Source: an optimization exercise on an open RTL-to-GDS flow (aim: small area and a short achievable clock period). Production flows keep margins and buffers that such runs may drop. At most, simulation tests tie the RTL to the original design; equivalence was not proved. Not every run is shown, and edits may drop behaviour that the tests do not exercise. For runs 1 to 5, 10 and 11, only the layout was checked, not whether the RTL still works. Power figures rest on the tool's default switching activity, not on a simulated workload.

==> design.v <==
module piped_wallace_mult(
    input wire clock, reset,
    input wire [15:0] x, y,
    output reg [31:0] prod
);
    reg [59:0] r1;
    reg [101:0] r2;
    reg [61:0] r3;
    reg v1, v2, v3;
    wire g1 = x[1] & x[0];
    wire q2 = x[1] ^ x[0];
    wire g3 = x[2] & x[1];
    wire q4 = x[2] ^ x[1];
    wire g5 = x[3] & x[2];
    wire q6 = x[3] ^ x[2];
    wire g7 = x[4] & x[3];
    wire q8 = x[4] ^ x[3];
    wire g9 = x[5] & x[4];
    wire q10 = x[5] ^ x[4];
    wire g11 = x[6] & x[5];
    wire q12 = x[6] ^ x[5];
    wire g13 = x[7] & x[6];
    wire q14 = x[7] ^ x[6];
    wire g15 = x[8] & x[7];
    wire q16 = x[8] ^ x[7];
    wire g17 = x[9] & x[8];
    wire q18 = x[9] ^ x[8];
    wire g19 = x[10] & x[9];
    wire q20 = x[10] ^ x[9];
    wire g21 = x[11] & x[10];
    wire q22 = x[11] ^ x[10];
    wire g23 = x[12] & x[11];
    wire q24 = x[12] ^ x[11];
    wire g25 = x[13] & x[12];
    wire q26 = x[13] ^ x[12];
    wire g27 = x[14] & x[13];
    wire q28 = x[14] ^ x[13];
    wire g29 = x[15] & x[14];
    wire q30 = x[15] ^ x[14];
    wire t31, u32;
    pfx i33 (.gh(g3), .ph(q4), .gl(g1), .pl(q2), .g(t31), .p(u32));
    wire t34, u35;
    pfx i36 (.gh(g5), .ph(q6), .gl(g3), .pl(q4), .g(t34), .p(u35));
    wire t37, u38;
    pfx i39 (.gh(g7), .ph(q8), .gl(g5), .pl(q6), .g(t37), .p(u38));
    wire t40, u41;
    pfx i42 (.gh(g9), .ph(q10), .gl(g7), .pl(q8), .g(t40), .p(u41));
    wire t43, u44;
    pfx i45 (.gh(g11), .ph(q12), .gl(g9), .pl(q10), .g(t43), .p(u44));
    wire t46, u47;
    pfx i48 (.gh(g13), .ph(q14), .gl(g11), .pl(q12), .g(t46), .p(u47));
    wire t49, u50;
    pfx i51 (.gh(g15), .ph(q16), .gl(g13), .pl(q14), .g(t49), .p(u50));
    wire t52, u53;
    pfx i54 (.gh(g17), .ph(q18), .gl(g15), .pl(q16), .g(t52), .p(u53));
    wire t55, u56;
    pfx i57 (.gh(g19), .ph(q20), .gl(g17), .pl(q18), .g(t55), .p(u56));
    wire t58, u59;
    pfx i60 (.gh(g21), .ph(q22), .gl(g19), .pl(q20), .g(t58), .p(u59));
    wire t61, u62;
    pfx i63 (.gh(g23), .ph(q24), .gl(g21), .pl(q22), .g(t61), .p(u62));
    wire t64, u65;
    pfx i66 (.gh(g25), .ph(q26), .gl(g23), .pl(q24), .g(t64), .p(u65));
    wire t67, u68;
    pfx i69 (.gh(g27), .ph(q28), .gl(g25), .pl(q26), .g(t67), .p(u68));
    wire t70, u71;
    pfx i72 (.gh(g29), .ph(q30), .gl(g27), .pl(q28), .g(t70), .p(u71));
    wire t73 = x[15] & g29;
    wire u74 = x[15] & q30;
    wire t75;
    pfx_g i76 (.gh(t34), .ph(u35), .gl(g1), .g(t75));
    wire t77, u78;
    pfx i79 (.gh(t37), .ph(u38), .gl(t31), .pl(u32), .g(t77), .p(u78));
    wire t80, u81;
    pfx i82 (.gh(t40), .ph(u41), .gl(t34), .pl(u35), .g(t80), .p(u81));
    wire t83, u84;
    pfx i85 (.gh(t43), .ph(u44), .gl(t37), .pl(u38), .g(t83), .p(u84));
    wire t86, u87;
    pfx i88 (.gh(t46), .ph(u47), .gl(t40), .pl(u41), .g(t86), .p(u87));
    wire t89, u90;
    pfx i91 (.gh(t49), .ph(u50), .gl(t43), .pl(u44), .g(t89), .p(u90));
    wire t92, u93;
    pfx i94 (.gh(t52), .ph(u53), .gl(t46), .pl(u47), .g(t92), .p(u93));
    wire t95, u96;
    pfx i97 (.gh(t55), .ph(u56), .gl(t49), .pl(u50), .g(t95), .p(u96));
    wire t98, u99;
    pfx i100 (.gh(t58), .ph(u59), .gl(t52), .pl(u53), .g(t98), .p(u99));
    wire t101, u102;
    pfx i103 (.gh(t61), .ph(u62), .gl(t55), .pl(u56), .g(t101), .p(u102));
    wire t104, u105;
    pfx i106 (.gh(t64), .ph(u65), .gl(t58), .pl(u59), .g(t104), .p(u105));
    wire t107, u108;
    pfx i109 (.gh(t67), .ph(u68), .gl(t61), .pl(u62), .g(t107), .p(u108));
    wire t110, u111;
    pfx i112 (.gh(t70), .ph(u71), .gl(t64), .pl(u65), .g(t110), .p(u111));
    wire t113, u114;
    pfx i115 (.gh(t73), .ph(u74), .gl(t67), .pl(u68), .g(t113), .p(u114));
    wire t116;
    pfx_g i117 (.gh(t80), .ph(u81), .gl(g1), .g(t116));
    wire t118;
    pfx_g i119 (.gh(t83), .ph(u84), .gl(t31), .g(t118));
    wire t120;
    pfx_g i121 (.gh(t86), .ph(u87), .gl(t75), .g(t120));
    wire t122, u123;
    pfx i124 (.gh(t89), .ph(u90), .gl(t77), .pl(u78), .g(t122), .p(u123));
    wire t125, u126;
    pfx i127 (.gh(t92), .ph(u93), .gl(t80), .pl(u81), .g(t125), .p(u126));
    wire t128, u129;
    pfx i130 (.gh(t95), .ph(u96), .gl(t83), .pl(u84), .g(t128), .p(u129));
    wire t131, u132;
    pfx i133 (.gh(t98), .ph(u99), .gl(t86), .pl(u87), .g(t131), .p(u132));
    wire t134, u135;
    pfx i136 (.gh(t101), .ph(u102), .gl(t89), .pl(u90), .g(t134), .p(u135));
    wire t137, u138;
    pfx i139 (.gh(t104), .ph(u105), .gl(t92), .pl(u93), .g(t137), .p(u138));
    wire t140, u141;
    pfx i142 (.gh(t107), .ph(u108), .gl(t95), .pl(u96), .g(t140), .p(u141));
    wire t143, u144;
    pfx i145 (.gh(t110), .ph(u111), .gl(t98), .pl(u99), .g(t143), .p(u144));
    wire t146, u147;
    pfx i148 (.gh(t113), .ph(u114), .gl(t101), .pl(u102), .g(t146), .p(u147));
    wire t149;
    pfx_g i150 (.gh(t125), .ph(u126), .gl(g1), .g(t149));
    wire t151;
    pfx_g i152 (.gh(t128), .ph(u129), .gl(t31), .g(t151));
    wire t153;
    pfx_g i154 (.gh(t131), .ph(u132), .gl(t75), .g(t153));
    wire t155;
    pfx_g i156 (.gh(t134), .ph(u135), .gl(t77), .g(t155));
    wire t157;
    pfx_g i158 (.gh(t137), .ph(u138), .gl(t116), .g(t157));
    wire t159;
    pfx_g i160 (.gh(t140), .ph(u141), .gl(t118), .g(t159));
    wire t161;
    pfx_g i162 (.gh(t143), .ph(u144), .gl(t120), .g(t161));
    wire t163, u164;
    pfx i165 (.gh(t146), .ph(u147), .gl(t122), .pl(u123), .g(t163), .p(u164));
    wire z166 = q4 ^ g1;
    wire z167 = q6 ^ t31;
    wire z168 = q8 ^ t75;
    wire z169 = q10 ^ t77;
    wire z170 = q12 ^ t116;
    wire z171 = q14 ^ t118;
    wire z172 = q16 ^ t120;
    wire z173 = q18 ^ t122;
    wire z174 = q20 ^ t149;
    wire z175 = q22 ^ t151;
    wire z176 = q24 ^ t153;
    wire z177 = q26 ^ t155;
    wire z178 = q28 ^ t157;
    wire z179 = q30 ^ t159;
    wire z180 = x[15] ^ t161;
    wire p181 = ((r1[33] & r1[0]) | (r1[35] & r1[0])) ^ r1[37];
    wire p182 = ((r1[33] & r1[1]) | (r1[34] & r1[0]) | (r1[35] & r1[16])) ^ r1[37];
    wire p183 = ((r1[33] & r1[2]) | (r1[34] & r1[1]) | (r1[35] & r1[17]) | (r1[36] & r1[0])) ^ r1[37];
    wire p184 = ((r1[33] & r1[3]) | (r1[34] & r1[2]) | (r1[35] & r1[18]) | (r1[36] & r1[1])) ^ r1[37];
    wire p185 = ((r1[33] & r1[4]) | (r1[34] & r1[3]) | (r1[35] & r1[19]) | (r1[36] & r1[2])) ^ r1[37];
    wire p186 = ((r1[33] & r1[5]) | (r1[34] & r1[4]) | (r1[35] & r1[20]) | (r1[36] & r1[3])) ^ r1[37];
    wire p187 = ((r1[33] & r1[6]) | (r1[34] & r1[5]) | (r1[35] & r1[21]) | (r1[36] & r1[4])) ^ r1[37];
    wire p188 = ((r1[33] & r1[7]) | (r1[34] & r1[6]) | (r1[35] & r1[22]) | (r1[36] & r1[5])) ^ r1[37];
    wire p189 = ((r1[33] & r1[8]) | (r1[34] & r1[7]) | (r1[35] & r1[23]) | (r1[36] & r1[6])) ^ r1[37];
    wire p190 = ((r1[33] & r1[9]) | (r1[34] & r1[8]) | (r1[35] & r1[24]) | (r1[36] & r1[7])) ^ r1[37];
    wire p191 = ((r1[33] & r1[10]) | (r1[34] & r1[9]) | (r1[35] & r1[25]) | (r1[36] & r1[8])) ^ r1[37];
    wire p192 = ((r1[33] & r1[11]) | (r1[34] & r1[10]) | (r1[35] & r1[26]) | (r1[36] & r1[9])) ^ r1[37];
    wire p193 = ((r1[33] & r1[12]) | (r1[34] & r1[11]) | (r1[35] & r1[27]) | (r1[36] & r1[10])) ^ r1[37];
    wire p194 = ((r1[33] & r1[13]) | (r1[34] & r1[12]) | (r1[35] & r1[28]) | (r1[36] & r1[11])) ^ r1[37];
    wire p195 = ((r1[33] & r1[14]) | (r1[34] & r1[13]) | (r1[35] & r1[29]) | (r1[36] & r1[12])) ^ r1[37];
    wire p196 = ((r1[33] & r1[15]) | (r1[34] & r1[14]) | (r1[35] & r1[30]) | (r1[36] & r1[13])) ^ r1[37];
    wire p197 = ((r1[34] & r1[15]) | (r1[35] & r1[31]) | (r1[36] & r1[14])) ^ r1[37];
    wire p198 = ((r1[35] & r1[32]) | (r1[36] & r1[15])) ^ r1[37];
    wire p199 = ((r1[38] & r1[0]) | (r1[40] & r1[0])) ^ r1[42];
    wire p200 = ((r1[38] & r1[1]) | (r1[39] & r1[0]) | (r1[40] & r1[16])) ^ r1[42];
    wire p201 = ((r1[38] & r1[2]) | (r1[39] & r1[1]) | (r1[40] & r1[17]) | (r1[41] & r1[0])) ^ r1[42];
    wire p202 = ((r1[38] & r1[3]) | (r1[39] & r1[2]) | (r1[40] & r1[18]) | (r1[41] & r1[1])) ^ r1[42];
    wire p203 = ((r1[38] & r1[4]) | (r1[39] & r1[3]) | (r1[40] & r1[19]) | (r1[41] & r1[2])) ^ r1[42];
    wire p204 = ((r1[38] & r1[5]) | (r1[39] & r1[4]) | (r1[40] & r1[20]) | (r1[41] & r1[3])) ^ r1[42];
    wire p205 = ((r1[38] & r1[6]) | (r1[39] & r1[5]) | (r1[40] & r1[21]) | (r1[41] & r1[4])) ^ r1[42];
    wire p206 = ((r1[38] & r1[7]) | (r1[39] & r1[6]) | (r1[40] & r1[22]) | (r1[41] & r1[5])) ^ r1[42];
    wire p207 = ((r1[38] & r1[8]) | (r1[39] & r1[7]) | (r1[40] & r1[23]) | (r1[41] & r1[6])) ^ r1[42];
    wire p208 = ((r1[38] & r1[9]) | (r1[39] & r1[8]) | (r1[40] & r1[24]) | (r1[41] & r1[7])) ^ r1[42];
    wire p209 = ((r1[38] & r1[10]) | (r1[39] & r1[9]) | (r1[40] & r1[25]) | (r1[41] & r1[8])) ^ r1[42];
    wire p210 = ((r1[38] & r1[11]) | (r1[39] & r1[10]) | (r1[40] & r1[26]) | (r1[41] & r1[9])) ^ r1[42];
    wire p211 = ((r1[38] & r1[12]) | (r1[39] & r1[11]) | (r1[40] & r1[27]) | (r1[41] & r1[10])) ^ r1[42];
    wire p212 = ((r1[38] & r1[13]) | (r1[39] & r1[12]) | (r1[40] & r1[28]) | (r1[41] & r1[11])) ^ r1[42];
    wire p213 = ((r1[38] & r1[14]) | (r1[39] & r1[13]) | (r1[40] & r1[29]) | (r1[41] & r1[12])) ^ r1[42];
    wire p214 = ((r1[38] & r1[15]) | (r1[39] & r1[14]) | (r1[40] & r1[30]) | (r1[41] & r1[13])) ^ r1[42];
    wire p215 = ((r1[39] & r1[15]) | (r1[40] & r1[31]) | (r1[41] & r1[14])) ^ r1[42];
    wire p216 = ((r1[40] & r1[32]) | (r1[41] & r1[15])) ^ r1[42];
    wire p217 = ((r1[43] & r1[0]) | (r1[45] & r1[0])) ^ r1[47];
    wire p218 = ((r1[43] & r1[1]) | (r1[44] & r1[0]) | (r1[45] & r1[16])) ^ r1[47];
    wire p219 = ((r1[43] & r1[2]) | (r1[44] & r1[1]) | (r1[45] & r1[17]) | (r1[46] & r1[0])) ^ r1[47];
    wire p220 = ((r1[43] & r1[3]) | (r1[44] & r1[2]) | (r1[45] & r1[18]) | (r1[46] & r1[1])) ^ r1[47];
    wire p221 = ((r1[43] & r1[4]) | (r1[44] & r1[3]) | (r1[45] & r1[19]) | (r1[46] & r1[2])) ^ r1[47];
    wire p222 = ((r1[43] & r1[5]) | (r1[44] & r1[4]) | (r1[45] & r1[20]) | (r1[46] & r1[3])) ^ r1[47];
    wire p223 = ((r1[43] & r1[6]) | (r1[44] & r1[5]) | (r1[45] & r1[21]) | (r1[46] & r1[4])) ^ r1[47];
    wire p224 = ((r1[43] & r1[7]) | (r1[44] & r1[6]) | (r1[45] & r1[22]) | (r1[46] & r1[5])) ^ r1[47];
    wire p225 = ((r1[43] & r1[8]) | (r1[44] & r1[7]) | (r1[45] & r1[23]) | (r1[46] & r1[6])) ^ r1[47];
    wire p226 = ((r1[43] & r1[9]) | (r1[44] & r1[8]) | (r1[45] & r1[24]) | (r1[46] & r1[7])) ^ r1[47];
    wire p227 = ((r1[43] & r1[10]) | (r1[44] & r1[9]) | (r1[45] & r1[25]) | (r1[46] & r1[8])) ^ r1[47];
    wire p228 = ((r1[43] & r1[11]) | (r1[44] & r1[10]) | (r1[45] & r1[26]) | (r1[46] & r1[9])) ^ r1[47];
    wire p229 = ((r1[43] & r1[12]) | (r1[44] & r1[11]) | (r1[45] & r1[27]) | (r1[46] & r1[10])) ^ r1[47];
    wire p230 = ((r1[43] & r1[13]) | (r1[44] & r1[12]) | (r1[45] & r1[28]) | (r1[46] & r1[11])) ^ r1[47];
    wire p231 = ((r1[43] & r1[14]) | (r1[44] & r1[13]) | (r1[45] & r1[29]) | (r1[46] & r1[12])) ^ r1[47];
    wire p232 = ((r1[43] & r1[15]) | (r1[44] & r1[14]) | (r1[45] & r1[30]) | (r1[46] & r1[13])) ^ r1[47];
    wire p233 = ((r1[44] & r1[15]) | (r1[45] & r1[31]) | (r1[46] & r1[14])) ^ r1[47];
    wire p234 = ((r1[45] & r1[32]) | (r1[46] & r1[15])) ^ r1[47];
    wire p235 = ((r1[48] & r1[0]) | (r1[50] & r1[0])) ^ r1[52];
    wire p236 = ((r1[48] & r1[1]) | (r1[49] & r1[0]) | (r1[50] & r1[16])) ^ r1[52];
    wire p237 = ((r1[48] & r1[2]) | (r1[49] & r1[1]) | (r1[50] & r1[17]) | (r1[51] & r1[0])) ^ r1[52];
    wire p238 = ((r1[48] & r1[3]) | (r1[49] & r1[2]) | (r1[50] & r1[18]) | (r1[51] & r1[1])) ^ r1[52];
    wire p239 = ((r1[48] & r1[4]) | (r1[49] & r1[3]) | (r1[50] & r1[19]) | (r1[51] & r1[2])) ^ r1[52];
    wire p240 = ((r1[48] & r1[5]) | (r1[49] & r1[4]) | (r1[50] & r1[20]) | (r1[51] & r1[3])) ^ r1[52];
    wire p241 = ((r1[48] & r1[6]) | (r1[49] & r1[5]) | (r1[50] & r1[21]) | (r1[51] & r1[4])) ^ r1[52];
    wire p242 = ((r1[48] & r1[7]) | (r1[49] & r1[6]) | (r1[50] & r1[22]) | (r1[51] & r1[5])) ^ r1[52];
    wire p243 = ((r1[48] & r1[8]) | (r1[49] & r1[7]) | (r1[50] & r1[23]) | (r1[51] & r1[6])) ^ r1[52];
    wire p244 = ((r1[48] & r1[9]) | (r1[49] & r1[8]) | (r1[50] & r1[24]) | (r1[51] & r1[7])) ^ r1[52];
    wire p245 = ((r1[48] & r1[10]) | (r1[49] & r1[9]) | (r1[50] & r1[25]) | (r1[51] & r1[8])) ^ r1[52];
    wire p246 = ((r1[48] & r1[11]) | (r1[49] & r1[10]) | (r1[50] & r1[26]) | (r1[51] & r1[9])) ^ r1[52];
    wire p247 = ((r1[48] & r1[12]) | (r1[49] & r1[11]) | (r1[50] & r1[27]) | (r1[51] & r1[10])) ^ r1[52];
    wire p248 = ((r1[48] & r1[13]) | (r1[49] & r1[12]) | (r1[50] & r1[28]) | (r1[51] & r1[11])) ^ r1[52];
    wire p249 = ((r1[48] & r1[14]) | (r1[49] & r1[13]) | (r1[50] & r1[29]) | (r1[51] & r1[12])) ^ r1[52];
    wire p250 = ((r1[48] & r1[15]) | (r1[49] & r1[14]) | (r1[50] & r1[30]) | (r1[51] & r1[13])) ^ r1[52];
    wire p251 = ((r1[49] & r1[15]) | (r1[50] & r1[31]) | (r1[51] & r1[14])) ^ r1[52];
    wire p252 = ((r1[50] & r1[32]) | (r1[51] & r1[15])) ^ r1[52];
    wire p253 = ((r1[53] & r1[0]) | (r1[55] & r1[0])) ^ r1[57];
    wire p254 = ((r1[53] & r1[1]) | (r1[54] & r1[0]) | (r1[55] & r1[16])) ^ r1[57];
    wire p255 = ((r1[53] & r1[2]) | (r1[54] & r1[1]) | (r1[55] & r1[17]) | (r1[56] & r1[0])) ^ r1[57];
    wire p256 = ((r1[53] & r1[3]) | (r1[54] & r1[2]) | (r1[55] & r1[18]) | (r1[56] & r1[1])) ^ r1[57];
    wire p257 = ((r1[53] & r1[4]) | (r1[54] & r1[3]) | (r1[55] & r1[19]) | (r1[56] & r1[2])) ^ r1[57];
    wire p258 = ((r1[53] & r1[5]) | (r1[54] & r1[4]) | (r1[55] & r1[20]) | (r1[56] & r1[3])) ^ r1[57];
    wire p259 = ((r1[53] & r1[6]) | (r1[54] & r1[5]) | (r1[55] & r1[21]) | (r1[56] & r1[4])) ^ r1[57];
    wire p260 = ((r1[53] & r1[7]) | (r1[54] & r1[6]) | (r1[55] & r1[22]) | (r1[56] & r1[5])) ^ r1[57];
    wire p261 = ((r1[53] & r1[8]) | (r1[54] & r1[7]) | (r1[55] & r1[23]) | (r1[56] & r1[6])) ^ r1[57];
    wire p262 = ((r1[53] & r1[9]) | (r1[54] & r1[8]) | (r1[55] & r1[24]) | (r1[56] & r1[7])) ^ r1[57];
    wire p263 = ((r1[53] & r1[10]) | (r1[54] & r1[9]) | (r1[55] & r1[25]) | (r1[56] & r1[8])) ^ r1[57];
    wire p264 = ((r1[53] & r1[11]) | (r1[54] & r1[10]) | (r1[55] & r1[26]) | (r1[56] & r1[9])) ^ r1[57];
    wire p265 = ((r1[53] & r1[12]) | (r1[54] & r1[11]) | (r1[55] & r1[27]) | (r1[56] & r1[10])) ^ r1[57];
    wire p266 = ((r1[53] & r1[13]) | (r1[54] & r1[12]) | (r1[55] & r1[28]) | (r1[56] & r1[11])) ^ r1[57];
    wire p267 = ((r1[53] & r1[14]) | (r1[54] & r1[13]) | (r1[55] & r1[29]) | (r1[56] & r1[12])) ^ r1[57];
    wire p268 = ((r1[53] & r1[15]) | (r1[54] & r1[14]) | (r1[55] & r1[30]) | (r1[56] & r1[13])) ^ r1[57];
    wire p269 = ((r1[54] & r1[15]) | (r1[55] & r1[31]) | (r1[56] & r1[14])) ^ r1[57];
    wire p270 = ((r1[55] & r1[32]) | (r1[56] & r1[15])) ^ r1[57];
    wire p271 = (r1[58] & r1[0]);
    wire p272 = (r1[58] & r1[1]) | (r1[59] & r1[0]);
    wire p273 = (r1[58] & r1[2]) | (r1[59] & r1[1]);
    wire p274 = (r1[58] & r1[3]) | (r1[59] & r1[2]);
    wire p275 = (r1[58] & r1[4]) | (r1[59] & r1[3]);
    wire p276 = (r1[58] & r1[5]) | (r1[59] & r1[4]);
    wire p277 = (r1[58] & r1[6]) | (r1[59] & r1[5]);
    wire p278 = (r1[58] & r1[7]) | (r1[59] & r1[6]);
    wire p279 = (r1[58] & r1[8]) | (r1[59] & r1[7]);
    wire p280 = (r1[58] & r1[9]) | (r1[59] & r1[8]);
    wire p281 = (r1[58] & r1[10]) | (r1[59] & r1[9]);
    wire p282 = (r1[58] & r1[11]) | (r1[59] & r1[10]);
    wire p283 = (r1[58] & r1[12]) | (r1[59] & r1[11]);
    wire p284 = (r1[58] & r1[13]) | (r1[59] & r1[12]);
    wire p285 = (r1[58] & r1[14]) | (r1[59] & r1[13]);
    wire p286 = (r1[58] & r1[15]) | (r1[59] & r1[14]);
    wire p287 = (r1[59] & r1[15]);
    wire p288 = ~r1[37];
    wire p289 = ~r1[42];
    wire p290 = ~r1[47];
    wire p291 = ~r1[52];
    wire p292 = ~r1[57];
    wire s293 = p190 ^ p205;
    wire c294 = p190 & p205;
    wire s295 = p191 ^ p206;
    wire c296 = p191 & p206;
    wire s297 = p192 ^ p207;
    wire c298 = p192 & p207;
    wire s299 = p193 ^ p208 ^ p223;
    wire c300 = (p193 & p208) | (p193 & p223) | (p208 & p223);
    wire s301 = p238 ^ p253;
    wire c302 = p238 & p253;
    wire s303 = p194 ^ p209 ^ p224;
    wire c304 = (p194 & p209) | (p194 & p224) | (p209 & p224);
    wire s305 = p239 ^ p254;
    wire c306 = p239 & p254;
    wire s307 = p195 ^ p210 ^ p225;
    wire c308 = (p195 & p210) | (p195 & p225) | (p210 & p225);
    wire s309 = p240 ^ p255;
    wire c310 = p240 & p255;
    wire s311 = p196 ^ p211 ^ p226;
    wire c312 = (p196 & p211) | (p196 & p226) | (p211 & p226);
    wire s313 = p241 ^ p256 ^ p271;
    wire c314 = (p241 & p256) | (p241 & p271) | (p256 & p271);
    wire s315 = p197 ^ p212 ^ p227;
    wire c316 = (p197 & p212) | (p197 & p227) | (p212 & p227);
    wire s317 = p242 ^ p257 ^ p272;
    wire c318 = (p242 & p257) | (p242 & p272) | (p257 & p272);
    wire s319 = p198 ^ p213 ^ p228;
    wire c320 = (p198 & p213) | (p198 & p228) | (p213 & p228);
    wire s321 = p243 ^ p258 ^ p273;
    wire c322 = (p243 & p258) | (p243 & p273) | (p258 & p273);
    wire s323 = p214 ^ p229 ^ p244;
    wire c324 = (p214 & p229) | (p214 & p244) | (p229 & p244);
    wire s325 = p259 ^ p274 ^ r1[37];
    wire c326 = (p259 & p274) | (p259 & r1[37]) | (p274 & r1[37]);
    wire s327 = p215 ^ p230 ^ p245;
    wire c328 = (p215 & p230) | (p215 & p245) | (p230 & p245);
    wire s329 = p260 ^ p275 ^ r1[37];
    wire c330 = (p260 & p275) | (p260 & r1[37]) | (p275 & r1[37]);
    wire s331 = p216 ^ p231 ^ p246;
    wire c332 = (p216 & p231) | (p216 & p246) | (p231 & p246);
    wire s333 = p261 ^ p276 ^ r1[37];
    wire c334 = (p261 & p276) | (p261 & r1[37]) | (p276 & r1[37]);
    wire s335 = p232 ^ p247 ^ p262;
    wire c336 = (p232 & p247) | (p232 & p262) | (p247 & p262);
    wire s337 = p277 ^ p288 ^ p289;
    wire c338 = (p277 & p288) | (p277 & p289) | (p288 & p289);
    wire s339 = p233 ^ p248 ^ p263;
    wire c340 = (p233 & p248) | (p233 & p263) | (p248 & p263);
    wire s341 = p278 ^ 1'b1;
    wire c342 = p278 & 1'b1;
    wire s343 = p234 ^ p249 ^ p264;
    wire c344 = (p234 & p249) | (p234 & p264) | (p249 & p264);
    wire s345 = p279 ^ 1'b1;
    wire c346 = p279 & 1'b1;
    wire s347 = p250 ^ p265 ^ p280;
    wire c348 = (p250 & p265) | (p250 & p280) | (p265 & p280);
    wire s349 = p251 ^ p266;
    wire c350 = p251 & p266;
    wire s351 = p252 ^ p267;
    wire c352 = p252 & p267;
    wire s353 = r2[11] ^ r2[12];
    wire c354 = r2[11] & r2[12];
    wire s355 = r2[15] ^ r2[16];
    wire c356 = r2[15] & r2[16];
    wire s357 = r2[18] ^ r2[19];
    wire c358 = r2[18] & r2[19];
    wire s359 = r2[21] ^ r2[22] ^ r2[23];
    wire c360 = (r2[21] & r2[22]) | (r2[21] & r2[23]) | (r2[22] & r2[23]);
    wire s361 = r2[25] ^ r2[26] ^ r2[27];
    wire c362 = (r2[25] & r2[26]) | (r2[25] & r2[27]) | (r2[26] & r2[27]);
    wire s363 = r2[29] ^ r2[30] ^ r2[31];
    wire c364 = (r2[29] & r2[30]) | (r2[29] & r2[31]) | (r2[30] & r2[31]);
    wire s365 = r2[33] ^ r2[34] ^ r2[35];
    wire c366 = (r2[33] & r2[34]) | (r2[33] & r2[35]) | (r2[34] & r2[35]);
    wire s367 = r2[37] ^ r2[38] ^ r2[39];
    wire c368 = (r2[37] & r2[38]) | (r2[37] & r2[39]) | (r2[38] & r2[39]);
    wire s369 = r2[41] ^ r2[42] ^ r2[43];
    wire c370 = (r2[41] & r2[42]) | (r2[41] & r2[43]) | (r2[42] & r2[43]);
    wire s371 = r2[45] ^ r2[46] ^ r2[47];
    wire c372 = (r2[45] & r2[46]) | (r2[45] & r2[47]) | (r2[46] & r2[47]);
    wire s373 = r2[49] ^ r2[50] ^ r2[51];
    wire c374 = (r2[49] & r2[50]) | (r2[49] & r2[51]) | (r2[50] & r2[51]);
    wire s375 = r2[53] ^ r2[54] ^ r2[55];
    wire c376 = (r2[53] & r2[54]) | (r2[53] & r2[55]) | (r2[54] & r2[55]);
    wire s377 = r2[57] ^ r2[58] ^ r2[59];
    wire c378 = (r2[57] & r2[58]) | (r2[57] & r2[59]) | (r2[58] & r2[59]);
    wire s379 = r2[61] ^ r2[62] ^ r2[63];
    wire c380 = (r2[61] & r2[62]) | (r2[61] & r2[63]) | (r2[62] & r2[63]);
    wire s381 = r2[65] ^ r2[66] ^ r2[67];
    wire c382 = (r2[65] & r2[66]) | (r2[65] & r2[67]) | (r2[66] & r2[67]);
    wire s383 = r2[69] ^ r2[70] ^ r2[71];
    wire c384 = (r2[69] & r2[70]) | (r2[69] & r2[71]) | (r2[70] & r2[71]);
    wire s385 = r2[73] ^ r2[74] ^ r2[75];
    wire c386 = (r2[73] & r2[74]) | (r2[73] & r2[75]) | (r2[74] & r2[75]);
    wire s387 = r2[77] ^ r2[78] ^ r2[79];
    wire c388 = (r2[77] & r2[78]) | (r2[77] & r2[79]) | (r2[78] & r2[79]);
    wire s389 = r2[81] ^ r2[82] ^ r2[83];
    wire c390 = (r2[81] & r2[82]) | (r2[81] & r2[83]) | (r2[82] & r2[83]);
    wire s391 = r2[85] ^ r2[86] ^ r2[87];
    wire c392 = (r2[85] & r2[86]) | (r2[85] & r2[87]) | (r2[86] & r2[87]);
    wire s393 = r2[88] ^ r2[89] ^ r2[90];
    wire c394 = (r2[88] & r2[89]) | (r2[88] & r2[90]) | (r2[89] & r2[90]);
    wire s395 = r2[91] ^ r2[92] ^ r2[93];
    wire c396 = (r2[91] & r2[92]) | (r2[91] & r2[93]) | (r2[92] & r2[93]);
    wire s397 = r2[95] ^ r2[96];
    wire c398 = r2[95] & r2[96];
    wire s399 = r2[97] ^ r2[98];
    wire c400 = r2[97] & r2[98];
    wire s401 = r2[4] ^ r2[5];
    wire c402 = r2[4] & r2[5];
    wire s403 = r2[7] ^ r2[8];
    wire c404 = r2[7] & r2[8];
    wire s405 = r2[9] ^ r2[10];
    wire c406 = r2[9] & r2[10];
    wire s407 = s353 ^ r2[13] ^ r2[14];
    wire c408 = (s353 & r2[13]) | (s353 & r2[14]) | (r2[13] & r2[14]);
    wire s409 = c354 ^ s355 ^ r2[17];
    wire c410 = (c354 & s355) | (c354 & r2[17]) | (s355 & r2[17]);
    wire s411 = c356 ^ s357 ^ r2[20];
    wire c412 = (c356 & s357) | (c356 & r2[20]) | (s357 & r2[20]);
    wire s413 = c358 ^ s359 ^ r2[24];
    wire c414 = (c358 & s359) | (c358 & r2[24]) | (s359 & r2[24]);
    wire s415 = c360 ^ s361 ^ r2[28];
    wire c416 = (c360 & s361) | (c360 & r2[28]) | (s361 & r2[28]);
    wire s417 = c362 ^ s363 ^ r2[32];
    wire c418 = (c362 & s363) | (c362 & r2[32]) | (s363 & r2[32]);
    wire s419 = c364 ^ s365 ^ r2[36];
    wire c420 = (c364 & s365) | (c364 & r2[36]) | (s365 & r2[36]);
    wire s421 = c366 ^ s367 ^ r2[40];
    wire c422 = (c366 & s367) | (c366 & r2[40]) | (s367 & r2[40]);
    wire s423 = c368 ^ s369 ^ r2[44];
    wire c424 = (c368 & s369) | (c368 & r2[44]) | (s369 & r2[44]);
    wire s425 = c370 ^ s371 ^ r2[48];
    wire c426 = (c370 & s371) | (c370 & r2[48]) | (s371 & r2[48]);
    wire s427 = c372 ^ s373 ^ r2[52];
    wire c428 = (c372 & s373) | (c372 & r2[52]) | (s373 & r2[52]);
    wire s429 = c374 ^ s375 ^ r2[56];
    wire c430 = (c374 & s375) | (c374 & r2[56]) | (s375 & r2[56]);
    wire s431 = c376 ^ s377 ^ r2[60];
    wire c432 = (c376 & s377) | (c376 & r2[60]) | (s377 & r2[60]);
    wire s433 = c378 ^ s379 ^ r2[64];
    wire c434 = (c378 & s379) | (c378 & r2[64]) | (s379 & r2[64]);
    wire s435 = c380 ^ s381 ^ r2[68];
    wire c436 = (c380 & s381) | (c380 & r2[68]) | (s381 & r2[68]);
    wire s437 = c382 ^ s383 ^ r2[72];
    wire c438 = (c382 & s383) | (c382 & r2[72]) | (s383 & r2[72]);
    wire s439 = c384 ^ s385 ^ r2[76];
    wire c440 = (c384 & s385) | (c384 & r2[76]) | (s385 & r2[76]);
    wire s441 = c386 ^ s387 ^ r2[80];
    wire c442 = (c386 & s387) | (c386 & r2[80]) | (s387 & r2[80]);
    wire s443 = c388 ^ s389 ^ r2[84];
    wire c444 = (c388 & s389) | (c388 & r2[84]) | (s389 & r2[84]);
    wire s445 = c390 ^ s391 ^ 1'b1;
    wire c446 = (c390 & s391) | (c390 & 1'b1) | (s391 & 1'b1);
    wire s447 = c392 ^ s393 ^ 1'b1;
    wire c448 = (c392 & s393) | (c392 & 1'b1) | (s393 & 1'b1);
    wire s449 = c394 ^ s395 ^ r2[94];
    wire c450 = (c394 & s395) | (c394 & r2[94]) | (s395 & r2[94]);
    wire s451 = c396 ^ s397 ^ 1'b1;
    wire c452 = (c396 & s397) | (c396 & 1'b1) | (s397 & 1'b1);
    wire s453 = c398 ^ s399 ^ 1'b1;
    wire c454 = (c398 & s399) | (c398 & 1'b1) | (s399 & 1'b1);
    wire s455 = c400 ^ r2[99] ^ r2[100];
    wire c456 = (c400 & r2[99]) | (c400 & r2[100]) | (r2[99] & r2[100]);
    wire s457 = r2[101] ^ 1'b1;
    wire c458 = r2[101] & 1'b1;
    wire t459 = r3[2] & r3[0];
    wire u460 = r3[5] & r3[3];
    wire t461, u462;
    pfx i463 (.gh(r3[8]), .ph(r3[9]), .gl(r3[6]), .pl(r3[7]), .g(t461), .p(u462));
    wire t464, u465;
    pfx i466 (.gh(r3[12]), .ph(r3[13]), .gl(r3[10]), .pl(r3[11]), .g(t464), .p(u465));
    wire t467, u468;
    pfx i469 (.gh(r3[16]), .ph(r3[17]), .gl(r3[14]), .pl(r3[15]), .g(t467), .p(u468));
    wire t470, u471;
    pfx i472 (.gh(r3[20]), .ph(r3[21]), .gl(r3[18]), .pl(r3[19]), .g(t470), .p(u471));
    wire t473, u474;
    pfx i475 (.gh(r3[24]), .ph(r3[25]), .gl(r3[22]), .pl(r3[23]), .g(t473), .p(u474));
    wire t476, u477;
    pfx i478 (.gh(r3[28]), .ph(r3[29]), .gl(r3[26]), .pl(r3[27]), .g(t476), .p(u477));
    wire t479, u480;
    pfx i481 (.gh(r3[32]), .ph(r3[33]), .gl(r3[30]), .pl(r3[31]), .g(t479), .p(u480));
    wire t482, u483;
    pfx i484 (.gh(r3[36]), .ph(r3[37]), .gl(r3[34]), .pl(r3[35]), .g(t482), .p(u483));
    wire t485, u486;
    pfx i487 (.gh(r3[40]), .ph(r3[41]), .gl(r3[38]), .pl(r3[39]), .g(t485), .p(u486));
    wire t488, u489;
    pfx i490 (.gh(r3[44]), .ph(r3[45]), .gl(r3[42]), .pl(r3[43]), .g(t488), .p(u489));
    wire t491, u492;
    pfx i493 (.gh(r3[48]), .ph(r3[49]), .gl(r3[46]), .pl(r3[47]), .g(t491), .p(u492));
    wire t494, u495;
    pfx i496 (.gh(r3[52]), .ph(r3[53]), .gl(r3[50]), .pl(r3[51]), .g(t494), .p(u495));
    wire t497, u498;
    pfx i499 (.gh(r3[56]), .ph(r3[57]), .gl(r3[54]), .pl(r3[55]), .g(t497), .p(u498));
    wire t500 = r3[3] & t459;
    wire t501;
    pfx_g i502 (.gh(r3[4]), .ph(u460), .gl(t459), .g(t501));
    wire t503, u504;
    pfx i505 (.gh(r3[10]), .ph(r3[11]), .gl(t461), .pl(u462), .g(t503), .p(u504));
    wire t506, u507;
    pfx i508 (.gh(t464), .ph(u465), .gl(t461), .pl(u462), .g(t506), .p(u507));
    wire t509, u510;
    pfx i511 (.gh(r3[18]), .ph(r3[19]), .gl(t467), .pl(u468), .g(t509), .p(u510));
    wire t512, u513;
    pfx i514 (.gh(t470), .ph(u471), .gl(t467), .pl(u468), .g(t512), .p(u513));
    wire t515, u516;
    pfx i517 (.gh(r3[26]), .ph(r3[27]), .gl(t473), .pl(u474), .g(t515), .p(u516));
    wire t518, u519;
    pfx i520 (.gh(t476), .ph(u477), .gl(t473), .pl(u474), .g(t518), .p(u519));
    wire t521, u522;
    pfx i523 (.gh(r3[34]), .ph(r3[35]), .gl(t479), .pl(u480), .g(t521), .p(u522));
    wire t524, u525;
    pfx i526 (.gh(t482), .ph(u483), .gl(t479), .pl(u480), .g(t524), .p(u525));
    wire t527, u528;
    pfx i529 (.gh(r3[42]), .ph(r3[43]), .gl(t485), .pl(u486), .g(t527), .p(u528));
    wire t530, u531;
    pfx i532 (.gh(t488), .ph(u489), .gl(t485), .pl(u486), .g(t530), .p(u531));
    wire t533, u534;
    pfx i535 (.gh(r3[50]), .ph(r3[51]), .gl(t491), .pl(u492), .g(t533), .p(u534));
    wire t536, u537;
    pfx i538 (.gh(t494), .ph(u495), .gl(t491), .pl(u492), .g(t536), .p(u537));
    wire t539, u540;
    pfx i541 (.gh(r3[58]), .ph(r3[59]), .gl(t497), .pl(u498), .g(t539), .p(u540));
    wire t542;
    pfx_g i543 (.gh(r3[6]), .ph(r3[7]), .gl(t501), .g(t542));
    wire t544;
    pfx_g i545 (.gh(t461), .ph(u462), .gl(t501), .g(t544));
    wire t546;
    pfx_g i547 (.gh(t503), .ph(u504), .gl(t501), .g(t546));
    wire t548;
    pfx_g i549 (.gh(t506), .ph(u507), .gl(t501), .g(t548));
    wire t550, u551;
    pfx i552 (.gh(r3[22]), .ph(r3[23]), .gl(t512), .pl(u513), .g(t550), .p(u551));
    wire t553, u554;
    pfx i555 (.gh(t473), .ph(u474), .gl(t512), .pl(u513), .g(t553), .p(u554));
    wire t556, u557;
    pfx i558 (.gh(t515), .ph(u516), .gl(t512), .pl(u513), .g(t556), .p(u557));
    wire t559, u560;
    pfx i561 (.gh(t518), .ph(u519), .gl(t512), .pl(u513), .g(t559), .p(u560));
    wire t562, u563;
    pfx i564 (.gh(r3[38]), .ph(r3[39]), .gl(t524), .pl(u525), .g(t562), .p(u563));
    wire t565, u566;
    pfx i567 (.gh(t485), .ph(u486), .gl(t524), .pl(u525), .g(t565), .p(u566));
    wire t568, u569;
    pfx i570 (.gh(t527), .ph(u528), .gl(t524), .pl(u525), .g(t568), .p(u569));
    wire t571, u572;
    pfx i573 (.gh(t530), .ph(u531), .gl(t524), .pl(u525), .g(t571), .p(u572));
    wire t574, u575;
    pfx i576 (.gh(r3[54]), .ph(r3[55]), .gl(t536), .pl(u537), .g(t574), .p(u575));
    wire t577, u578;
    pfx i579 (.gh(t497), .ph(u498), .gl(t536), .pl(u537), .g(t577), .p(u578));
    wire t580, u581;
    pfx i582 (.gh(t539), .ph(u540), .gl(t536), .pl(u537), .g(t580), .p(u581));
    wire t583;
    pfx_g i584 (.gh(r3[14]), .ph(r3[15]), .gl(t548), .g(t583));
    wire t585;
    pfx_g i586 (.gh(t467), .ph(u468), .gl(t548), .g(t585));
    wire t587;
    pfx_g i588 (.gh(t509), .ph(u510), .gl(t548), .g(t587));
    wire t589;
    pfx_g i590 (.gh(t512), .ph(u513), .gl(t548), .g(t589));
    wire t591;
    pfx_g i592 (.gh(t550), .ph(u551), .gl(t548), .g(t591));
    wire t593;
    pfx_g i594 (.gh(t553), .ph(u554), .gl(t548), .g(t593));
    wire t595;
    pfx_g i596 (.gh(t556), .ph(u557), .gl(t548), .g(t595));
    wire t597;
    pfx_g i598 (.gh(t559), .ph(u560), .gl(t548), .g(t597));
    wire t599, u600;
    pfx i601 (.gh(r3[46]), .ph(r3[47]), .gl(t571), .pl(u572), .g(t599), .p(u600));
    wire t602, u603;
    pfx i604 (.gh(t491), .ph(u492), .gl(t571), .pl(u572), .g(t602), .p(u603));
    wire t605, u606;
    pfx i607 (.gh(t533), .ph(u534), .gl(t571), .pl(u572), .g(t605), .p(u606));
    wire t608, u609;
    pfx i610 (.gh(t536), .ph(u537), .gl(t571), .pl(u572), .g(t608), .p(u609));
    wire t611, u612;
    pfx i613 (.gh(t574), .ph(u575), .gl(t571), .pl(u572), .g(t611), .p(u612));
    wire t614, u615;
    pfx i616 (.gh(t577), .ph(u578), .gl(t571), .pl(u572), .g(t614), .p(u615));
    wire t617, u618;
    pfx i619 (.gh(t580), .ph(u581), .gl(t571), .pl(u572), .g(t617), .p(u618));
    wire t620;
    pfx_g i621 (.gh(r3[30]), .ph(r3[31]), .gl(t597), .g(t620));
    wire t622;
    pfx_g i623 (.gh(t479), .ph(u480), .gl(t597), .g(t622));
    wire t624;
    pfx_g i625 (.gh(t521), .ph(u522), .gl(t597), .g(t624));
    wire t626;
    pfx_g i627 (.gh(t524), .ph(u525), .gl(t597), .g(t626));
    wire t628;
    pfx_g i629 (.gh(t562), .ph(u563), .gl(t597), .g(t628));
    wire t630;
    pfx_g i631 (.gh(t565), .ph(u566), .gl(t597), .g(t630));
    wire t632;
    pfx_g i633 (.gh(t568), .ph(u569), .gl(t597), .g(t632));
    wire t634;
    pfx_g i635 (.gh(t571), .ph(u572), .gl(t597), .g(t634));
    wire t636;
    pfx_g i637 (.gh(t599), .ph(u600), .gl(t597), .g(t636));
    wire t638;
    pfx_g i639 (.gh(t602), .ph(u603), .gl(t597), .g(t638));
    wire t640;
    pfx_g i641 (.gh(t605), .ph(u606), .gl(t597), .g(t640));
    wire t642;
    pfx_g i643 (.gh(t608), .ph(u609), .gl(t597), .g(t642));
    wire t644;
    pfx_g i645 (.gh(t611), .ph(u612), .gl(t597), .g(t644));
    wire t646;
    pfx_g i647 (.gh(t614), .ph(u615), .gl(t597), .g(t646));
    wire t648;
    pfx_g i649 (.gh(t617), .ph(u618), .gl(t597), .g(t648));
    wire z650 = r3[2] ^ r3[0];
    wire z651 = r3[3] ^ t459;
    wire z652 = r3[5] ^ t500;
    wire z653 = r3[7] ^ t501;
    wire z654 = r3[9] ^ t542;
    wire z655 = r3[11] ^ t544;
    wire z656 = r3[13] ^ t546;
    wire z657 = r3[15] ^ t548;
    wire z658 = r3[17] ^ t583;
    wire z659 = r3[19] ^ t585;
    wire z660 = r3[21] ^ t587;
    wire z661 = r3[23] ^ t589;
    wire z662 = r3[25] ^ t591;
    wire z663 = r3[27] ^ t593;
    wire z664 = r3[29] ^ t595;
    wire z665 = r3[31] ^ t597;
    wire z666 = r3[33] ^ t620;
    wire z667 = r3[35] ^ t622;
    wire z668 = r3[37] ^ t624;
    wire z669 = r3[39] ^ t626;
    wire z670 = r3[41] ^ t628;
    wire z671 = r3[43] ^ t630;
    wire z672 = r3[45] ^ t632;
    wire z673 = r3[47] ^ t634;
    wire z674 = r3[49] ^ t636;
    wire z675 = r3[51] ^ t638;
    wire z676 = r3[53] ^ t640;
    wire z677 = r3[55] ^ t642;
    wire z678 = r3[57] ^ t644;
    wire z679 = r3[59] ^ t646;
    wire z680 = r3[61] ^ t648;
    wire [31:0] result = {z680, z679, z678, z677, z676, z675, z674, z673, z672, z671, z670, z669, z668, z667, z666, z665, z664, z663, z662, z661, z660, z659, z658, z657, z656, z655, z654, z653, z652, z651, z650, r3[1]};
    always @(posedge clock) begin
        r1 <= {(y[14] & y[15]), (y[14] & ~y[15]) | (~y[14] & y[15]), y[14], (y[11] & y[12] & y[13] & ~y[14]) | (~y[11] & ~y[12] & ~y[13] & y[14]), (y[11] & ~y[12] & y[13] & ~y[14]) | (~y[11] & y[12] & y[13] & ~y[14]) | (y[11] & ~y[12] & ~y[13] & y[14]) | (~y[11] & y[12] & ~y[13] & y[14]), (y[11] & y[12] & ~y[13] & ~y[14]) | (~y[11] & ~y[12] & y[13] & ~y[14]) | (y[11] & y[12] & ~y[13] & y[14]) | (~y[11] & ~y[12] & y[13] & y[14]), (y[11] & ~y[12] & ~y[13] & ~y[14]) | (~y[11] & y[12] & ~y[13] & ~y[14]) | (y[11] & ~y[12] & y[13] & y[14]) | (~y[11] & y[12] & y[13] & y[14]), y[11], (y[8] & y[9] & y[10] & ~y[11]) | (~y[8] & ~y[9] & ~y[10] & y[11]), (y[8] & ~y[9] & y[10] & ~y[11]) | (~y[8] & y[9] & y[10] & ~y[11]) | (y[8] & ~y[9] & ~y[10] & y[11]) | (~y[8] & y[9] & ~y[10] & y[11]), (y[8] & y[9] & ~y[10] & ~y[11]) | (~y[8] & ~y[9] & y[10] & ~y[11]) | (y[8] & y[9] & ~y[10] & y[11]) | (~y[8] & ~y[9] & y[10] & y[11]), (y[8] & ~y[9] & ~y[10] & ~y[11]) | (~y[8] & y[9] & ~y[10] & ~y[11]) | (y[8] & ~y[9] & y[10] & y[11]) | (~y[8] & y[9] & y[10] & y[11]), y[8], (y[5] & y[6] & y[7] & ~y[8]) | (~y[5] & ~y[6] & ~y[7] & y[8]), (y[5] & ~y[6] & y[7] & ~y[8]) | (~y[5] & y[6] & y[7] & ~y[8]) | (y[5] & ~y[6] & ~y[7] & y[8]) | (~y[5] & y[6] & ~y[7] & y[8]), (y[5] & y[6] & ~y[7] & ~y[8]) | (~y[5] & ~y[6] & y[7] & ~y[8]) | (y[5] & y[6] & ~y[7] & y[8]) | (~y[5] & ~y[6] & y[7] & y[8]), (y[5] & ~y[6] & ~y[7] & ~y[8]) | (~y[5] & y[6] & ~y[7] & ~y[8]) | (y[5] & ~y[6] & y[7] & y[8]) | (~y[5] & y[6] & y[7] & y[8]), y[5], (y[2] & y[3] & y[4] & ~y[5]) | (~y[2] & ~y[3] & ~y[4] & y[5]), (y[2] & ~y[3] & y[4] & ~y[5]) | (~y[2] & y[3] & y[4] & ~y[5]) | (y[2] & ~y[3] & ~y[4] & y[5]) | (~y[2] & y[3] & ~y[4] & y[5]), (y[2] & y[3] & ~y[4] & ~y[5]) | (~y[2] & ~y[3] & y[4] & ~y[5]) | (y[2] & y[3] & ~y[4] & y[5]) | (~y[2] & ~y[3] & y[4] & y[5]), (y[2] & ~y[3] & ~y[4] & ~y[5]) | (~y[2] & y[3] & ~y[4] & ~y[5]) | (y[2] & ~y[3] & y[4] & y[5]) | (~y[2] & y[3] & y[4] & y[5]), y[2], (~y[0] & ~y[1] & y[2]), (y[0] & y[1] & ~y[2]) | (y[0] & ~y[1] & y[2]), (~y[0] & y[1] & ~y[2]) | (~y[0] & y[1] & y[2]), (y[0] & ~y[1] & ~y[2]) | (y[0] & y[1] & y[2]), t163, z180, z179, z178, z177, z176, z175, z174, z173, z172, z171, z170, z169, z168, z167, z166, q2, x[15], x[14], x[13], x[12], x[11], x[10], x[9], x[8], x[7], x[6], x[5], x[4], x[3], x[2], x[1], x[0]};
        r2 <= {p287, p292, p286, p285, p270, p284, p269, p291, p283, p268, c352, p282, s351, c350, p281, s349, c348, p290, s347, c346, c344, s345, s343, c342, c340, s341, s339, c338, c336, s337, s335, c334, c332, s333, s331, c330, c328, s329, s327, c326, c324, s325, s323, c322, c320, s321, s319, c318, c316, s317, s315, c314, c312, s313, s311, c310, c308, s309, s307, c306, c304, s305, s303, c302, c300, r1[57], s301, s299, c298, p237, p222, s297, c296, p236, p221, s295, c294, r1[52], p235, p220, s293, p219, p204, p189, p218, p203, p188, r1[47], p217, p202, p187, p201, p186, p200, p185, r1[42], p199, p184, p183, p182, r1[37], p181};
        r3 <= {c456 ^ s457, c456 & s457, c454 ^ s455, c454 & s455, c452 ^ s453, c452 & s453, c450 ^ s451, c450 & s451, c448 ^ s449, c448 & s449, c446 ^ s447, c446 & s447, c444 ^ s445, c444 & s445, c442 ^ s443, c442 & s443, c440 ^ s441, c440 & s441, c438 ^ s439, c438 & s439, c436 ^ s437, c436 & s437, c434 ^ s435, c434 & s435, c432 ^ s433, c432 & s433, c430 ^ s431, c430 & s431, c428 ^ s429, c428 & s429, c426 ^ s427, c426 & s427, c424 ^ s425, c424 & s425, c422 ^ s423, c422 & s423, c420 ^ s421, c420 & s421, c418 ^ s419, c418 & s419, c416 ^ s417, c416 & s417, c414 ^ s415, c414 & s415, c412 ^ s413, c412 & s413, c410 ^ s411, c410 & s411, c408 ^ s409, c408 & s409, c406 ^ s407, c406 & s407, c404 ^ s405, c404 & s405, c402 ^ s403, c402 & s403, s401 ^ r2[6], s401 & r2[6], r2[3], r2[2], r2[0] ^ r2[1], r2[0] & r2[1]};
    end
    always @(posedge clock or posedge reset)
        if (reset) begin
            v1 <= 1'b0; v2 <= 1'b0; v3 <= 1'b0; prod <= 32'd0;
        end else begin
            v1 <= 1'b1; v2 <= v1; v3 <= v2;
            prod <= v3 ? result : 32'd0;
        end
endmodule
module pfx(input wire gh, ph, gl, pl, output wire g, p);
    assign g = gh | (ph & gl);
    assign p = ph & pl;
endmodule
module pfx_g(input wire gh, ph, gl, output wire g);
    assign g = gh | (ph & gl);
endmodule
==> run.sh <==
#!/bin/bash
# synth_recipe.tcl (not shown) runs the flow's synth.tcl, then flattens the netlist and writes it again
# the make line also repeats each setting of config.mk as NAME=value (left out here)
make -C /OpenROAD-flow-scripts/flow DESIGN_CONFIG=/design/flow/config.mk WORK_HOME=/design/flow/orfs CLKGATE_MAP_FILE= SYNTH_SCRIPT=/design/flow/synth_recipe.tcl finish
==> config.mk <==
export PLATFORM = sky130hd
export DESIGN_NAME = piped_wallace_mult
export DESIGN_NICKNAME = piped_wallace_mult
export VERILOG_FILES = /design/flow/design.v
export SDC_FILE = /design/flow/constraint.sdc
export NUM_CORES = 4
export LEC_CHECK = 0
export CAP_MARGIN = 20
export CORE_MARGIN = 2
export CORE_UTILIZATION = 40
export SETUP_SLACK_MARGIN = 0.95
export SLEW_MARGIN = 20
export SYNTH_HIERARCHICAL = 1
export SYNTH_MINIMUM_KEEP_SIZE = 0
==> constraint.sdc <==
create_clock -name core_clock -period 2.8 [get_ports {clock}]
set_input_delay 0.5600 -clock core_clock [delete_from_list [all_inputs] [get_ports {clock}]]
set_output_delay 0.5600 -clock core_clock [all_outputs]
set_load 0.01 [all_outputs]
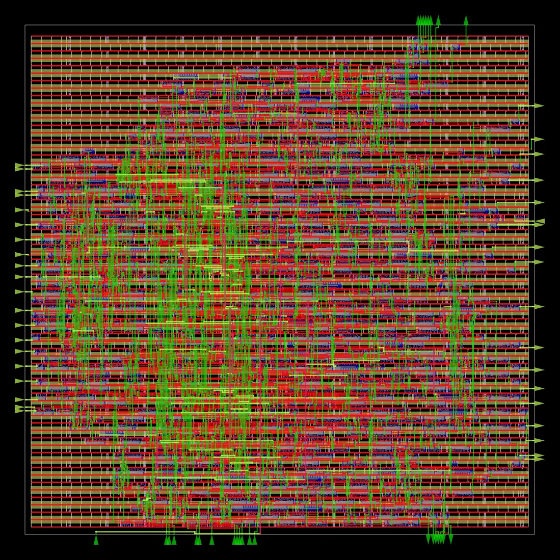
Figure 1: run 1, wires after detailed routing.
DR top layer: met4
routed len/inst: 16.9 µm
Total GRT Usage: 16.5%

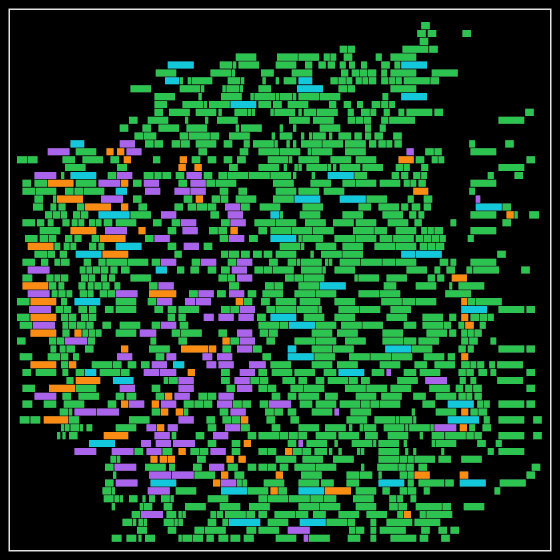
Figure 2: run 1, drive-strength map.
[purple] x2 | cells: 105 | share: 8.7%
[orange] x3 and x4 | cells: 69 | share: 5.7%
[cyan] x6 and larger | cells: 44 | share: 3.6%
[green] x1 and smaller | cells: 995 | share: 82%
Finished Cell Area: 15500 µm²
Syn-to-layout area delta: 16.7%
Worst Setup Slack, final: 0.960 ns
Non-CTS buffers: 110

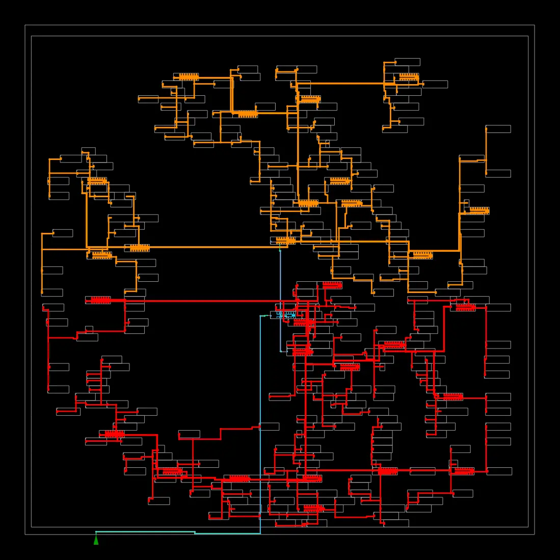
Figure 3: run 1, clock tree after CTS.
Clock Sinks: 258
htree depth: 1
TritonCTS buffer count: 29

==> metrics.cfg, run 1 <==
[final_layout]
nMultiInputCombCells=721
fin_util_pct=47.6
fin_cells=1655
seq-cell-share_pct=34.7
clock_area_share_pct=6.41
final_cell_mix=193 x dfxtp_1, 117 x a21o_1, 111 x and2_1
top_regs=r2 (102), r3 (61), r1 (60)
buffer_area_share_pct=6.40
largestClassByArea=multi-input combinational cells
largest_register_ffs=102
layout_commonest_cell=dfxtp_1
max_flop_register=r2
n_clock_buffer=38
multi_input_area_share_pct=47.2
layout.nets=1353
n_all_inverters=71
seq_cells=258
multi_input_area_um2=7320
n_antenna_cell=0
nFillCells=2915

[timing]
hold_violations=0
finalCritPeriodShare_pct=65.7
skew_ns=0.0187
grt_setup_unrepaired=yes
setup_tns_ns=0
finalSetupViolations=0
tightest_slew_ns=0.898
slew_headroom_pct=40.0
slew_violations=0
fin_crit_ns=1.84

[floorplan]
die_h_um=186
start_util_pct=40.7
tapCellCount=442
core-area_um2=32600
fp-row-count=66
die-area_um2=34700
die_w_um=186
boundaryPins=66

[clocking]
path_clk_slew_ns=0.06
post_cts_buffers=2
clk_latency_ns=0.54
root_buffer=clkbuf_16
cts_hold_buf=0
cts_tree=built

[worst_setup_path]
cp.required_ns=3.21
cp-startpoint=x[8]
slowest_stage=clkdlybuf4s50_1
crit_top_cell=a21o_1
cpPeakStageDelay_ns=0.59
critPathCaptureType=register
crit_type=in2reg
cp_num_cells=7
crit_buf_inv=1
crit_path_max_fanout=4
r2r_cells=5
startpoint_type=primary input
crit_family=compound AO/OA/AOI/OAI gates
rr_endpoint=r3[17]

[hold_path]
hold_path_depth=1
hold_class=in2reg
min_from=x[3]
whs_endpoint=r1[3]

[drt]
vias=8275
via_per_inst=5.00
dr_wl_met2_um=12300
drc_errors=0
ant_nets=0
drtIter0Drc=495

[power]
p_int_w=0.00984
power.total_w=0.0146
combPwrFrac_pct=35.0
clock_net_power_w=0.00384
powerSeq_w=0.00563
pwr-share-seq_pct=38.7
pwr-share-clk_pct=26.3
comb-power_w=0.00509
p_sw_share_pct=32.4
power_leader=registers
switching_power_w=0.00472
cellLeakagePower_nw=7.24
ir_worst_vdd_uv=503

[job]
drv_cap=0

[placed_design]
port_buffers=65
numPlacedInstances=1595
preCtsSetupSlack_ns=0.334
placed_area_um2=14200
place.gp.congestion=0.960

[synth]
avgSynthCellArea_um2=11.7
synthCells=1137
syn_area_um2=13300
syn-num-nets=1299
yosys_warnings=7

[grt]
grt_pass1_wl_um=45700
overflow=0
grt_antenna_before_repair=0
grt_use_met3_pct=2.69
grt.busiest_layer=met2
met2_usage_pct=26.4
grt_max_degree=36
first_global_vias=8472
use_met1_pct=23.5

[outcome]
status=no timing/DRC/antenna violations

--- run 2 (changed files replaced; the others as in run 1) ---
==> design.v <==
module piped_wallace_mult(
    input wire clock, reset,
    input wire [15:0] x, y,
    output reg [31:0] prod
);
    reg [40:0] r1;
    reg [102:0] r2;
    reg [60:0] r3;
    reg v1, v2, v3;
    wire p1 = ((r1[16] & r1[0])) ^ r1[18];
    wire p2 = ((r1[16] & r1[1]) | (r1[17] & r1[0])) ^ r1[18];
    wire p3 = ((r1[16] & r1[2]) | (r1[17] & r1[1])) ^ r1[18];
    wire p4 = ((r1[16] & r1[3]) | (r1[17] & r1[2])) ^ r1[18];
    wire p5 = ((r1[16] & r1[4]) | (r1[17] & r1[3])) ^ r1[18];
    wire p6 = ((r1[16] & r1[5]) | (r1[17] & r1[4])) ^ r1[18];
    wire p7 = ((r1[16] & r1[6]) | (r1[17] & r1[5])) ^ r1[18];
    wire p8 = ((r1[16] & r1[7]) | (r1[17] & r1[6])) ^ r1[18];
    wire p9 = ((r1[16] & r1[8]) | (r1[17] & r1[7])) ^ r1[18];
    wire p10 = ((r1[16] & r1[9]) | (r1[17] & r1[8])) ^ r1[18];
    wire p11 = ((r1[16] & r1[10]) | (r1[17] & r1[9])) ^ r1[18];
    wire p12 = ((r1[16] & r1[11]) | (r1[17] & r1[10])) ^ r1[18];
    wire p13 = ((r1[16] & r1[12]) | (r1[17] & r1[11])) ^ r1[18];
    wire p14 = ((r1[16] & r1[13]) | (r1[17] & r1[12])) ^ r1[18];
    wire p15 = ((r1[16] & r1[14]) | (r1[17] & r1[13])) ^ r1[18];
    wire p16 = ((r1[16] & r1[15]) | (r1[17] & r1[14])) ^ r1[18];
    wire p17 = ((r1[17] & r1[15])) ^ r1[18];
    wire p18 = ((r1[19] & r1[0])) ^ r1[21];
    wire p19 = ((r1[19] & r1[1]) | (r1[20] & r1[0])) ^ r1[21];
    wire p20 = ((r1[19] & r1[2]) | (r1[20] & r1[1])) ^ r1[21];
    wire p21 = ((r1[19] & r1[3]) | (r1[20] & r1[2])) ^ r1[21];
    wire p22 = ((r1[19] & r1[4]) | (r1[20] & r1[3])) ^ r1[21];
    wire p23 = ((r1[19] & r1[5]) | (r1[20] & r1[4])) ^ r1[21];
    wire p24 = ((r1[19] & r1[6]) | (r1[20] & r1[5])) ^ r1[21];
    wire p25 = ((r1[19] & r1[7]) | (r1[20] & r1[6])) ^ r1[21];
    wire p26 = ((r1[19] & r1[8]) | (r1[20] & r1[7])) ^ r1[21];
    wire p27 = ((r1[19] & r1[9]) | (r1[20] & r1[8])) ^ r1[21];
    wire p28 = ((r1[19] & r1[10]) | (r1[20] & r1[9])) ^ r1[21];
    wire p29 = ((r1[19] & r1[11]) | (r1[20] & r1[10])) ^ r1[21];
    wire p30 = ((r1[19] & r1[12]) | (r1[20] & r1[11])) ^ r1[21];
    wire p31 = ((r1[19] & r1[13]) | (r1[20] & r1[12])) ^ r1[21];
    wire p32 = ((r1[19] & r1[14]) | (r1[20] & r1[13])) ^ r1[21];
    wire p33 = ((r1[19] & r1[15]) | (r1[20] & r1[14])) ^ r1[21];
    wire p34 = ((r1[20] & r1[15])) ^ r1[21];
    wire p35 = ((r1[22] & r1[0])) ^ r1[24];
    wire p36 = ((r1[22] & r1[1]) | (r1[23] & r1[0])) ^ r1[24];
    wire p37 = ((r1[22] & r1[2]) | (r1[23] & r1[1])) ^ r1[24];
    wire p38 = ((r1[22] & r1[3]) | (r1[23] & r1[2])) ^ r1[24];
    wire p39 = ((r1[22] & r1[4]) | (r1[23] & r1[3])) ^ r1[24];
    wire p40 = ((r1[22] & r1[5]) | (r1[23] & r1[4])) ^ r1[24];
    wire p41 = ((r1[22] & r1[6]) | (r1[23] & r1[5])) ^ r1[24];
    wire p42 = ((r1[22] & r1[7]) | (r1[23] & r1[6])) ^ r1[24];
    wire p43 = ((r1[22] & r1[8]) | (r1[23] & r1[7])) ^ r1[24];
    wire p44 = ((r1[22] & r1[9]) | (r1[23] & r1[8])) ^ r1[24];
    wire p45 = ((r1[22] & r1[10]) | (r1[23] & r1[9])) ^ r1[24];
    wire p46 = ((r1[22] & r1[11]) | (r1[23] & r1[10])) ^ r1[24];
    wire p47 = ((r1[22] & r1[12]) | (r1[23] & r1[11])) ^ r1[24];
    wire p48 = ((r1[22] & r1[13]) | (r1[23] & r1[12])) ^ r1[24];
    wire p49 = ((r1[22] & r1[14]) | (r1[23] & r1[13])) ^ r1[24];
    wire p50 = ((r1[22] & r1[15]) | (r1[23] & r1[14])) ^ r1[24];
    wire p51 = ((r1[23] & r1[15])) ^ r1[24];
    wire p52 = ((r1[25] & r1[0])) ^ r1[27];
    wire p53 = ((r1[25] & r1[1]) | (r1[26] & r1[0])) ^ r1[27];
    wire p54 = ((r1[25] & r1[2]) | (r1[26] & r1[1])) ^ r1[27];
    wire p55 = ((r1[25] & r1[3]) | (r1[26] & r1[2])) ^ r1[27];
    wire p56 = ((r1[25] & r1[4]) | (r1[26] & r1[3])) ^ r1[27];
    wire p57 = ((r1[25] & r1[5]) | (r1[26] & r1[4])) ^ r1[27];
    wire p58 = ((r1[25] & r1[6]) | (r1[26] & r1[5])) ^ r1[27];
    wire p59 = ((r1[25] & r1[7]) | (r1[26] & r1[6])) ^ r1[27];
    wire p60 = ((r1[25] & r1[8]) | (r1[26] & r1[7])) ^ r1[27];
    wire p61 = ((r1[25] & r1[9]) | (r1[26] & r1[8])) ^ r1[27];
    wire p62 = ((r1[25] & r1[10]) | (r1[26] & r1[9])) ^ r1[27];
    wire p63 = ((r1[25] & r1[11]) | (r1[26] & r1[10])) ^ r1[27];
    wire p64 = ((r1[25] & r1[12]) | (r1[26] & r1[11])) ^ r1[27];
    wire p65 = ((r1[25] & r1[13]) | (r1[26] & r1[12])) ^ r1[27];
    wire p66 = ((r1[25] & r1[14]) | (r1[26] & r1[13])) ^ r1[27];
    wire p67 = ((r1[25] & r1[15]) | (r1[26] & r1[14])) ^ r1[27];
    wire p68 = ((r1[26] & r1[15])) ^ r1[27];
    wire p69 = ((r1[28] & r1[0])) ^ r1[30];
    wire p70 = ((r1[28] & r1[1]) | (r1[29] & r1[0])) ^ r1[30];
    wire p71 = ((r1[28] & r1[2]) | (r1[29] & r1[1])) ^ r1[30];
    wire p72 = ((r1[28] & r1[3]) | (r1[29] & r1[2])) ^ r1[30];
    wire p73 = ((r1[28] & r1[4]) | (r1[29] & r1[3])) ^ r1[30];
    wire p74 = ((r1[28] & r1[5]) | (r1[29] & r1[4])) ^ r1[30];
    wire p75 = ((r1[28] & r1[6]) | (r1[29] & r1[5])) ^ r1[30];
    wire p76 = ((r1[28] & r1[7]) | (r1[29] & r1[6])) ^ r1[30];
    wire p77 = ((r1[28] & r1[8]) | (r1[29] & r1[7])) ^ r1[30];
    wire p78 = ((r1[28] & r1[9]) | (r1[29] & r1[8])) ^ r1[30];
    wire p79 = ((r1[28] & r1[10]) | (r1[29] & r1[9])) ^ r1[30];
    wire p80 = ((r1[28] & r1[11]) | (r1[29] & r1[10])) ^ r1[30];
    wire p81 = ((r1[28] & r1[12]) | (r1[29] & r1[11])) ^ r1[30];
    wire p82 = ((r1[28] & r1[13]) | (r1[29] & r1[12])) ^ r1[30];
    wire p83 = ((r1[28] & r1[14]) | (r1[29] & r1[13])) ^ r1[30];
    wire p84 = ((r1[28] & r1[15]) | (r1[29] & r1[14])) ^ r1[30];
    wire p85 = ((r1[29] & r1[15])) ^ r1[30];
    wire p86 = ((r1[31] & r1[0])) ^ r1[33];
    wire p87 = ((r1[31] & r1[1]) | (r1[32] & r1[0])) ^ r1[33];
    wire p88 = ((r1[31] & r1[2]) | (r1[32] & r1[1])) ^ r1[33];
    wire p89 = ((r1[31] & r1[3]) | (r1[32] & r1[2])) ^ r1[33];
    wire p90 = ((r1[31] & r1[4]) | (r1[32] & r1[3])) ^ r1[33];
    wire p91 = ((r1[31] & r1[5]) | (r1[32] & r1[4])) ^ r1[33];
    wire p92 = ((r1[31] & r1[6]) | (r1[32] & r1[5])) ^ r1[33];
    wire p93 = ((r1[31] & r1[7]) | (r1[32] & r1[6])) ^ r1[33];
    wire p94 = ((r1[31] & r1[8]) | (r1[32] & r1[7])) ^ r1[33];
    wire p95 = ((r1[31] & r1[9]) | (r1[32] & r1[8])) ^ r1[33];
    wire p96 = ((r1[31] & r1[10]) | (r1[32] & r1[9])) ^ r1[33];
    wire p97 = ((r1[31] & r1[11]) | (r1[32] & r1[10])) ^ r1[33];
    wire p98 = ((r1[31] & r1[12]) | (r1[32] & r1[11])) ^ r1[33];
    wire p99 = ((r1[31] & r1[13]) | (r1[32] & r1[12])) ^ r1[33];
    wire p100 = ((r1[31] & r1[14]) | (r1[32] & r1[13])) ^ r1[33];
    wire p101 = ((r1[31] & r1[15]) | (r1[32] & r1[14])) ^ r1[33];
    wire p102 = ((r1[32] & r1[15])) ^ r1[33];
    wire p103 = ((r1[34] & r1[0])) ^ r1[36];
    wire p104 = ((r1[34] & r1[1]) | (r1[35] & r1[0])) ^ r1[36];
    wire p105 = ((r1[34] & r1[2]) | (r1[35] & r1[1])) ^ r1[36];
    wire p106 = ((r1[34] & r1[3]) | (r1[35] & r1[2])) ^ r1[36];
    wire p107 = ((r1[34] & r1[4]) | (r1[35] & r1[3])) ^ r1[36];
    wire p108 = ((r1[34] & r1[5]) | (r1[35] & r1[4])) ^ r1[36];
    wire p109 = ((r1[34] & r1[6]) | (r1[35] & r1[5])) ^ r1[36];
    wire p110 = ((r1[34] & r1[7]) | (r1[35] & r1[6])) ^ r1[36];
    wire p111 = ((r1[34] & r1[8]) | (r1[35] & r1[7])) ^ r1[36];
    wire p112 = ((r1[34] & r1[9]) | (r1[35] & r1[8])) ^ r1[36];
    wire p113 = ((r1[34] & r1[10]) | (r1[35] & r1[9])) ^ r1[36];
    wire p114 = ((r1[34] & r1[11]) | (r1[35] & r1[10])) ^ r1[36];
    wire p115 = ((r1[34] & r1[12]) | (r1[35] & r1[11])) ^ r1[36];
    wire p116 = ((r1[34] & r1[13]) | (r1[35] & r1[12])) ^ r1[36];
    wire p117 = ((r1[34] & r1[14]) | (r1[35] & r1[13])) ^ r1[36];
    wire p118 = ((r1[34] & r1[15]) | (r1[35] & r1[14])) ^ r1[36];
    wire p119 = ((r1[35] & r1[15])) ^ r1[36];
    wire p120 = ((r1[37] & r1[0])) ^ r1[39];
    wire p121 = ((r1[37] & r1[1]) | (r1[38] & r1[0])) ^ r1[39];
    wire p122 = ((r1[37] & r1[2]) | (r1[38] & r1[1])) ^ r1[39];
    wire p123 = ((r1[37] & r1[3]) | (r1[38] & r1[2])) ^ r1[39];
    wire p124 = ((r1[37] & r1[4]) | (r1[38] & r1[3])) ^ r1[39];
    wire p125 = ((r1[37] & r1[5]) | (r1[38] & r1[4])) ^ r1[39];
    wire p126 = ((r1[37] & r1[6]) | (r1[38] & r1[5])) ^ r1[39];
    wire p127 = ((r1[37] & r1[7]) | (r1[38] & r1[6])) ^ r1[39];
    wire p128 = ((r1[37] & r1[8]) | (r1[38] & r1[7])) ^ r1[39];
    wire p129 = ((r1[37] & r1[9]) | (r1[38] & r1[8])) ^ r1[39];
    wire p130 = ((r1[37] & r1[10]) | (r1[38] & r1[9])) ^ r1[39];
    wire p131 = ((r1[37] & r1[11]) | (r1[38] & r1[10])) ^ r1[39];
    wire p132 = ((r1[37] & r1[12]) | (r1[38] & r1[11])) ^ r1[39];
    wire p133 = ((r1[37] & r1[13]) | (r1[38] & r1[12])) ^ r1[39];
    wire p134 = ((r1[37] & r1[14]) | (r1[38] & r1[13])) ^ r1[39];
    wire p135 = ((r1[37] & r1[15]) | (r1[38] & r1[14])) ^ r1[39];
    wire p136 = ((r1[38] & r1[15])) ^ r1[39];
    wire p137 = (r1[40] & r1[0]);
    wire p138 = (r1[40] & r1[1]);
    wire p139 = (r1[40] & r1[2]);
    wire p140 = (r1[40] & r1[3]);
    wire p141 = (r1[40] & r1[4]);
    wire p142 = (r1[40] & r1[5]);
    wire p143 = (r1[40] & r1[6]);
    wire p144 = (r1[40] & r1[7]);
    wire p145 = (r1[40] & r1[8]);
    wire p146 = (r1[40] & r1[9]);
    wire p147 = (r1[40] & r1[10]);
    wire p148 = (r1[40] & r1[11]);
    wire p149 = (r1[40] & r1[12]);
    wire p150 = (r1[40] & r1[13]);
    wire p151 = (r1[40] & r1[14]);
    wire p152 = (r1[40] & r1[15]);
    wire p153 = ~r1[18];
    wire p154 = ~r1[21];
    wire p155 = ~r1[24];
    wire p156 = ~r1[27];
    wire p157 = ~r1[30];
    wire p158 = ~r1[33];
    wire p159 = ~r1[36];
    wire p160 = ~r1[39];
    wire s161 = p11 ^ p26;
    wire c162 = p11 & p26;
    wire s163 = p12 ^ p27;
    wire c164 = p12 & p27;
    wire s165 = p13 ^ p28 ^ p43;
    wire c166 = (p13 & p28) | (p13 & p43) | (p28 & p43);
    wire s167 = p58 ^ p73;
    wire c168 = p58 & p73;
    wire s169 = p14 ^ p29 ^ p44;
    wire c170 = (p14 & p29) | (p14 & p44) | (p29 & p44);
    wire s171 = p59 ^ p74;
    wire c172 = p59 & p74;
    wire s173 = p15 ^ p30 ^ p45;
    wire c174 = (p15 & p30) | (p15 & p45) | (p30 & p45);
    wire s175 = p60 ^ p75 ^ p90;
    wire c176 = (p60 & p75) | (p60 & p90) | (p75 & p90);
    wire s177 = p105 ^ p120;
    wire c178 = p105 & p120;
    wire s179 = p16 ^ p31 ^ p46;
    wire c180 = (p16 & p31) | (p16 & p46) | (p31 & p46);
    wire s181 = p61 ^ p76 ^ p91;
    wire c182 = (p61 & p76) | (p61 & p91) | (p76 & p91);
    wire s183 = p106 ^ p121;
    wire c184 = p106 & p121;
    wire s185 = p17 ^ p32 ^ p47;
    wire c186 = (p17 & p32) | (p17 & p47) | (p32 & p47);
    wire s187 = p62 ^ p77 ^ p92;
    wire c188 = (p62 & p77) | (p62 & p92) | (p77 & p92);
    wire s189 = p107 ^ p122 ^ p137;
    wire c190 = (p107 & p122) | (p107 & p137) | (p122 & p137);
    wire s191 = p33 ^ p48 ^ p63;
    wire c192 = (p33 & p48) | (p33 & p63) | (p48 & p63);
    wire s193 = p78 ^ p93 ^ p108;
    wire c194 = (p78 & p93) | (p78 & p108) | (p93 & p108);
    wire s195 = p123 ^ p138 ^ r1[18];
    wire c196 = (p123 & p138) | (p123 & r1[18]) | (p138 & r1[18]);
    wire s197 = p34 ^ p49 ^ p64;
    wire c198 = (p34 & p49) | (p34 & p64) | (p49 & p64);
    wire s199 = p79 ^ p94 ^ p109;
    wire c200 = (p79 & p94) | (p79 & p109) | (p94 & p109);
    wire s201 = p124 ^ p139 ^ r1[18];
    wire c202 = (p124 & p139) | (p124 & r1[18]) | (p139 & r1[18]);
    wire s203 = p50 ^ p65 ^ p80;
    wire c204 = (p50 & p65) | (p50 & p80) | (p65 & p80);
    wire s205 = p95 ^ p110 ^ p125;
    wire c206 = (p95 & p110) | (p95 & p125) | (p110 & p125);
    wire s207 = p140 ^ p153 ^ p154;
    wire c208 = (p140 & p153) | (p140 & p154) | (p153 & p154);
    wire s209 = p51 ^ p66 ^ p81;
    wire c210 = (p51 & p66) | (p51 & p81) | (p66 & p81);
    wire s211 = p96 ^ p111 ^ p126;
    wire c212 = (p96 & p111) | (p96 & p126) | (p111 & p126);
    wire s213 = p141 ^ 1'b1;
    wire c214 = p141 & 1'b1;
    wire s215 = p67 ^ p82 ^ p97;
    wire c216 = (p67 & p82) | (p67 & p97) | (p82 & p97);
    wire s217 = p112 ^ p127 ^ p142;
    wire c218 = (p112 & p127) | (p112 & p142) | (p127 & p142);
    wire s219 = p68 ^ p83 ^ p98;
    wire c220 = (p68 & p83) | (p68 & p98) | (p83 & p98);
    wire s221 = p113 ^ p128;
    wire c222 = p113 & p128;
    wire s223 = p84 ^ p99 ^ p114;
    wire c224 = (p84 & p99) | (p84 & p114) | (p99 & p114);
    wire s225 = p85 ^ p100;
    wire c226 = p85 & p100;
    wire s227 = p3 ^ p18 ^ r1[21];
    wire c228 = (p3 & p18) | (p3 & r1[21]) | (p18 & r1[21]);
    wire s229 = p5 ^ p20 ^ p35;
    wire c230 = (p5 & p20) | (p5 & p35) | (p20 & p35);
    wire s231 = p6 ^ p21 ^ p36;
    wire c232 = (p6 & p21) | (p6 & p36) | (p21 & p36);
    wire s233 = p7 ^ p22 ^ p37;
    wire c234 = (p7 & p22) | (p7 & p37) | (p22 & p37);
    wire s235 = p9 ^ p24 ^ p39;
    wire c236 = (p9 & p24) | (p9 & p39) | (p24 & p39);
    wire s237 = p101 ^ p116 ^ p131;
    wire c238 = (p101 & p116) | (p101 & p131) | (p116 & p131);
    wire s239 = p102 ^ p117 ^ p132;
    wire c240 = (p102 & p117) | (p102 & p132) | (p117 & p132);
    wire s241 = p118 ^ p133 ^ p148;
    wire c242 = (p118 & p133) | (p118 & p148) | (p133 & p148);
    wire s243 = p119 ^ p134 ^ p149;
    wire c244 = (p119 & p134) | (p119 & p149) | (p134 & p149);
    wire s245 = p135 ^ p150 ^ p159;
    wire c246 = (p135 & p150) | (p135 & p159) | (p150 & p159);
    wire s247 = p136 ^ p151 ^ 1'b1;
    wire c248 = (p136 & p151) | (p136 & 1'b1) | (p151 & 1'b1);
    wire s249 = c234 ^ p8;
    wire c250 = c234 & p8;
    wire s251 = s235 ^ p54;
    wire c252 = s235 & p54;
    wire s253 = c236 ^ p10 ^ p25;
    wire c254 = (c236 & p10) | (c236 & p25) | (p10 & p25);
    wire s255 = p40 ^ p55;
    wire c256 = p40 & p55;
    wire s257 = s161 ^ p41 ^ p56;
    wire c258 = (s161 & p41) | (s161 & p56) | (p41 & p56);
    wire s259 = p71 ^ p86 ^ r1[33];
    wire c260 = (p71 & p86) | (p71 & r1[33]) | (p86 & r1[33]);
    wire s261 = c162 ^ s163 ^ p42;
    wire c262 = (c162 & s163) | (c162 & p42) | (s163 & p42);
    wire s263 = p57 ^ p72 ^ p87;
    wire c264 = (p57 & p72) | (p57 & p87) | (p72 & p87);
    wire s265 = c164 ^ s165 ^ s167;
    wire c266 = (c164 & s165) | (c164 & s167) | (s165 & s167);
    wire s267 = p88 ^ p103 ^ r1[36];
    wire c268 = (p88 & p103) | (p88 & r1[36]) | (p103 & r1[36]);
    wire s269 = c166 ^ c168 ^ s169;
    wire c270 = (c166 & c168) | (c166 & s169) | (c168 & s169);
    wire s271 = s171 ^ p89 ^ p104;
    wire c272 = (s171 & p89) | (s171 & p104) | (p89 & p104);
    wire s273 = c170 ^ c172 ^ s173;
    wire c274 = (c170 & c172) | (c170 & s173) | (c172 & s173);
    wire s275 = s175 ^ s177 ^ r1[39];
    wire c276 = (s175 & s177) | (s175 & r1[39]) | (s177 & r1[39]);
    wire s277 = c174 ^ c176 ^ c178;
    wire c278 = (c174 & c176) | (c174 & c178) | (c176 & c178);
    wire s279 = s179 ^ s181 ^ s183;
    wire c280 = (s179 & s181) | (s179 & s183) | (s181 & s183);
    wire s281 = c180 ^ c182 ^ c184;
    wire c282 = (c180 & c182) | (c180 & c184) | (c182 & c184);
    wire s283 = s185 ^ s187 ^ s189;
    wire c284 = (s185 & s187) | (s185 & s189) | (s187 & s189);
    wire s285 = c186 ^ c188 ^ c190;
    wire c286 = (c186 & c188) | (c186 & c190) | (c188 & c190);
    wire s287 = s191 ^ s193 ^ s195;
    wire c288 = (s191 & s193) | (s191 & s195) | (s193 & s195);
    wire s289 = c192 ^ c194 ^ c196;
    wire c290 = (c192 & c194) | (c192 & c196) | (c194 & c196);
    wire s291 = s197 ^ s199 ^ s201;
    wire c292 = (s197 & s199) | (s197 & s201) | (s199 & s201);
    wire s293 = c198 ^ c200 ^ c202;
    wire c294 = (c198 & c200) | (c198 & c202) | (c200 & c202);
    wire s295 = s203 ^ s205 ^ s207;
    wire c296 = (s203 & s205) | (s203 & s207) | (s205 & s207);
    wire s297 = c204 ^ c206 ^ c208;
    wire c298 = (c204 & c206) | (c204 & c208) | (c206 & c208);
    wire s299 = s209 ^ s211 ^ s213;
    wire c300 = (s209 & s211) | (s209 & s213) | (s211 & s213);
    wire s301 = c210 ^ c212 ^ c214;
    wire c302 = (c210 & c212) | (c210 & c214) | (c212 & c214);
    wire s303 = s215 ^ s217 ^ p155;
    wire c304 = (s215 & s217) | (s215 & p155) | (s217 & p155);
    wire s305 = c216 ^ c218 ^ s219;
    wire c306 = (c216 & c218) | (c216 & s219) | (c218 & s219);
    wire s307 = s221 ^ p143 ^ 1'b1;
    wire c308 = (s221 & p143) | (s221 & 1'b1) | (p143 & 1'b1);
    wire s309 = c220 ^ c222 ^ s223;
    wire c310 = (c220 & c222) | (c220 & s223) | (c222 & s223);
    wire s311 = p129 ^ p144 ^ p156;
    wire c312 = (p129 & p144) | (p129 & p156) | (p144 & p156);
    wire s313 = c224 ^ s225 ^ p115;
    wire c314 = (c224 & s225) | (c224 & p115) | (s225 & p115);
    wire s315 = p130 ^ p145 ^ 1'b1;
    wire c316 = (p130 & p145) | (p130 & 1'b1) | (p145 & 1'b1);
    wire s317 = c226 ^ s237 ^ p146;
    wire c318 = (c226 & s237) | (c226 & p146) | (s237 & p146);
    wire s319 = c238 ^ s239;
    wire c320 = c238 & s239;
    wire s321 = c228 ^ p4 ^ p19;
    wire c322 = (c228 & p4) | (c228 & p19) | (p4 & p19);
    wire s323 = c240 ^ s241 ^ p158;
    wire c324 = (c240 & s241) | (c240 & p158) | (s241 & p158);
    wire s325 = c242 ^ s243 ^ 1'b1;
    wire c326 = (c242 & s243) | (c242 & 1'b1) | (s243 & 1'b1);
    wire s327 = c248 ^ p152 ^ p160;
    wire c328 = (c248 & p152) | (c248 & p160) | (p152 & p160);
    wire s329 = r2[10] ^ r2[11];
    wire c330 = r2[10] & r2[11];
    wire s331 = r2[14] ^ r2[15] ^ r2[16];
    wire c332 = (r2[14] & r2[15]) | (r2[14] & r2[16]) | (r2[15] & r2[16]);
    wire s333 = r2[18] ^ r2[19] ^ r2[20];
    wire c334 = (r2[18] & r2[19]) | (r2[18] & r2[20]) | (r2[19] & r2[20]);
    wire s335 = r2[22] ^ r2[23] ^ r2[24];
    wire c336 = (r2[22] & r2[23]) | (r2[22] & r2[24]) | (r2[23] & r2[24]);
    wire s337 = r2[26] ^ r2[27] ^ r2[28];
    wire c338 = (r2[26] & r2[27]) | (r2[26] & r2[28]) | (r2[27] & r2[28]);
    wire s339 = r2[30] ^ r2[31] ^ r2[32];
    wire c340 = (r2[30] & r2[31]) | (r2[30] & r2[32]) | (r2[31] & r2[32]);
    wire s341 = r2[34] ^ r2[35] ^ r2[36];
    wire c342 = (r2[34] & r2[35]) | (r2[34] & r2[36]) | (r2[35] & r2[36]);
    wire s343 = r2[38] ^ r2[39] ^ r2[40];
    wire c344 = (r2[38] & r2[39]) | (r2[38] & r2[40]) | (r2[39] & r2[40]);
    wire s345 = r2[42] ^ r2[43] ^ r2[44];
    wire c346 = (r2[42] & r2[43]) | (r2[42] & r2[44]) | (r2[43] & r2[44]);
    wire s347 = r2[46] ^ r2[47] ^ r2[48];
    wire c348 = (r2[46] & r2[47]) | (r2[46] & r2[48]) | (r2[47] & r2[48]);
    wire s349 = r2[50] ^ r2[51] ^ r2[52];
    wire c350 = (r2[50] & r2[51]) | (r2[50] & r2[52]) | (r2[51] & r2[52]);
    wire s351 = r2[54] ^ r2[55] ^ r2[56];
    wire c352 = (r2[54] & r2[55]) | (r2[54] & r2[56]) | (r2[55] & r2[56]);
    wire s353 = r2[58] ^ r2[59] ^ r2[60];
    wire c354 = (r2[58] & r2[59]) | (r2[58] & r2[60]) | (r2[59] & r2[60]);
    wire s355 = r2[62] ^ r2[63] ^ r2[64];
    wire c356 = (r2[62] & r2[63]) | (r2[62] & r2[64]) | (r2[63] & r2[64]);
    wire s357 = r2[66] ^ r2[67] ^ r2[68];
    wire c358 = (r2[66] & r2[67]) | (r2[66] & r2[68]) | (r2[67] & r2[68]);
    wire s359 = r2[70] ^ r2[71] ^ r2[72];
    wire c360 = (r2[70] & r2[71]) | (r2[70] & r2[72]) | (r2[71] & r2[72]);
    wire s361 = r2[74] ^ r2[75] ^ r2[76];
    wire c362 = (r2[74] & r2[75]) | (r2[74] & r2[76]) | (r2[75] & r2[76]);
    wire s363 = r2[78] ^ r2[79] ^ r2[80];
    wire c364 = (r2[78] & r2[79]) | (r2[78] & r2[80]) | (r2[79] & r2[80]);
    wire s365 = r2[82] ^ r2[83] ^ r2[84];
    wire c366 = (r2[82] & r2[83]) | (r2[82] & r2[84]) | (r2[83] & r2[84]);
    wire s367 = r2[86] ^ r2[87] ^ r2[88];
    wire c368 = (r2[86] & r2[87]) | (r2[86] & r2[88]) | (r2[87] & r2[88]);
    wire s369 = r2[90] ^ r2[91] ^ r2[92];
    wire c370 = (r2[90] & r2[91]) | (r2[90] & r2[92]) | (r2[91] & r2[92]);
    wire s371 = r2[5] ^ r2[6];
    wire c372 = r2[5] & r2[6];
    wire s373 = r2[8] ^ r2[9];
    wire c374 = r2[8] & r2[9];
    wire s375 = s329 ^ r2[12] ^ r2[13];
    wire c376 = (s329 & r2[12]) | (s329 & r2[13]) | (r2[12] & r2[13]);
    wire s377 = c330 ^ s331 ^ r2[17];
    wire c378 = (c330 & s331) | (c330 & r2[17]) | (s331 & r2[17]);
    wire s379 = c332 ^ s333 ^ r2[21];
    wire c380 = (c332 & s333) | (c332 & r2[21]) | (s333 & r2[21]);
    wire s381 = c334 ^ s335 ^ r2[25];
    wire c382 = (c334 & s335) | (c334 & r2[25]) | (s335 & r2[25]);
    wire s383 = c336 ^ s337 ^ r2[29];
    wire c384 = (c336 & s337) | (c336 & r2[29]) | (s337 & r2[29]);
    wire s385 = c338 ^ s339 ^ r2[33];
    wire c386 = (c338 & s339) | (c338 & r2[33]) | (s339 & r2[33]);
    wire s387 = c340 ^ s341 ^ r2[37];
    wire c388 = (c340 & s341) | (c340 & r2[37]) | (s341 & r2[37]);
    wire s389 = c342 ^ s343 ^ r2[41];
    wire c390 = (c342 & s343) | (c342 & r2[41]) | (s343 & r2[41]);
    wire s391 = c344 ^ s345 ^ r2[45];
    wire c392 = (c344 & s345) | (c344 & r2[45]) | (s345 & r2[45]);
    wire s393 = c346 ^ s347 ^ r2[49];
    wire c394 = (c346 & s347) | (c346 & r2[49]) | (s347 & r2[49]);
    wire s395 = c348 ^ s349 ^ r2[53];
    wire c396 = (c348 & s349) | (c348 & r2[53]) | (s349 & r2[53]);
    wire s397 = c350 ^ s351 ^ r2[57];
    wire c398 = (c350 & s351) | (c350 & r2[57]) | (s351 & r2[57]);
    wire s399 = c352 ^ s353 ^ r2[61];
    wire c400 = (c352 & s353) | (c352 & r2[61]) | (s353 & r2[61]);
    wire s401 = c354 ^ s355 ^ r2[65];
    wire c402 = (c354 & s355) | (c354 & r2[65]) | (s355 & r2[65]);
    wire s403 = c356 ^ s357 ^ r2[69];
    wire c404 = (c356 & s357) | (c356 & r2[69]) | (s357 & r2[69]);
    wire s405 = c358 ^ s359 ^ r2[73];
    wire c406 = (c358 & s359) | (c358 & r2[73]) | (s359 & r2[73]);
    wire s407 = c360 ^ s361 ^ r2[77];
    wire c408 = (c360 & s361) | (c360 & r2[77]) | (s361 & r2[77]);
    wire s409 = c362 ^ s363 ^ r2[81];
    wire c410 = (c362 & s363) | (c362 & r2[81]) | (s363 & r2[81]);
    wire s411 = c364 ^ s365 ^ r2[85];
    wire c412 = (c364 & s365) | (c364 & r2[85]) | (s365 & r2[85]);
    wire s413 = c366 ^ s367 ^ r2[89];
    wire c414 = (c366 & s367) | (c366 & r2[89]) | (s367 & r2[89]);
    wire s415 = c368 ^ s369 ^ 1'b1;
    wire c416 = (c368 & s369) | (c368 & 1'b1) | (s369 & 1'b1);
    wire s417 = c370 ^ r2[93] ^ r2[94];
    wire c418 = (c370 & r2[93]) | (c370 & r2[94]) | (r2[93] & r2[94]);
    wire s419 = r2[95] ^ r2[96];
    wire c420 = r2[95] & r2[96];
    wire s421 = r2[97] ^ r2[98] ^ r2[99];
    wire c422 = (r2[97] & r2[98]) | (r2[97] & r2[99]) | (r2[98] & r2[99]);
    wire s423 = r2[100] ^ r2[101];
    wire c424 = r2[100] & r2[101];
    wire t425 = r3[2] & r3[0];
    wire u426 = r3[4] & r3[3];
    wire t427, u428;
    pfx i429 (.gh(r3[7]), .ph(r3[8]), .gl(r3[5]), .pl(r3[6]), .g(t427), .p(u428));
    wire t430, u431;
    pfx i432 (.gh(r3[11]), .ph(r3[12]), .gl(r3[9]), .pl(r3[10]), .g(t430), .p(u431));
    wire t433, u434;
    pfx i435 (.gh(r3[15]), .ph(r3[16]), .gl(r3[13]), .pl(r3[14]), .g(t433), .p(u434));
    wire t436, u437;
    pfx i438 (.gh(r3[19]), .ph(r3[20]), .gl(r3[17]), .pl(r3[18]), .g(t436), .p(u437));
    wire t439, u440;
    pfx i441 (.gh(r3[23]), .ph(r3[24]), .gl(r3[21]), .pl(r3[22]), .g(t439), .p(u440));
    wire t442, u443;
    pfx i444 (.gh(r3[27]), .ph(r3[28]), .gl(r3[25]), .pl(r3[26]), .g(t442), .p(u443));
    wire t445, u446;
    pfx i447 (.gh(r3[31]), .ph(r3[32]), .gl(r3[29]), .pl(r3[30]), .g(t445), .p(u446));
    wire t448, u449;
    pfx i450 (.gh(r3[35]), .ph(r3[36]), .gl(r3[33]), .pl(r3[34]), .g(t448), .p(u449));
    wire t451, u452;
    pfx i453 (.gh(r3[39]), .ph(r3[40]), .gl(r3[37]), .pl(r3[38]), .g(t451), .p(u452));
    wire t454, u455;
    pfx i456 (.gh(r3[43]), .ph(r3[44]), .gl(r3[41]), .pl(r3[42]), .g(t454), .p(u455));
    wire t457, u458;
    pfx i459 (.gh(r3[47]), .ph(r3[48]), .gl(r3[45]), .pl(r3[46]), .g(t457), .p(u458));
    wire t460, u461;
    pfx i462 (.gh(r3[51]), .ph(r3[52]), .gl(r3[49]), .pl(r3[50]), .g(t460), .p(u461));
    wire t463, u464;
    pfx i465 (.gh(r3[55]), .ph(r3[56]), .gl(r3[53]), .pl(r3[54]), .g(t463), .p(u464));
    wire t466 = r3[3] & t425;
    wire t467 = u426 & t425;
    wire t468, u469;
    pfx i470 (.gh(r3[9]), .ph(r3[10]), .gl(t427), .pl(u428), .g(t468), .p(u469));
    wire t471, u472;
    pfx i473 (.gh(t430), .ph(u431), .gl(t427), .pl(u428), .g(t471), .p(u472));
    wire t474, u475;
    pfx i476 (.gh(r3[17]), .ph(r3[18]), .gl(t433), .pl(u434), .g(t474), .p(u475));
    wire t477, u478;
    pfx i479 (.gh(t436), .ph(u437), .gl(t433), .pl(u434), .g(t477), .p(u478));
    wire t480, u481;
    pfx i482 (.gh(r3[25]), .ph(r3[26]), .gl(t439), .pl(u440), .g(t480), .p(u481));
    wire t483, u484;
    pfx i485 (.gh(t442), .ph(u443), .gl(t439), .pl(u440), .g(t483), .p(u484));
    wire t486, u487;
    pfx i488 (.gh(r3[33]), .ph(r3[34]), .gl(t445), .pl(u446), .g(t486), .p(u487));
    wire t489, u490;
    pfx i491 (.gh(t448), .ph(u449), .gl(t445), .pl(u446), .g(t489), .p(u490));
    wire t492, u493;
    pfx i494 (.gh(r3[41]), .ph(r3[42]), .gl(t451), .pl(u452), .g(t492), .p(u493));
    wire t495, u496;
    pfx i497 (.gh(t454), .ph(u455), .gl(t451), .pl(u452), .g(t495), .p(u496));
    wire t498, u499;
    pfx i500 (.gh(r3[49]), .ph(r3[50]), .gl(t457), .pl(u458), .g(t498), .p(u499));
    wire t501, u502;
    pfx i503 (.gh(t460), .ph(u461), .gl(t457), .pl(u458), .g(t501), .p(u502));
    wire t504, u505;
    pfx i506 (.gh(r3[57]), .ph(r3[58]), .gl(t463), .pl(u464), .g(t504), .p(u505));
    wire t507;
    pfx_g i508 (.gh(r3[5]), .ph(r3[6]), .gl(t467), .g(t507));
    wire t509;
    pfx_g i510 (.gh(t427), .ph(u428), .gl(t467), .g(t509));
    wire t511;
    pfx_g i512 (.gh(t468), .ph(u469), .gl(t467), .g(t511));
    wire t513;
    pfx_g i514 (.gh(t471), .ph(u472), .gl(t467), .g(t513));
    wire t515, u516;
    pfx i517 (.gh(r3[21]), .ph(r3[22]), .gl(t477), .pl(u478), .g(t515), .p(u516));
    wire t518, u519;
    pfx i520 (.gh(t439), .ph(u440), .gl(t477), .pl(u478), .g(t518), .p(u519));
    wire t521, u522;
    pfx i523 (.gh(t480), .ph(u481), .gl(t477), .pl(u478), .g(t521), .p(u522));
    wire t524, u525;
    pfx i526 (.gh(t483), .ph(u484), .gl(t477), .pl(u478), .g(t524), .p(u525));
    wire t527, u528;
    pfx i529 (.gh(r3[37]), .ph(r3[38]), .gl(t489), .pl(u490), .g(t527), .p(u528));
    wire t530, u531;
    pfx i532 (.gh(t451), .ph(u452), .gl(t489), .pl(u490), .g(t530), .p(u531));
    wire t533, u534;
    pfx i535 (.gh(t492), .ph(u493), .gl(t489), .pl(u490), .g(t533), .p(u534));
    wire t536, u537;
    pfx i538 (.gh(t495), .ph(u496), .gl(t489), .pl(u490), .g(t536), .p(u537));
    wire t539, u540;
    pfx i541 (.gh(r3[53]), .ph(r3[54]), .gl(t501), .pl(u502), .g(t539), .p(u540));
    wire t542, u543;
    pfx i544 (.gh(t463), .ph(u464), .gl(t501), .pl(u502), .g(t542), .p(u543));
    wire t545, u546;
    pfx i547 (.gh(t504), .ph(u505), .gl(t501), .pl(u502), .g(t545), .p(u546));
    wire t548;
    pfx_g i549 (.gh(r3[13]), .ph(r3[14]), .gl(t513), .g(t548));
    wire t550;
    pfx_g i551 (.gh(t433), .ph(u434), .gl(t513), .g(t550));
    wire t552;
    pfx_g i553 (.gh(t474), .ph(u475), .gl(t513), .g(t552));
    wire t554;
    pfx_g i555 (.gh(t477), .ph(u478), .gl(t513), .g(t554));
    wire t556;
    pfx_g i557 (.gh(t515), .ph(u516), .gl(t513), .g(t556));
    wire t558;
    pfx_g i559 (.gh(t518), .ph(u519), .gl(t513), .g(t558));
    wire t560;
    pfx_g i561 (.gh(t521), .ph(u522), .gl(t513), .g(t560));
    wire t562;
    pfx_g i563 (.gh(t524), .ph(u525), .gl(t513), .g(t562));
    wire t564, u565;
    pfx i566 (.gh(r3[45]), .ph(r3[46]), .gl(t536), .pl(u537), .g(t564), .p(u565));
    wire t567, u568;
    pfx i569 (.gh(t457), .ph(u458), .gl(t536), .pl(u537), .g(t567), .p(u568));
    wire t570, u571;
    pfx i572 (.gh(t498), .ph(u499), .gl(t536), .pl(u537), .g(t570), .p(u571));
    wire t573, u574;
    pfx i575 (.gh(t501), .ph(u502), .gl(t536), .pl(u537), .g(t573), .p(u574));
    wire t576, u577;
    pfx i578 (.gh(t539), .ph(u540), .gl(t536), .pl(u537), .g(t576), .p(u577));
    wire t579, u580;
    pfx i581 (.gh(t542), .ph(u543), .gl(t536), .pl(u537), .g(t579), .p(u580));
    wire t582, u583;
    pfx i584 (.gh(t545), .ph(u546), .gl(t536), .pl(u537), .g(t582), .p(u583));
    wire t585;
    pfx_g i586 (.gh(r3[29]), .ph(r3[30]), .gl(t562), .g(t585));
    wire t587;
    pfx_g i588 (.gh(t445), .ph(u446), .gl(t562), .g(t587));
    wire t589;
    pfx_g i590 (.gh(t486), .ph(u487), .gl(t562), .g(t589));
    wire t591;
    pfx_g i592 (.gh(t489), .ph(u490), .gl(t562), .g(t591));
    wire t593;
    pfx_g i594 (.gh(t527), .ph(u528), .gl(t562), .g(t593));
    wire t595;
    pfx_g i596 (.gh(t530), .ph(u531), .gl(t562), .g(t595));
    wire t597;
    pfx_g i598 (.gh(t533), .ph(u534), .gl(t562), .g(t597));
    wire t599;
    pfx_g i600 (.gh(t536), .ph(u537), .gl(t562), .g(t599));
    wire t601;
    pfx_g i602 (.gh(t564), .ph(u565), .gl(t562), .g(t601));
    wire t603;
    pfx_g i604 (.gh(t567), .ph(u568), .gl(t562), .g(t603));
    wire t605;
    pfx_g i606 (.gh(t570), .ph(u571), .gl(t562), .g(t605));
    wire t607;
    pfx_g i608 (.gh(t573), .ph(u574), .gl(t562), .g(t607));
    wire t609;
    pfx_g i610 (.gh(t576), .ph(u577), .gl(t562), .g(t609));
    wire t611;
    pfx_g i612 (.gh(t579), .ph(u580), .gl(t562), .g(t611));
    wire t613;
    pfx_g i614 (.gh(t582), .ph(u583), .gl(t562), .g(t613));
    wire z615 = r3[2] ^ r3[0];
    wire z616 = r3[3] ^ t425;
    wire z617 = r3[4] ^ t466;
    wire z618 = r3[6] ^ t467;
    wire z619 = r3[8] ^ t507;
    wire z620 = r3[10] ^ t509;
    wire z621 = r3[12] ^ t511;
    wire z622 = r3[14] ^ t513;
    wire z623 = r3[16] ^ t548;
    wire z624 = r3[18] ^ t550;
    wire z625 = r3[20] ^ t552;
    wire z626 = r3[22] ^ t554;
    wire z627 = r3[24] ^ t556;
    wire z628 = r3[26] ^ t558;
    wire z629 = r3[28] ^ t560;
    wire z630 = r3[30] ^ t562;
    wire z631 = r3[32] ^ t585;
    wire z632 = r3[34] ^ t587;
    wire z633 = r3[36] ^ t589;
    wire z634 = r3[38] ^ t591;
    wire z635 = r3[40] ^ t593;
    wire z636 = r3[42] ^ t595;
    wire z637 = r3[44] ^ t597;
    wire z638 = r3[46] ^ t599;
    wire z639 = r3[48] ^ t601;
    wire z640 = r3[50] ^ t603;
    wire z641 = r3[52] ^ t605;
    wire z642 = r3[54] ^ t607;
    wire z643 = r3[56] ^ t609;
    wire z644 = r3[58] ^ t611;
    wire z645 = r3[60] ^ t613;
    wire [31:0] result = {z645, z644, z643, z642, z641, z640, z639, z638, z637, z636, z635, z634, z633, z632, z631, z630, z629, z628, z627, z626, z625, z624, z623, z622, z621, z620, z619, z618, z617, z616, z615, r3[1]};
    always @(posedge clock) begin
        r1 <= {(y[15]), y[15], (y[13] & y[14] & ~y[15]) | (~y[13] & ~y[14] & y[15]), (y[13] & ~y[14] & ~y[15]) | (~y[13] & y[14] & ~y[15]) | (y[13] & ~y[14] & y[15]) | (~y[13] & y[14] & y[15]), y[13], (y[11] & y[12] & ~y[13]) | (~y[11] & ~y[12] & y[13]), (y[11] & ~y[12] & ~y[13]) | (~y[11] & y[12] & ~y[13]) | (y[11] & ~y[12] & y[13]) | (~y[11] & y[12] & y[13]), y[11], (y[9] & y[10] & ~y[11]) | (~y[9] & ~y[10] & y[11]), (y[9] & ~y[10] & ~y[11]) | (~y[9] & y[10] & ~y[11]) | (y[9] & ~y[10] & y[11]) | (~y[9] & y[10] & y[11]), y[9], (y[7] & y[8] & ~y[9]) | (~y[7] & ~y[8] & y[9]), (y[7] & ~y[8] & ~y[9]) | (~y[7] & y[8] & ~y[9]) | (y[7] & ~y[8] & y[9]) | (~y[7] & y[8] & y[9]), y[7], (y[5] & y[6] & ~y[7]) | (~y[5] & ~y[6] & y[7]), (y[5] & ~y[6] & ~y[7]) | (~y[5] & y[6] & ~y[7]) | (y[5] & ~y[6] & y[7]) | (~y[5] & y[6] & y[7]), y[5], (y[3] & y[4] & ~y[5]) | (~y[3] & ~y[4] & y[5]), (y[3] & ~y[4] & ~y[5]) | (~y[3] & y[4] & ~y[5]) | (y[3] & ~y[4] & y[5]) | (~y[3] & y[4] & y[5]), y[3], (y[1] & y[2] & ~y[3]) | (~y[1] & ~y[2] & y[3]), (y[1] & ~y[2] & ~y[3]) | (~y[1] & y[2] & ~y[3]) | (y[1] & ~y[2] & y[3]) | (~y[1] & y[2] & y[3]), y[1], (~y[0] & y[1]), (y[0] & ~y[1]) | (y[0] & y[1]), x[15], x[14], x[13], x[12], x[11], x[10], x[9], x[8], x[7], x[6], x[5], x[4], x[3], x[2], x[1], x[0]};
        r2 <= {s327, s247, c246, s245, c244, c326, s325, c324, s323, c320, p147, s319, c318, p157, s317, c316, c314, s315, s313, c312, c310, s311, s309, c308, c306, s307, s305, c304, c302, s303, s301, c300, c298, s299, s297, c296, c294, s295, s293, c292, c290, s291, s289, c288, c286, s287, s285, c284, c282, s283, s281, c280, c278, s279, s277, c276, c274, s275, s273, c272, c270, s271, s269, c268, c266, s267, s265, c264, c262, s263, s261, c260, c258, s259, s257, c256, c254, p70, s255, s253, c252, r1[30], p69, s251, c250, p53, p38, p23, s249, r1[27], p52, s233, c232, s231, c230, r1[24], s229, c322, s321, s227, p2, r1[18], p1};
        r3 <= {c424 ^ r2[102], c424 & r2[102], c422 ^ s423, c422 & s423, c420 ^ s421, c420 & s421, c418 ^ s419, c418 & s419, c416 ^ s417, c416 & s417, c414 ^ s415, c414 & s415, c412 ^ s413, c412 & s413, c410 ^ s411, c410 & s411, c408 ^ s409, c408 & s409, c406 ^ s407, c406 & s407, c404 ^ s405, c404 & s405, c402 ^ s403, c402 & s403, c400 ^ s401, c400 & s401, c398 ^ s399, c398 & s399, c396 ^ s397, c396 & s397, c394 ^ s395, c394 & s395, c392 ^ s393, c392 & s393, c390 ^ s391, c390 & s391, c388 ^ s389, c388 & s389, c386 ^ s387, c386 & s387, c384 ^ s385, c384 & s385, c382 ^ s383, c382 & s383, c380 ^ s381, c380 & s381, c378 ^ s379, c378 & s379, c376 ^ s377, c376 & s377, c374 ^ s375, c374 & s375, c372 ^ s373, c372 & s373, s371 ^ r2[7], s371 & r2[7], r2[4], r2[3], r2[2], r2[0] ^ r2[1], r2[0] & r2[1]};
    end
    always @(posedge clock or posedge reset)
        if (reset) begin
            v1 <= 1'b0; v2 <= 1'b0; v3 <= 1'b0; prod <= 32'd0;
        end else begin
            v1 <= 1'b1; v2 <= v1; v3 <= v2;
            prod <= v3 ? result : 32'd0;
        end
endmodule
module pfx(input wire gh, ph, gl, pl, output wire g, p);
    assign g = gh | (ph & gl);
    assign p = ph & pl;
endmodule
module pfx_g(input wire gh, ph, gl, output wire g);
    assign g = gh | (ph & gl);
endmodule
==> run 2 against run 1 <==
Total power fell by 0.12%. Design area down 0.21%. Global-route usage up 0.47 points. Fmax is 9.7% lower. Clock-buffer cell count decreased by 5. Sequential cell count fell by 20. Critical path type is now reg2reg. Critical path depth is 2 lower.
==> metrics.cfg, run 2 <==
[worst_setup_path]
cpPeakStageDelay_ns=0.63  ; was 0.59 ns
crit_path_max_fanout=8  ; was 4
crit_family=adder cells  ; was compound AO/OA/AOI/OAI gates
ff2ff_setup_slack_ns=0.76  ; was 0.97 ns
crit_buf_inv=1  ; unchanged
r2r_cells=5  ; unchanged
crit_path_end=r2[49]  ; was r1[31]
cp-startpoint=r1[13]  ; was x[8]
crit_chain=buf_12 -> a22oi_2 -> xnor2_2 -> fa_2 -> fa_2  ; was clkdlybuf4s50_1 -> ha_4 -> a21o_1 -> a21o_1 -> a21o_1 -> a21o_1 -> xor2_1
r2r-start=r1[13]  ; was r2[21]
crit_top_cell=fa_2  ; was a21o_1
cp.required_ns=3.22  ; was 3.21 ns
critPathCaptureType=register  ; unchanged
slowest_stage=fa_2  ; was clkdlybuf4s50_1
arrival_ns=2.46  ; was 2.25 ns
startpoint_type=register  ; was primary input
cp_num_cells=5  ; was 7
rr_endpoint=r2[49]  ; was r3[17]
crit_type=reg2reg  ; was in2reg

[placed_design]
port_buffers=65  ; unchanged
dp_hpwl_um=18900  ; was 21200 µm
placed_area_um2=13500  ; was 14200 µm²
place.gp.congestion=0.867  ; was 0.960
numPlacedInstances=1475  ; was 1595
preCtsSetupSlack_ns=0.415  ; was 0.334 ns

[grt]
grt_antenna_before_repair=0  ; unchanged
first_global_vias=7995  ; was 8472
grt_use_met3_pct=2.32  ; was 2.69%
grt_max_degree=36  ; unchanged
grt_pass1_wl_um=42500  ; was 45700 µm
met2_usage_pct=28.9  ; was 26.4%
grt.busiest_layer=met2  ; unchanged
use_met1_pct=22.6  ; was 23.5%
overflow=0  ; unchanged

[synth]
synth_common_cells=203 x dfxtp_1, 134 x xnor2_1, 117 x a22oi_1
synth.mux.area_fraction_pct=0.277
yosysTopAreaCell=dfxtp_1
syn-num-nets=1246  ; was 1299
synth_edf_count=0
post_synth_and_or_nand_nor_area_fraction_pct=5.95
syn_area_um2=12200  ; was 13300 µm²
synthCells=1055  ; was 1137
async_flop_share_pct=14.7
synth_compound_area_share_pct=12.3
synth_seq_cells=238
ys_types=26
yosys_warnings=7  ; unchanged
yosys-top-cells-area=dfxtp_1 33%, fa_1 17%, xnor2_1 9.6%, a22oi_1 7.2%, dfrtp_1 7.2%
avgSynthCellArea_um2=11.5  ; was 11.7 µm²
synth_top_area_share_pct=33.4
post-synth-top-count-cell=dfxtp_1
synthAdderAreaFrac_pct=22.6
synth_top_family_by_area=adder cells
ys_seq_area_share_pct=40.6
synth_flop_cell=dfxtp_1
synth_xor_area_share_pct=12.5

[timing]
worst_hold_slack_ns=0.331  ; was 0.231 ns
max_freq_mhz=491  ; was 543 MHz
setup_tns_ns=0  ; unchanged
finalSetupViolations=0  ; unchanged
hold_violations=0  ; unchanged
slew_headroom_pct=44.6  ; was 40.0%
skew_ns=0.0101  ; was 0.0187 ns
slew_violations=0  ; unchanged
finalCritPeriodShare_pct=72.8  ; was 65.7%
grt_setup_unrepaired=yes  ; unchanged
tightest_slew_ns=0.830  ; was 0.898 ns
fin_crit_ns=2.04  ; was 1.84 ns

[floorplan]
die_h_um=179  ; was 186 µm
fp-row-count=63  ; was 66
die-area_um2=31900  ; was 34700 µm²
die_w_um=179  ; was 186 µm
boundaryPins=66  ; unchanged
tapCellCount=390  ; was 442

[power]
clock_net_power_w=0.00340  ; was 0.00384 W
pwr-share-seq_pct=36.7  ; was 38.7%
p_int_w=0.00966  ; was 0.00984 W
p_sw_share_pct=33.6  ; was 32.4%
combPwrFrac_pct=40.0  ; was 35.0%
comb-power_w=0.00582  ; was 0.00509 W
pwr-share-clk_pct=23.3  ; was 26.3%
power.total_w=0.0145  ; was 0.0146 W
cellLeakagePower_nw=6.90  ; was 7.24 nW
switching_power_w=0.00489  ; was 0.00472 W
power_leader=combinational cells  ; was registers
powerSeq_w=0.00533  ; was 0.00563 W
ir_worst_vdd_uv=501  ; was 503 µV
powerDensity_nw_per_um2=939  ; about the same

[final_layout]
fin_cells=1562  ; was 1655
n_clock_buffer=33  ; was 38
buffer_area_share_pct=10.1  ; was 6.40%
final_cell_mix=172 x dfxtp_1, 104 x xnor2_1, 81 x and2_1  ; was 193 x dfxtp_1, 117 x a21o_1, 111 x and2_1
top_regs=r2 (103), r3 (60), r1 (40)  ; was r2 (102), r3 (61), r1 (60)
seq_area_um2=5030  ; was 5390 µm²
clock_area_share_pct=5.58  ; was 6.41%
max_flop_register=r2  ; unchanged
layout_commonest_cell=dfxtp_1  ; unchanged
largest_register_ffs=103  ; was 102
drive_above_1_share_pct=27.4  ; was 18.0%
nMultiInputCombCells=657  ; was 721
multi_input_area_um2=7240  ; was 7320 µm²
n_all_inverters=78  ; was 71
nFillCells=2612  ; was 2915
n_antenna_cell=0  ; unchanged
layout.nets=1347  ; was 1353
fin_util_pct=52.0  ; was 47.6%
largestClassByArea=multi-input combinational cells  ; unchanged
multi_input_area_share_pct=46.7  ; was 47.2%
seq-cell-share_pct=32.5  ; was 34.7%

[hold_path]
hold_path_depth=0  ; was 1
min_from=r2[4]  ; was x[3]
hold_class=reg2reg  ; was in2reg
whs_endpoint=r3[4]  ; was r1[3]

[clocking]
root_buffer=clkbuf_16  ; unchanged
post_cts_buffers=31  ; was 2
numCtsBuffers=27  ; was 29
cts_tree=built  ; unchanged
path_clk_slew_ns=0.06  ; about the same
clk_latency_ns=0.54  ; about the same
cts_resized=158  ; was 68
clockBufferDepth=3  ; unchanged
cts-htree-levels=1  ; unchanged
cts_hold_buf=0  ; unchanged

[drt]
dr.pass1.iters=5  ; was 6
drtIter0Drc=380  ; was 495
drc_errors=0  ; unchanged
ant_nets=0  ; unchanged
via_per_inst=4.86  ; was 5.00
top_layer_used=met4  ; unchanged
met1_length_um=11900  ; was 13700 µm
routed_wl_um=26300  ; was 28000 µm

[outcome]
status=no timing/DRC/antenna violations  ; unchanged

[job]
drv_cap=0  ; unchanged

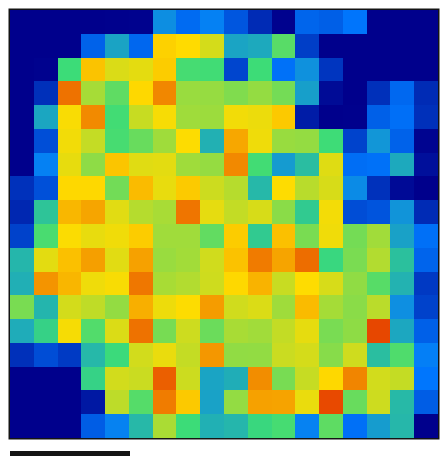
Figure 4: run 2, placement density heat map.
Scale bar: 50 µm. The die is cut into 18 by 18 equal tiles; dark blue is low, red is high, 0 to 100% covered.
tiles over 75% full: 15%
fullest tile: 92%
emptiest ninth of the die: upper right
nearly empty tiles: 13%
Core ar.: 29800 µm²
Starting Density: 40.9%

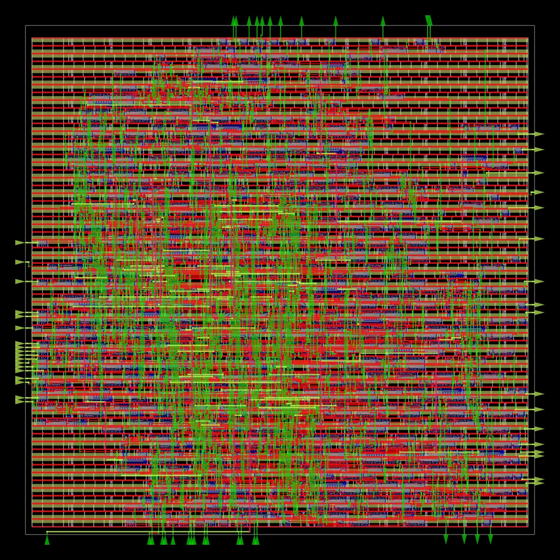
Figure 5: run 2, wires after detailed routing.
routed len/inst: 16.8 µm
Total GRT Usage: 17.0%
vias: 7599
met2 wire length: 12400 µm
WL met3: 1150 µm

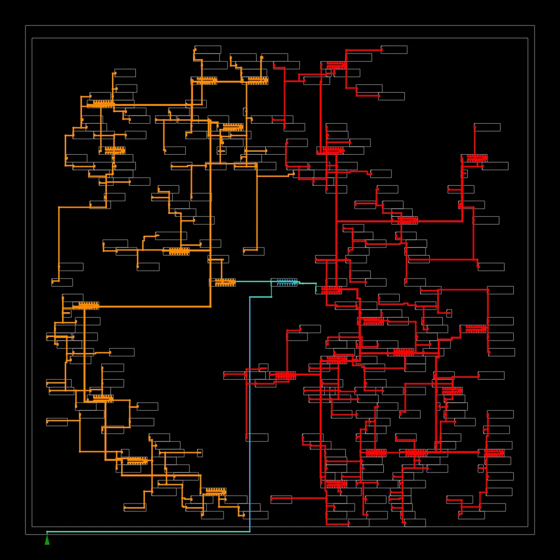
Figure 6: run 2, clock tree after CTS.
FFs & Latches: 238
Clock Sinks: 238

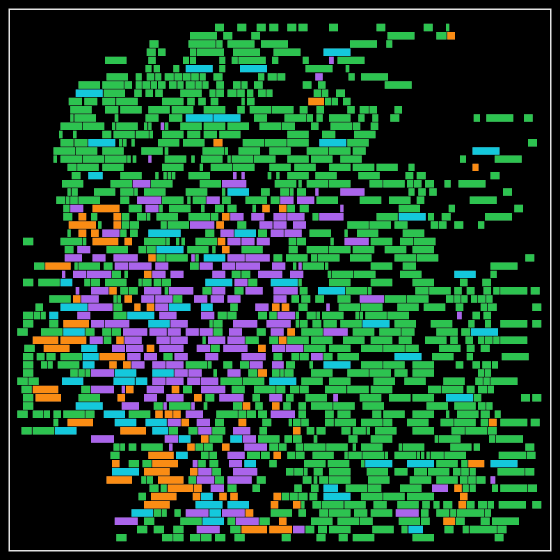
Figure 7: run 2, drive-strength map.
Syn-to-layout area delta: 27.1%
Non-CTS buffers: 154
Worst Setup Slack, final: 0.763 ns
Finished Cell Area: 15500 µm²

## Run 3: files that changed since run 2, shown whole
==> design.v <==
module piped_wallace_mult(
    input wire clock, reset,
    input wire [15:0] x, y,
    output reg [31:0] prod
);
    reg [40:0] r1;
    reg [114:0] r2;
    reg [62:0] r3;
    reg v1, v2, v3;
    wire p1 = ((r1[0] & r1[16])) ^ r1[18];
    wire p2 = ((r1[1] & r1[16]) | (r1[0] & r1[17])) ^ r1[18];
    wire p3 = ((r1[2] & r1[16]) | (r1[1] & r1[17])) ^ r1[18];
    wire p4 = ((r1[3] & r1[16]) | (r1[2] & r1[17])) ^ r1[18];
    wire p5 = ((r1[4] & r1[16]) | (r1[3] & r1[17])) ^ r1[18];
    wire p6 = ((r1[5] & r1[16]) | (r1[4] & r1[17])) ^ r1[18];
    wire p7 = ((r1[6] & r1[16]) | (r1[5] & r1[17])) ^ r1[18];
    wire p8 = ((r1[7] & r1[16]) | (r1[6] & r1[17])) ^ r1[18];
    wire p9 = ((r1[8] & r1[16]) | (r1[7] & r1[17])) ^ r1[18];
    wire p10 = ((r1[9] & r1[16]) | (r1[8] & r1[17])) ^ r1[18];
    wire p11 = ((r1[10] & r1[16]) | (r1[9] & r1[17])) ^ r1[18];
    wire p12 = ((r1[11] & r1[16]) | (r1[10] & r1[17])) ^ r1[18];
    wire p13 = ((r1[12] & r1[16]) | (r1[11] & r1[17])) ^ r1[18];
    wire p14 = ((r1[13] & r1[16]) | (r1[12] & r1[17])) ^ r1[18];
    wire p15 = ((r1[14] & r1[16]) | (r1[13] & r1[17])) ^ r1[18];
    wire p16 = ((r1[15] & r1[16]) | (r1[14] & r1[17])) ^ r1[18];
    wire p17 = ((r1[15] & r1[17])) ^ r1[18];
    wire p18 = ~r1[18];
    wire p19 = ((r1[0] & r1[19])) ^ r1[21];
    wire p20 = ((r1[1] & r1[19]) | (r1[0] & r1[20])) ^ r1[21];
    wire p21 = ((r1[2] & r1[19]) | (r1[1] & r1[20])) ^ r1[21];
    wire p22 = ((r1[3] & r1[19]) | (r1[2] & r1[20])) ^ r1[21];
    wire p23 = ((r1[4] & r1[19]) | (r1[3] & r1[20])) ^ r1[21];
    wire p24 = ((r1[5] & r1[19]) | (r1[4] & r1[20])) ^ r1[21];
    wire p25 = ((r1[6] & r1[19]) | (r1[5] & r1[20])) ^ r1[21];
    wire p26 = ((r1[7] & r1[19]) | (r1[6] & r1[20])) ^ r1[21];
    wire p27 = ((r1[8] & r1[19]) | (r1[7] & r1[20])) ^ r1[21];
    wire p28 = ((r1[9] & r1[19]) | (r1[8] & r1[20])) ^ r1[21];
    wire p29 = ((r1[10] & r1[19]) | (r1[9] & r1[20])) ^ r1[21];
    wire p30 = ((r1[11] & r1[19]) | (r1[10] & r1[20])) ^ r1[21];
    wire p31 = ((r1[12] & r1[19]) | (r1[11] & r1[20])) ^ r1[21];
    wire p32 = ((r1[13] & r1[19]) | (r1[12] & r1[20])) ^ r1[21];
    wire p33 = ((r1[14] & r1[19]) | (r1[13] & r1[20])) ^ r1[21];
    wire p34 = ((r1[15] & r1[19]) | (r1[14] & r1[20])) ^ r1[21];
    wire p35 = ((r1[15] & r1[20])) ^ r1[21];
    wire p36 = ~r1[21];
    wire p37 = ((r1[0] & r1[22])) ^ r1[24];
    wire p38 = ((r1[1] & r1[22]) | (r1[0] & r1[23])) ^ r1[24];
    wire p39 = ((r1[2] & r1[22]) | (r1[1] & r1[23])) ^ r1[24];
    wire p40 = ((r1[3] & r1[22]) | (r1[2] & r1[23])) ^ r1[24];
    wire p41 = ((r1[4] & r1[22]) | (r1[3] & r1[23])) ^ r1[24];
    wire p42 = ((r1[5] & r1[22]) | (r1[4] & r1[23])) ^ r1[24];
    wire p43 = ((r1[6] & r1[22]) | (r1[5] & r1[23])) ^ r1[24];
    wire p44 = ((r1[7] & r1[22]) | (r1[6] & r1[23])) ^ r1[24];
    wire p45 = ((r1[8] & r1[22]) | (r1[7] & r1[23])) ^ r1[24];
    wire p46 = ((r1[9] & r1[22]) | (r1[8] & r1[23])) ^ r1[24];
    wire p47 = ((r1[10] & r1[22]) | (r1[9] & r1[23])) ^ r1[24];
    wire p48 = ((r1[11] & r1[22]) | (r1[10] & r1[23])) ^ r1[24];
    wire p49 = ((r1[12] & r1[22]) | (r1[11] & r1[23])) ^ r1[24];
    wire p50 = ((r1[13] & r1[22]) | (r1[12] & r1[23])) ^ r1[24];
    wire p51 = ((r1[14] & r1[22]) | (r1[13] & r1[23])) ^ r1[24];
    wire p52 = ((r1[15] & r1[22]) | (r1[14] & r1[23])) ^ r1[24];
    wire p53 = ((r1[15] & r1[23])) ^ r1[24];
    wire p54 = ~r1[24];
    wire p55 = ((r1[0] & r1[25])) ^ r1[27];
    wire p56 = ((r1[1] & r1[25]) | (r1[0] & r1[26])) ^ r1[27];
    wire p57 = ((r1[2] & r1[25]) | (r1[1] & r1[26])) ^ r1[27];
    wire p58 = ((r1[3] & r1[25]) | (r1[2] & r1[26])) ^ r1[27];
    wire p59 = ((r1[4] & r1[25]) | (r1[3] & r1[26])) ^ r1[27];
    wire p60 = ((r1[5] & r1[25]) | (r1[4] & r1[26])) ^ r1[27];
    wire p61 = ((r1[6] & r1[25]) | (r1[5] & r1[26])) ^ r1[27];
    wire p62 = ((r1[7] & r1[25]) | (r1[6] & r1[26])) ^ r1[27];
    wire p63 = ((r1[8] & r1[25]) | (r1[7] & r1[26])) ^ r1[27];
    wire p64 = ((r1[9] & r1[25]) | (r1[8] & r1[26])) ^ r1[27];
    wire p65 = ((r1[10] & r1[25]) | (r1[9] & r1[26])) ^ r1[27];
    wire p66 = ((r1[11] & r1[25]) | (r1[10] & r1[26])) ^ r1[27];
    wire p67 = ((r1[12] & r1[25]) | (r1[11] & r1[26])) ^ r1[27];
    wire p68 = ((r1[13] & r1[25]) | (r1[12] & r1[26])) ^ r1[27];
    wire p69 = ((r1[14] & r1[25]) | (r1[13] & r1[26])) ^ r1[27];
    wire p70 = ((r1[15] & r1[25]) | (r1[14] & r1[26])) ^ r1[27];
    wire p71 = ((r1[15] & r1[26])) ^ r1[27];
    wire p72 = ~r1[27];
    wire p73 = ((r1[0] & r1[28])) ^ r1[30];
    wire p74 = ((r1[1] & r1[28]) | (r1[0] & r1[29])) ^ r1[30];
    wire p75 = ((r1[2] & r1[28]) | (r1[1] & r1[29])) ^ r1[30];
    wire p76 = ((r1[3] & r1[28]) | (r1[2] & r1[29])) ^ r1[30];
    wire p77 = ((r1[4] & r1[28]) | (r1[3] & r1[29])) ^ r1[30];
    wire p78 = ((r1[5] & r1[28]) | (r1[4] & r1[29])) ^ r1[30];
    wire p79 = ((r1[6] & r1[28]) | (r1[5] & r1[29])) ^ r1[30];
    wire p80 = ((r1[7] & r1[28]) | (r1[6] & r1[29])) ^ r1[30];
    wire p81 = ((r1[8] & r1[28]) | (r1[7] & r1[29])) ^ r1[30];
    wire p82 = ((r1[9] & r1[28]) | (r1[8] & r1[29])) ^ r1[30];
    wire p83 = ((r1[10] & r1[28]) | (r1[9] & r1[29])) ^ r1[30];
    wire p84 = ((r1[11] & r1[28]) | (r1[10] & r1[29])) ^ r1[30];
    wire p85 = ((r1[12] & r1[28]) | (r1[11] & r1[29])) ^ r1[30];
    wire p86 = ((r1[13] & r1[28]) | (r1[12] & r1[29])) ^ r1[30];
    wire p87 = ((r1[14] & r1[28]) | (r1[13] & r1[29])) ^ r1[30];
    wire p88 = ((r1[15] & r1[28]) | (r1[14] & r1[29])) ^ r1[30];
    wire p89 = ((r1[15] & r1[29])) ^ r1[30];
    wire p90 = ~r1[30];
    wire p91 = ((r1[0] & r1[31])) ^ r1[33];
    wire p92 = ((r1[1] & r1[31]) | (r1[0] & r1[32])) ^ r1[33];
    wire p93 = ((r1[2] & r1[31]) | (r1[1] & r1[32])) ^ r1[33];
    wire p94 = ((r1[3] & r1[31]) | (r1[2] & r1[32])) ^ r1[33];
    wire p95 = ((r1[4] & r1[31]) | (r1[3] & r1[32])) ^ r1[33];
    wire p96 = ((r1[5] & r1[31]) | (r1[4] & r1[32])) ^ r1[33];
    wire p97 = ((r1[6] & r1[31]) | (r1[5] & r1[32])) ^ r1[33];
    wire p98 = ((r1[7] & r1[31]) | (r1[6] & r1[32])) ^ r1[33];
    wire p99 = ((r1[8] & r1[31]) | (r1[7] & r1[32])) ^ r1[33];
    wire p100 = ((r1[9] & r1[31]) | (r1[8] & r1[32])) ^ r1[33];
    wire p101 = ((r1[10] & r1[31]) | (r1[9] & r1[32])) ^ r1[33];
    wire p102 = ((r1[11] & r1[31]) | (r1[10] & r1[32])) ^ r1[33];
    wire p103 = ((r1[12] & r1[31]) | (r1[11] & r1[32])) ^ r1[33];
    wire p104 = ((r1[13] & r1[31]) | (r1[12] & r1[32])) ^ r1[33];
    wire p105 = ((r1[14] & r1[31]) | (r1[13] & r1[32])) ^ r1[33];
    wire p106 = ((r1[15] & r1[31]) | (r1[14] & r1[32])) ^ r1[33];
    wire p107 = ((r1[15] & r1[32])) ^ r1[33];
    wire p108 = ~r1[33];
    wire p109 = ((r1[0] & r1[34])) ^ r1[36];
    wire p110 = ((r1[1] & r1[34]) | (r1[0] & r1[35])) ^ r1[36];
    wire p111 = ((r1[2] & r1[34]) | (r1[1] & r1[35])) ^ r1[36];
    wire p112 = ((r1[3] & r1[34]) | (r1[2] & r1[35])) ^ r1[36];
    wire p113 = ((r1[4] & r1[34]) | (r1[3] & r1[35])) ^ r1[36];
    wire p114 = ((r1[5] & r1[34]) | (r1[4] & r1[35])) ^ r1[36];
    wire p115 = ((r1[6] & r1[34]) | (r1[5] & r1[35])) ^ r1[36];
    wire p116 = ((r1[7] & r1[34]) | (r1[6] & r1[35])) ^ r1[36];
    wire p117 = ((r1[8] & r1[34]) | (r1[7] & r1[35])) ^ r1[36];
    wire p118 = ((r1[9] & r1[34]) | (r1[8] & r1[35])) ^ r1[36];
    wire p119 = ((r1[10] & r1[34]) | (r1[9] & r1[35])) ^ r1[36];
    wire p120 = ((r1[11] & r1[34]) | (r1[10] & r1[35])) ^ r1[36];
    wire p121 = ((r1[12] & r1[34]) | (r1[11] & r1[35])) ^ r1[36];
    wire p122 = ((r1[13] & r1[34]) | (r1[12] & r1[35])) ^ r1[36];
    wire p123 = ((r1[14] & r1[34]) | (r1[13] & r1[35])) ^ r1[36];
    wire p124 = ((r1[15] & r1[34]) | (r1[14] & r1[35])) ^ r1[36];
    wire p125 = ((r1[15] & r1[35])) ^ r1[36];
    wire p126 = ~r1[36];
    wire p127 = ((r1[0] & r1[37])) ^ r1[39];
    wire p128 = ((r1[1] & r1[37]) | (r1[0] & r1[38])) ^ r1[39];
    wire p129 = ((r1[2] & r1[37]) | (r1[1] & r1[38])) ^ r1[39];
    wire p130 = ((r1[3] & r1[37]) | (r1[2] & r1[38])) ^ r1[39];
    wire p131 = ((r1[4] & r1[37]) | (r1[3] & r1[38])) ^ r1[39];
    wire p132 = ((r1[5] & r1[37]) | (r1[4] & r1[38])) ^ r1[39];
    wire p133 = ((r1[6] & r1[37]) | (r1[5] & r1[38])) ^ r1[39];
    wire p134 = ((r1[7] & r1[37]) | (r1[6] & r1[38])) ^ r1[39];
    wire p135 = ((r1[8] & r1[37]) | (r1[7] & r1[38])) ^ r1[39];
    wire p136 = ((r1[9] & r1[37]) | (r1[8] & r1[38])) ^ r1[39];
    wire p137 = ((r1[10] & r1[37]) | (r1[9] & r1[38])) ^ r1[39];
    wire p138 = ((r1[11] & r1[37]) | (r1[10] & r1[38])) ^ r1[39];
    wire p139 = ((r1[12] & r1[37]) | (r1[11] & r1[38])) ^ r1[39];
    wire p140 = ((r1[13] & r1[37]) | (r1[12] & r1[38])) ^ r1[39];
    wire p141 = ((r1[14] & r1[37]) | (r1[13] & r1[38])) ^ r1[39];
    wire p142 = ((r1[15] & r1[37]) | (r1[14] & r1[38])) ^ r1[39];
    wire p143 = ((r1[15] & r1[38])) ^ r1[39];
    wire p144 = ~r1[39];
    wire p145 = r1[0] & r1[40];
    wire p146 = r1[1] & r1[40];
    wire p147 = r1[2] & r1[40];
    wire p148 = r1[3] & r1[40];
    wire p149 = r1[4] & r1[40];
    wire p150 = r1[5] & r1[40];
    wire p151 = r1[6] & r1[40];
    wire p152 = r1[7] & r1[40];
    wire p153 = r1[8] & r1[40];
    wire p154 = r1[9] & r1[40];
    wire p155 = r1[10] & r1[40];
    wire p156 = r1[11] & r1[40];
    wire p157 = r1[12] & r1[40];
    wire p158 = r1[13] & r1[40];
    wire p159 = r1[14] & r1[40];
    wire p160 = r1[15] & r1[40];
    wire s161 = r1[33] ^ p11;
    wire c162 = r1[33] & p11;
    wire s163 = p12 ^ p28;
    wire c164 = p12 & p28;
    wire s165 = r1[36] ^ p13 ^ p29;
    wire c166 = (r1[36] & p13) | (r1[36] & p29) | (p13 & p29);
    wire s167 = p45 ^ p61;
    wire c168 = p45 & p61;
    wire s169 = p14 ^ p30 ^ p46;
    wire c170 = (p14 & p30) | (p14 & p46) | (p30 & p46);
    wire s171 = p62 ^ p78;
    wire c172 = p62 & p78;
    wire s173 = r1[39] ^ p15 ^ p31;
    wire c174 = (r1[39] & p15) | (r1[39] & p31) | (p15 & p31);
    wire s175 = p47 ^ p63 ^ p79;
    wire c176 = (p47 & p63) | (p47 & p79) | (p63 & p79);
    wire s177 = p95 ^ p111;
    wire c178 = p95 & p111;
    wire s179 = p16 ^ p32 ^ p48;
    wire c180 = (p16 & p32) | (p16 & p48) | (p32 & p48);
    wire s181 = p64 ^ p80 ^ p96;
    wire c182 = (p64 & p80) | (p64 & p96) | (p80 & p96);
    wire s183 = p112 ^ p128;
    wire c184 = p112 & p128;
    wire s185 = p17 ^ p33 ^ p49;
    wire c186 = (p17 & p33) | (p17 & p49) | (p33 & p49);
    wire s187 = p65 ^ p81 ^ p97;
    wire c188 = (p65 & p81) | (p65 & p97) | (p81 & p97);
    wire s189 = p113 ^ p129 ^ p145;
    wire c190 = (p113 & p129) | (p113 & p145) | (p129 & p145);
    wire s191 = r1[18] ^ p34 ^ p50;
    wire c192 = (r1[18] & p34) | (r1[18] & p50) | (p34 & p50);
    wire s193 = p66 ^ p82 ^ p98;
    wire c194 = (p66 & p82) | (p66 & p98) | (p82 & p98);
    wire s195 = p114 ^ p130 ^ p146;
    wire c196 = (p114 & p130) | (p114 & p146) | (p130 & p146);
    wire s197 = r1[18] ^ p35 ^ p51;
    wire c198 = (r1[18] & p35) | (r1[18] & p51) | (p35 & p51);
    wire s199 = p67 ^ p83 ^ p99;
    wire c200 = (p67 & p83) | (p67 & p99) | (p83 & p99);
    wire s201 = p115 ^ p131 ^ p147;
    wire c202 = (p115 & p131) | (p115 & p147) | (p131 & p147);
    wire s203 = p18 ^ p36 ^ p52;
    wire c204 = (p18 & p36) | (p18 & p52) | (p36 & p52);
    wire s205 = p68 ^ p84 ^ p100;
    wire c206 = (p68 & p84) | (p68 & p100) | (p84 & p100);
    wire s207 = p116 ^ p132 ^ p148;
    wire c208 = (p116 & p132) | (p116 & p148) | (p132 & p148);
    wire s209 = 1'b1 ^ p53 ^ p69;
    wire c210 = (1'b1 & p53) | (1'b1 & p69) | (p53 & p69);
    wire s211 = p85 ^ p101 ^ p117;
    wire c212 = (p85 & p101) | (p85 & p117) | (p101 & p117);
    wire s213 = p133 ^ p149;
    wire c214 = p133 & p149;
    wire s215 = p54 ^ p70 ^ p86;
    wire c216 = (p54 & p70) | (p54 & p86) | (p70 & p86);
    wire s217 = p102 ^ p118 ^ p134;
    wire c218 = (p102 & p118) | (p102 & p134) | (p118 & p134);
    wire s219 = 1'b1 ^ p71 ^ p87;
    wire c220 = (1'b1 & p71) | (1'b1 & p87) | (p71 & p87);
    wire s221 = p103 ^ p119;
    wire c222 = p103 & p119;
    wire s223 = p72 ^ p88 ^ p104;
    wire c224 = (p72 & p88) | (p72 & p104) | (p88 & p104);
    wire s225 = 1'b1 ^ p89;
    wire c226 = 1'b1 & p89;
    wire s227 = r1[27] ^ p7;
    wire c228 = r1[27] & p7;
    wire s229 = p8 ^ p24;
    wire c230 = p8 & p24;
    wire s231 = r1[30] ^ p9 ^ p25;
    wire c232 = (r1[30] & p9) | (r1[30] & p25) | (p9 & p25);
    wire s233 = p41 ^ p57;
    wire c234 = p41 & p57;
    wire s235 = p10 ^ p26 ^ p42;
    wire c236 = (p10 & p26) | (p10 & p42) | (p26 & p42);
    wire s237 = p58 ^ p74;
    wire c238 = p58 & p74;
    wire s239 = p27 ^ p43 ^ p59;
    wire c240 = (p27 & p43) | (p27 & p59) | (p43 & p59);
    wire s241 = p75 ^ p91 ^ s161;
    wire c242 = (p75 & p91) | (p75 & s161) | (p91 & s161);
    wire s243 = p44 ^ p60 ^ p76;
    wire c244 = (p44 & p60) | (p44 & p76) | (p60 & p76);
    wire s245 = p92 ^ c162 ^ s163;
    wire c246 = (p92 & c162) | (p92 & s163) | (c162 & s163);
    wire s247 = p77 ^ p93 ^ p109;
    wire c248 = (p77 & p93) | (p77 & p109) | (p93 & p109);
    wire s249 = c164 ^ s167 ^ s165;
    wire c250 = (c164 & s167) | (c164 & s165) | (s167 & s165);
    wire s251 = p94 ^ p110 ^ c168;
    wire c252 = (p94 & p110) | (p94 & c168) | (p110 & c168);
    wire s253 = s171 ^ c166 ^ s169;
    wire c254 = (s171 & c166) | (s171 & s169) | (c166 & s169);
    wire s255 = p127 ^ c172 ^ s177;
    wire c256 = (p127 & c172) | (p127 & s177) | (c172 & s177);
    wire s257 = c170 ^ s173 ^ s175;
    wire c258 = (c170 & s173) | (c170 & s175) | (s173 & s175);
    wire s259 = c178 ^ s183 ^ c174;
    wire c260 = (c178 & s183) | (c178 & c174) | (s183 & c174);
    wire s261 = c176 ^ s179 ^ s181;
    wire c262 = (c176 & s179) | (c176 & s181) | (s179 & s181);
    wire s263 = c184 ^ c180 ^ c182;
    wire c264 = (c184 & c180) | (c184 & c182) | (c180 & c182);
    wire s265 = s185 ^ s187 ^ s189;
    wire c266 = (s185 & s187) | (s185 & s189) | (s187 & s189);
    wire s267 = c186 ^ c188 ^ c190;
    wire c268 = (c186 & c188) | (c186 & c190) | (c188 & c190);
    wire s269 = s191 ^ s193 ^ s195;
    wire c270 = (s191 & s193) | (s191 & s195) | (s193 & s195);
    wire s271 = c192 ^ c194 ^ c196;
    wire c272 = (c192 & c194) | (c192 & c196) | (c194 & c196);
    wire s273 = s197 ^ s199 ^ s201;
    wire c274 = (s197 & s199) | (s197 & s201) | (s199 & s201);
    wire s275 = c198 ^ c200 ^ c202;
    wire c276 = (c198 & c200) | (c198 & c202) | (c200 & c202);
    wire s277 = s203 ^ s205 ^ s207;
    wire c278 = (s203 & s205) | (s203 & s207) | (s205 & s207);
    wire s279 = s213 ^ c204 ^ c206;
    wire c280 = (s213 & c204) | (s213 & c206) | (c204 & c206);
    wire s281 = c208 ^ s209 ^ s211;
    wire c282 = (c208 & s209) | (c208 & s211) | (s209 & s211);
    wire s283 = p150 ^ c214 ^ c210;
    wire c284 = (p150 & c214) | (p150 & c210) | (c214 & c210);
    wire s285 = c212 ^ s215 ^ s217;
    wire c286 = (c212 & s215) | (c212 & s217) | (s215 & s217);
    wire s287 = p135 ^ p151 ^ s221;
    wire c288 = (p135 & p151) | (p135 & s221) | (p151 & s221);
    wire s289 = c216 ^ c218 ^ s219;
    wire c290 = (c216 & c218) | (c216 & s219) | (c218 & s219);
    wire s291 = p120 ^ p136 ^ p152;
    wire c292 = (p120 & p136) | (p120 & p152) | (p136 & p152);
    wire s293 = c222 ^ c220 ^ s223;
    wire c294 = (c222 & c220) | (c222 & s223) | (c220 & s223);
    wire s295 = p105 ^ p121 ^ p137;
    wire c296 = (p105 & p121) | (p105 & p137) | (p121 & p137);
    wire s297 = p153 ^ s225 ^ c224;
    wire c298 = (p153 & s225) | (p153 & c224) | (s225 & c224);
    wire s299 = p90 ^ p106 ^ p122;
    wire c300 = (p90 & p106) | (p90 & p122) | (p106 & p122);
    wire s301 = p138 ^ p154 ^ c226;
    wire c302 = (p138 & p154) | (p138 & c226) | (p154 & c226);
    wire s303 = 1'b1 ^ p107 ^ p123;
    wire c304 = (1'b1 & p107) | (1'b1 & p123) | (p107 & p123);
    wire s305 = p139 ^ p155;
    wire c306 = p139 & p155;
    wire s307 = p108 ^ p124 ^ p140;
    wire c308 = (p108 & p124) | (p108 & p140) | (p124 & p140);
    wire s309 = 1'b1 ^ p125;
    wire c310 = 1'b1 & p125;
    wire s311 = r2[8] ^ r2[9];
    wire c312 = r2[8] & r2[9];
    wire s313 = r2[12] ^ r2[13];
    wire c314 = r2[12] & r2[13];
    wire s315 = r2[15] ^ r2[16] ^ r2[17];
    wire c316 = (r2[15] & r2[16]) | (r2[15] & r2[17]) | (r2[16] & r2[17]);
    wire s317 = r2[19] ^ r2[20] ^ r2[21];
    wire c318 = (r2[19] & r2[20]) | (r2[19] & r2[21]) | (r2[20] & r2[21]);
    wire s319 = r2[23] ^ r2[24] ^ r2[25];
    wire c320 = (r2[23] & r2[24]) | (r2[23] & r2[25]) | (r2[24] & r2[25]);
    wire s321 = r2[27] ^ r2[28] ^ r2[29];
    wire c322 = (r2[27] & r2[28]) | (r2[27] & r2[29]) | (r2[28] & r2[29]);
    wire s323 = r2[31] ^ r2[32] ^ r2[33];
    wire c324 = (r2[31] & r2[32]) | (r2[31] & r2[33]) | (r2[32] & r2[33]);
    wire s325 = r2[35] ^ r2[36] ^ r2[37];
    wire c326 = (r2[35] & r2[36]) | (r2[35] & r2[37]) | (r2[36] & r2[37]);
    wire s327 = r2[39] ^ r2[40] ^ r2[41];
    wire c328 = (r2[39] & r2[40]) | (r2[39] & r2[41]) | (r2[40] & r2[41]);
    wire s329 = r2[43] ^ r2[44] ^ r2[45];
    wire c330 = (r2[43] & r2[44]) | (r2[43] & r2[45]) | (r2[44] & r2[45]);
    wire s331 = r2[47] ^ r2[48] ^ r2[49];
    wire c332 = (r2[47] & r2[48]) | (r2[47] & r2[49]) | (r2[48] & r2[49]);
    wire s333 = r2[51] ^ r2[52] ^ r2[53];
    wire c334 = (r2[51] & r2[52]) | (r2[51] & r2[53]) | (r2[52] & r2[53]);
    wire s335 = r2[55] ^ r2[56] ^ r2[57];
    wire c336 = (r2[55] & r2[56]) | (r2[55] & r2[57]) | (r2[56] & r2[57]);
    wire s337 = r2[59] ^ r2[60] ^ r2[61];
    wire c338 = (r2[59] & r2[60]) | (r2[59] & r2[61]) | (r2[60] & r2[61]);
    wire s339 = r2[63] ^ r2[64] ^ r2[65];
    wire c340 = (r2[63] & r2[64]) | (r2[63] & r2[65]) | (r2[64] & r2[65]);
    wire s341 = r2[67] ^ r2[68] ^ r2[69];
    wire c342 = (r2[67] & r2[68]) | (r2[67] & r2[69]) | (r2[68] & r2[69]);
    wire s343 = r2[71] ^ r2[72] ^ r2[73];
    wire c344 = (r2[71] & r2[72]) | (r2[71] & r2[73]) | (r2[72] & r2[73]);
    wire s345 = r2[75] ^ r2[76] ^ r2[77];
    wire c346 = (r2[75] & r2[76]) | (r2[75] & r2[77]) | (r2[76] & r2[77]);
    wire s347 = r2[79] ^ r2[80] ^ r2[81];
    wire c348 = (r2[79] & r2[80]) | (r2[79] & r2[81]) | (r2[80] & r2[81]);
    wire s349 = r2[83] ^ r2[84] ^ r2[85];
    wire c350 = (r2[83] & r2[84]) | (r2[83] & r2[85]) | (r2[84] & r2[85]);
    wire s351 = r2[87] ^ r2[88] ^ r2[89];
    wire c352 = (r2[87] & r2[88]) | (r2[87] & r2[89]) | (r2[88] & r2[89]);
    wire s353 = r2[91] ^ r2[92] ^ r2[93];
    wire c354 = (r2[91] & r2[92]) | (r2[91] & r2[93]) | (r2[92] & r2[93]);
    wire s355 = r2[95] ^ r2[96] ^ r2[97];
    wire c356 = (r2[95] & r2[96]) | (r2[95] & r2[97]) | (r2[96] & r2[97]);
    wire s357 = r2[99] ^ r2[100] ^ r2[101];
    wire c358 = (r2[99] & r2[100]) | (r2[99] & r2[101]) | (r2[100] & r2[101]);
    wire s359 = r2[103] ^ r2[104] ^ r2[105];
    wire c360 = (r2[103] & r2[104]) | (r2[103] & r2[105]) | (r2[104] & r2[105]);
    wire s361 = r2[107] ^ r2[108] ^ r2[109];
    wire c362 = (r2[107] & r2[108]) | (r2[107] & r2[109]) | (r2[108] & r2[109]);
    wire s363 = 1'b1 ^ r2[111];
    wire c364 = 1'b1 & r2[111];
    wire s365 = r2[3] ^ r2[4];
    wire c366 = r2[3] & r2[4];
    wire s367 = r2[6] ^ r2[7];
    wire c368 = r2[6] & r2[7];
    wire s369 = r2[10] ^ r2[11] ^ s311;
    wire c370 = (r2[10] & r2[11]) | (r2[10] & s311) | (r2[11] & s311);
    wire s371 = r2[14] ^ c312 ^ s313;
    wire c372 = (r2[14] & c312) | (r2[14] & s313) | (c312 & s313);
    wire s373 = r2[18] ^ c314 ^ s315;
    wire c374 = (r2[18] & c314) | (r2[18] & s315) | (c314 & s315);
    wire s375 = r2[22] ^ c316 ^ s317;
    wire c376 = (r2[22] & c316) | (r2[22] & s317) | (c316 & s317);
    wire s377 = r2[26] ^ c318 ^ s319;
    wire c378 = (r2[26] & c318) | (r2[26] & s319) | (c318 & s319);
    wire s379 = r2[30] ^ c320 ^ s321;
    wire c380 = (r2[30] & c320) | (r2[30] & s321) | (c320 & s321);
    wire s381 = r2[34] ^ c322 ^ s323;
    wire c382 = (r2[34] & c322) | (r2[34] & s323) | (c322 & s323);
    wire s383 = r2[38] ^ c324 ^ s325;
    wire c384 = (r2[38] & c324) | (r2[38] & s325) | (c324 & s325);
    wire s385 = r2[42] ^ c326 ^ s327;
    wire c386 = (r2[42] & c326) | (r2[42] & s327) | (c326 & s327);
    wire s387 = r2[46] ^ c328 ^ s329;
    wire c388 = (r2[46] & c328) | (r2[46] & s329) | (c328 & s329);
    wire s389 = r2[50] ^ c330 ^ s331;
    wire c390 = (r2[50] & c330) | (r2[50] & s331) | (c330 & s331);
    wire s391 = r2[54] ^ c332 ^ s333;
    wire c392 = (r2[54] & c332) | (r2[54] & s333) | (c332 & s333);
    wire s393 = r2[58] ^ c334 ^ s335;
    wire c394 = (r2[58] & c334) | (r2[58] & s335) | (c334 & s335);
    wire s395 = r2[62] ^ c336 ^ s337;
    wire c396 = (r2[62] & c336) | (r2[62] & s337) | (c336 & s337);
    wire s397 = r2[66] ^ c338 ^ s339;
    wire c398 = (r2[66] & c338) | (r2[66] & s339) | (c338 & s339);
    wire s399 = r2[70] ^ c340 ^ s341;
    wire c400 = (r2[70] & c340) | (r2[70] & s341) | (c340 & s341);
    wire s401 = r2[74] ^ c342 ^ s343;
    wire c402 = (r2[74] & c342) | (r2[74] & s343) | (c342 & s343);
    wire s403 = r2[78] ^ c344 ^ s345;
    wire c404 = (r2[78] & c344) | (r2[78] & s345) | (c344 & s345);
    wire s405 = r2[82] ^ c346 ^ s347;
    wire c406 = (r2[82] & c346) | (r2[82] & s347) | (c346 & s347);
    wire s407 = r2[86] ^ c348 ^ s349;
    wire c408 = (r2[86] & c348) | (r2[86] & s349) | (c348 & s349);
    wire s409 = r2[90] ^ c350 ^ s351;
    wire c410 = (r2[90] & c350) | (r2[90] & s351) | (c350 & s351);
    wire s411 = r2[94] ^ c352 ^ s353;
    wire c412 = (r2[94] & c352) | (r2[94] & s353) | (c352 & s353);
    wire s413 = r2[98] ^ c354 ^ s355;
    wire c414 = (r2[98] & c354) | (r2[98] & s355) | (c354 & s355);
    wire s415 = r2[102] ^ c356 ^ s357;
    wire c416 = (r2[102] & c356) | (r2[102] & s357) | (c356 & s357);
    wire s417 = r2[106] ^ c358 ^ s359;
    wire c418 = (r2[106] & c358) | (r2[106] & s359) | (c358 & s359);
    wire s419 = r2[110] ^ c360 ^ s361;
    wire c420 = (r2[110] & c360) | (r2[110] & s361) | (c360 & s361);
    wire s421 = r2[112] ^ s363 ^ c362;
    wire c422 = (r2[112] & s363) | (r2[112] & c362) | (s363 & c362);
    wire s423 = r2[113] ^ r2[114] ^ c364;
    wire c424 = (r2[113] & r2[114]) | (r2[113] & c364) | (r2[114] & c364);
    wire [1:0] lo425 = {r2[0]} + {r2[1]};
    wire [30:0] hi426 = {r3[61], r3[59], r3[57], r3[55], r3[53], r3[51], r3[49], r3[47], r3[45], r3[43], r3[41], r3[39], r3[37], r3[35], r3[33], r3[31], r3[29], r3[27], r3[25], r3[23], r3[21], r3[19], r3[17], r3[15], r3[13], r3[11], r3[9], r3[7], r3[5], r3[3], r3[2]} + {r3[62], r3[60], r3[58], r3[56], r3[54], r3[52], r3[50], r3[48], r3[46], r3[44], r3[42], r3[40], r3[38], r3[36], r3[34], r3[32], r3[30], r3[28], r3[26], r3[24], r3[22], r3[20], r3[18], r3[16], r3[14], r3[12], r3[10], r3[8], r3[6], r3[4], 1'b0} + r3[1];
    wire [31:0] result = {hi426, r3[0]};
    always @(posedge clock) begin
        r1 <= {(1'b0 ^ y[15]), y[15], ((y[15] & ~y[14] & ~y[13]) | (~y[15] & y[14] & y[13])), (y[14] ^ y[13]), y[13], ((y[13] & ~y[12] & ~y[11]) | (~y[13] & y[12] & y[11])), (y[12] ^ y[11]), y[11], ((y[11] & ~y[10] & ~y[9]) | (~y[11] & y[10] & y[9])), (y[10] ^ y[9]), y[9], ((y[9] & ~y[8] & ~y[7]) | (~y[9] & y[8] & y[7])), (y[8] ^ y[7]), y[7], ((y[7] & ~y[6] & ~y[5]) | (~y[7] & y[6] & y[5])), (y[6] ^ y[5]), y[5], ((y[5] & ~y[4] & ~y[3]) | (~y[5] & y[4] & y[3])), (y[4] ^ y[3]), y[3], ((y[3] & ~y[2] & ~y[1]) | (~y[3] & y[2] & y[1])), (y[2] ^ y[1]), y[1], ((y[1] & ~y[0] & ~1'b0) | (~y[1] & y[0] & 1'b0)), (y[0] ^ 1'b0), x[15], x[14], x[13], x[12], x[11], x[10], x[9], x[8], x[7], x[6], x[5], x[4], x[3], x[2], x[1], x[0]};
        r2 <= {p160, p144, p159, p143, p158, p142, p126, c310, p157, p141, s309, c308, p156, s307, c306, c304, s305, s303, c302, c300, s301, s299, c298, c296, s297, s295, c294, c292, s293, s291, c290, c288, s289, s287, c286, c284, s285, s283, c282, c280, s281, s279, c278, c276, s277, s275, c274, c272, s273, s271, c270, c268, s269, s267, c266, c264, s265, s263, c262, c260, s261, s259, c258, c256, s257, s255, c254, c252, s253, s251, c250, c248, s249, s247, c246, c244, s245, s243, c242, c240, s241, s239, c238, c236, s237, s235, c234, c232, p73, s233, s231, c230, p56, p40, s229, c228, p55, p39, p23, s227, p38, p22, p6, p37, p21, p5, r1[24], p20, p4, p19, p3, r1[21], p2, p1, r1[18]};
        r3 <= {s423, c422, s421, c420, s419, c418, s417, c416, s415, c414, s413, c412, s411, c410, s409, c408, s407, c406, s405, c404, s403, c402, s401, c400, s399, c398, s397, c396, s395, c394, s393, c392, s391, c390, s389, c388, s387, c386, s385, c384, s383, c382, s381, c380, s379, c378, s377, c376, s375, c374, s373, c372, s371, c370, s369, c368, s367, c366, r2[5], s365, r2[2], lo425[1], lo425[0]};
    end
    always @(posedge clock or posedge reset)
        if (reset) begin
            v1 <= 1'b0; v2 <= 1'b0; v3 <= 1'b0; prod <= 32'd0;
        end else begin
            v1 <= 1'b1; v2 <= v1; v3 <= v2;
            prod <= v3 ? result : 32'd0;
        end
endmodule
==> config.mk <==
export PLATFORM = sky130hd
export DESIGN_NAME = piped_wallace_mult
export DESIGN_NICKNAME = piped_wallace_mult
export VERILOG_FILES = /design/flow/design.v
export SDC_FILE = /design/flow/constraint.sdc
export NUM_CORES = 4
export LEC_CHECK = 0
export CAP_MARGIN = 20
export CORE_MARGIN = 2
export CORE_UTILIZATION = 40
export SLEW_MARGIN = 20
==> run 3 against run 2 <==
Still clean on timing, DRC and antenna. Synthesized cell count is 3.3% higher. Final cell count is 0.13% higher. Synthesized area is 1.7% higher. Core utilization is 4.4 points lower. Die area is 1.6% higher. Critical path depth is 6 higher. Clock power hardly changed. Design area is 6.4% lower. Clock skew is 0.0083 ns higher. Combinational power is 13% higher. Largest power group unchanged.
==> metrics.cfg, run 3 <==
[outcome]
status=no timing/DRC/antenna violations  ; unchanged

[final_layout]
final_cell_mix=218 x dfxtp_1, 127 x xnor2_1, 120 x a22oi_1  ; was 172 x dfxtp_1, 104 x xnor2_1, 81 x and2_1
nFillCells=2792  ; was 2612
seq_area_um2=5240  ; was 5030 µm²
max_flop_register=r2  ; unchanged
n_clock_buffer=35  ; was 33
layout.nets=1342  ; was 1347
nMultiInputCombCells=683  ; was 657
drive_above_1_share_pct=9.50  ; was 27.4%
buffer_area_share_pct=7.23  ; was 10.1%
fin_util_pct=47.5  ; was 52.0%
clock_area_share_pct=6.09  ; was 5.58%
n_antenna_cell=0  ; unchanged
n_all_inverters=65  ; was 78
multi_input_area_um2=6580  ; was 7240 µm²
buffers_excl_clock=118  ; was 154
top_regs=r2 (115), r3 (63), r1 (40)  ; was r2 (103), r3 (60), r1 (40)

[synth]
syn-num-nets=1284  ; was 1246
synth_common_cells=218 x dfxtp_1, 127 x xnor2_1, 120 x a22oi_1  ; was 203 x dfxtp_1, 134 x xnor2_1, 117 x a22oi_1
synth_compound_area_share_pct=11.7  ; was 12.3%
synth_xor_area_share_pct=11.8  ; was 12.5%
synth_top_area_share_pct=35.2  ; was 33.4%
synthCells=1090  ; was 1055
yosys-top-cells-area=dfxtp_1 35%, fa_1 18%, xnor2_1 9.0%, a22oi_1 7.3%, dfrtp_1 7.1%  ; was dfxtp_1 33%, fa_1 17%, xnor2_1 9.6%, a22oi_1 7.2%, dfrtp_1 7.2%
synth.mux.area_fraction_pct=0.242  ; was 0.277%
yosysTopAreaCell=dfxtp_1  ; unchanged
ys_types=52  ; was 26
synthAdderAreaFrac_pct=22.8  ; was 22.6%
yosys_warnings=1  ; was 7
synth_edf_count=0  ; unchanged
syn_area_um2=12400  ; was 12200 µm²
post_synth_and_or_nand_nor_area_fraction_pct=6.46  ; was 5.95%
ys_seq_area_share_pct=42.3  ; was 40.6%
synth_flop_cell=dfxtp_1  ; unchanged
avgSynthCellArea_um2=11.4  ; was 11.5 µm²
synth_top_family_by_area=adder cells  ; unchanged

[grt]
first_global_vias=7923  ; was 7995
grt_antenna_before_repair=0  ; unchanged
grt_use_met3_pct=2.80  ; was 2.32%
grt_max_degree=36  ; unchanged
grt.busiest_layer=met2  ; unchanged
grt_pass1_wl_um=42300  ; was 42500 µm
use_met1_pct=22.8  ; was 22.6%
met2_usage_pct=25.1  ; was 28.9%
grt_use_total_pct=16.0  ; was 17.0%
overflow=0  ; unchanged

[clocking]
post_cts_buffers=0  ; was 31
cts_tree=built  ; unchanged
cts_hold_buf=0  ; unchanged
cts_resized=3  ; was 158
clockBufferDepth=3  ; unchanged
path_clk_slew_ns=0.06  ; about the same
cts-htree-levels=1  ; unchanged
clk_latency_ns=0.52  ; was 0.54 ns

[timing]
hold_violations=0  ; unchanged
finalCritPeriodShare_pct=95.5  ; was 72.8%
worst_hold_slack_ns=0.325  ; was 0.331 ns
slew_violations=0  ; unchanged
max_freq_mhz=374  ; was 491 MHz
tightest_slew_ns=0.639  ; was 0.830 ns
grt_setup_unrepaired=yes  ; unchanged
skew_ns=0.0184  ; was 0.0101 ns
slew_headroom_pct=57.3  ; was 44.6%
fin_crit_ns=2.67  ; was 2.04 ns
finalSetupViolations=0  ; unchanged

[power]
p_int_w=0.00999  ; was 0.00966 W
ir_worst_vdd_uv=516  ; was 501 µV
pwr-share-seq_pct=34.9  ; was 36.7%
combPwrFrac_pct=42.9  ; was 40.0%
p_sw_share_pct=35.1  ; was 33.6%
pwr-share-clk_pct=22.3  ; was 23.3%
powerSeq_w=0.00536  ; was 0.00533 W
power_leader=combinational cells  ; unchanged
powerDensity_nw_per_um2=1060  ; was 939 nW/µm²
clock_net_power_w=0.00342  ; was 0.00340 W
power.total_w=0.0154  ; was 0.0145 W

[floorplan]
fp-row-count=64  ; was 63
die_h_um=180  ; was 179 µm
start_util_pct=40.6  ; was 40.9%
boundaryPins=66  ; unchanged
core-area_um2=30500  ; was 29800 µm²
die-area_um2=32400  ; was 31900 µm²
die_w_um=180  ; was 179 µm

[worst_setup_path]
crit_path_end=prod[29]  ; was r2[49]
critPathCaptureType=register  ; unchanged
r2r-start=r3[1]  ; was r1[13]
rr_endpoint=prod[29]  ; was r2[49]
arrival_ns=3.12  ; was 2.46 ns
crit_type=reg2reg  ; unchanged
crit_path_max_fanout=4  ; was 8
cpPeakStageDelay_ns=0.36  ; was 0.63 ns
crit_chain=ha_1 -> fa_2 -> a21o_1 -> a31oi_2 -> o31a_2 -> a21oi_2 -> a31oi_4 -> o21ai_2 -> a31o_1 -> a311oi_2 -> mux2i_1  ; was buf_12 -> a22oi_2 -> xnor2_2 -> fa_2 -> fa_2
cp-startpoint=r3[1]  ; was r1[13]
cp_num_cells=11  ; was 5
startpoint_type=register  ; unchanged
cp.required_ns=3.25  ; was 3.22 ns
r2r_cells=11  ; was 5
crit_buf_inv=0  ; was 1
ff2ff_setup_slack_ns=0.13  ; was 0.76 ns
slowest_stage=fa_2  ; unchanged

[hold_path]
min_from=r2[5]  ; was r2[4]
hold_class=reg2reg  ; unchanged
hold_path_depth=0  ; unchanged
whs_endpoint=r3[4]  ; unchanged

[placed_design]
port_buffers=65  ; unchanged
dp_hpwl_um=19600  ; was 18900 µm
place.gp.congestion=0.859  ; was 0.867
preCtsSetupSlack_ns=-0.0428  ; was 0.415 ns
numPlacedInstances=1515  ; was 1475
placed_area_um2=13600  ; was 13500 µm²

[drt]
dr_wl_met2_um=11100  ; was 12400 µm
drtIter0Drc=402  ; was 380
met1_length_um=12400  ; was 11900 µm
top_layer_used=met4  ; unchanged

[job]
drv_cap=0  ; unchanged

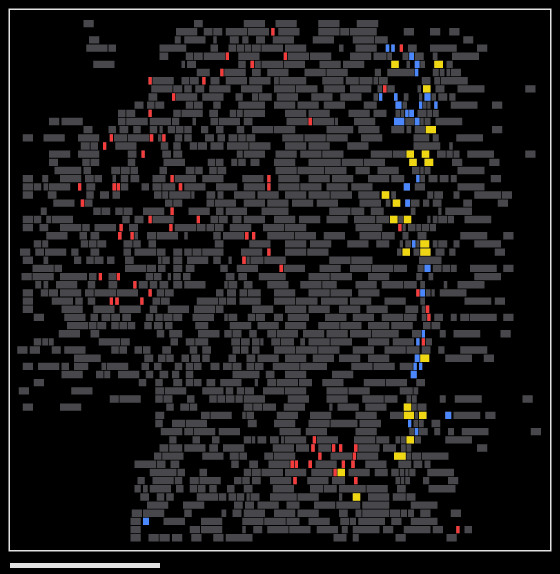
Figure 8: run 3, logic cells by family.
Scale bar: 50 µm.
[blue] nor cells | cells: 31 | most used: nor2_1 | where: a column on the right
[yellow] non-inverting ao/oa cells | cells: 23 | most used: a21o_1
[red] inv cells | cells: 65 | most used: inv_1
commonest non-fill, non-tap cell in the layout: dfxtp_1
fraction of area in multi-input gates: 45.4%
Post-Layout Cell Count: 1564

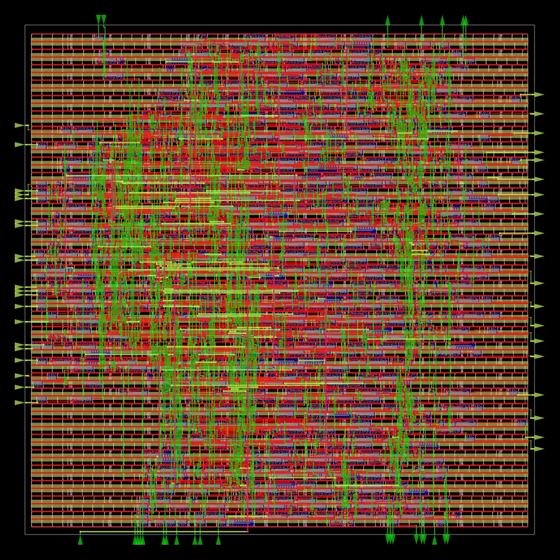
Figure 9: run 3, wires after detailed routing.
WL met3: 1530 µm
vias: 7631
WL final: 25600 µm

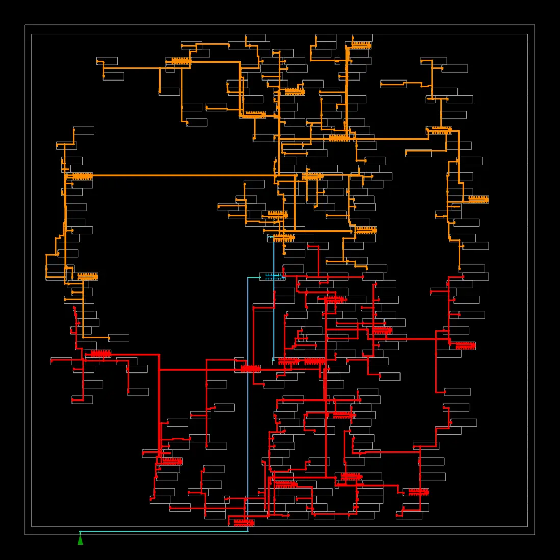
Figure 10: run 3, clock tree after CTS.
Clock Sinks: 253
FFs & Latches: 253
root cell of the clock tree: clkbuf_16
TritonCTS buffer count: 27

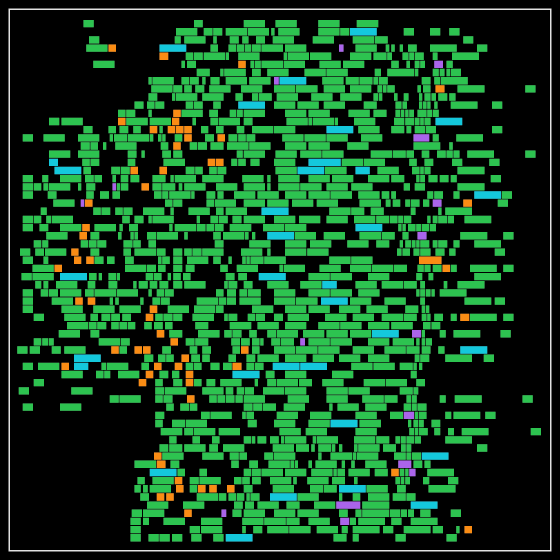
Figure 11: run 3, drive-strength map.
[cyan] x6 and larger | cells: 33 | share: 2.8%
[orange] x3 and x4 | cells: 62 | share: 5.3%
[green] x1 and smaller | cells: 1057 | share: 90%
[purple] x2 | cells: 16 | share: 1.4%
Finished Cell Area: 14500 µm²
Worst Setup Slack, final: 0.127 ns
Syn-to-layout area delta: 17.0%

==> run 4, diff against run 3 <==
--- a/config.mk
+++ b/config.mk
@@ -7,2 +7,3 @@
 export LEC_CHECK = 0
+export ABC_CLOCK_PERIOD_IN_PS = 1500
 export CAP_MARGIN = 20
@@ -10,2 +11,3 @@
 export CORE_UTILIZATION = 40
+export SETUP_SLACK_MARGIN = 1.2
 export SLEW_MARGIN = 20
==> run 4 against run 3 <==
Still clean. Worst hold slack improved by 0.016 ns. Total power up 11%. Via count increased by 4.0%. Sequential power grew 1%. Wire length increased by 11%. Die area stayed put. Combinational power up about 20%. Highest routed layer unchanged.
==> metrics.cfg, run 4 <==
[synth]
synth_xor_area_share_pct=11.8  ; unchanged
synthCells=1090  ; unchanged
post_synth_and_or_nand_nor_area_fraction_pct=6.46  ; unchanged
synthAdderAreaFrac_pct=22.8  ; unchanged
synth_top_area_share_pct=35.2  ; unchanged
syn_area_um2=12400  ; unchanged
synth_top_family_by_area=adder cells  ; unchanged
yosysTopAreaCell=dfxtp_1  ; unchanged
avgSynthCellArea_um2=11.4  ; unchanged
synth_compound_area_share_pct=11.7  ; unchanged
yosys_warnings=1  ; unchanged
syn-num-nets=1284  ; unchanged
synth_flop_cell=dfxtp_1  ; unchanged

[final_layout]
max_flop_register=r2  ; unchanged
multi_input_area_share_pct=45.9  ; was 45.4%
drive_above_1_share_pct=38.6  ; was 9.50%
n_all_inverters=65  ; unchanged
top_regs=r2 (115), r3 (63), r1 (40)  ; unchanged
multi_input_area_um2=7600  ; was 6580 µm²
final_cell_mix=177 x dfxtp_1, 101 x xnor2_1, 82 x a22oi_2  ; was 218 x dfxtp_1, 127 x xnor2_1, 120 x a22oi_1
fin_area_um2=16600  ; was 14500 µm²
n_clock_buffer=38  ; was 35

[clocking]
cts_resized=292  ; was 3
path_clk_slew_ns=0.06  ; about the same
root_buffer=clkbuf_16  ; unchanged
post_cts_buffers=45  ; was 0
clockBufferDepth=3  ; unchanged
clk_latency_ns=0.53  ; was 0.52 ns
cts-htree-levels=1  ; unchanged
cts_tree=built  ; unchanged
numCtsBuffers=27  ; unchanged

[placed_design]
placed_area_um2=14200  ; was 13600 µm²
place.gp.congestion=0.820  ; was 0.859
numPlacedInstances=1516  ; was 1515
port_buffers=65  ; unchanged
preCtsSetupSlack_ns=0.204  ; was -0.0428 ns
dp_hpwl_um=20100  ; was 19600 µm

[power]
p_int_w=0.0111  ; was 0.00999 W
power.total_w=0.0171  ; was 0.0154 W
clock_net_power_w=0.00370  ; was 0.00342 W
powerSeq_w=0.00544  ; was 0.00536 W
power_leader=combinational cells  ; unchanged
pwr-share-clk_pct=21.7  ; was 22.3%
cellLeakagePower_nw=6.81  ; was 6.07 nW
comb-power_w=0.00792  ; was 0.00659 W

[drt]
met1_length_um=13900  ; was 12400 µm
top_layer_used=met4  ; unchanged
via_per_inst=4.85  ; was 4.88
drc_errors=0  ; unchanged
drtIter0Drc=550  ; was 402

[worst_setup_path]
startpoint_type=register  ; unchanged
slowest_stage=ha_1  ; was fa_2
arrival_ns=2.89  ; was 3.12 ns
crit_type=reg2reg  ; unchanged
rr_endpoint=prod[29]  ; unchanged
crit_path_end=prod[29]  ; unchanged
crit_chain=ha_1 -> or2_2 -> a21oi_2 -> o31a_4 -> a21oi_4 -> a31oi_4 -> o21ai_2 -> a31o_1 -> a311oi_2 -> mux2i_1  ; was ha_1 -> fa_2 -> a21o_1 -> a31oi_2 -> o31a_2 -> a21oi_2 -> a31oi_4 -> o21ai_2 -> a31o_1 -> a311oi_2 -> mux2i_1
cp.required_ns=3.24  ; was 3.25 ns
cp_num_cells=10  ; was 11
r2r_cells=10  ; was 11
critPathCaptureType=register  ; unchanged
ff2ff_setup_slack_ns=0.35  ; was 0.13 ns

[hold_path]
hold_class=reg2reg  ; unchanged
hold_path_depth=0  ; unchanged

[grt]
grt_pass1_wl_um=45500  ; was 42300 µm
grt.busiest_layer=met2  ; unchanged
first_global_vias=8116  ; was 7923
grt_antenna_before_repair=0  ; unchanged
met2_usage_pct=26.8  ; was 25.1%

[timing]
setup_slack_ns=0.351  ; was 0.127 ns
grt_setup_unrepaired=yes  ; unchanged
hold_violations=0  ; unchanged
finalSetupViolations=0  ; unchanged
max_freq_mhz=408  ; was 374 MHz
skew_ns=0.0116  ; was 0.0184 ns

[floorplan]
die_h_um=180  ; unchanged
die-area_um2=32400  ; unchanged
die_w_um=180  ; unchanged
boundaryPins=66  ; unchanged
fp-row-count=64  ; unchanged

[outcome]
status=no timing/DRC/antenna violations  ; unchanged

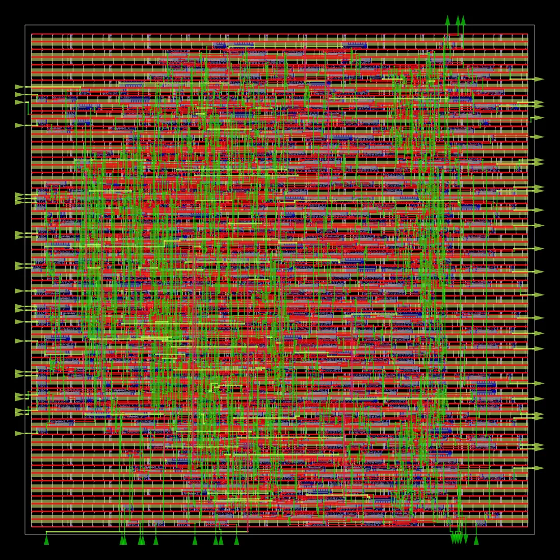
Figure 12: run 4, wires after detailed routing.
vias: 7938
WL final: 28600 µm
routed len/inst: 17.4 µm
met2 wire length: 12700 µm
WL met3: 1420 µm

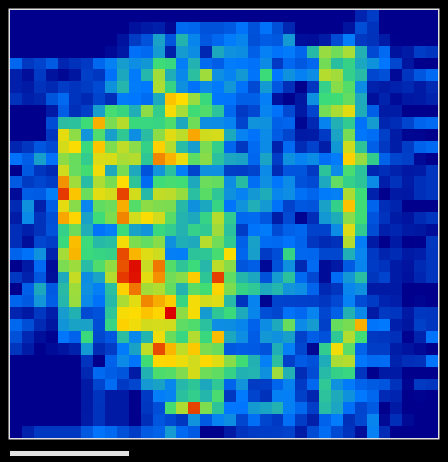
Figure 13: run 4, signal metal coverage by tile.
Scale bar: 50 µm. The die is cut into 36 by 36 equal tiles; dark blue is low, red is high, scaled to the fullest tile. Values are wire area over tile area, all layers added.
tiles over half the peak: 18%
fullest tile: 0.51
mean over tiles: 0.14
densest ninth of the die: middle left
Total GRT Usage: 17.5%

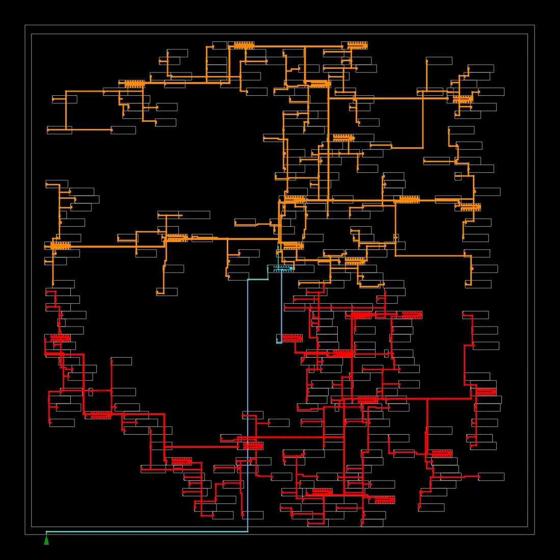
Figure 14: run 4, clock tree after CTS.

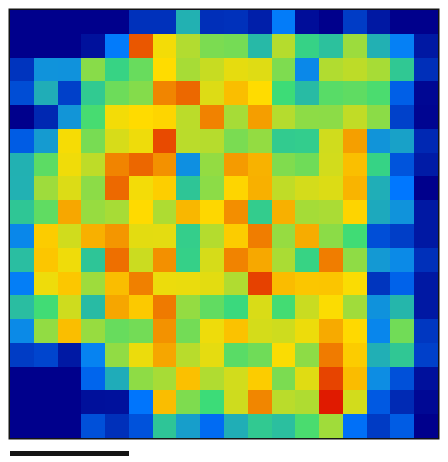
Figure 15: run 4, placement density heat map.
Scale bar: 50 µm. The die is cut into 18 by 18 equal tiles; dark blue is low, red is high, 0 to 100% covered.
nearly empty tiles: 8.0%
mean over tiles: 50%
fullest tile: 97%
tiles over 75% full: 20%
Core ar.: 30500 µm²
Starting Density: 40.6%
fin util: 54.3%

==> run 5, diff against run 4 <==
--- a/config.mk
+++ b/config.mk
@@ -11,3 +11,3 @@
 export CORE_UTILIZATION = 40
-export SETUP_SLACK_MARGIN = 1.2
+export SETUP_SLACK_MARGIN = 0.8
 export SLEW_MARGIN = 20
==> run 5 against run 4 <==
Worst hold slack worse by 0.015 ns. Clock-buffer cell count is 1 lower. Global-route usage is 1.0 points lower. Final cell count is 1.5% lower. Still clean on timing, DRC and antenna. Die area stayed put.
==> metrics.cfg, run 5 <==
[synth]
async_flop_share_pct=13.8  ; unchanged
synth_compound_area_share_pct=11.7  ; unchanged
post_synth_and_or_nand_nor_area_fraction_pct=6.46  ; unchanged
syn_area_um2=12400  ; unchanged
post-synth-top-count-cell=dfxtp_1  ; unchanged
synth_edf_count=0  ; unchanged
ys_seq_area_share_pct=42.3  ; unchanged
synthCells=1090  ; unchanged
synthAdderAreaFrac_pct=22.8  ; unchanged
synth_seq_cells=253  ; unchanged

[timing]
worst_hold_slack_ns=0.326  ; was 0.341 ns
max_freq_mhz=397  ; was 408 MHz
fin_crit_ns=2.52  ; was 2.45 ns
tightest_slew_ns=0.672
finalCritPeriodShare_pct=89.9  ; was 87.5%
skew_ns=0.0217  ; was 0.0116 ns

[final_layout]
max_flop_register=r2  ; unchanged
multi_input_area_um2=7120  ; was 7600 µm²
top_regs=r2 (115), r3 (63), r1 (40)  ; unchanged
nMultiInputCombCells=683  ; unchanged
n_antenna_cell=0  ; unchanged
largest_register_ffs=115  ; unchanged
largestClassByArea=multi-input combinational cells  ; unchanged
seq-cell-share_pct=34.0  ; was 32.3%
fin_util_pct=51.3  ; was 54.3%
seq_area_um2=5330  ; was 5360 µm²
buffer_area_share_pct=10.0  ; was 11.6%

[placed_design]
dp_hpwl_um=19700  ; was 20100 µm
port_buffers=65  ; unchanged
place.gp.congestion=0.841  ; was 0.820

[worst_setup_path]
crit_type=reg2reg  ; unchanged
cpPeakStageDelay_ns=0.34  ; was 0.37 ns
slowest_stage=fa_2  ; was ha_1
crit_path_end=prod[9]  ; was prod[29]
crit_top_cell=buf_4
crit_buf_inv=8  ; was 0
arrival_ns=2.91  ; was 2.89 ns
crit_chain=ha_4 -> fa_2 -> a21o_1 -> a31oi_2 -> buf_4 -> buf_4 -> buf_4 -> buf_4 -> buf_4 -> buf_4 -> buf_4 -> buf_4 -> nor2_2 -> a21o_1 -> xnor2_1 -> nor2b_1  ; was ha_1 -> or2_2 -> a21oi_2 -> o31a_4 -> a21oi_4 -> a31oi_4 -> o21ai_2 -> a31o_1 -> a311oi_2 -> mux2i_1
cp.required_ns=3.20  ; was 3.24 ns

[clocking]
cts_hold_buf=0  ; unchanged
cts_sinks=253  ; unchanged
post_cts_buffers=27  ; was 45
root_buffer=clkbuf_16  ; unchanged
cts_tree=built  ; unchanged
clk_latency_ns=0.53  ; about the same
cts-htree-levels=1  ; unchanged

[power]
switching_power_w=0.00590  ; was 0.00595 W
powerDensity_nw_per_um2=1080  ; was 1030 nW/µm²
power.total_w=0.0169  ; was 0.0171 W

[floorplan]
die_h_um=180  ; unchanged
core-area_um2=30500  ; unchanged
start_util_pct=40.6  ; unchanged
fp-row-count=64  ; unchanged
tapCellCount=396  ; unchanged

[grt]
overflow=0  ; unchanged
grt_antenna_before_repair=0  ; unchanged
grt.busiest_layer=met2  ; unchanged
grt_max_degree=36  ; was 40
met2_usage_pct=25.8  ; was 26.8%

[drt]
dr.pass1.iters=6  ; was 4

[hold_path]
min_from=r2[5]  ; unchanged

[outcome]
status=no timing/DRC/antenna violations  ; unchanged

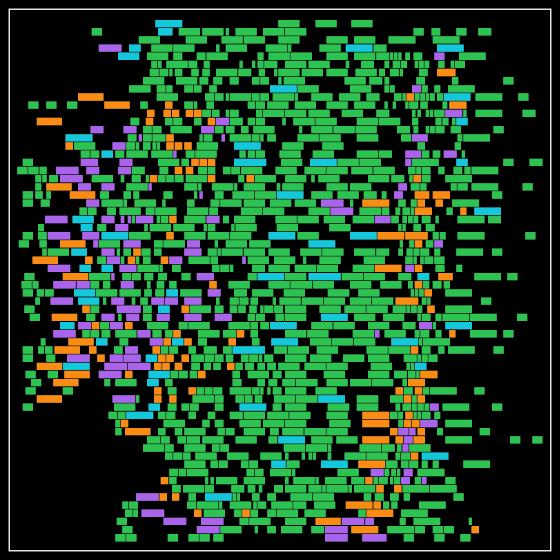
Figure 16: run 5, drive-strength map.
[green] x1 and smaller | cells: 931 | share: 76%
[orange] x3 and x4 | cells: 125 | share: 10%
[purple] x2 | cells: 105 | share: 8.6%
[cyan] x6 and larger | cells: 56 | share: 4.6%
Syn-to-layout area delta: 26.5%
Finished Cell Area: 15700 µm²
Worst Setup Slack, final: 0.284 ns
Non-CTS buffers: 169

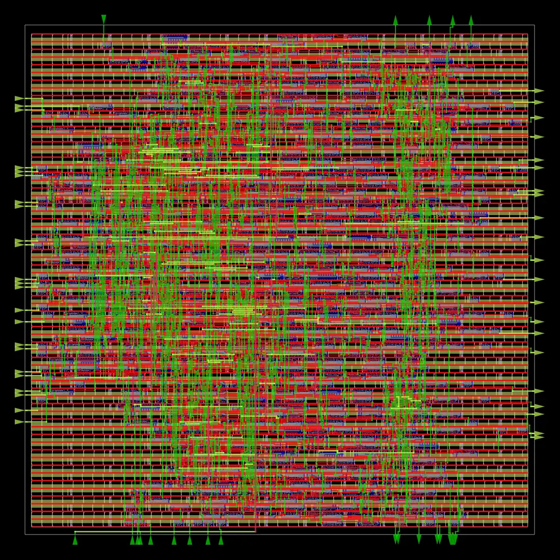
Figure 17: run 5, wires after detailed routing.
met2 wire length: 12100 µm
WL met3: 1590 µm
met1 WL: 13100 µm
vias: 7891

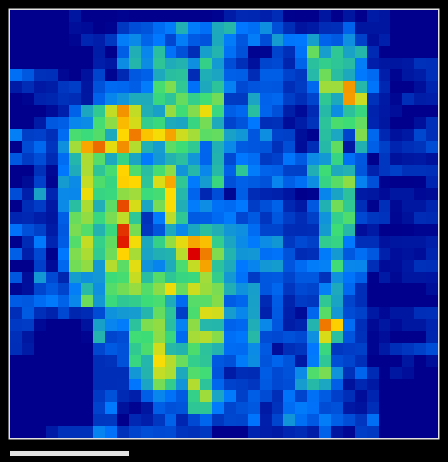
Figure 18: run 5, signal metal coverage by tile.
Scale bar: 50 µm. The die is cut into 36 by 36 equal tiles; dark blue is low, red is high, scaled to the fullest tile. Values are wire area over tile area, all layers added.
mean over tiles: 0.13
nearly empty tiles: 18%
fullest tile: 0.59
tiles over half the peak: 13%
Total GRT Usage: 16.5%
WL final: 27200 µm

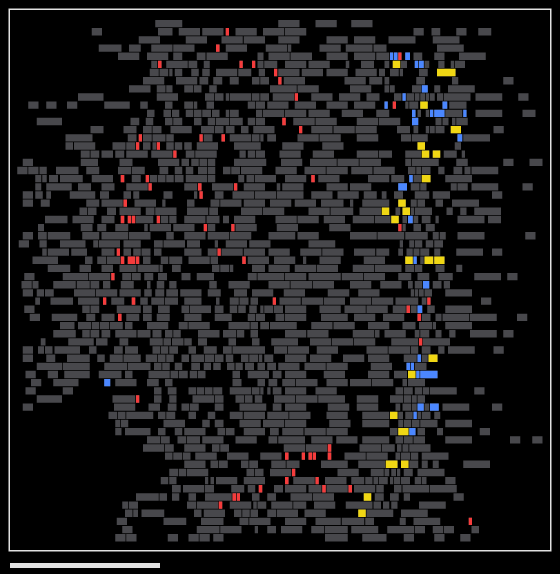
Figure 19: run 5, logic cells by family.
Scale bar: 50 µm.
Post-Layout Cell Count: 1613
fraction of area in multi-input gates: 45.5%

==> run 6, diff against run 5 <==
--- a/design.v
+++ b/design.v
@@ -433,5 +433,225 @@
     wire c424 = (r2[113] & r2[114]) | (r2[113] & c364) | (r2[114] & c364);
-    wire [1:0] lo425 = {r2[0]} + {r2[1]};
-    wire [30:0] hi426 = {r3[61], r3[59], r3[57], r3[55], r3[53], r3[51], r3[49], r3[47], r3[45], r3[43], r3[41], r3[39], r3[37], r3[35], r3[33], r3[31], r3[29], r3[27], r3[25], r3[23], r3[21], r3[19], r3[17], r3[15], r3[13], r3[11], r3[9], r3[7], r3[5], r3[3], r3[2]} + {r3[62], r3[60], r3[58], r3[56], r3[54], r3[52], r3[50], r3[48], r3[46], r3[44], r3[42], r3[40], r3[38], r3[36], r3[34], r3[32], r3[30], r3[28], r3[26], r3[24], r3[22], r3[20], r3[18], r3[16], r3[14], r3[12], r3[10], r3[8], r3[6], r3[4], 1'b0} + r3[1];
-    wire [31:0] result = {hi426, r3[0]};
+    wire g425 = r2[0] & r2[1];
+    wire q426 = r2[0] ^ r2[1];
+    wire g427 = r3[3] & r3[4];
+    wire q428 = r3[3] ^ r3[4];
+    wire g429 = r3[5] & r3[6];
+    wire q430 = r3[5] ^ r3[6];
+    wire g431 = r3[7] & r3[8];
+    wire q432 = r3[7] ^ r3[8];
+    wire g433 = r3[9] & r3[10];
+    wire q434 = r3[9] ^ r3[10];
+    wire g435 = r3[11] & r3[12];
+    wire q436 = r3[11] ^ r3[12];
+    wire g437 = r3[13] & r3[14];
+    wire q438 = r3[13] ^ r3[14];
+    wire g439 = r3[15] & r3[16];
+    wire q440 = r3[15] ^ r3[16];
+    wire g441 = r3[17] & r3[18];
+    wire q442 = r3[17] ^ r3[18];
+    wire g443 = r3[19] & r3[20];
+    wire q444 = r3[19] ^ r3[20];
+    wire g445 = r3[21] & r3[22];
+    wire q446 = r3[21] ^ r3[22];
+    wire g447 = r3[23] & r3[24];
+    wire q448 = r3[23] ^ r3[24];
+    wire g449 = r3[25] & r3[26];
+    wire q450 = r3[25] ^ r3[26];
+    wire g451 = r3[27] & r3[28];
+    wire q452 = r3[27] ^ r3[28];
+    wire g453 = r3[29] & r3[30];
+    wire q454 = r3[29] ^ r3[30];
+    wire g455 = r3[31] & r3[32];
+    wire q456 = r3[31] ^ r3[32];
+    wire g457 = r3[33] & r3[34];
+    wire q458 = r3[33] ^ r3[34];
+    wire g459 = r3[35] & r3[36];
+    wire q460 = r3[35] ^ r3[36];
+    wire g461 = r3[37] & r3[38];
+    wire q462 = r3[37] ^ r3[38];
+    wire g463 = r3[39] & r3[40];
+    wire q464 = r3[39] ^ r3[40];
+    wire g465 = r3[41] & r3[42];
+    wire q466 = r3[41] ^ r3[42];
+    wire g467 = r3[43] & r3[44];
+    wire q468 = r3[43] ^ r3[44];
+    wire g469 = r3[45] & r3[46];
+    wire q470 = r3[45] ^ r3[46];
+    wire g471 = r3[47] & r3[48];
+    wire q472 = r3[47] ^ r3[48];
+    wire g473 = r3[49] & r3[50];
+    wire q474 = r3[49] ^ r3[50];
+    wire g475 = r3[51] & r3[52];
+    wire q476 = r3[51] ^ r3[52];
+    wire g477 = r3[53] & r3[54];
+    wire q478 = r3[53] ^ r3[54];
+    wire g479 = r3[55] & r3[56];
+    wire q480 = r3[55] ^ r3[56];
+    wire g481 = r3[57] & r3[58];
+    wire q482 = r3[57] ^ r3[58];
+    wire g483 = r3[59] & r3[60];
+    wire q484 = r3[59] ^ r3[60];
+    wire g485 = r3[61] & r3[62];
+    wire q486 = r3[61] ^ r3[62];
+    wire t487 = r3[2] & r3[1];
+    wire t488 = g429 | (q430 & g427);
+    wire u489 = q430 & q428;
+    wire t490 = g433 | (q434 & g431);
+    wire u491 = q434 & q432;
+    wire t492 = g437 | (q438 & g435);
+    wire u493 = q438 & q436;
+    wire t494 = g441 | (q442 & g439);
+    wire u495 = q442 & q440;
+    wire t496 = g445 | (q446 & g443);
+    wire u497 = q446 & q444;
+    wire t498 = g449 | (q450 & g447);
+    wire u499 = q450 & q448;
+    wire t500 = g453 | (q454 & g451);
+    wire u501 = q454 & q452;
+    wire t502 = g457 | (q458 & g455);
+    wire u503 = q458 & q456;
+    wire t504 = g461 | (q462 & g459);
+    wire u505 = q462 & q460;
+    wire t506 = g465 | (q466 & g463);
+    wire u507 = q466 & q464;
+    wire t508 = g469 | (q470 & g467);
+    wire u509 = q470 & q468;
+    wire t510 = g473 | (q474 & g471);
+    wire u511 = q474 & q472;
+    wire t512 = g477 | (q478 & g475);
+    wire u513 = q478 & q476;
+    wire t514 = g481 | (q482 & g479);
+    wire u515 = q482 & q480;
+    wire t516 = g485 | (q486 & g483);
+    wire u517 = q486 & q484;
+    wire t518 = g427 | (q428 & t487);
+    wire t519 = t488 | (u489 & t487);
+    wire t520 = g435 | (q436 & t490);
+    wire u521 = q436 & u491;
+    wire t522 = t492 | (u493 & t490);
+    wire u523 = u493 & u491;
+    wire t524 = g443 | (q444 & t494);
+    wire u525 = q444 & u495;
+    wire t526 = t496 | (u497 & t494);
+    wire u527 = u497 & u495;
+    wire t528 = g451 | (q452 & t498);
+    wire u529 = q452 & u499;
+    wire t530 = t500 | (u501 & t498);
+    wire u531 = u501 & u499;
+    wire t532 = g459 | (q460 & t502);
+    wire u533 = q460 & u503;
+    wire t534 = t504 | (u505 & t502);
+    wire u535 = u505 & u503;
+    wire t536 = g467 | (q468 & t506);
+    wire u537 = q468 & u507;
+    wire t538 = t508 | (u509 & t506);
+    wire u539 = u509 & u507;
+    wire t540 = g475 | (q476 & t510);
+    wire u541 = q476 & u511;
+    wire t542 = t512 | (u513 & t510);
+    wire u543 = u513 & u511;
+    wire t544 = g483 | (q484 & t514);
+    wire u545 = q484 & u515;
+    wire t546 = t516 | (u517 & t514);
+    wire u547 = u517 & u515;
+    wire t548 = g431 | (q432 & t519);
+    wire t549 = t490 | (u491 & t519);
+    wire t550 = t520 | (u521 & t519);
+    wire t551 = t522 | (u523 & t519);
+    wire t552 = g447 | (q448 & t526);
+    wire u553 = q448 & u527;
+    wire t554 = t498 | (u499 & t526);
+    wire u555 = u499 & u527;
+    wire t556 = t528 | (u529 & t526);
+    wire u557 = u529 & u527;
+    wire t558 = t530 | (u531 & t526);
+    wire u559 = u531 & u527;
+    wire t560 = g463 | (q464 & t534);
+    wire u561 = q464 & u535;
+    wire t562 = t506 | (u507 & t534);
+    wire u563 = u507 & u535;
+    wire t564 = t536 | (u537 & t534);
+    wire u565 = u537 & u535;
+    wire t566 = t538 | (u539 & t534);
+    wire u567 = u539 & u535;
+    wire t568 = g479 | (q480 & t542);
+    wire u569 = q480 & u543;
+    wire t570 = t514 | (u515 & t542);
+    wire u571 = u515 & u543;
+    wire t572 = t544 | (u545 & t542);
+    wire u573 = u545 & u543;
+    wire t574 = t546 | (u547 & t542);
+    wire u575 = u547 & u543;
+    wire t576 = g439 | (q440 & t551);
+    wire t577 = t494 | (u495 & t551);
+    wire t578 = t524 | (u525 & t551);
+    wire t579 = t526 | (u527 & t551);
+    wire t580 = t552 | (u553 & t551);
+    wire t581 = t554 | (u555 & t551);
+    wire t582 = t556 | (u557 & t551);
+    wire t583 = t558 | (u559 & t551);
+    wire t584 = g471 | (q472 & t566);
+    wire u585 = q472 & u567;
+    wire t586 = t510 | (u511 & t566);
+    wire u587 = u511 & u567;
+    wire t588 = t540 | (u541 & t566);
+    wire u589 = u541 & u567;
+    wire t590 = t542 | (u543 & t566);
+    wire u591 = u543 & u567;
+    wire t592 = t568 | (u569 & t566);
+    wire u593 = u569 & u567;
+    wire t594 = t570 | (u571 & t566);
+    wire u595 = u571 & u567;
+    wire t596 = t572 | (u573 & t566);
+    wire u597 = u573 & u567;
+    wire t598 = t574 | (u575 & t566);
+    wire u599 = u575 & u567;
+    wire t600 = g455 | (q456 & t583);
+    wire t601 = t502 | (u503 & t583);
+    wire t602 = t532 | (u533 & t583);
+    wire t603 = t534 | (u535 & t583);
+    wire t604 = t560 | (u561 & t583);
+    wire t605 = t562 | (u563 & t583);
+    wire t606 = t564 | (u565 & t583);
+    wire t607 = t566 | (u567 & t583);
+    wire t608 = t584 | (u585 & t583);
+    wire t609 = t586 | (u587 & t583);
+    wire t610 = t588 | (u589 & t583);
+    wire t611 = t590 | (u591 & t583);
+    wire t612 = t592 | (u593 & t583);
+    wire t613 = t594 | (u595 & t583);
+    wire t614 = t596 | (u597 & t583);
+    wire t615 = t598 | (u599 & t583);
+    wire z616 = r3[2] ^ r3[1];
+    wire z617 = q428 ^ t487;
+    wire z618 = q430 ^ t518;
+    wire z619 = q432 ^ t519;
+    wire z620 = q434 ^ t548;
+    wire z621 = q436 ^ t549;
+    wire z622 = q438 ^ t550;
+    wire z623 = q440 ^ t551;
+    wire z624 = q442 ^ t576;
+    wire z625 = q444 ^ t577;
+    wire z626 = q446 ^ t578;
+    wire z627 = q448 ^ t579;
+    wire z628 = q450 ^ t580;
+    wire z629 = q452 ^ t581;
+    wire z630 = q454 ^ t582;
+    wire z631 = q456 ^ t583;
+    wire z632 = q458 ^ t600;
+    wire z633 = q460 ^ t601;
+    wire z634 = q462 ^ t602;
+    wire z635 = q464 ^ t603;
+    wire z636 = q466 ^ t604;
+    wire z637 = q468 ^ t605;
+    wire z638 = q470 ^ t606;
+    wire z639 = q472 ^ t607;
+    wire z640 = q474 ^ t608;
+    wire z641 = q476 ^ t609;
+    wire z642 = q478 ^ t610;
+    wire z643 = q480 ^ t611;
+    wire z644 = q482 ^ t612;
+    wire z645 = q484 ^ t613;
+    wire z646 = q486 ^ t614;
+    wire [31:0] result = {z646, z645, z644, z643, z642, z641, z640, z639, z638, z637, z636, z635, z634, z633, z632, z631, z630, z629, z628, z627, z626, z625, z624, z623, z622, z621, z620, z619, z618, z617, z616, r3[0]};
     always @(posedge clock) begin
@@ -439,3 +659,3 @@
         r2 <= {p160, p144, p159, p143, p158, p142, p126, c310, p157, p141, s309, c308, p156, s307, c306, c304, s305, s303, c302, c300, s301, s299, c298, c296, s297, s295, c294, c292, s293, s291, c290, c288, s289, s287, c286, c284, s285, s283, c282, c280, s281, s279, c278, c276, s277, s275, c274, c272, s273, s271, c270, c268, s269, s267, c266, c264, s265, s263, c262, c260, s261, s259, c258, c256, s257, s255, c254, c252, s253, s251, c250, c248, s249, s247, c246, c244, s245, s243, c242, c240, s241, s239, c238, c236, s237, s235, c234, c232, p73, s233, s231, c230, p56, p40, s229, c228, p55, p39, p23, s227, p38, p22, p6, p37, p21, p5, r1[24], p20, p4, p19, p3, r1[21], p2, p1, r1[18]};
-        r3 <= {s423, c422, s421, c420, s419, c418, s417, c416, s415, c414, s413, c412, s411, c410, s409, c408, s407, c406, s405, c404, s403, c402, s401, c400, s399, c398, s397, c396, s395, c394, s393, c392, s391, c390, s389, c388, s387, c386, s385, c384, s383, c382, s381, c380, s379, c378, s377, c376, s375, c374, s373, c372, s371, c370, s369, c368, s367, c366, r2[5], s365, r2[2], lo425[1], lo425[0]};
+        r3 <= {s423, c422, s421, c420, s419, c418, s417, c416, s415, c414, s413, c412, s411, c410, s409, c408, s407, c406, s405, c404, s403, c402, s401, c400, s399, c398, s397, c396, s395, c394, s393, c392, s391, c390, s389, c388, s387, c386, s385, c384, s383, c382, s381, c380, s379, c378, s377, c376, s375, c374, s373, c372, s371, c370, s369, c368, s367, c366, r2[5], s365, r2[2], g425, q426};
     end
--- a/config.mk
+++ b/config.mk
@@ -10,4 +10,4 @@
 export CORE_MARGIN = 2
-export CORE_UTILIZATION = 40
-export SETUP_SLACK_MARGIN = 0.8
+export CORE_UTILIZATION = 65
+export SETUP_SLACK_MARGIN = 1.0
 export SLEW_MARGIN = 20
==> run 6 against run 5 <==
Largest cell class unchanged. Register-to-register slack better by 0.39 ns. Critical path depth fell by 7. Clock-buffer cell count unchanged. Design area rose by 3.1%. Clock skew is 0.0063 ns higher. Sequential share of layout area decreased by 0.64 points. Largest power group unchanged.
==> metrics.cfg, run 6 <==
[outcome]
status=no timing/DRC/antenna violations  ; unchanged

[final_layout]
fin_util_pct=86.9  ; was 51.3%
n_all_inverters=72  ; was 65
max_flop_register=r2  ; unchanged
seq-cell-share_pct=33.4  ; was 34.0%
nMultiInputCombCells=641  ; was 683
seq_area_um2=5400  ; was 5330 µm²
n_antenna_cell=0  ; unchanged
top_regs=r2 (115), r3 (63), r1 (40)  ; unchanged
buffer_area_share_pct=11.3  ; was 10.0%
nFillCells=847  ; was 2625
drive_above_1_share_pct=36.1  ; was 23.5%
seq_cells=253  ; unchanged
clock_area_share_pct=5.33  ; was 5.73%
n_clock_buffer=37  ; unchanged
layout_commonest_cell=dfxtp_1  ; unchanged
multi_input_area_um2=7510  ; was 7120 µm²
layout.nets=1386  ; was 1392
final_cell_mix=164 x dfxtp_1, 102 x xnor2_1, 89 x buf_4  ; was 177 x dfxtp_1, 117 x xnor2_1, 107 x fa_1
largestClassByArea=multi-input combinational cells  ; unchanged
largest_register_ffs=115  ; unchanged

[hold_path]
whs_endpoint=r3[4]  ; unchanged
min_from=r2[5]  ; unchanged
hold_class=reg2reg  ; unchanged
hold_path_depth=0  ; unchanged

[synth]
synth_seq_cells=253  ; unchanged
ys_types=59  ; was 52
syn_area_um2=12200  ; was 12400 µm²
synth_top_area_share_pct=35.6  ; was 35.2%
synthAdderAreaFrac_pct=23.5  ; was 22.8%
yosysTopAreaCell=dfxtp_1  ; unchanged
synthCells=1049  ; was 1090
synth_compound_area_share_pct=11.9  ; was 11.7%
synth_flop_cell=dfxtp_1  ; unchanged
yosys_warnings=1  ; unchanged
post_synth_and_or_nand_nor_area_fraction_pct=5.13  ; was 6.46%
ys_seq_area_share_pct=42.8  ; was 42.3%
synth_edf_count=0  ; unchanged
yosys-top-cells-area=dfxtp_1 36%, fa_1 18%, xnor2_1 8.7%, a22oi_1 7.4%, dfrtp_1 7.2%  ; was dfxtp_1 35%, fa_1 18%, xnor2_1 9.0%, a22oi_1 7.3%, dfrtp_1 7.1%
syn-num-nets=1246  ; was 1284
synth_top_family_by_area=adder cells  ; unchanged
synth_xor_area_share_pct=11.5  ; was 11.8%
avgSynthCellArea_um2=11.7  ; was 11.4 µm²
synth_common_cells=218 x dfxtp_1, 122 x xnor2_1, 120 x a22oi_1  ; was 218 x dfxtp_1, 127 x xnor2_1, 120 x a22oi_1
post-synth-top-count-cell=dfxtp_1  ; unchanged
async_flop_share_pct=13.8  ; unchanged
synth.mux.area_fraction_pct=0.286  ; was 0.242%

[worst_setup_path]
cp_num_cells=9  ; was 16
crit_path_end=prod[27]  ; was prod[9]
cpPeakStageDelay_ns=0.33  ; was 0.34 ns
critPathCaptureType=register  ; unchanged
rr_endpoint=prod[27]  ; was prod[9]
arrival_ns=2.58  ; was 2.91 ns
crit_type=reg2reg  ; unchanged
ff2ff_setup_slack_ns=0.68  ; was 0.28 ns
cp.required_ns=3.25  ; was 3.20 ns
r2r-start=r3[9]  ; was r3[1]
crit_chain=ha_4 -> o211ai_1 -> buf_4 -> o211ai_4 -> nand3_4 -> a21oi_4 -> o2111ai_2 -> a21o_1 -> a21oi_2  ; was ha_4 -> fa_2 -> a21o_1 -> a31oi_2 -> buf_4 -> buf_4 -> buf_4 -> buf_4 -> buf_4 -> buf_4 -> buf_4 -> buf_4 -> nor2_2 -> a21o_1 -> xnor2_1 -> nor2b_1
slowest_stage=dfxtp_2  ; was fa_2
crit_family=compound AO/OA/AOI/OAI gates  ; was buffers and inverters
cp-startpoint=r3[9]  ; was r3[1]
r2r_cells=9  ; was 16
crit_path_max_fanout=4  ; was 3
startpoint_type=register  ; unchanged
crit_buf_inv=1  ; was 8

[drt]
drtIter0Drc=606  ; was 533
dr.pass1.iters=5  ; was 6
dr_wl_met3_um=2330  ; was 1590 µm
ant_nets=0  ; unchanged
dr_wl_met2_um=15600  ; was 12100 µm
drc_errors=0  ; unchanged
via_per_inst=5.85  ; was 4.89
top_layer_used=met4  ; unchanged

[power]
switching_power_w=0.00642  ; was 0.00590 W
power_leader=combinational cells  ; unchanged
pwr-share-seq_pct=32.6  ; was 32.1%
cellLeakagePower_nw=6.66  ; was 6.52 nW
p_sw_share_pct=36.6  ; was 34.8%
power.total_w=0.0175  ; was 0.0169 W
powerDensity_nw_per_um2=1080  ; about the same
clock_net_power_w=0.00345  ; was 0.00356 W
pwr-share-clk_pct=19.7  ; was 21.0%
combPwrFrac_pct=47.7  ; was 46.9%
comb-power_w=0.00835  ; was 0.00794 W
powerSeq_w=0.00572  ; was 0.00544 W
p_int_w=0.0111  ; was 0.0110 W
ir_worst_vdd_uv=643  ; was 526 µV

[floorplan]
die_h_um=141  ; was 180 µm
fp-row-count=50  ; was 64
boundaryPins=66  ; unchanged
start_util_pct=65.9  ; was 40.6%
tapCellCount=234  ; was 396
core-area_um2=18600  ; was 30500 µm²
die-area_um2=20000  ; was 32400 µm²
die_w_um=141  ; was 180 µm

[timing]
skew_ns=0.0280  ; was 0.0217 ns
worst_hold_slack_ns=0.336  ; was 0.326 ns
slew_violations=0  ; unchanged
setup_tns_ns=0  ; unchanged
max_freq_mhz=471  ; was 397 MHz
finalSetupViolations=0  ; unchanged
hold_violations=0  ; unchanged
finalCritPeriodShare_pct=75.9  ; was 89.9%
grt_setup_unrepaired=yes  ; unchanged
fin_crit_ns=2.12  ; was 2.52 ns

[placed_design]
place.gp.congestion=0.898  ; was 0.841
numPlacedInstances=1318  ; was 1515
preCtsSetupSlack_ns=0.480  ; was 0.175 ns
dp_hpwl_um=19200  ; was 19700 µm
placed_area_um2=13600  ; was 13700 µm²
port_buffers=65  ; unchanged

[clocking]
clk_latency_ns=0.54  ; was 0.53 ns
cts_resized=225  ; was 78
cts_hold_buf=0  ; unchanged
post_cts_buffers=50  ; was 27
root_buffer=clkbuf_16  ; unchanged
cts_sinks=253  ; unchanged
clockBufferDepth=3  ; unchanged
path_clk_slew_ns=0.06  ; about the same
numCtsBuffers=26  ; unchanged
cts-htree-levels=1  ; unchanged
cts_tree=built  ; unchanged

[grt]
grt_max_degree=36  ; unchanged
use_met1_pct=41.9  ; was 24.0%
grt_use_met3_pct=4.76  ; was 2.67%
grt_pass1_wl_um=46100  ; was 43500 µm
overflow=0  ; unchanged
met2_usage_pct=48.9  ; was 25.8%
first_global_vias=8423  ; was 7988
grt_antenna_before_repair=0  ; unchanged
grt.busiest_layer=met2  ; unchanged

[job]
drv_cap=0  ; unchanged

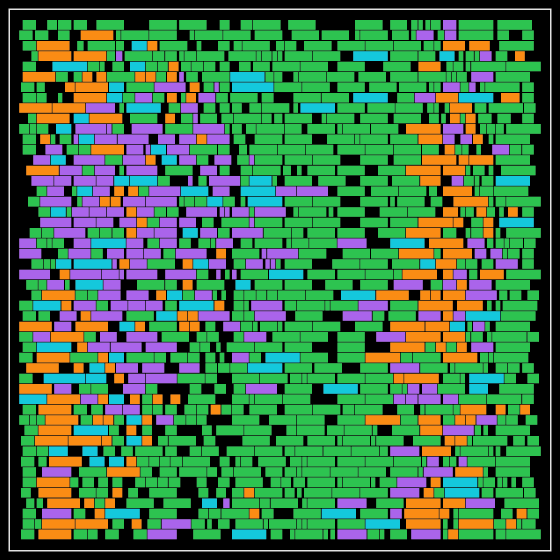
Figure 20: run 6, drive-strength map.
Non-CTS buffers: 195
Finished Cell Area: 16100 µm²
Syn-to-layout area delta: 31.9%
Worst Setup Slack, final: 0.676 ns

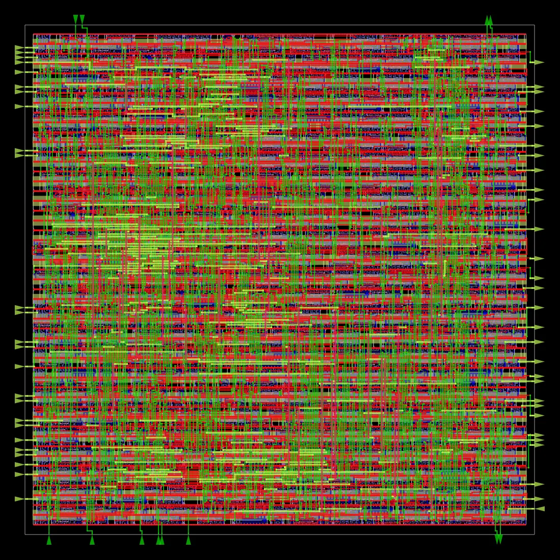
Figure 21: run 6, wires after detailed routing.
routed len/inst: 22.2 µm
met1 WL: 13200 µm

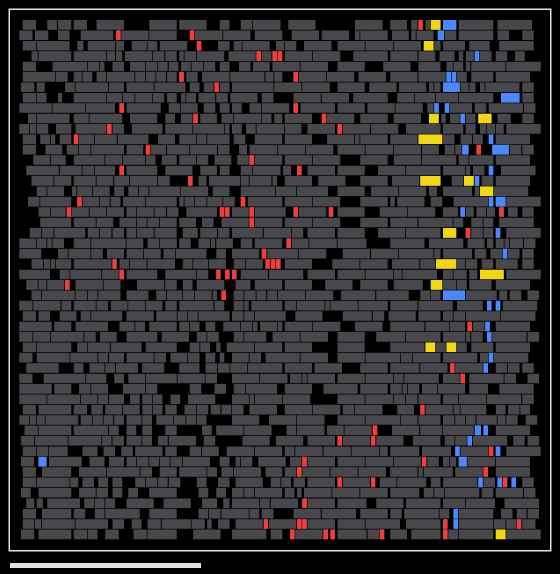
Figure 22: run 6, logic cells by family.
Scale bar: 50 µm.
[blue] nor cells | cells: 39 | most used: nor2_1 | where: a column on the right
[red] inv cells | cells: 72 | most used: inv_1 | where: spread over the die
[yellow] non-inverting ao/oa cells | cells: 15 | most used: a21o_1
fraction of area in multi-input gates: 46.5%
Post-Layout Cell Count: 1440

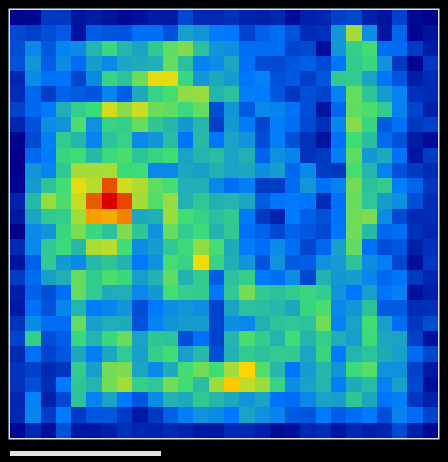
Figure 23: run 6, signal metal coverage by tile.
Scale bar: 50 µm. The die is cut into 28 by 28 equal tiles; dark blue is low, red is high, scaled to the fullest tile. Values are wire area over tile area, all layers added.
WL final: 32000 µm
Total GRT Usage: 29.7%
vias: 8427

==> run 7, diff against run 6 <==
--- a/config.mk
+++ b/config.mk
@@ -7,3 +7,2 @@
 export LEC_CHECK = 0
-export ABC_CLOCK_PERIOD_IN_PS = 1500
 export CAP_MARGIN = 20
@@ -11,3 +10,3 @@
 export CORE_UTILIZATION = 65
-export SETUP_SLACK_MARGIN = 1.0
+export PLACE_DENSITY = 0.75
 export SLEW_MARGIN = 20
==> run 7 against run 6 <==
Sequential cell count unchanged. Clock-buffer cell count decreased by 2. Via count decreased by 8.6%. Synthesized cell count unchanged. First-iteration DRC count increased by 5.6%. Clock skew decreased by 0.010 ns. Largest power group unchanged.
==> metrics.cfg, run 7 <==
[synth]
ys_types=59  ; unchanged
avgSynthCellArea_um2=11.7  ; unchanged
synthAdderAreaFrac_pct=23.5  ; unchanged
synth_xor_area_share_pct=11.5  ; unchanged
synth.mux.area_fraction_pct=0.286  ; unchanged
syn-num-nets=1246  ; unchanged
yosys-top-cells-area=dfxtp_1 36%, fa_1 18%, xnor2_1 8.7%, a22oi_1 7.4%, dfrtp_1 7.2%  ; unchanged
synthCells=1049  ; unchanged
synth_top_area_share_pct=35.6  ; unchanged
ys_seq_area_share_pct=42.8  ; unchanged
yosys_warnings=1  ; unchanged
synth_compound_area_share_pct=11.9  ; unchanged
synth_top_family_by_area=adder cells  ; unchanged
synth_common_cells=218 x dfxtp_1, 122 x xnor2_1, 120 x a22oi_1  ; unchanged
post_synth_and_or_nand_nor_area_fraction_pct=5.13  ; unchanged
post-synth-top-count-cell=dfxtp_1  ; unchanged
syn_area_um2=12200  ; unchanged
async_flop_share_pct=13.8  ; unchanged
synth_edf_count=0  ; unchanged
synth_flop_cell=dfxtp_1  ; unchanged
synth_seq_cells=253  ; unchanged
yosysTopAreaCell=dfxtp_1  ; unchanged

[final_layout]
buffer_area_share_pct=7.24  ; was 11.3%
nFillCells=1259  ; was 847
top_regs=r2 (115), r3 (63), r1 (40)  ; unchanged
final_cell_mix=218 x dfxtp_1, 122 x xnor2_1, 120 x a22oi_1  ; was 164 x dfxtp_1, 102 x xnor2_1, 89 x buf_4
max_flop_register=r2  ; unchanged
seq_cells=253  ; unchanged
nMultiInputCombCells=641  ; unchanged
n_clock_buffer=35  ; was 37
seq_area_um2=5240  ; was 5400 µm²
largestClassByArea=multi-input combinational cells  ; unchanged
layout.nets=1305  ; was 1386
fin_area_um2=14100  ; was 16100 µm²
clock_area_share_pct=5.95  ; was 5.33%
n_antenna_cell=0  ; unchanged
drive_above_1_share_pct=10.5  ; was 36.1%
n_all_inverters=72  ; unchanged
largest_register_ffs=115  ; unchanged
seq-cell-share_pct=37.2  ; was 33.4%
layout_commonest_cell=dfxtp_1  ; unchanged
multi_input_area_um2=6420  ; was 7510 µm²

[grt]
use_met1_pct=39.1  ; was 41.9%
grt_pass1_wl_um=41400  ; was 46100 µm
grt_antenna_before_repair=0  ; unchanged
grt.busiest_layer=met2  ; unchanged
overflow=0  ; unchanged
grt_use_met3_pct=4.93  ; was 4.76%
met2_usage_pct=40.4  ; was 48.9%
first_global_vias=7755  ; was 8423
grt_max_degree=36  ; unchanged

[floorplan]
die_w_um=141  ; unchanged
die_h_um=141  ; unchanged
boundaryPins=66  ; unchanged
tapCellCount=234  ; unchanged
die-area_um2=20000  ; unchanged
fp-row-count=50  ; unchanged

[placed_design]
dp_hpwl_um=18500  ; was 19200 µm
numPlacedInstances=1314  ; was 1318
placed_area_um2=13200  ; was 13600 µm²
port_buffers=65  ; unchanged
preCtsSetupSlack_ns=0.493  ; was 0.480 ns
place.gp.congestion=0.957  ; was 0.898

[timing]
tightest_slew_ns=0.695
slew_violations=0  ; unchanged
fin_crit_ns=2.36  ; was 2.12 ns
hold_violations=0  ; unchanged
setup_tns_ns=0  ; unchanged
max_freq_mhz=424  ; was 471 MHz
worst_hold_slack_ns=0.326  ; was 0.336 ns
skew_ns=0.0176  ; was 0.0280 ns
slew_headroom_pct=53.6
setup_slack_ns=0.442  ; was 0.676 ns
finalSetupViolations=0  ; unchanged
grt_setup_unrepaired=no  ; was yes
finalCritPeriodShare_pct=84.2  ; was 75.9%

[worst_setup_path]
r2r_cells=4  ; was 9
cp-startpoint=r1[8]  ; was r3[9]
crit_top_cell=fa_1
crit_chain=a22oi_1 -> xnor2_1 -> fa_1 -> fa_1  ; was ha_4 -> o211ai_1 -> buf_4 -> o211ai_4 -> nand3_4 -> a21oi_4 -> o2111ai_2 -> a21o_1 -> a21oi_2
r2r-start=r1[8]  ; was r3[9]
crit_buf_inv=0  ; was 1
ff2ff_setup_slack_ns=0.44  ; was 0.68 ns
crit_path_max_fanout=15  ; was 4
critPathCaptureType=register  ; unchanged
arrival_ns=2.75  ; was 2.58 ns
rr_endpoint=r2[50]  ; was prod[27]
crit_type=reg2reg  ; unchanged
startpoint_type=register  ; unchanged
slowest_stage=dfxtp_1  ; was dfxtp_2
cp.required_ns=3.20  ; was 3.25 ns
crit_path_end=r2[50]  ; was prod[27]
crit_family=adder cells  ; was compound AO/OA/AOI/OAI gates
cp_num_cells=4  ; was 9
cpPeakStageDelay_ns=0.75  ; was 0.33 ns

[power]
combPwrFrac_pct=40.3  ; was 47.7%
clock_net_power_w=0.00328  ; was 0.00345 W
powerDensity_nw_per_um2=1040  ; was 1080 nW/µm²
pwr-share-seq_pct=37.4  ; was 32.6%
p_sw_share_pct=34.9  ; was 36.6%
ir_worst_vdd_uv=510  ; was 643 µV
pwr-share-clk_pct=22.3  ; was 19.7%
comb-power_w=0.00591  ; was 0.00835 W
powerSeq_w=0.00549  ; was 0.00572 W
switching_power_w=0.00513  ; was 0.00642 W
power.total_w=0.0147  ; was 0.0175 W
p_int_w=0.00956  ; was 0.0111 W
cellLeakagePower_nw=5.93  ; was 6.66 nW
power_leader=combinational cells  ; unchanged

[drt]
dr_wl_met3_um=2140  ; was 2330 µm
via_per_inst=5.66  ; was 5.85
top_layer_used=met4  ; unchanged
ant_nets=0  ; unchanged
dr_wl_met2_um=11200  ; was 15600 µm
dr.pass1.iters=5  ; unchanged
met1_length_um=11200  ; was 13200 µm
drtIter0Drc=640  ; was 606
drc_errors=0  ; unchanged

[outcome]
status=no timing/DRC/antenna violations  ; unchanged

[clocking]
clockBufferDepth=3  ; unchanged
clk_latency_ns=0.53  ; was 0.54 ns
cts_sinks=253  ; unchanged
cts_resized=0  ; was 225
root_buffer=clkbuf_16  ; unchanged
cts_tree=built  ; unchanged
cts_hold_buf=0  ; unchanged
post_cts_buffers=0  ; was 50
numCtsBuffers=26  ; unchanged
path_clk_slew_ns=0.06  ; about the same
cts-htree-levels=1  ; unchanged

[job]
drv_cap=0  ; unchanged

[hold_path]
hold_path_depth=0  ; unchanged
hold_class=reg2reg  ; unchanged
whs_endpoint=r3[4]  ; unchanged
min_from=r2[5]  ; unchanged

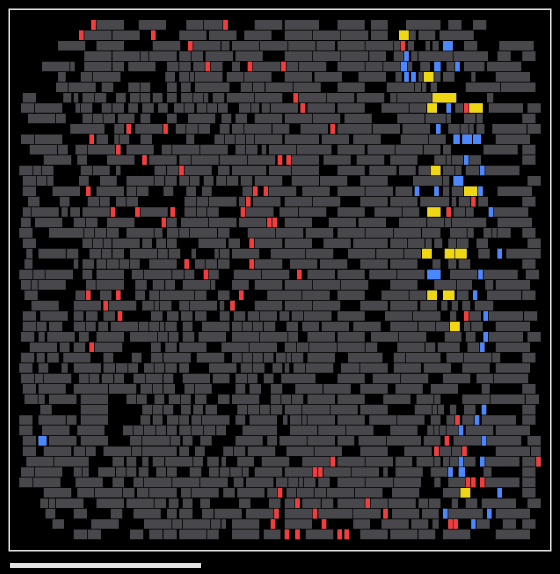
Figure 24: run 7, logic cells by family.
Scale bar: 50 µm.
Post-Layout Cell Count: 1361
fraction of area in multi-input gates: 45.6%

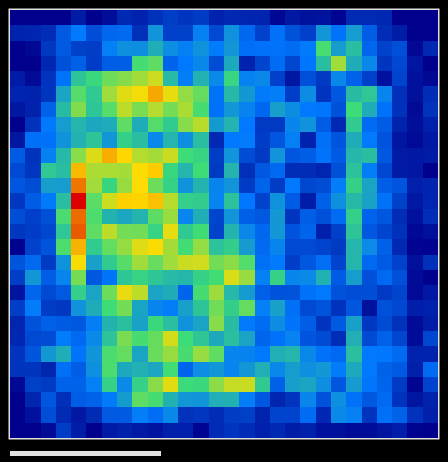
Figure 25: run 7, signal metal coverage by tile.
Scale bar: 50 µm. The die is cut into 28 by 28 equal tiles; dark blue is low, red is high, scaled to the fullest tile. Values are wire area over tile area, all layers added.
nearly empty tiles: 4.6%
fullest tile: 0.76
mean over tiles: 0.21
Total GRT Usage: 26.5%
WL final: 25300 µm
routed len/inst: 18.6 µm
vias: 7701

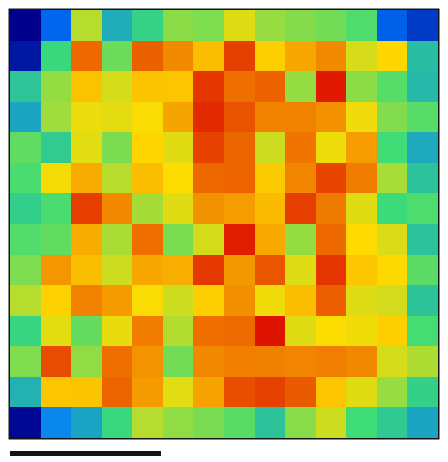
Figure 26: run 7, placement density heat map.
Scale bar: 50 µm. The die is cut into 14 by 14 equal tiles; dark blue is low, red is high, 0 to 100% covered.
Core ar.: 18600 µm²
Starting Density: 65.9%
fin util: 75.8%

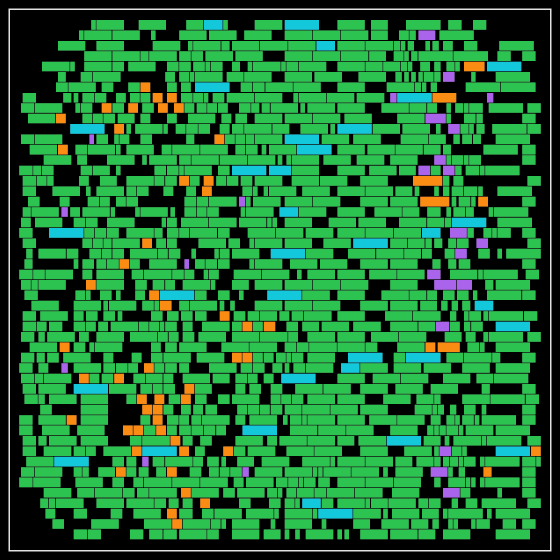
Figure 27: run 7, drive-strength map.
Syn-to-layout area delta: 14.9%
Non-CTS buffers: 114

==> run 8, diff against run 7 <==
--- a/config.mk
+++ b/config.mk
@@ -7,2 +7,3 @@
 export LEC_CHECK = 0
+export ABC_CLOCK_PERIOD_IN_PS = 800
 export CAP_MARGIN = 20
@@ -10,3 +11,5 @@
 export CORE_UTILIZATION = 65
-export PLACE_DENSITY = 0.75
+export CTS_BUF_LIST = sky130_fd_sc_hd__clkbuf_4
+export CTS_CLUSTER_SIZE = 20
+export SETUP_SLACK_MARGIN = 1.0
 export SLEW_MARGIN = 20
==> run 8 against run 7 <==
Design area grew 12%. Via count grew 8.8%. Largest cell class unchanged. Final cell count grew 11%. Clock skew grew 0.030 ns. Still clean on timing, DRC and antenna. First-iteration DRC count shrank 19%. Synthesized area is the same. Setup slack gained 0.19 ns. Core utilization grew 9.3 points. Clock-buffer cell count grew 47. Synthesized cell count is the same. Total power grew 12%.
==> metrics.cfg, run 8 <==
[outcome]
status=no timing/DRC/antenna violations  ; unchanged

[final_layout]
n_antenna_cell=1  ; was 0
largestClassByArea=multi-input combinational cells  ; unchanged
layout.nets=1426  ; was 1305
largest_register_ffs=115  ; unchanged
final_cell_mix=166 x dfxtp_1, 106 x xnor2_1, 96 x buf_4  ; was 218 x dfxtp_1, 122 x xnor2_1, 120 x a22oi_1
buffer_area_share_pct=10.7  ; was 7.24%
seq-cell-share_pct=34.1  ; was 37.2%
fin_area_um2=15800  ; was 14100 µm²
seq_area_um2=5380  ; was 5240 µm²
seq_cells=253  ; unchanged
layout_commonest_cell=dfxtp_1  ; unchanged
clock_area_share_pct=4.91  ; was 5.95%
drive_above_1_share_pct=39.5  ; was 10.5%
nMultiInputCombCells=641  ; unchanged
multi_input_area_um2=7390  ; was 6420 µm²
n_clock_buffer=82  ; was 35
fin_util_pct=85.1  ; was 75.8%
max_flop_register=r2  ; unchanged

[grt]
grt.busiest_layer=met2  ; unchanged
first_global_vias=8462  ; was 7755
grt_use_met3_pct=6.65  ; was 4.93%
use_met1_pct=41.0  ; was 39.1%
met2_usage_pct=45.2  ; was 40.4%
overflow=0  ; unchanged
grt_pass1_wl_um=45200  ; was 41400 µm

[synth]
synth_flop_cell=dfxtp_1  ; unchanged
synthAdderAreaFrac_pct=23.5  ; unchanged
synth_top_family_by_area=adder cells  ; unchanged
synth.mux.area_fraction_pct=0.286  ; unchanged
synth_top_area_share_pct=35.6  ; unchanged
synth_xor_area_share_pct=11.5  ; unchanged
syn-num-nets=1246  ; unchanged
synth_seq_cells=253  ; unchanged
synth_edf_count=0  ; unchanged
post_synth_and_or_nand_nor_area_fraction_pct=5.13  ; unchanged
synth_common_cells=218 x dfxtp_1, 122 x xnor2_1, 120 x a22oi_1  ; unchanged
syn_area_um2=12200  ; unchanged
ys_seq_area_share_pct=42.8  ; unchanged
avgSynthCellArea_um2=11.7  ; unchanged
ys_types=59  ; unchanged
yosys-top-cells-area=dfxtp_1 36%, fa_1 18%, xnor2_1 8.7%, a22oi_1 7.4%, dfrtp_1 7.2%  ; unchanged
yosys_warnings=1  ; unchanged
synthCells=1049  ; unchanged
synth_compound_area_share_pct=11.9  ; unchanged
post-synth-top-count-cell=dfxtp_1  ; unchanged
yosysTopAreaCell=dfxtp_1  ; unchanged

[clocking]
post_cts_buffers=62  ; was 0
root_buffer=clkbuf_4  ; was clkbuf_16
numCtsBuffers=61  ; was 26
cts_hold_buf=0  ; unchanged
path_clk_slew_ns=0.07  ; was 0.06 ns
clockBufferDepth=3  ; unchanged
cts_resized=322  ; was 0
cts-htree-levels=2  ; was 1
cts_tree=built  ; unchanged
clk_latency_ns=0.70  ; was 0.53 ns
cts_sinks=253  ; unchanged

[worst_setup_path]
crit_path_max_fanout=3  ; was 15
cp.required_ns=3.38  ; was 3.20 ns
slowest_stage=dfxtp_1  ; unchanged
startpoint_type=register  ; unchanged
critPathCaptureType=register  ; unchanged
ff2ff_setup_slack_ns=0.63  ; was 0.44 ns
cp_num_cells=9  ; was 4
crit_family=compound AO/OA/AOI/OAI gates  ; was adder cells
crit_type=reg2reg  ; unchanged
crit_buf_inv=2  ; was 0
cp-startpoint=r3[29]  ; was r1[8]

[floorplan]
die-area_um2=20000  ; unchanged
boundaryPins=66  ; unchanged
tapCellCount=234  ; unchanged
start_util_pct=65.9  ; unchanged
die_w_um=141  ; unchanged
core-area_um2=18600  ; unchanged
fp-row-count=50  ; unchanged
die_h_um=141  ; unchanged

[drt]
dr_wl_met2_um=14100  ; was 11200 µm
top_layer_used=met4  ; unchanged
dr.pass1.iters=5  ; unchanged
drtIter0Drc=521  ; was 640
drc_errors=0  ; unchanged
met1_length_um=12700  ; was 11200 µm
via_per_inst=5.56  ; was 5.66
ant_nets=0  ; unchanged

[power]
powerSeq_w=0.00559  ; was 0.00549 W
power_leader=combinational cells  ; unchanged
switching_power_w=0.00611  ; was 0.00513 W
ir_worst_vdd_uv=523  ; was 510 µV
clock_net_power_w=0.00298  ; was 0.00328 W
cellLeakagePower_nw=6.62  ; was 5.93 nW
powerDensity_nw_per_um2=1040  ; about the same
pwr-share-clk_pct=18.2  ; was 22.3%
combPwrFrac_pct=47.6  ; was 40.3%
power.total_w=0.0164  ; was 0.0147 W

[placed_design]
placed_area_um2=13600  ; was 13200 µm²
port_buffers=65  ; unchanged
place.gp.congestion=0.898  ; was 0.957
numPlacedInstances=1318  ; was 1314
preCtsSetupSlack_ns=0.480  ; was 0.493 ns
dp_hpwl_um=19200  ; was 18500 µm

[timing]
hold_violations=0  ; unchanged
finalCritPeriodShare_pct=77.5  ; was 84.2%
fin_crit_ns=2.17  ; was 2.36 ns
skew_ns=0.0477  ; was 0.0176 ns
worst_hold_slack_ns=0.252  ; was 0.326 ns
setup_tns_ns=0  ; unchanged
finalSetupViolations=0  ; unchanged
max_freq_mhz=461  ; was 424 MHz
grt_setup_unrepaired=yes  ; was no

[hold_path]
hold_class=in2async  ; was reg2reg

[job]
drv_cap=0  ; unchanged

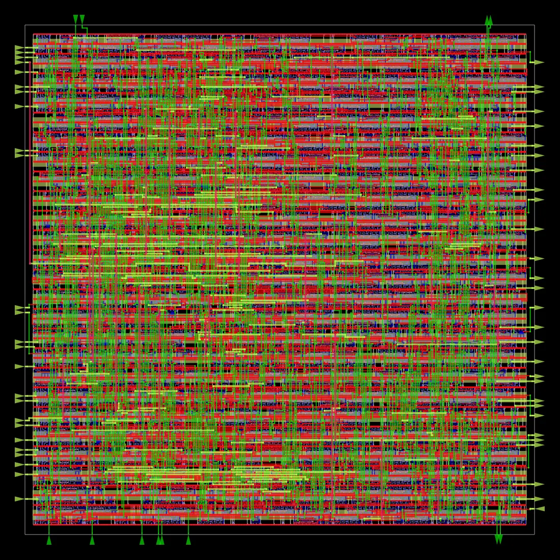
Figure 28: run 8, wires after detailed routing.
Total GRT Usage: 29.3%
vias: 8380
WL final: 29600 µm
WL met3: 2040 µm

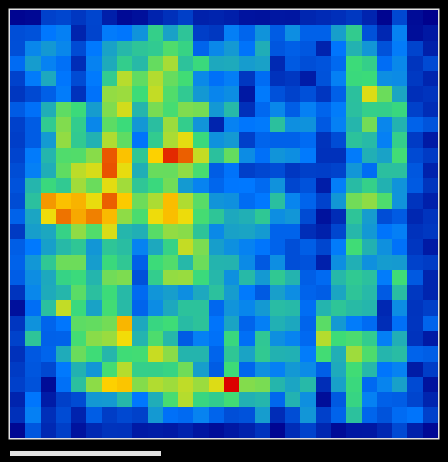
Figure 29: run 8, signal metal coverage by tile.
Scale bar: 50 µm. The die is cut into 28 by 28 equal tiles; dark blue is low, red is high, scaled to the fullest tile. Values are wire area over tile area, all layers added.
routed len/inst: 19.6 µm

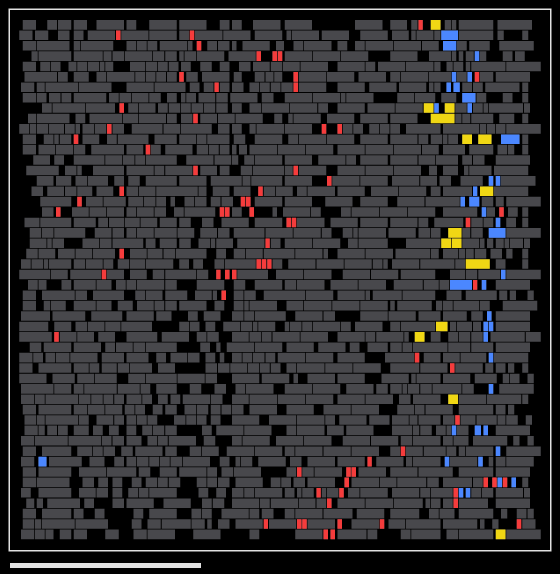
Figure 30: run 8, logic cells by family.
Scale bar: 50 µm.
fraction of area in multi-input gates: 46.8%
Post-Layout Cell Count: 1508

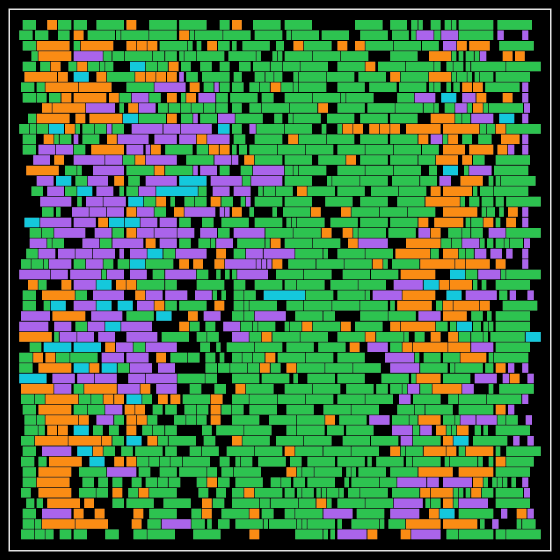
Figure 31: run 8, drive-strength map.
Worst Setup Slack, final: 0.630 ns
Syn-to-layout area delta: 29.1%
Non-CTS buffers: 200

==> run 9, diff against run 8 <==
--- a/config.mk
+++ b/config.mk
@@ -7,8 +7,6 @@
 export LEC_CHECK = 0
-export ABC_CLOCK_PERIOD_IN_PS = 800
+export ABC_CLOCK_PERIOD_IN_PS = 1500
 export CAP_MARGIN = 20
 export CORE_MARGIN = 2
-export CORE_UTILIZATION = 65
-export CTS_BUF_LIST = sky130_fd_sc_hd__clkbuf_4
-export CTS_CLUSTER_SIZE = 20
+export CORE_UTILIZATION = 40
 export SETUP_SLACK_MARGIN = 1.0
==> run 9 against run 8 <==
Still clean. Critical path depth shrank 3. Wire length shrank 6.3%. Sequential share of layout area shrank 0.74 points. Register-to-register slack gained 0.097 ns. Clock power grew 17%. Synthesized cell count is the same. First-iteration DRC count shrank 17%. Combinational power shrank 4.4%. Largest cell class unchanged.
==> metrics.cfg, run 9 <==
[power]
pwr-share-seq_pct=33.7  ; was 34.1%
power.total_w=0.0165  ; was 0.0164 W
powerDensity_nw_per_um2=1020  ; was 1040 nW/µm²
switching_power_w=0.00575  ; was 0.00611 W
p_sw_share_pct=34.8  ; was 37.3%
pwr-share-clk_pct=21.1  ; was 18.2%
power_leader=combinational cells  ; unchanged
powerSeq_w=0.00557  ; was 0.00559 W
ir_worst_vdd_uv=499  ; was 523 µV
comb-power_w=0.00746  ; was 0.00780 W
combPwrFrac_pct=45.2  ; was 47.6%
clock_net_power_w=0.00348  ; was 0.00298 W

[placed_design]
dp_hpwl_um=20200  ; was 19200 µm
place.gp.congestion=0.857  ; was 0.898
placed_area_um2=13800  ; was 13600 µm²
port_buffers=65  ; unchanged
numPlacedInstances=1478  ; was 1318
preCtsSetupSlack_ns=0.425  ; was 0.480 ns

[worst_setup_path]
r2r-start=r1[12]  ; was r3[29]
slowest_stage=fa_2  ; was dfxtp_1
cpPeakStageDelay_ns=0.52  ; was 0.33 ns
crit_chain=buf_12 -> a22oi_2 -> xor2_1 -> fa_2 -> inv_2 -> fa_2  ; was ha_4 -> nand4_1 -> nor3_4 -> a32oi_2 -> buf_6 -> a21oi_4 -> o21ai_4 -> buf_4 -> o311ai_2
crit_top_cell=fa_2
cp.required_ns=3.20  ; was 3.38 ns
cp_num_cells=6  ; was 9
crit_path_max_fanout=12  ; was 3
crit_family=adder cells  ; was compound AO/OA/AOI/OAI gates
crit_buf_inv=2  ; unchanged
r2r_cells=6  ; was 9
rr_endpoint=r2[70]  ; was prod[26]
crit_type=reg2reg  ; unchanged
arrival_ns=2.47  ; was 2.75 ns
cp-startpoint=r1[12]  ; was r3[29]
ff2ff_setup_slack_ns=0.73  ; was 0.63 ns

[final_layout]
seq_cells=253  ; unchanged
n_antenna_cell=0  ; was 1
buffer_area_share_pct=10.8  ; was 10.7%
drive_above_1_share_pct=34.7  ; was 39.5%
final_cell_mix=162 x dfxtp_1, 101 x xnor2_1, 80 x fa_1  ; was 166 x dfxtp_1, 106 x xnor2_1, 96 x buf_4
layout.nets=1374  ; was 1426
nMultiInputCombCells=641  ; unchanged
multi_input_area_um2=7380  ; was 7390 µm²
n_clock_buffer=37  ; was 82
layout_commonest_cell=dfxtp_1  ; unchanged
max_flop_register=r2  ; unchanged
clock_area_share_pct=5.50  ; was 4.91%
seq-cell-share_pct=33.3  ; was 34.1%
seq_area_um2=5390  ; was 5380 µm²
n_all_inverters=72  ; unchanged
top_regs=r2 (115), r3 (63), r1 (40)  ; unchanged
largest_register_ffs=115  ; unchanged
nFillCells=2548  ; was 971
largestClassByArea=multi-input combinational cells  ; unchanged

[timing]
worst_hold_slack_ns=0.334  ; was 0.252 ns
slew_violations=0  ; unchanged
finalSetupViolations=0  ; unchanged
fin_crit_ns=2.07  ; was 2.17 ns
finalCritPeriodShare_pct=74.0  ; was 77.5%
hold_violations=0  ; unchanged
skew_ns=0.0108  ; was 0.0477 ns
grt_setup_unrepaired=yes  ; unchanged
max_freq_mhz=482  ; was 461 MHz
setup_tns_ns=0  ; unchanged

[clocking]
root_buffer=clkbuf_16  ; was clkbuf_4
cts_tree=built  ; unchanged
clk_latency_ns=0.52  ; was 0.70 ns
cts_sinks=253  ; unchanged
path_clk_slew_ns=0.06  ; was 0.07 ns
clockBufferDepth=3  ; unchanged
numCtsBuffers=27  ; was 61
cts_hold_buf=0  ; unchanged
cts_resized=229  ; was 322
post_cts_buffers=49  ; was 62

[hold_path]
whs_endpoint=r3[2]
hold_path_depth=0
min_from=r2[2]

[floorplan]
die_h_um=179  ; was 141 µm
fp-row-count=64  ; was 50
boundaryPins=66  ; unchanged
die-area_um2=32000  ; was 20000 µm²
tapCellCount=396  ; was 234

[synth]
synth_flop_cell=dfxtp_1  ; unchanged
synthAdderAreaFrac_pct=23.5  ; unchanged
synthCells=1049  ; unchanged
synth_top_family_by_area=adder cells  ; unchanged
syn-num-nets=1246  ; unchanged
ys_types=59  ; unchanged
synth_edf_count=0  ; unchanged
synth_xor_area_share_pct=11.5  ; unchanged
post_synth_and_or_nand_nor_area_fraction_pct=5.13  ; unchanged
avgSynthCellArea_um2=11.7  ; unchanged
yosysTopAreaCell=dfxtp_1  ; unchanged
synth_common_cells=218 x dfxtp_1, 122 x xnor2_1, 120 x a22oi_1  ; unchanged
synth.mux.area_fraction_pct=0.286  ; unchanged
synth_top_area_share_pct=35.6  ; unchanged
syn_area_um2=12200  ; unchanged
synth_seq_cells=253  ; unchanged
synth_compound_area_share_pct=11.9  ; unchanged
post-synth-top-count-cell=dfxtp_1  ; unchanged
yosys_warnings=1  ; unchanged
async_flop_share_pct=13.8  ; unchanged
ys_seq_area_share_pct=42.8  ; unchanged

[outcome]
status=no timing/DRC/antenna violations  ; unchanged

[drt]
ant_nets=0  ; unchanged
drtIter0Drc=430  ; was 521
dr.pass1.iters=4  ; was 5
met1_length_um=13300  ; was 12700 µm
top_layer_used=met4  ; unchanged
dr_wl_met3_um=1500  ; was 2040 µm
routed_wl_um=27800  ; was 29600 µm
via_per_inst=4.86  ; was 5.56
drc_errors=0  ; unchanged
avgRoutedWirePerCell_um=17.4  ; was 19.6 µm

[grt]
grt_antenna_before_repair=0  ; was 1
met2_usage_pct=28.2  ; was 45.2%
grt_pass1_wl_um=45200  ; about the same
use_met1_pct=26.2  ; was 41.0%
overflow=0  ; unchanged
first_global_vias=8178  ; was 8462
grt_use_met3_pct=2.82  ; was 6.65%
grt.busiest_layer=met2  ; unchanged
grt_max_degree=36  ; unchanged

[job]
drv_cap=0  ; unchanged

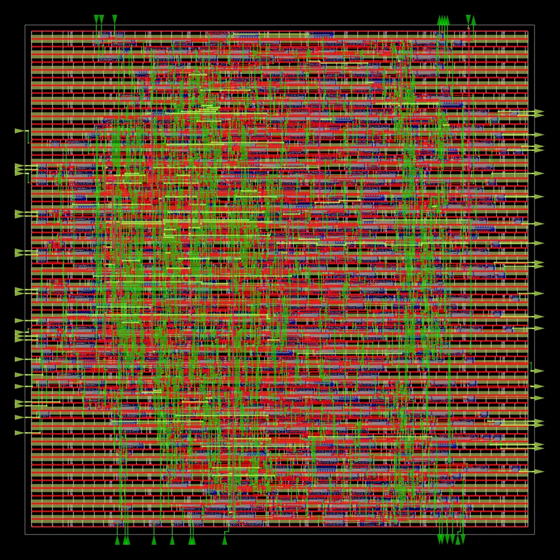
Figure 32: run 9, wires after detailed routing.
vias: 7744
met2 wire length: 12500 µm

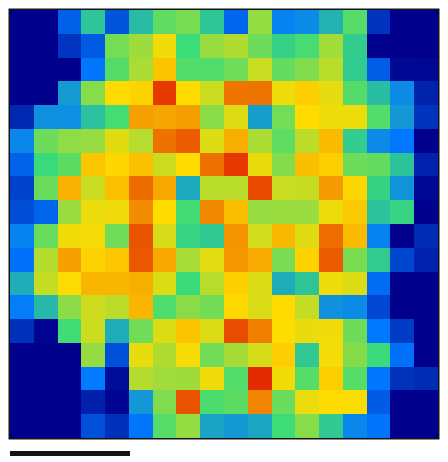
Figure 33: run 9, placement density heat map.
Scale bar: 50 µm. The die is cut into 18 by 18 equal tiles; dark blue is low, red is high, 0 to 100% covered.
Starting Density: 40.3%
Core ar.: 30300 µm²
fin util: 53.3%

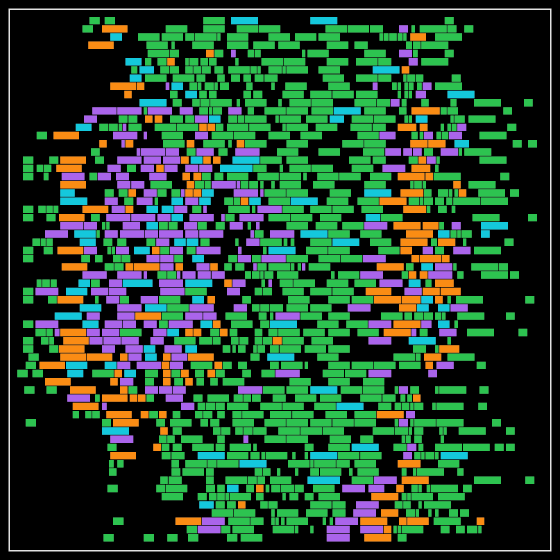
Figure 34: run 9, drive-strength map.
[purple] x2 | cells: 194 | share: 16%
[orange] x3 and x4 | cells: 138 | share: 12%
[green] x1 and smaller | cells: 781 | share: 65%
[cyan] x6 and larger | cells: 83 | share: 6.9%
Worst Setup Slack, final: 0.727 ns
Syn-to-layout area delta: 32.0%
Non-CTS buffers: 182
Finished Cell Area: 16200 µm²

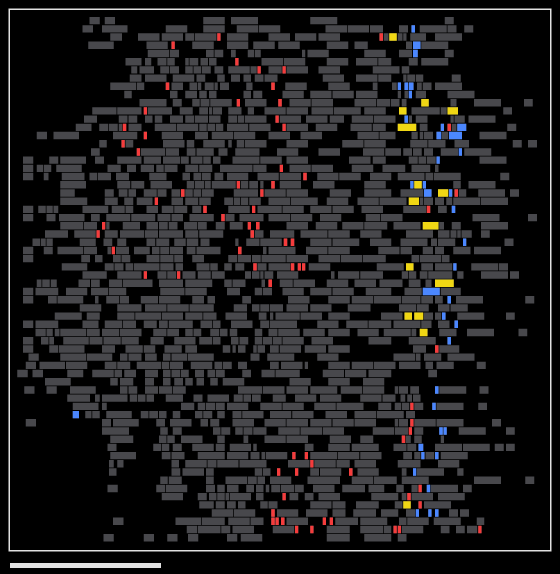
Figure 35: run 9, logic cells by family.
Scale bar: 50 µm.
[yellow] non-inverting ao/oa cells | cells: 15 | most used: a21o_1
[blue] nor cells | cells: 39 | most used: nor2_1 | where: a column on the right
[red] inv cells | cells: 72 | most used: inv_1
fraction of area in multi-input gates: 45.6%
Post-Layout Cell Count: 1592

==> run 10, diff against run 9 <==
--- a/design.v
+++ b/design.v
@@ -496,162 +496,259 @@
     wire t487 = r3[2] & r3[1];
-    wire t488 = g429 | (q430 & g427);
-    wire u489 = q430 & q428;
-    wire t490 = g433 | (q434 & g431);
-    wire u491 = q434 & q432;
-    wire t492 = g437 | (q438 & g435);
-    wire u493 = q438 & q436;
-    wire t494 = g441 | (q442 & g439);
-    wire u495 = q442 & q440;
-    wire t496 = g445 | (q446 & g443);
-    wire u497 = q446 & q444;
-    wire t498 = g449 | (q450 & g447);
-    wire u499 = q450 & q448;
-    wire t500 = g453 | (q454 & g451);
-    wire u501 = q454 & q452;
-    wire t502 = g457 | (q458 & g455);
-    wire u503 = q458 & q456;
-    wire t504 = g461 | (q462 & g459);
-    wire u505 = q462 & q460;
-    wire t506 = g465 | (q466 & g463);
-    wire u507 = q466 & q464;
-    wire t508 = g469 | (q470 & g467);
-    wire u509 = q470 & q468;
-    wire t510 = g473 | (q474 & g471);
-    wire u511 = q474 & q472;
-    wire t512 = g477 | (q478 & g475);
-    wire u513 = q478 & q476;
-    wire t514 = g481 | (q482 & g479);
-    wire u515 = q482 & q480;
-    wire t516 = g485 | (q486 & g483);
-    wire u517 = q486 & q484;
-    wire t518 = g427 | (q428 & t487);
-    wire t519 = t488 | (u489 & t487);
-    wire t520 = g435 | (q436 & t490);
-    wire u521 = q436 & u491;
-    wire t522 = t492 | (u493 & t490);
-    wire u523 = u493 & u491;
-    wire t524 = g443 | (q444 & t494);
-    wire u525 = q444 & u495;
-    wire t526 = t496 | (u497 & t494);
-    wire u527 = u497 & u495;
-    wire t528 = g451 | (q452 & t498);
-    wire u529 = q452 & u499;
-    wire t530 = t500 | (u501 & t498);
-    wire u531 = u501 & u499;
-    wire t532 = g459 | (q460 & t502);
-    wire u533 = q460 & u503;
-    wire t534 = t504 | (u505 & t502);
-    wire u535 = u505 & u503;
-    wire t536 = g467 | (q468 & t506);
-    wire u537 = q468 & u507;
-    wire t538 = t508 | (u509 & t506);
-    wire u539 = u509 & u507;
-    wire t540 = g475 | (q476 & t510);
-    wire u541 = q476 & u511;
-    wire t542 = t512 | (u513 & t510);
-    wire u543 = u513 & u511;
-    wire t544 = g483 | (q484 & t514);
-    wire u545 = q484 & u515;
-    wire t546 = t516 | (u517 & t514);
-    wire u547 = u517 & u515;
-    wire t548 = g431 | (q432 & t519);
-    wire t549 = t490 | (u491 & t519);
-    wire t550 = t520 | (u521 & t519);
-    wire t551 = t522 | (u523 & t519);
-    wire t552 = g447 | (q448 & t526);
-    wire u553 = q448 & u527;
-    wire t554 = t498 | (u499 & t526);
-    wire u555 = u499 & u527;
-    wire t556 = t528 | (u529 & t526);
-    wire u557 = u529 & u527;
-    wire t558 = t530 | (u531 & t526);
-    wire u559 = u531 & u527;
-    wire t560 = g463 | (q464 & t534);
-    wire u561 = q464 & u535;
-    wire t562 = t506 | (u507 & t534);
-    wire u563 = u507 & u535;
-    wire t564 = t536 | (u537 & t534);
-    wire u565 = u537 & u535;
-    wire t566 = t538 | (u539 & t534);
-    wire u567 = u539 & u535;
-    wire t568 = g479 | (q480 & t542);
-    wire u569 = q480 & u543;
-    wire t570 = t514 | (u515 & t542);
-    wire u571 = u515 & u543;
-    wire t572 = t544 | (u545 & t542);
-    wire u573 = u545 & u543;
-    wire t574 = t546 | (u547 & t542);
-    wire u575 = u547 & u543;
-    wire t576 = g439 | (q440 & t551);
-    wire t577 = t494 | (u495 & t551);
-    wire t578 = t524 | (u525 & t551);
-    wire t579 = t526 | (u527 & t551);
-    wire t580 = t552 | (u553 & t551);
-    wire t581 = t554 | (u555 & t551);
-    wire t582 = t556 | (u557 & t551);
-    wire t583 = t558 | (u559 & t551);
-    wire t584 = g471 | (q472 & t566);
-    wire u585 = q472 & u567;
-    wire t586 = t510 | (u511 & t566);
-    wire u587 = u511 & u567;
-    wire t588 = t540 | (u541 & t566);
-    wire u589 = u541 & u567;
-    wire t590 = t542 | (u543 & t566);
-    wire u591 = u543 & u567;
-    wire t592 = t568 | (u569 & t566);
-    wire u593 = u569 & u567;
-    wire t594 = t570 | (u571 & t566);
-    wire u595 = u571 & u567;
-    wire t596 = t572 | (u573 & t566);
-    wire u597 = u573 & u567;
-    wire t598 = t574 | (u575 & t566);
-    wire u599 = u575 & u567;
-    wire t600 = g455 | (q456 & t583);
-    wire t601 = t502 | (u503 & t583);
-    wire t602 = t532 | (u533 & t583);
-    wire t603 = t534 | (u535 & t583);
-    wire t604 = t560 | (u561 & t583);
-    wire t605 = t562 | (u563 & t583);
-    wire t606 = t564 | (u565 & t583);
-    wire t607 = t566 | (u567 & t583);
-    wire t608 = t584 | (u585 & t583);
-    wire t609 = t586 | (u587 & t583);
-    wire t610 = t588 | (u589 & t583);
-    wire t611 = t590 | (u591 & t583);
-    wire t612 = t592 | (u593 & t583);
-    wire t613 = t594 | (u595 & t583);
-    wire t614 = t596 | (u597 & t583);
-    wire t615 = t598 | (u599 & t583);
-    wire z616 = r3[2] ^ r3[1];
-    wire z617 = q428 ^ t487;
-    wire z618 = q430 ^ t518;
-    wire z619 = q432 ^ t519;
-    wire z620 = q434 ^ t548;
-    wire z621 = q436 ^ t549;
-    wire z622 = q438 ^ t550;
-    wire z623 = q440 ^ t551;
-    wire z624 = q442 ^ t576;
-    wire z625 = q444 ^ t577;
-    wire z626 = q446 ^ t578;
-    wire z627 = q448 ^ t579;
-    wire z628 = q450 ^ t580;
-    wire z629 = q452 ^ t581;
-    wire z630 = q454 ^ t582;
-    wire z631 = q456 ^ t583;
-    wire z632 = q458 ^ t600;
-    wire z633 = q460 ^ t601;
-    wire z634 = q462 ^ t602;
-    wire z635 = q464 ^ t603;
-    wire z636 = q466 ^ t604;
-    wire z637 = q468 ^ t605;
-    wire z638 = q470 ^ t606;
-    wire z639 = q472 ^ t607;
-    wire z640 = q474 ^ t608;
-    wire z641 = q476 ^ t609;
-    wire z642 = q478 ^ t610;
-    wire z643 = q480 ^ t611;
-    wire z644 = q482 ^ t612;
-    wire z645 = q484 ^ t613;
-    wire z646 = q486 ^ t614;
-    wire [31:0] result = {z646, z645, z644, z643, z642, z641, z640, z639, z638, z637, z636, z635, z634, z633, z632, z631, z630, z629, z628, z627, z626, z625, z624, z623, z622, z621, z620, z619, z618, z617, z616, r3[0]};
+    wire u488 = q428 & r3[2];
+    wire t489 = g429 | (q430 & g427);
+    wire u490 = q430 & q428;
+    wire t491 = g431 | (q432 & g429);
+    wire u492 = q432 & q430;
+    wire t493 = g433 | (q434 & g431);
+    wire u494 = q434 & q432;
+    wire t495 = g435 | (q436 & g433);
+    wire u496 = q436 & q434;
+    wire t497 = g437 | (q438 & g435);
+    wire u498 = q438 & q436;
+    wire t499 = g439 | (q440 & g437);
+    wire u500 = q440 & q438;
+    wire t501 = g441 | (q442 & g439);
+    wire u502 = q442 & q440;
+    wire t503 = g443 | (q444 & g441);
+    wire u504 = q444 & q442;
+    wire t505 = g445 | (q446 & g443);
+    wire u506 = q446 & q444;
+    wire t507 = g447 | (q448 & g445);
+    wire u508 = q448 & q446;
+    wire t509 = g449 | (q450 & g447);
+    wire u510 = q450 & q448;
+    wire t511 = g451 | (q452 & g449);
+    wire u512 = q452 & q450;
+    wire t513 = g453 | (q454 & g451);
+    wire u514 = q454 & q452;
+    wire t515 = g455 | (q456 & g453);
+    wire u516 = q456 & q454;
+    wire t517 = g457 | (q458 & g455);
+    wire u518 = q458 & q456;
+    wire t519 = g459 | (q460 & g457);
+    wire u520 = q460 & q458;
+    wire t521 = g461 | (q462 & g459);
+    wire u522 = q462 & q460;
+    wire t523 = g463 | (q464 & g461);
+    wire u524 = q464 & q462;
+    wire t525 = g465 | (q466 & g463);
+    wire u526 = q466 & q464;
+    wire t527 = g467 | (q468 & g465);
+    wire u528 = q468 & q466;
+    wire t529 = g469 | (q470 & g467);
+    wire u530 = q470 & q468;
+    wire t531 = g471 | (q472 & g469);
+    wire u532 = q472 & q470;
+    wire t533 = g473 | (q474 & g471);
+    wire u534 = q474 & q472;
+    wire t535 = g475 | (q476 & g473);
+    wire u536 = q476 & q474;
+    wire t537 = g477 | (q478 & g475);
+    wire u538 = q478 & q476;
+    wire t539 = g479 | (q480 & g477);
+    wire u540 = q480 & q478;
+    wire t541 = g481 | (q482 & g479);
+    wire u542 = q482 & q480;
+    wire t543 = g483 | (q484 & g481);
+    wire u544 = q484 & q482;
+    wire t545 = g485 | (q486 & g483);
+    wire u546 = q486 & q484;
+    wire t547 = g427 | (u488 & r3[1]);
+    wire t548 = t489 | (u490 & t487);
+    wire t549 = t491 | (u492 & g427);
+    wire u550 = u492 & u488;
+    wire t551 = t493 | (u494 & t489);
+    wire u552 = u494 & u490;
+    wire t553 = t495 | (u496 & t491);
+    wire u554 = u496 & u492;
+    wire t555 = t497 | (u498 & t493);
+    wire u556 = u498 & u494;
+    wire t557 = t499 | (u500 & t495);
+    wire u558 = u500 & u496;
+    wire t559 = t501 | (u502 & t497);
+    wire u560 = u502 & u498;
+    wire t561 = t503 | (u504 & t499);
+    wire u562 = u504 & u500;
+    wire t563 = t505 | (u506 & t501);
+    wire u564 = u506 & u502;
+    wire t565 = t507 | (u508 & t503);
+    wire u566 = u508 & u504;
+    wire t567 = t509 | (u510 & t505);
+    wire u568 = u510 & u506;
+    wire t569 = t511 | (u512 & t507);
+    wire u570 = u512 & u508;
+    wire t571 = t513 | (u514 & t509);
+    wire u572 = u514 & u510;
+    wire t573 = t515 | (u516 & t511);
+    wire u574 = u516 & u512;
+    wire t575 = t517 | (u518 & t513);
+    wire u576 = u518 & u514;
+    wire t577 = t519 | (u520 & t515);
+    wire u578 = u520 & u516;
+    wire t579 = t521 | (u522 & t517);
+    wire u580 = u522 & u518;
+    wire t581 = t523 | (u524 & t519);
+    wire u582 = u524 & u520;
+    wire t583 = t525 | (u526 & t521);
+    wire u584 = u526 & u522;
+    wire t585 = t527 | (u528 & t523);
+    wire u586 = u528 & u524;
+    wire t587 = t529 | (u530 & t525);
+    wire u588 = u530 & u526;
+    wire t589 = t531 | (u532 & t527);
+    wire u590 = u532 & u528;
+    wire t591 = t533 | (u534 & t529);
+    wire u592 = u534 & u530;
+    wire t593 = t535 | (u536 & t531);
+    wire u594 = u536 & u532;
+    wire t595 = t537 | (u538 & t533);
+    wire u596 = u538 & u534;
+    wire t597 = t539 | (u540 & t535);
+    wire u598 = u540 & u536;
+    wire t599 = t541 | (u542 & t537);
+    wire u600 = u542 & u538;
+    wire t601 = t543 | (u544 & t539);
+    wire u602 = u544 & u540;
+    wire t603 = t545 | (u546 & t541);
+    wire u604 = u546 & u542;
+    wire t605 = t549 | (u550 & r3[1]);
+    wire t606 = t551 | (u552 & t487);
+    wire t607 = t553 | (u554 & t547);
+    wire t608 = t555 | (u556 & t548);
+    wire t609 = t557 | (u558 & t549);
+    wire u610 = u558 & u550;
+    wire t611 = t559 | (u560 & t551);
+    wire u612 = u560 & u552;
+    wire t613 = t561 | (u562 & t553);
+    wire u614 = u562 & u554;
+    wire t615 = t563 | (u564 & t555);
+    wire u616 = u564 & u556;
+    wire t617 = t565 | (u566 & t557);
+    wire u618 = u566 & u558;
+    wire t619 = t567 | (u568 & t559);
+    wire u620 = u568 & u560;
+    wire t621 = t569 | (u570 & t561);
+    wire u622 = u570 & u562;
+    wire t623 = t571 | (u572 & t563);
+    wire u624 = u572 & u564;
+    wire t625 = t573 | (u574 & t565);
+    wire u626 = u574 & u566;
+    wire t627 = t575 | (u576 & t567);
+    wire u628 = u576 & u568;
+    wire t629 = t577 | (u578 & t569);
+    wire u630 = u578 & u570;
+    wire t631 = t579 | (u580 & t571);
+    wire u632 = u580 & u572;
+    wire t633 = t581 | (u582 & t573);
+    wire u634 = u582 & u574;
+    wire t635 = t583 | (u584 & t575);
+    wire u636 = u584 & u576;
+    wire t637 = t585 | (u586 & t577);
+    wire u638 = u586 & u578;
+    wire t639 = t587 | (u588 & t579);
+    wire u640 = u588 & u580;
+    wire t641 = t589 | (u590 & t581);
+    wire u642 = u590 & u582;
+    wire t643 = t591 | (u592 & t583);
+    wire u644 = u592 & u584;
+    wire t645 = t593 | (u594 & t585);
+    wire u646 = u594 & u586;
+    wire t647 = t595 | (u596 & t587);
+    wire u648 = u596 & u588;
+    wire t649 = t597 | (u598 & t589);
+    wire u650 = u598 & u590;
+    wire t651 = t599 | (u600 & t591);
+    wire u652 = u600 & u592;
+    wire t653 = t601 | (u602 & t593);
+    wire u654 = u602 & u594;
+    wire t655 = t603 | (u604 & t595);
+    wire u656 = u604 & u596;
+    wire t657 = t609 | (u610 & r3[1]);
+    wire t658 = t611 | (u612 & t487);
+    wire t659 = t613 | (u614 & t547);
+    wire t660 = t615 | (u616 & t548);
+    wire t661 = t617 | (u618 & t605);
+    wire t662 = t619 | (u620 & t606);
+    wire t663 = t621 | (u622 & t607);
+    wire t664 = t623 | (u624 & t608);
+    wire t665 = t625 | (u626 & t609);
+    wire u666 = u626 & u610;
+    wire t667 = t627 | (u628 & t611);
+    wire u668 = u628 & u612;
+    wire t669 = t629 | (u630 & t613);
+    wire u670 = u630 & u614;
+    wire t671 = t631 | (u632 & t615);
+    wire u672 = u632 & u616;
+    wire t673 = t633 | (u634 & t617);
+    wire u674 = u634 & u618;
+    wire t675 = t635 | (u636 & t619);
+    wire u676 = u636 & u620;
+    wire t677 = t637 | (u638 & t621);
+    wire u678 = u638 & u622;
+    wire t679 = t639 | (u640 & t623);
+    wire u680 = u640 & u624;
+    wire t681 = t641 | (u642 & t625);
+    wire u682 = u642 & u626;
+    wire t683 = t643 | (u644 & t627);
+    wire u684 = u644 & u628;
+    wire t685 = t645 | (u646 & t629);
+    wire u686 = u646 & u630;
+    wire t687 = t647 | (u648 & t631);
+    wire u688 = u648 & u632;
+    wire t689 = t649 | (u650 & t633);
+    wire u690 = u650 & u634;
+    wire t691 = t651 | (u652 & t635);
+    wire u692 = u652 & u636;
+    wire t693 = t653 | (u654 & t637);
+    wire u694 = u654 & u638;
+    wire t695 = t655 | (u656 & t639);
+    wire u696 = u656 & u640;
+    wire t697 = t665 | (u666 & r3[1]);
+    wire t698 = t667 | (u668 & t487);
+    wire t699 = t669 | (u670 & t547);
+    wire t700 = t671 | (u672 & t548);
+    wire t701 = t673 | (u674 & t605);
+    wire t702 = t675 | (u676 & t606);
+    wire t703 = t677 | (u678 & t607);
+    wire t704 = t679 | (u680 & t608);
+    wire t705 = t681 | (u682 & t657);
+    wire t706 = t683 | (u684 & t658);
+    wire t707 = t685 | (u686 & t659);
+    wire t708 = t687 | (u688 & t660);
+    wire t709 = t689 | (u690 & t661);
+    wire t710 = t691 | (u692 & t662);
+    wire t711 = t693 | (u694 & t663);
+    wire t712 = t695 | (u696 & t664);
+    wire z713 = r3[2] ^ r3[1];
+    wire z714 = q428 ^ t487;
+    wire z715 = q430 ^ t547;
+    wire z716 = q432 ^ t548;
+    wire z717 = q434 ^ t605;
+    wire z718 = q436 ^ t606;
+    wire z719 = q438 ^ t607;
+    wire z720 = q440 ^ t608;
+    wire z721 = q442 ^ t657;
+    wire z722 = q444 ^ t658;
+    wire z723 = q446 ^ t659;
+    wire z724 = q448 ^ t660;
+    wire z725 = q450 ^ t661;
+    wire z726 = q452 ^ t662;
+    wire z727 = q454 ^ t663;
+    wire z728 = q456 ^ t664;
+    wire z729 = q458 ^ t697;
+    wire z730 = q460 ^ t698;
+    wire z731 = q462 ^ t699;
+    wire z732 = q464 ^ t700;
+    wire z733 = q466 ^ t701;
+    wire z734 = q468 ^ t702;
+    wire z735 = q470 ^ t703;
+    wire z736 = q472 ^ t704;
+    wire z737 = q474 ^ t705;
+    wire z738 = q476 ^ t706;
+    wire z739 = q478 ^ t707;
+    wire z740 = q480 ^ t708;
+    wire z741 = q482 ^ t709;
+    wire z742 = q484 ^ t710;
+    wire z743 = q486 ^ t711;
+    wire [31:0] result = {z743, z742, z741, z740, z739, z738, z737, z736, z735, z734, z733, z732, z731, z730, z729, z728, z727, z726, z725, z724, z723, z722, z721, z720, z719, z718, z717, z716, z715, z714, z713, r3[0]};
     always @(posedge clock) begin
==> run 10 against run 9 <==
Via count is 7.8% higher. Highest routed layer unchanged. Setup slack worse by 0.13 ns. Total power is 6.4% higher. Largest cell class unchanged. Design area is 1.1% higher. Combinational power is 12% higher. Critical endpoint is now prod[24]. Worst hold slack hardly changed.
==> metrics.cfg, run 10 <==
[final_layout]
max_flop_register=r2  ; unchanged
n_antenna_cell=0  ; unchanged
largest_register_ffs=115  ; unchanged
drive_above_1_share_pct=30.7  ; was 34.7%
seq_area_um2=5360  ; was 5390 µm²
buffers_excl_clock=168  ; was 182
layout_commonest_cell=dfxtp_1  ; unchanged
fin_util_pct=53.1  ; was 53.3%
layout.nets=1415  ; was 1374
seq_cells=253  ; unchanged
buffer_area_share_pct=10.1  ; was 10.8%
n_all_inverters=61  ; was 72

[clocking]
cts_hold_buf=0  ; unchanged
post_cts_buffers=38  ; was 49
cts_resized=222  ; was 229
clockBufferDepth=3  ; unchanged

[placed_design]
port_buffers=65  ; unchanged
numPlacedInstances=1531  ; was 1478
place.gp.congestion=0.873  ; was 0.857
placed_area_um2=14000  ; was 13800 µm²
dp_hpwl_um=21000  ; was 20200 µm
preCtsSetupSlack_ns=0.403  ; was 0.425 ns

[synth]
syn_area_um2=12500  ; was 12200 µm²
synth_xor_area_share_pct=11.2  ; was 11.5%
avgSynthCellArea_um2=11.2  ; was 11.7 µm²
post-synth-top-count-cell=dfxtp_1  ; unchanged
synth_common_cells=218 x dfxtp_1, 125 x xnor2_1, 121 x a22oi_1  ; was 218 x dfxtp_1, 122 x xnor2_1, 120 x a22oi_1
synth_seq_cells=253  ; unchanged
async_flop_share_pct=13.8  ; unchanged
ys_types=57  ; was 59
synth_edf_count=0  ; unchanged
synth_flop_cell=dfxtp_1  ; unchanged
yosys_warnings=1  ; unchanged
synthCells=1116  ; was 1049
syn-num-nets=1309  ; was 1246
ys_seq_area_share_pct=41.8  ; was 42.8%
post_synth_and_or_nand_nor_area_fraction_pct=6.17  ; was 5.13%
synthAdderAreaFrac_pct=22.3  ; was 23.5%
synth_top_family_by_area=adder cells  ; unchanged
synth.mux.area_fraction_pct=0.798  ; was 0.286%
synth_compound_area_share_pct=13.2  ; was 11.9%

[drt]
top_layer_used=met4  ; unchanged
via_per_inst=5.09  ; was 4.86
dr_wl_met2_um=13400  ; was 12500 µm
ant_nets=0  ; unchanged
drc_errors=0  ; unchanged
dr.pass1.iters=5  ; was 4

[grt]
grt_use_met3_pct=2.88  ; was 2.82%
grt_max_degree=36  ; unchanged
grt_pass1_wl_um=47600  ; was 45200 µm
use_met1_pct=25.3  ; was 26.2%
overflow=0  ; unchanged
grt_antenna_before_repair=1  ; was 0
met2_usage_pct=28.8  ; was 28.2%
grt.busiest_layer=met2  ; unchanged

[floorplan]
core-area_um2=30700  ; was 30300 µm²
die_w_um=181  ; was 179 µm
start_util_pct=40.8  ; was 40.3%
boundaryPins=66  ; unchanged
die-area_um2=32800  ; was 32000 µm²
tapCellCount=396  ; unchanged

[worst_setup_path]
slowest_stage=ha_2  ; was fa_2
ff2ff_setup_slack_ns=0.60  ; was 0.73 ns
cp.required_ns=3.22  ; was 3.20 ns
crit_path_end=prod[24]  ; was r2[70]
crit_family=simple AND/OR/NAND/NOR gates  ; was adder cells
critPathCaptureType=register  ; unchanged
crit_type=reg2reg  ; unchanged
r2r_cells=8  ; was 6
rr_endpoint=prod[24]  ; was r2[70]
crit_chain=ha_2 -> and3_1 -> nand3_1 -> or2_1 -> o211ai_2 -> buf_4 -> a21oi_4 -> mux2i_1  ; was buf_12 -> a22oi_2 -> xor2_1 -> fa_2 -> inv_2 -> fa_2
crit_buf_inv=1  ; was 2

[power]
cellLeakagePower_nw=6.63  ; was 6.61 nW
pwr-share-seq_pct=31.4  ; was 33.7%
powerSeq_w=0.00552  ; was 0.00557 W
ir_worst_vdd_uv=469  ; was 499 µV
clock_net_power_w=0.00366  ; was 0.00348 W
p_int_w=0.0110  ; was 0.0108 W
pwr-share-clk_pct=20.9  ; was 21.1%
combPwrFrac_pct=47.7  ; was 45.2%

[timing]
hold_violations=0  ; unchanged
finalCritPeriodShare_pct=78.6  ; was 74.0%
worst_hold_slack_ns=0.334  ; about the same
max_freq_mhz=455  ; was 482 MHz
fin_crit_ns=2.20  ; was 2.07 ns
slew_violations=0  ; unchanged
setup_tns_ns=0  ; unchanged
grt_setup_unrepaired=yes  ; unchanged
skew_ns=0.00782  ; was 0.0108 ns

[job]
drv_cap=0  ; unchanged

[hold_path]
hold_class=reg2reg  ; unchanged
whs_endpoint=r3[4]  ; was r3[2]
hold_path_depth=0  ; unchanged

[outcome]
status=no timing/DRC/antenna violations  ; unchanged

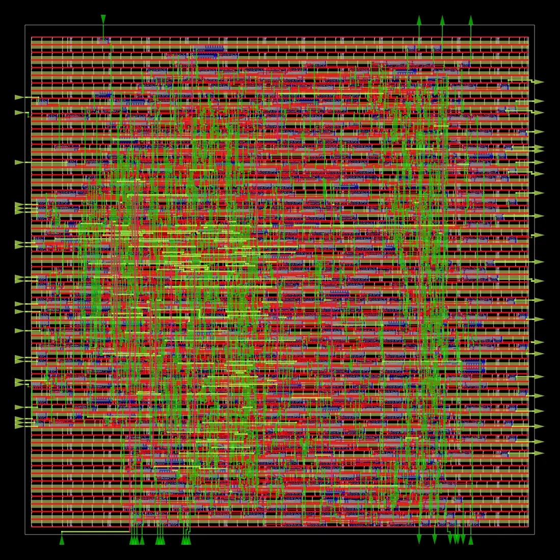
Figure 36: run 10, wires after detailed routing.
WL final: 29900 µm
met1 WL: 13800 µm
Total GRT Usage: 18.1%
WL met3: 1750 µm

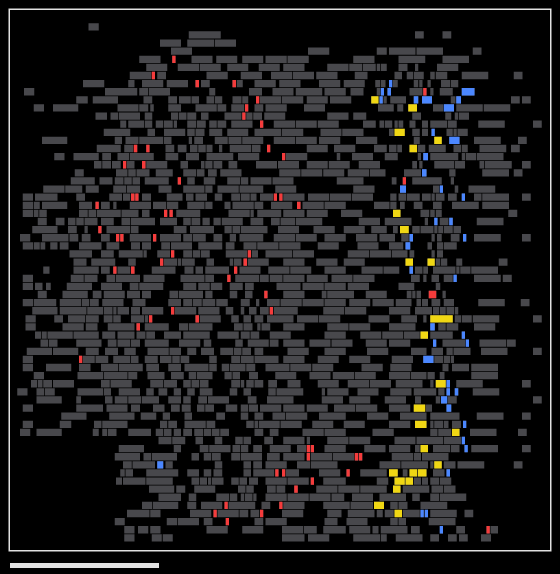
Figure 37: run 10, logic cells by family.
Scale bar: 50 µm.
[blue] nor cells | cells: 41 | most used: nor2_1 | where: a column on the right
[red] inv cells | cells: 61 | most used: inv_1
[yellow] non-inverting ao/oa cells | cells: 25
fraction of area in multi-input gates: 46.9%
Post-Layout Cell Count: 1639

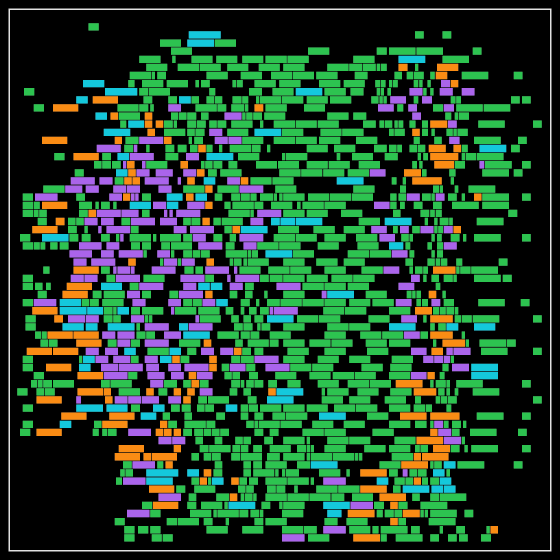
Figure 38: run 10, drive-strength map.
Finished Cell Area: 16300 µm²
Worst Setup Slack, final: 0.600 ns
Syn-to-layout area delta: 30.2%

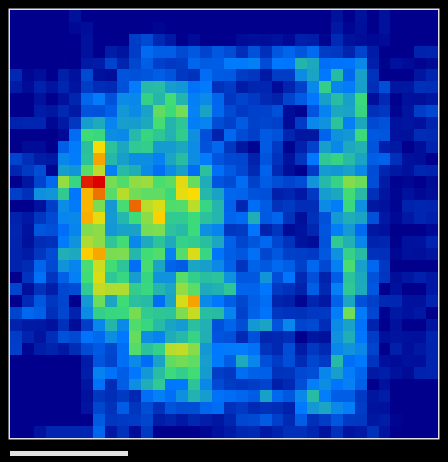
Figure 39: run 10, signal metal coverage by tile.
Scale bar: 50 µm. The die is cut into 36 by 36 equal tiles; dark blue is low, red is high, scaled to the fullest tile. Values are wire area over tile area, all layers added.
densest ninth of the die: middle left
tiles over half the peak: 7.1%
fullest tile: 0.77
nearly empty tiles: 18%
mean over tiles: 0.15
routed len/inst: 18.2 µm
vias: 8350

==> run 11: too many edits to list; what changed since run 10 <==
design.v: 766 -> 673 lines; modules unchanged: 0
  piped_wallace_mult: edited, 766 -> 659 lines
  pfxn: new, 4 lines
  pfxn_g: new, 3 lines
  pfxp: new, 4 lines
  pfxp_g: new, 3 lines
==> module pfxp_g as of run 11 <==
module pfxp_g(input wire gh, ph, gl, output wire g);
    assign g = ~(gh & (ph | gl));
endmodule
==> module pfxn_g as of run 11 <==
module pfxn_g(input wire gh, ph, gl, output wire g);
    assign g = ~(gh | (ph & gl));
endmodule
==> module pfxn as of run 11 <==
module pfxn(input wire gh, ph, gl, pl, output wire g, p);
    assign g = ~(gh | (ph & gl));
    assign p = ~(ph & pl);
endmodule
==> module pfxp as of run 11 <==
module pfxp(input wire gh, ph, gl, pl, output wire g, p);
    assign g = ~(gh & (ph | gl));
    assign p = ~(ph | pl);
endmodule
==> flow/run.sh (new file) <==
#!/bin/bash
# The standard layout (standard.sh, unchanged synthesis), except that the
# port buffers are plain buffers instead of delay cells. Tool output: standard.log
# here and ORFS's own logs under orfs/logs.
set -e
echo 'export BUFFER_PORTS_ARGS = -buffer_cell sky130_fd_sc_hd__buf_1' >> "$FLOW_CONFIG"
bash standard.sh > standard.log 2>&1
==> standard.sh (new file) <==
#!/bin/bash
# synth_recipe.tcl (not shown) runs the flow's synth.tcl, then flattens the netlist and writes it again
# the make line also repeats each setting of config.mk as NAME=value (left out here)
make -C /OpenROAD-flow-scripts/flow DESIGN_CONFIG=/design/flow/config.mk WORK_HOME=/design/flow/orfs CLKGATE_MAP_FILE= SYNTH_SCRIPT=/design/flow/synth_recipe.tcl "${@:-finish}"
--- a/config.mk
+++ b/config.mk
@@ -6,8 +6,10 @@
 export NUM_CORES = 4
 export LEC_CHECK = 0
-export ABC_CLOCK_PERIOD_IN_PS = 1500
 export CAP_MARGIN = 20
 export CORE_MARGIN = 2
 export CORE_UTILIZATION = 40
-export SETUP_SLACK_MARGIN = 1.0
+export SETUP_SLACK_MARGIN = 0.95
 export SLEW_MARGIN = 20
+export SYNTH_HIERARCHICAL = 1
+export SYNTH_MINIMUM_KEEP_SIZE = 0
+export BUFFER_PORTS_ARGS = -buffer_cell sky130_fd_sc_hd__buf_1
removed: run.sh
==> run 11 against run 10 <==
Worst hold slack lost 0.22 ns. Critical path type unchanged. Setup slack gained 0.38 ns. Sequential share of layout area up 2.2 points. Clock skew rose by 0.0027 ns. Synthesized area is 3.6% higher. Critical endpoint is now r3[44]. Design area decreased by 10%. Still clean on timing, DRC and antenna. Sequential power barely moved. Largest cell class unchanged. Clock-buffer cell count is 2 lower.
==> metrics.cfg, run 11 <==
[final_layout]
clock_area_share_pct=6.28  ; was 5.74%
max_flop_register=r2  ; unchanged
largest_register_ffs=91  ; was 115
top_regs=r2 (91), r1 (60), r3 (60)  ; was r2 (115), r3 (63), r1 (40)
seq_area_um2=5150  ; was 5360 µm²
drive_above_1_share_pct=24.4  ; was 30.7%
seq-cell-share_pct=35.0  ; was 32.8%
largestClassByArea=multi-input combinational cells  ; unchanged
nMultiInputCombCells=690  ; was 711
fin_cells=1664  ; was 1639
fin_util_pct=46.2  ; was 53.1%
buffer_area_share_pct=4.13  ; was 10.1%
multi_input_area_share_pct=47.4  ; was 46.9%
n_clock_buffer=32  ; was 34
layout_commonest_cell=dfxtp_1  ; unchanged

[worst_setup_path]
crit_path_max_fanout=1  ; was 6
crit_type=reg2reg  ; unchanged
cp-startpoint=r2[71]  ; was r3[26]
r2r-start=r2[71]  ; was r3[26]
slowest_stage=fa_1  ; was ha_2
crit_family=adder cells  ; was simple AND/OR/NAND/NOR gates
rr_endpoint=r3[44]  ; was prod[24]
arrival_ns=2.22  ; was 2.62 ns
crit_top_cell=inv_2
ff2ff_setup_slack_ns=0.98  ; was 0.60 ns
r2r_cells=5  ; was 8
cp_num_cells=5  ; was 8
startpoint_type=register  ; unchanged
crit_chain=inv_2 -> fa_1 -> inv_2 -> fa_2 -> ha_1  ; was ha_2 -> and3_1 -> nand3_1 -> or2_1 -> o211ai_2 -> buf_4 -> a21oi_4 -> mux2i_1

[power]
combPwrFrac_pct=36.7  ; was 47.7%
switching_power_w=0.00495  ; was 0.00652 W
pwr-share-clk_pct=25.0  ; was 20.9%
pwr-share-seq_pct=38.3  ; was 31.4%
powerDensity_nw_per_um2=977  ; was 1070 nW/µm²
ir_worst_vdd_uv=468  ; was 469 µV
cellLeakagePower_nw=6.14  ; was 6.63 nW
comb-power_w=0.00527  ; was 0.00838 W
power.total_w=0.0144  ; was 0.0176 W
power_leader=registers  ; was combinational cells
p_sw_share_pct=34.5  ; was 37.2%

[timing]
max_freq_mhz=550  ; was 455 MHz
skew_ns=0.0105  ; was 0.00782 ns
worst_hold_slack_ns=0.112  ; was 0.334 ns
finalCritPeriodShare_pct=64.9  ; was 78.6%
tightest_slew_ns=0.725
setup_tns_ns=0  ; unchanged
hold_violations=0  ; unchanged
slew_headroom_pct=51.7

[grt]
grt_antenna_before_repair=0  ; was 1
grt.busiest_layer=met2  ; unchanged
grt_use_met3_pct=2.75  ; was 2.88%
grt_max_degree=36  ; unchanged
use_met1_pct=23.2  ; was 25.3%
grt_pass1_wl_um=44800  ; was 47600 µm

[synth]
synth_top_area_share_pct=32.5  ; was 34.8%
yosysTopAreaCell=dfxtp_1  ; unchanged
post-synth-top-count-cell=dfxtp_1  ; unchanged
synth_edf_count=0  ; unchanged
synth.mux.area_fraction_pct=0  ; was 0.798%
synth_flop_cell=dfxtp_1  ; unchanged
async_flop_share_pct=14.2  ; was 13.8%
syn-num-nets=1318  ; was 1309
avgSynthCellArea_um2=11.2  ; about the same
synthCells=1159  ; was 1116
yosys-top-cells-area=dfxtp_1 33%, fa_1 9.1%, xnor2_1 8.4%, a221oi_2 7.9%, dfrtp_1 6.7%  ; was dfxtp_1 35%, fa_1 17%, xnor2_1 8.7%, a22oi_1 7.2%, dfrtp_1 7.0%
synth_common_cells=211 x dfxtp_1, 135 x inv_1, 125 x xnor2_1  ; was 218 x dfxtp_1, 125 x xnor2_1, 121 x a22oi_1
ys_types=35  ; was 57
synth_compound_area_share_pct=21.8  ; was 13.2%

[placed_design]
place.gp.congestion=0.876  ; was 0.873
port_buffers=65  ; unchanged
dp_hpwl_um=20100  ; was 21000 µm
preCtsSetupSlack_ns=0.581  ; was 0.403 ns

[drt]
vias=8119  ; was 8350
via_per_inst=4.88  ; was 5.09
ant_nets=0  ; unchanged
dr_wl_met3_um=1540  ; was 1750 µm
drc_errors=0  ; unchanged
drtIter0Drc=590  ; was 523

[clocking]
root_buffer=clkbuf_16  ; unchanged
cts_resized=28  ; was 222
path_clk_slew_ns=0.06  ; about the same
cts_hold_buf=0  ; unchanged
post_cts_buffers=1  ; was 38
clk_latency_ns=0.52  ; was 0.54 ns
cts-htree-levels=1  ; unchanged

[outcome]
status=no timing/DRC/antenna violations  ; unchanged

[hold_path]
hold_class=in2async  ; was reg2reg

[floorplan]
boundaryPins=66  ; unchanged
die_h_um=184  ; was 181 µm

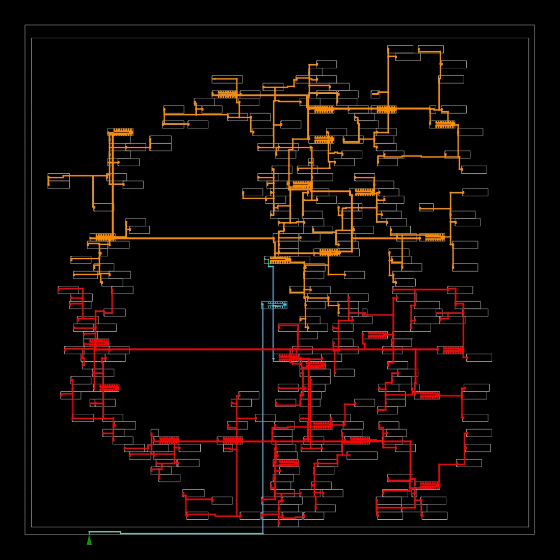
Figure 40: run 11, clock tree after CTS.
TritonCTS buffer count: 26
FFs & Latches: 246
Clock Sinks: 246

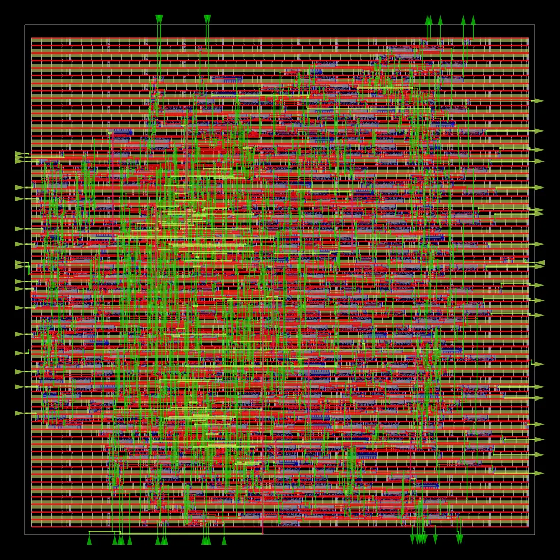
Figure 41: run 11, wires after detailed routing.
Total GRT Usage: 16.2%
met1 WL: 12800 µm
met2 wire length: 11500 µm

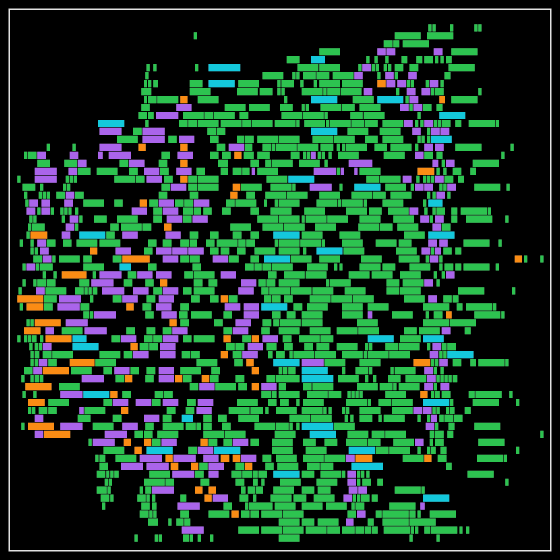
Figure 42: run 11, drive-strength map.
[green] x1 and smaller | cells: 929 | share: 76%
[orange] x3 and x4 | cells: 64 | share: 5.2%
[purple] x2 | cells: 198 | share: 16%
[cyan] x6 and larger | cells: 38 | share: 3.1%
Finished Cell Area: 14700 µm²
Non-CTS buffers: 109
Worst Setup Slack, final: 0.982 ns
Syn-to-layout area delta: 13.0%

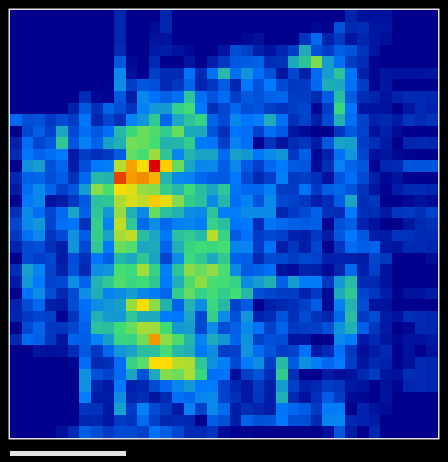
Figure 43: run 11, signal metal coverage by tile.
Scale bar: 50 µm. The die is cut into 37 by 37 equal tiles; dark blue is low, red is high, scaled to the fullest tile. Values are wire area over tile area, all layers added.
tiles over half the peak: 5.7%
nearly empty tiles: 22%
fullest tile: 0.70
mean over tiles: 0.12
routed len/inst: 15.8 µm
WL final: 26200 µm

==> run 12: too many edits to list; what changed since run 11 <==
design.v: 673 -> 594 lines; modules unchanged: 0
  piped_wallace_mult: edited, 659 -> 587 lines
  pfx: new, 4 lines
  pfx_g: new, 3 lines
  removed: pfxn, pfxn_g, pfxp, pfxp_g
==> module pfx as of run 12 <==
module pfx(input wire gh, ph, gl, pl, output wire g, p);
    assign g = gh | (ph & gl);
    assign p = ph & pl;
endmodule
==> module pfx_g as of run 12 <==
module pfx_g(input wire gh, ph, gl, output wire g);
    assign g = gh | (ph & gl);
endmodule
==> run.sh (new file) <==
#!/bin/bash
# synth_recipe.tcl (not shown) runs the flow's synth.tcl, then flattens the netlist and writes it again
# the make line also repeats each setting of config.mk as NAME=value (left out here)
make -C /OpenROAD-flow-scripts/flow DESIGN_CONFIG=/design/flow/config.mk WORK_HOME=/design/flow/orfs CLKGATE_MAP_FILE= SYNTH_SCRIPT=/design/flow/synth_recipe.tcl finish
--- a/config.mk
+++ b/config.mk
@@ -9,7 +9,6 @@
 export CORE_MARGIN = 2
 export CORE_UTILIZATION = 40
-export SETUP_SLACK_MARGIN = 0.95
+export SETUP_SLACK_MARGIN = 1.1
 export SLEW_MARGIN = 20
 export SYNTH_HIERARCHICAL = 1
 export SYNTH_MINIMUM_KEEP_SIZE = 0
-export BUFFER_PORTS_ARGS = -buffer_cell sky130_fd_sc_hd__buf_1
removed: flow/run.sh
removed: standard.sh
==> run 12 against run 11 <==
Still clean. Fmax decreased by 5.2%. Clock power about the same. Register-to-register slack got worse by 0.10 ns. Clock-buffer cell count increased by 6. Worst hold slack improved by 0.088 ns. Sequential cell count increased by 11. Highest routed layer unchanged.
==> metrics.cfg, run 12 <==
[placed_design]
numPlacedInstances=1574  ; was 1614
port_buffers=65  ; unchanged
placed_area_um2=14400  ; was 13600 µm²

[final_layout]
layout_commonest_cell=and2_1  ; was dfxtp_1
buffer_area_share_pct=8.00  ; was 4.13%
largest_register_ffs=102  ; was 91
clock_area_share_pct=5.47  ; was 6.28%
largestClassByArea=multi-input combinational cells  ; unchanged
layout.nets=1386  ; was 1368
fin_cells=1692  ; was 1664
multi_input_area_um2=7600  ; was 6960 µm²
final_cell_mix=121 x and2_1, 98 x a21o_1, 95 x dfrtp_1  ; was 177 x dfxtp_1, 133 x inv_1, 125 x xnor2_1
top_regs=r2 (102), r3 (61), r1 (60)  ; was r2 (91), r1 (60), r3 (60)
n_all_inverters=51  ; was 136
max_flop_register=r2  ; unchanged
seq-cell-share_pct=35.3  ; was 35.0%

[drt]
avgRoutedWirePerCell_um=17.6  ; was 15.8 µm
dr.pass1.iters=8  ; unchanged
ant_nets=0  ; unchanged
via_per_inst=5.05  ; was 4.88
vias=8544  ; was 8119
dr_wl_met3_um=1570  ; was 1540 µm
dr_wl_met2_um=12800  ; was 11500 µm
top_layer_used=met4  ; unchanged

[timing]
finalCritPeriodShare_pct=68.5  ; was 64.9%
slew_violations=0  ; unchanged
max_freq_mhz=522  ; was 550 MHz
tightest_slew_ns=0.623  ; was 0.725 ns
setup_slack_ns=0.883  ; was 0.982 ns
hold_violations=0  ; unchanged
skew_ns=0.00919  ; was 0.0105 ns
slew_headroom_pct=58.5  ; was 51.7%

[worst_setup_path]
r2r_cells=6  ; was 5
startpoint_type=register  ; unchanged
cp-startpoint=r2[79]  ; was r2[71]
crit_chain=inv_2 -> fa_1 -> inv_1 -> fa_1 -> ha_2 -> and2_1  ; was inv_2 -> fa_1 -> inv_2 -> fa_2 -> ha_1
crit_path_end=r3[45]  ; was r3[44]
cpPeakStageDelay_ns=0.52  ; was 0.55 ns
rr_endpoint=r3[45]  ; was r3[44]
r2r-start=r2[79]  ; was r2[71]
crit_path_max_fanout=1  ; unchanged
crit_buf_inv=2  ; unchanged
critPathCaptureType=register  ; unchanged

[power]
power_leader=registers  ; unchanged
powerSeq_w=0.00546  ; was 0.00550 W
pwr-share-clk_pct=25.3  ; was 25.0%
cellLeakagePower_nw=7.64  ; was 6.14 nW
p_int_w=0.00951  ; was 0.00940 W
combPwrFrac_pct=35.7  ; was 36.7%

[grt]
grt_max_degree=62  ; was 36
grt_antenna_before_repair=0  ; unchanged
overflow=0  ; unchanged
first_global_vias=8528  ; was 8451
use_met1_pct=24.1  ; was 23.2%

[clocking]
post_cts_buffers=19  ; was 1
clockBufferDepth=3  ; unchanged
cts_resized=196  ; was 28
cts_tree=built  ; unchanged
cts-htree-levels=1  ; unchanged
root_buffer=clkbuf_16  ; unchanged

[synth]
synth_top_area_share_pct=24.1  ; was 32.5%
synthCells=1111  ; was 1159
avgSynthCellArea_um2=12.1  ; was 11.2 µm²
yosysTopAreaCell=dfxtp_1  ; unchanged
yosys_warnings=7  ; unchanged
synth_edf_count=0  ; unchanged
async_flop_share_pct=37.0  ; was 14.2%
synth.mux.area_fraction_pct=0  ; unchanged
synthAdderAreaFrac_pct=15.3  ; was 15.4%
synth_common_cells=162 x dfxtp_1, 126 x and2_1, 103 x a21o_1  ; was 211 x dfxtp_1, 135 x inv_1, 125 x xnor2_1
syn_area_um2=13400  ; was 13000 µm²

[floorplan]
boundaryPins=66  ; unchanged
tapCellCount=448  ; was 435
die_w_um=187  ; was 184 µm
fp-row-count=67  ; was 65
die-area_um2=35100  ; was 33900 µm²

[hold_path]
whs_endpoint=r1[3]
hold_class=in2reg  ; was in2async

[outcome]
status=no timing/DRC/antenna violations  ; unchanged

[job]
drv_cap=0  ; unchanged

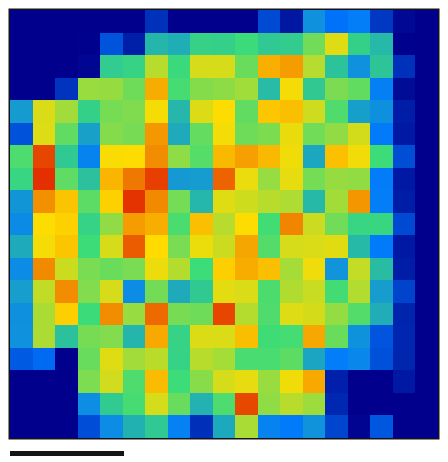
Figure 44: run 12, placement density heat map.
Scale bar: 50 µm. The die is cut into 19 by 19 equal tiles; dark blue is low, red is high, 0 to 100% covered.
nearly empty tiles: 16%
tiles over 75% full: 13%
emptiest ninth of the die: lower right
fullest tile: 95%
Starting Density: 40.4%
fin util: 49.0%
Core ar.: 33300 µm²

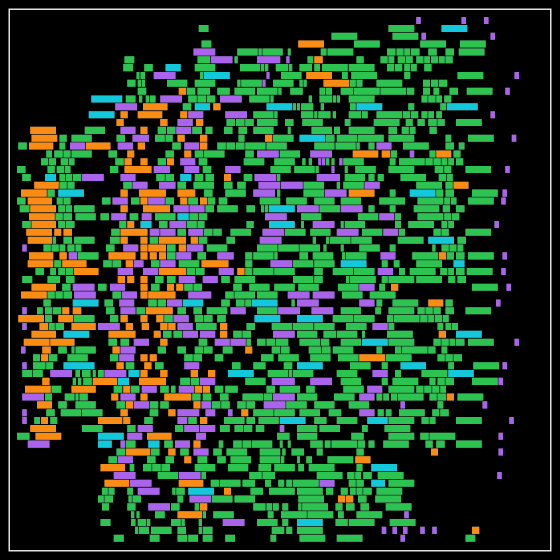
Figure 45: run 12, drive-strength map.
[green] x1 and smaller | cells: 850 | share: 68%
[orange] x3 and x4 | cells: 164 | share: 13%
[purple] x2 | cells: 185 | share: 15%
[cyan] x6 and larger | cells: 45 | share: 3.6%
Syn-to-layout area delta: 21.5%
Finished Cell Area: 16300 µm²

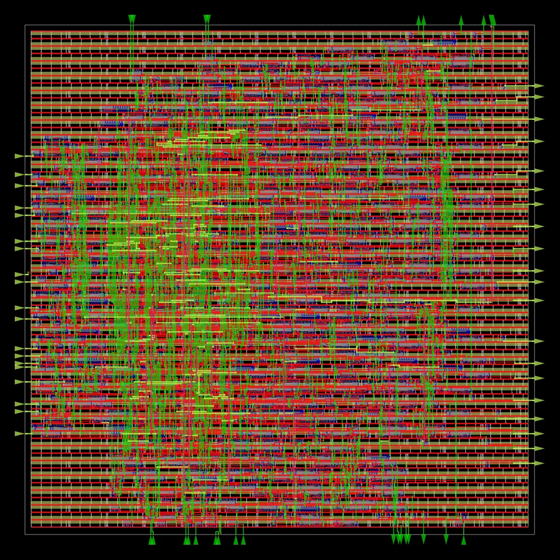
Figure 46: run 12, wires after detailed routing.
Total GRT Usage: 16.5%
met1 WL: 14500 µm
WL final: 29800 µm

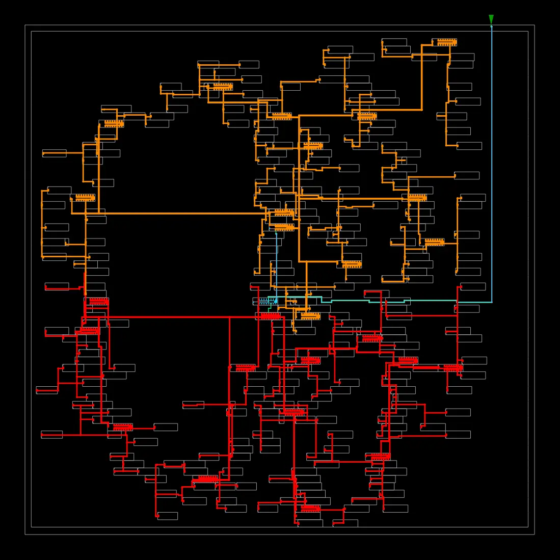
Figure 47: run 12, clock tree after CTS.
Clock Sinks: 257
TritonCTS buffer count: 27
FFs & Latches: 257

Check on run 12: ideal ports give 0.883 ns setup slack; a clkbuf_16 on the clock port and buf_2 on the inputs give 0.883 ns; moving port delays by the midpoint clock arrival (0.573 ns) as well gives 0.583 ns.
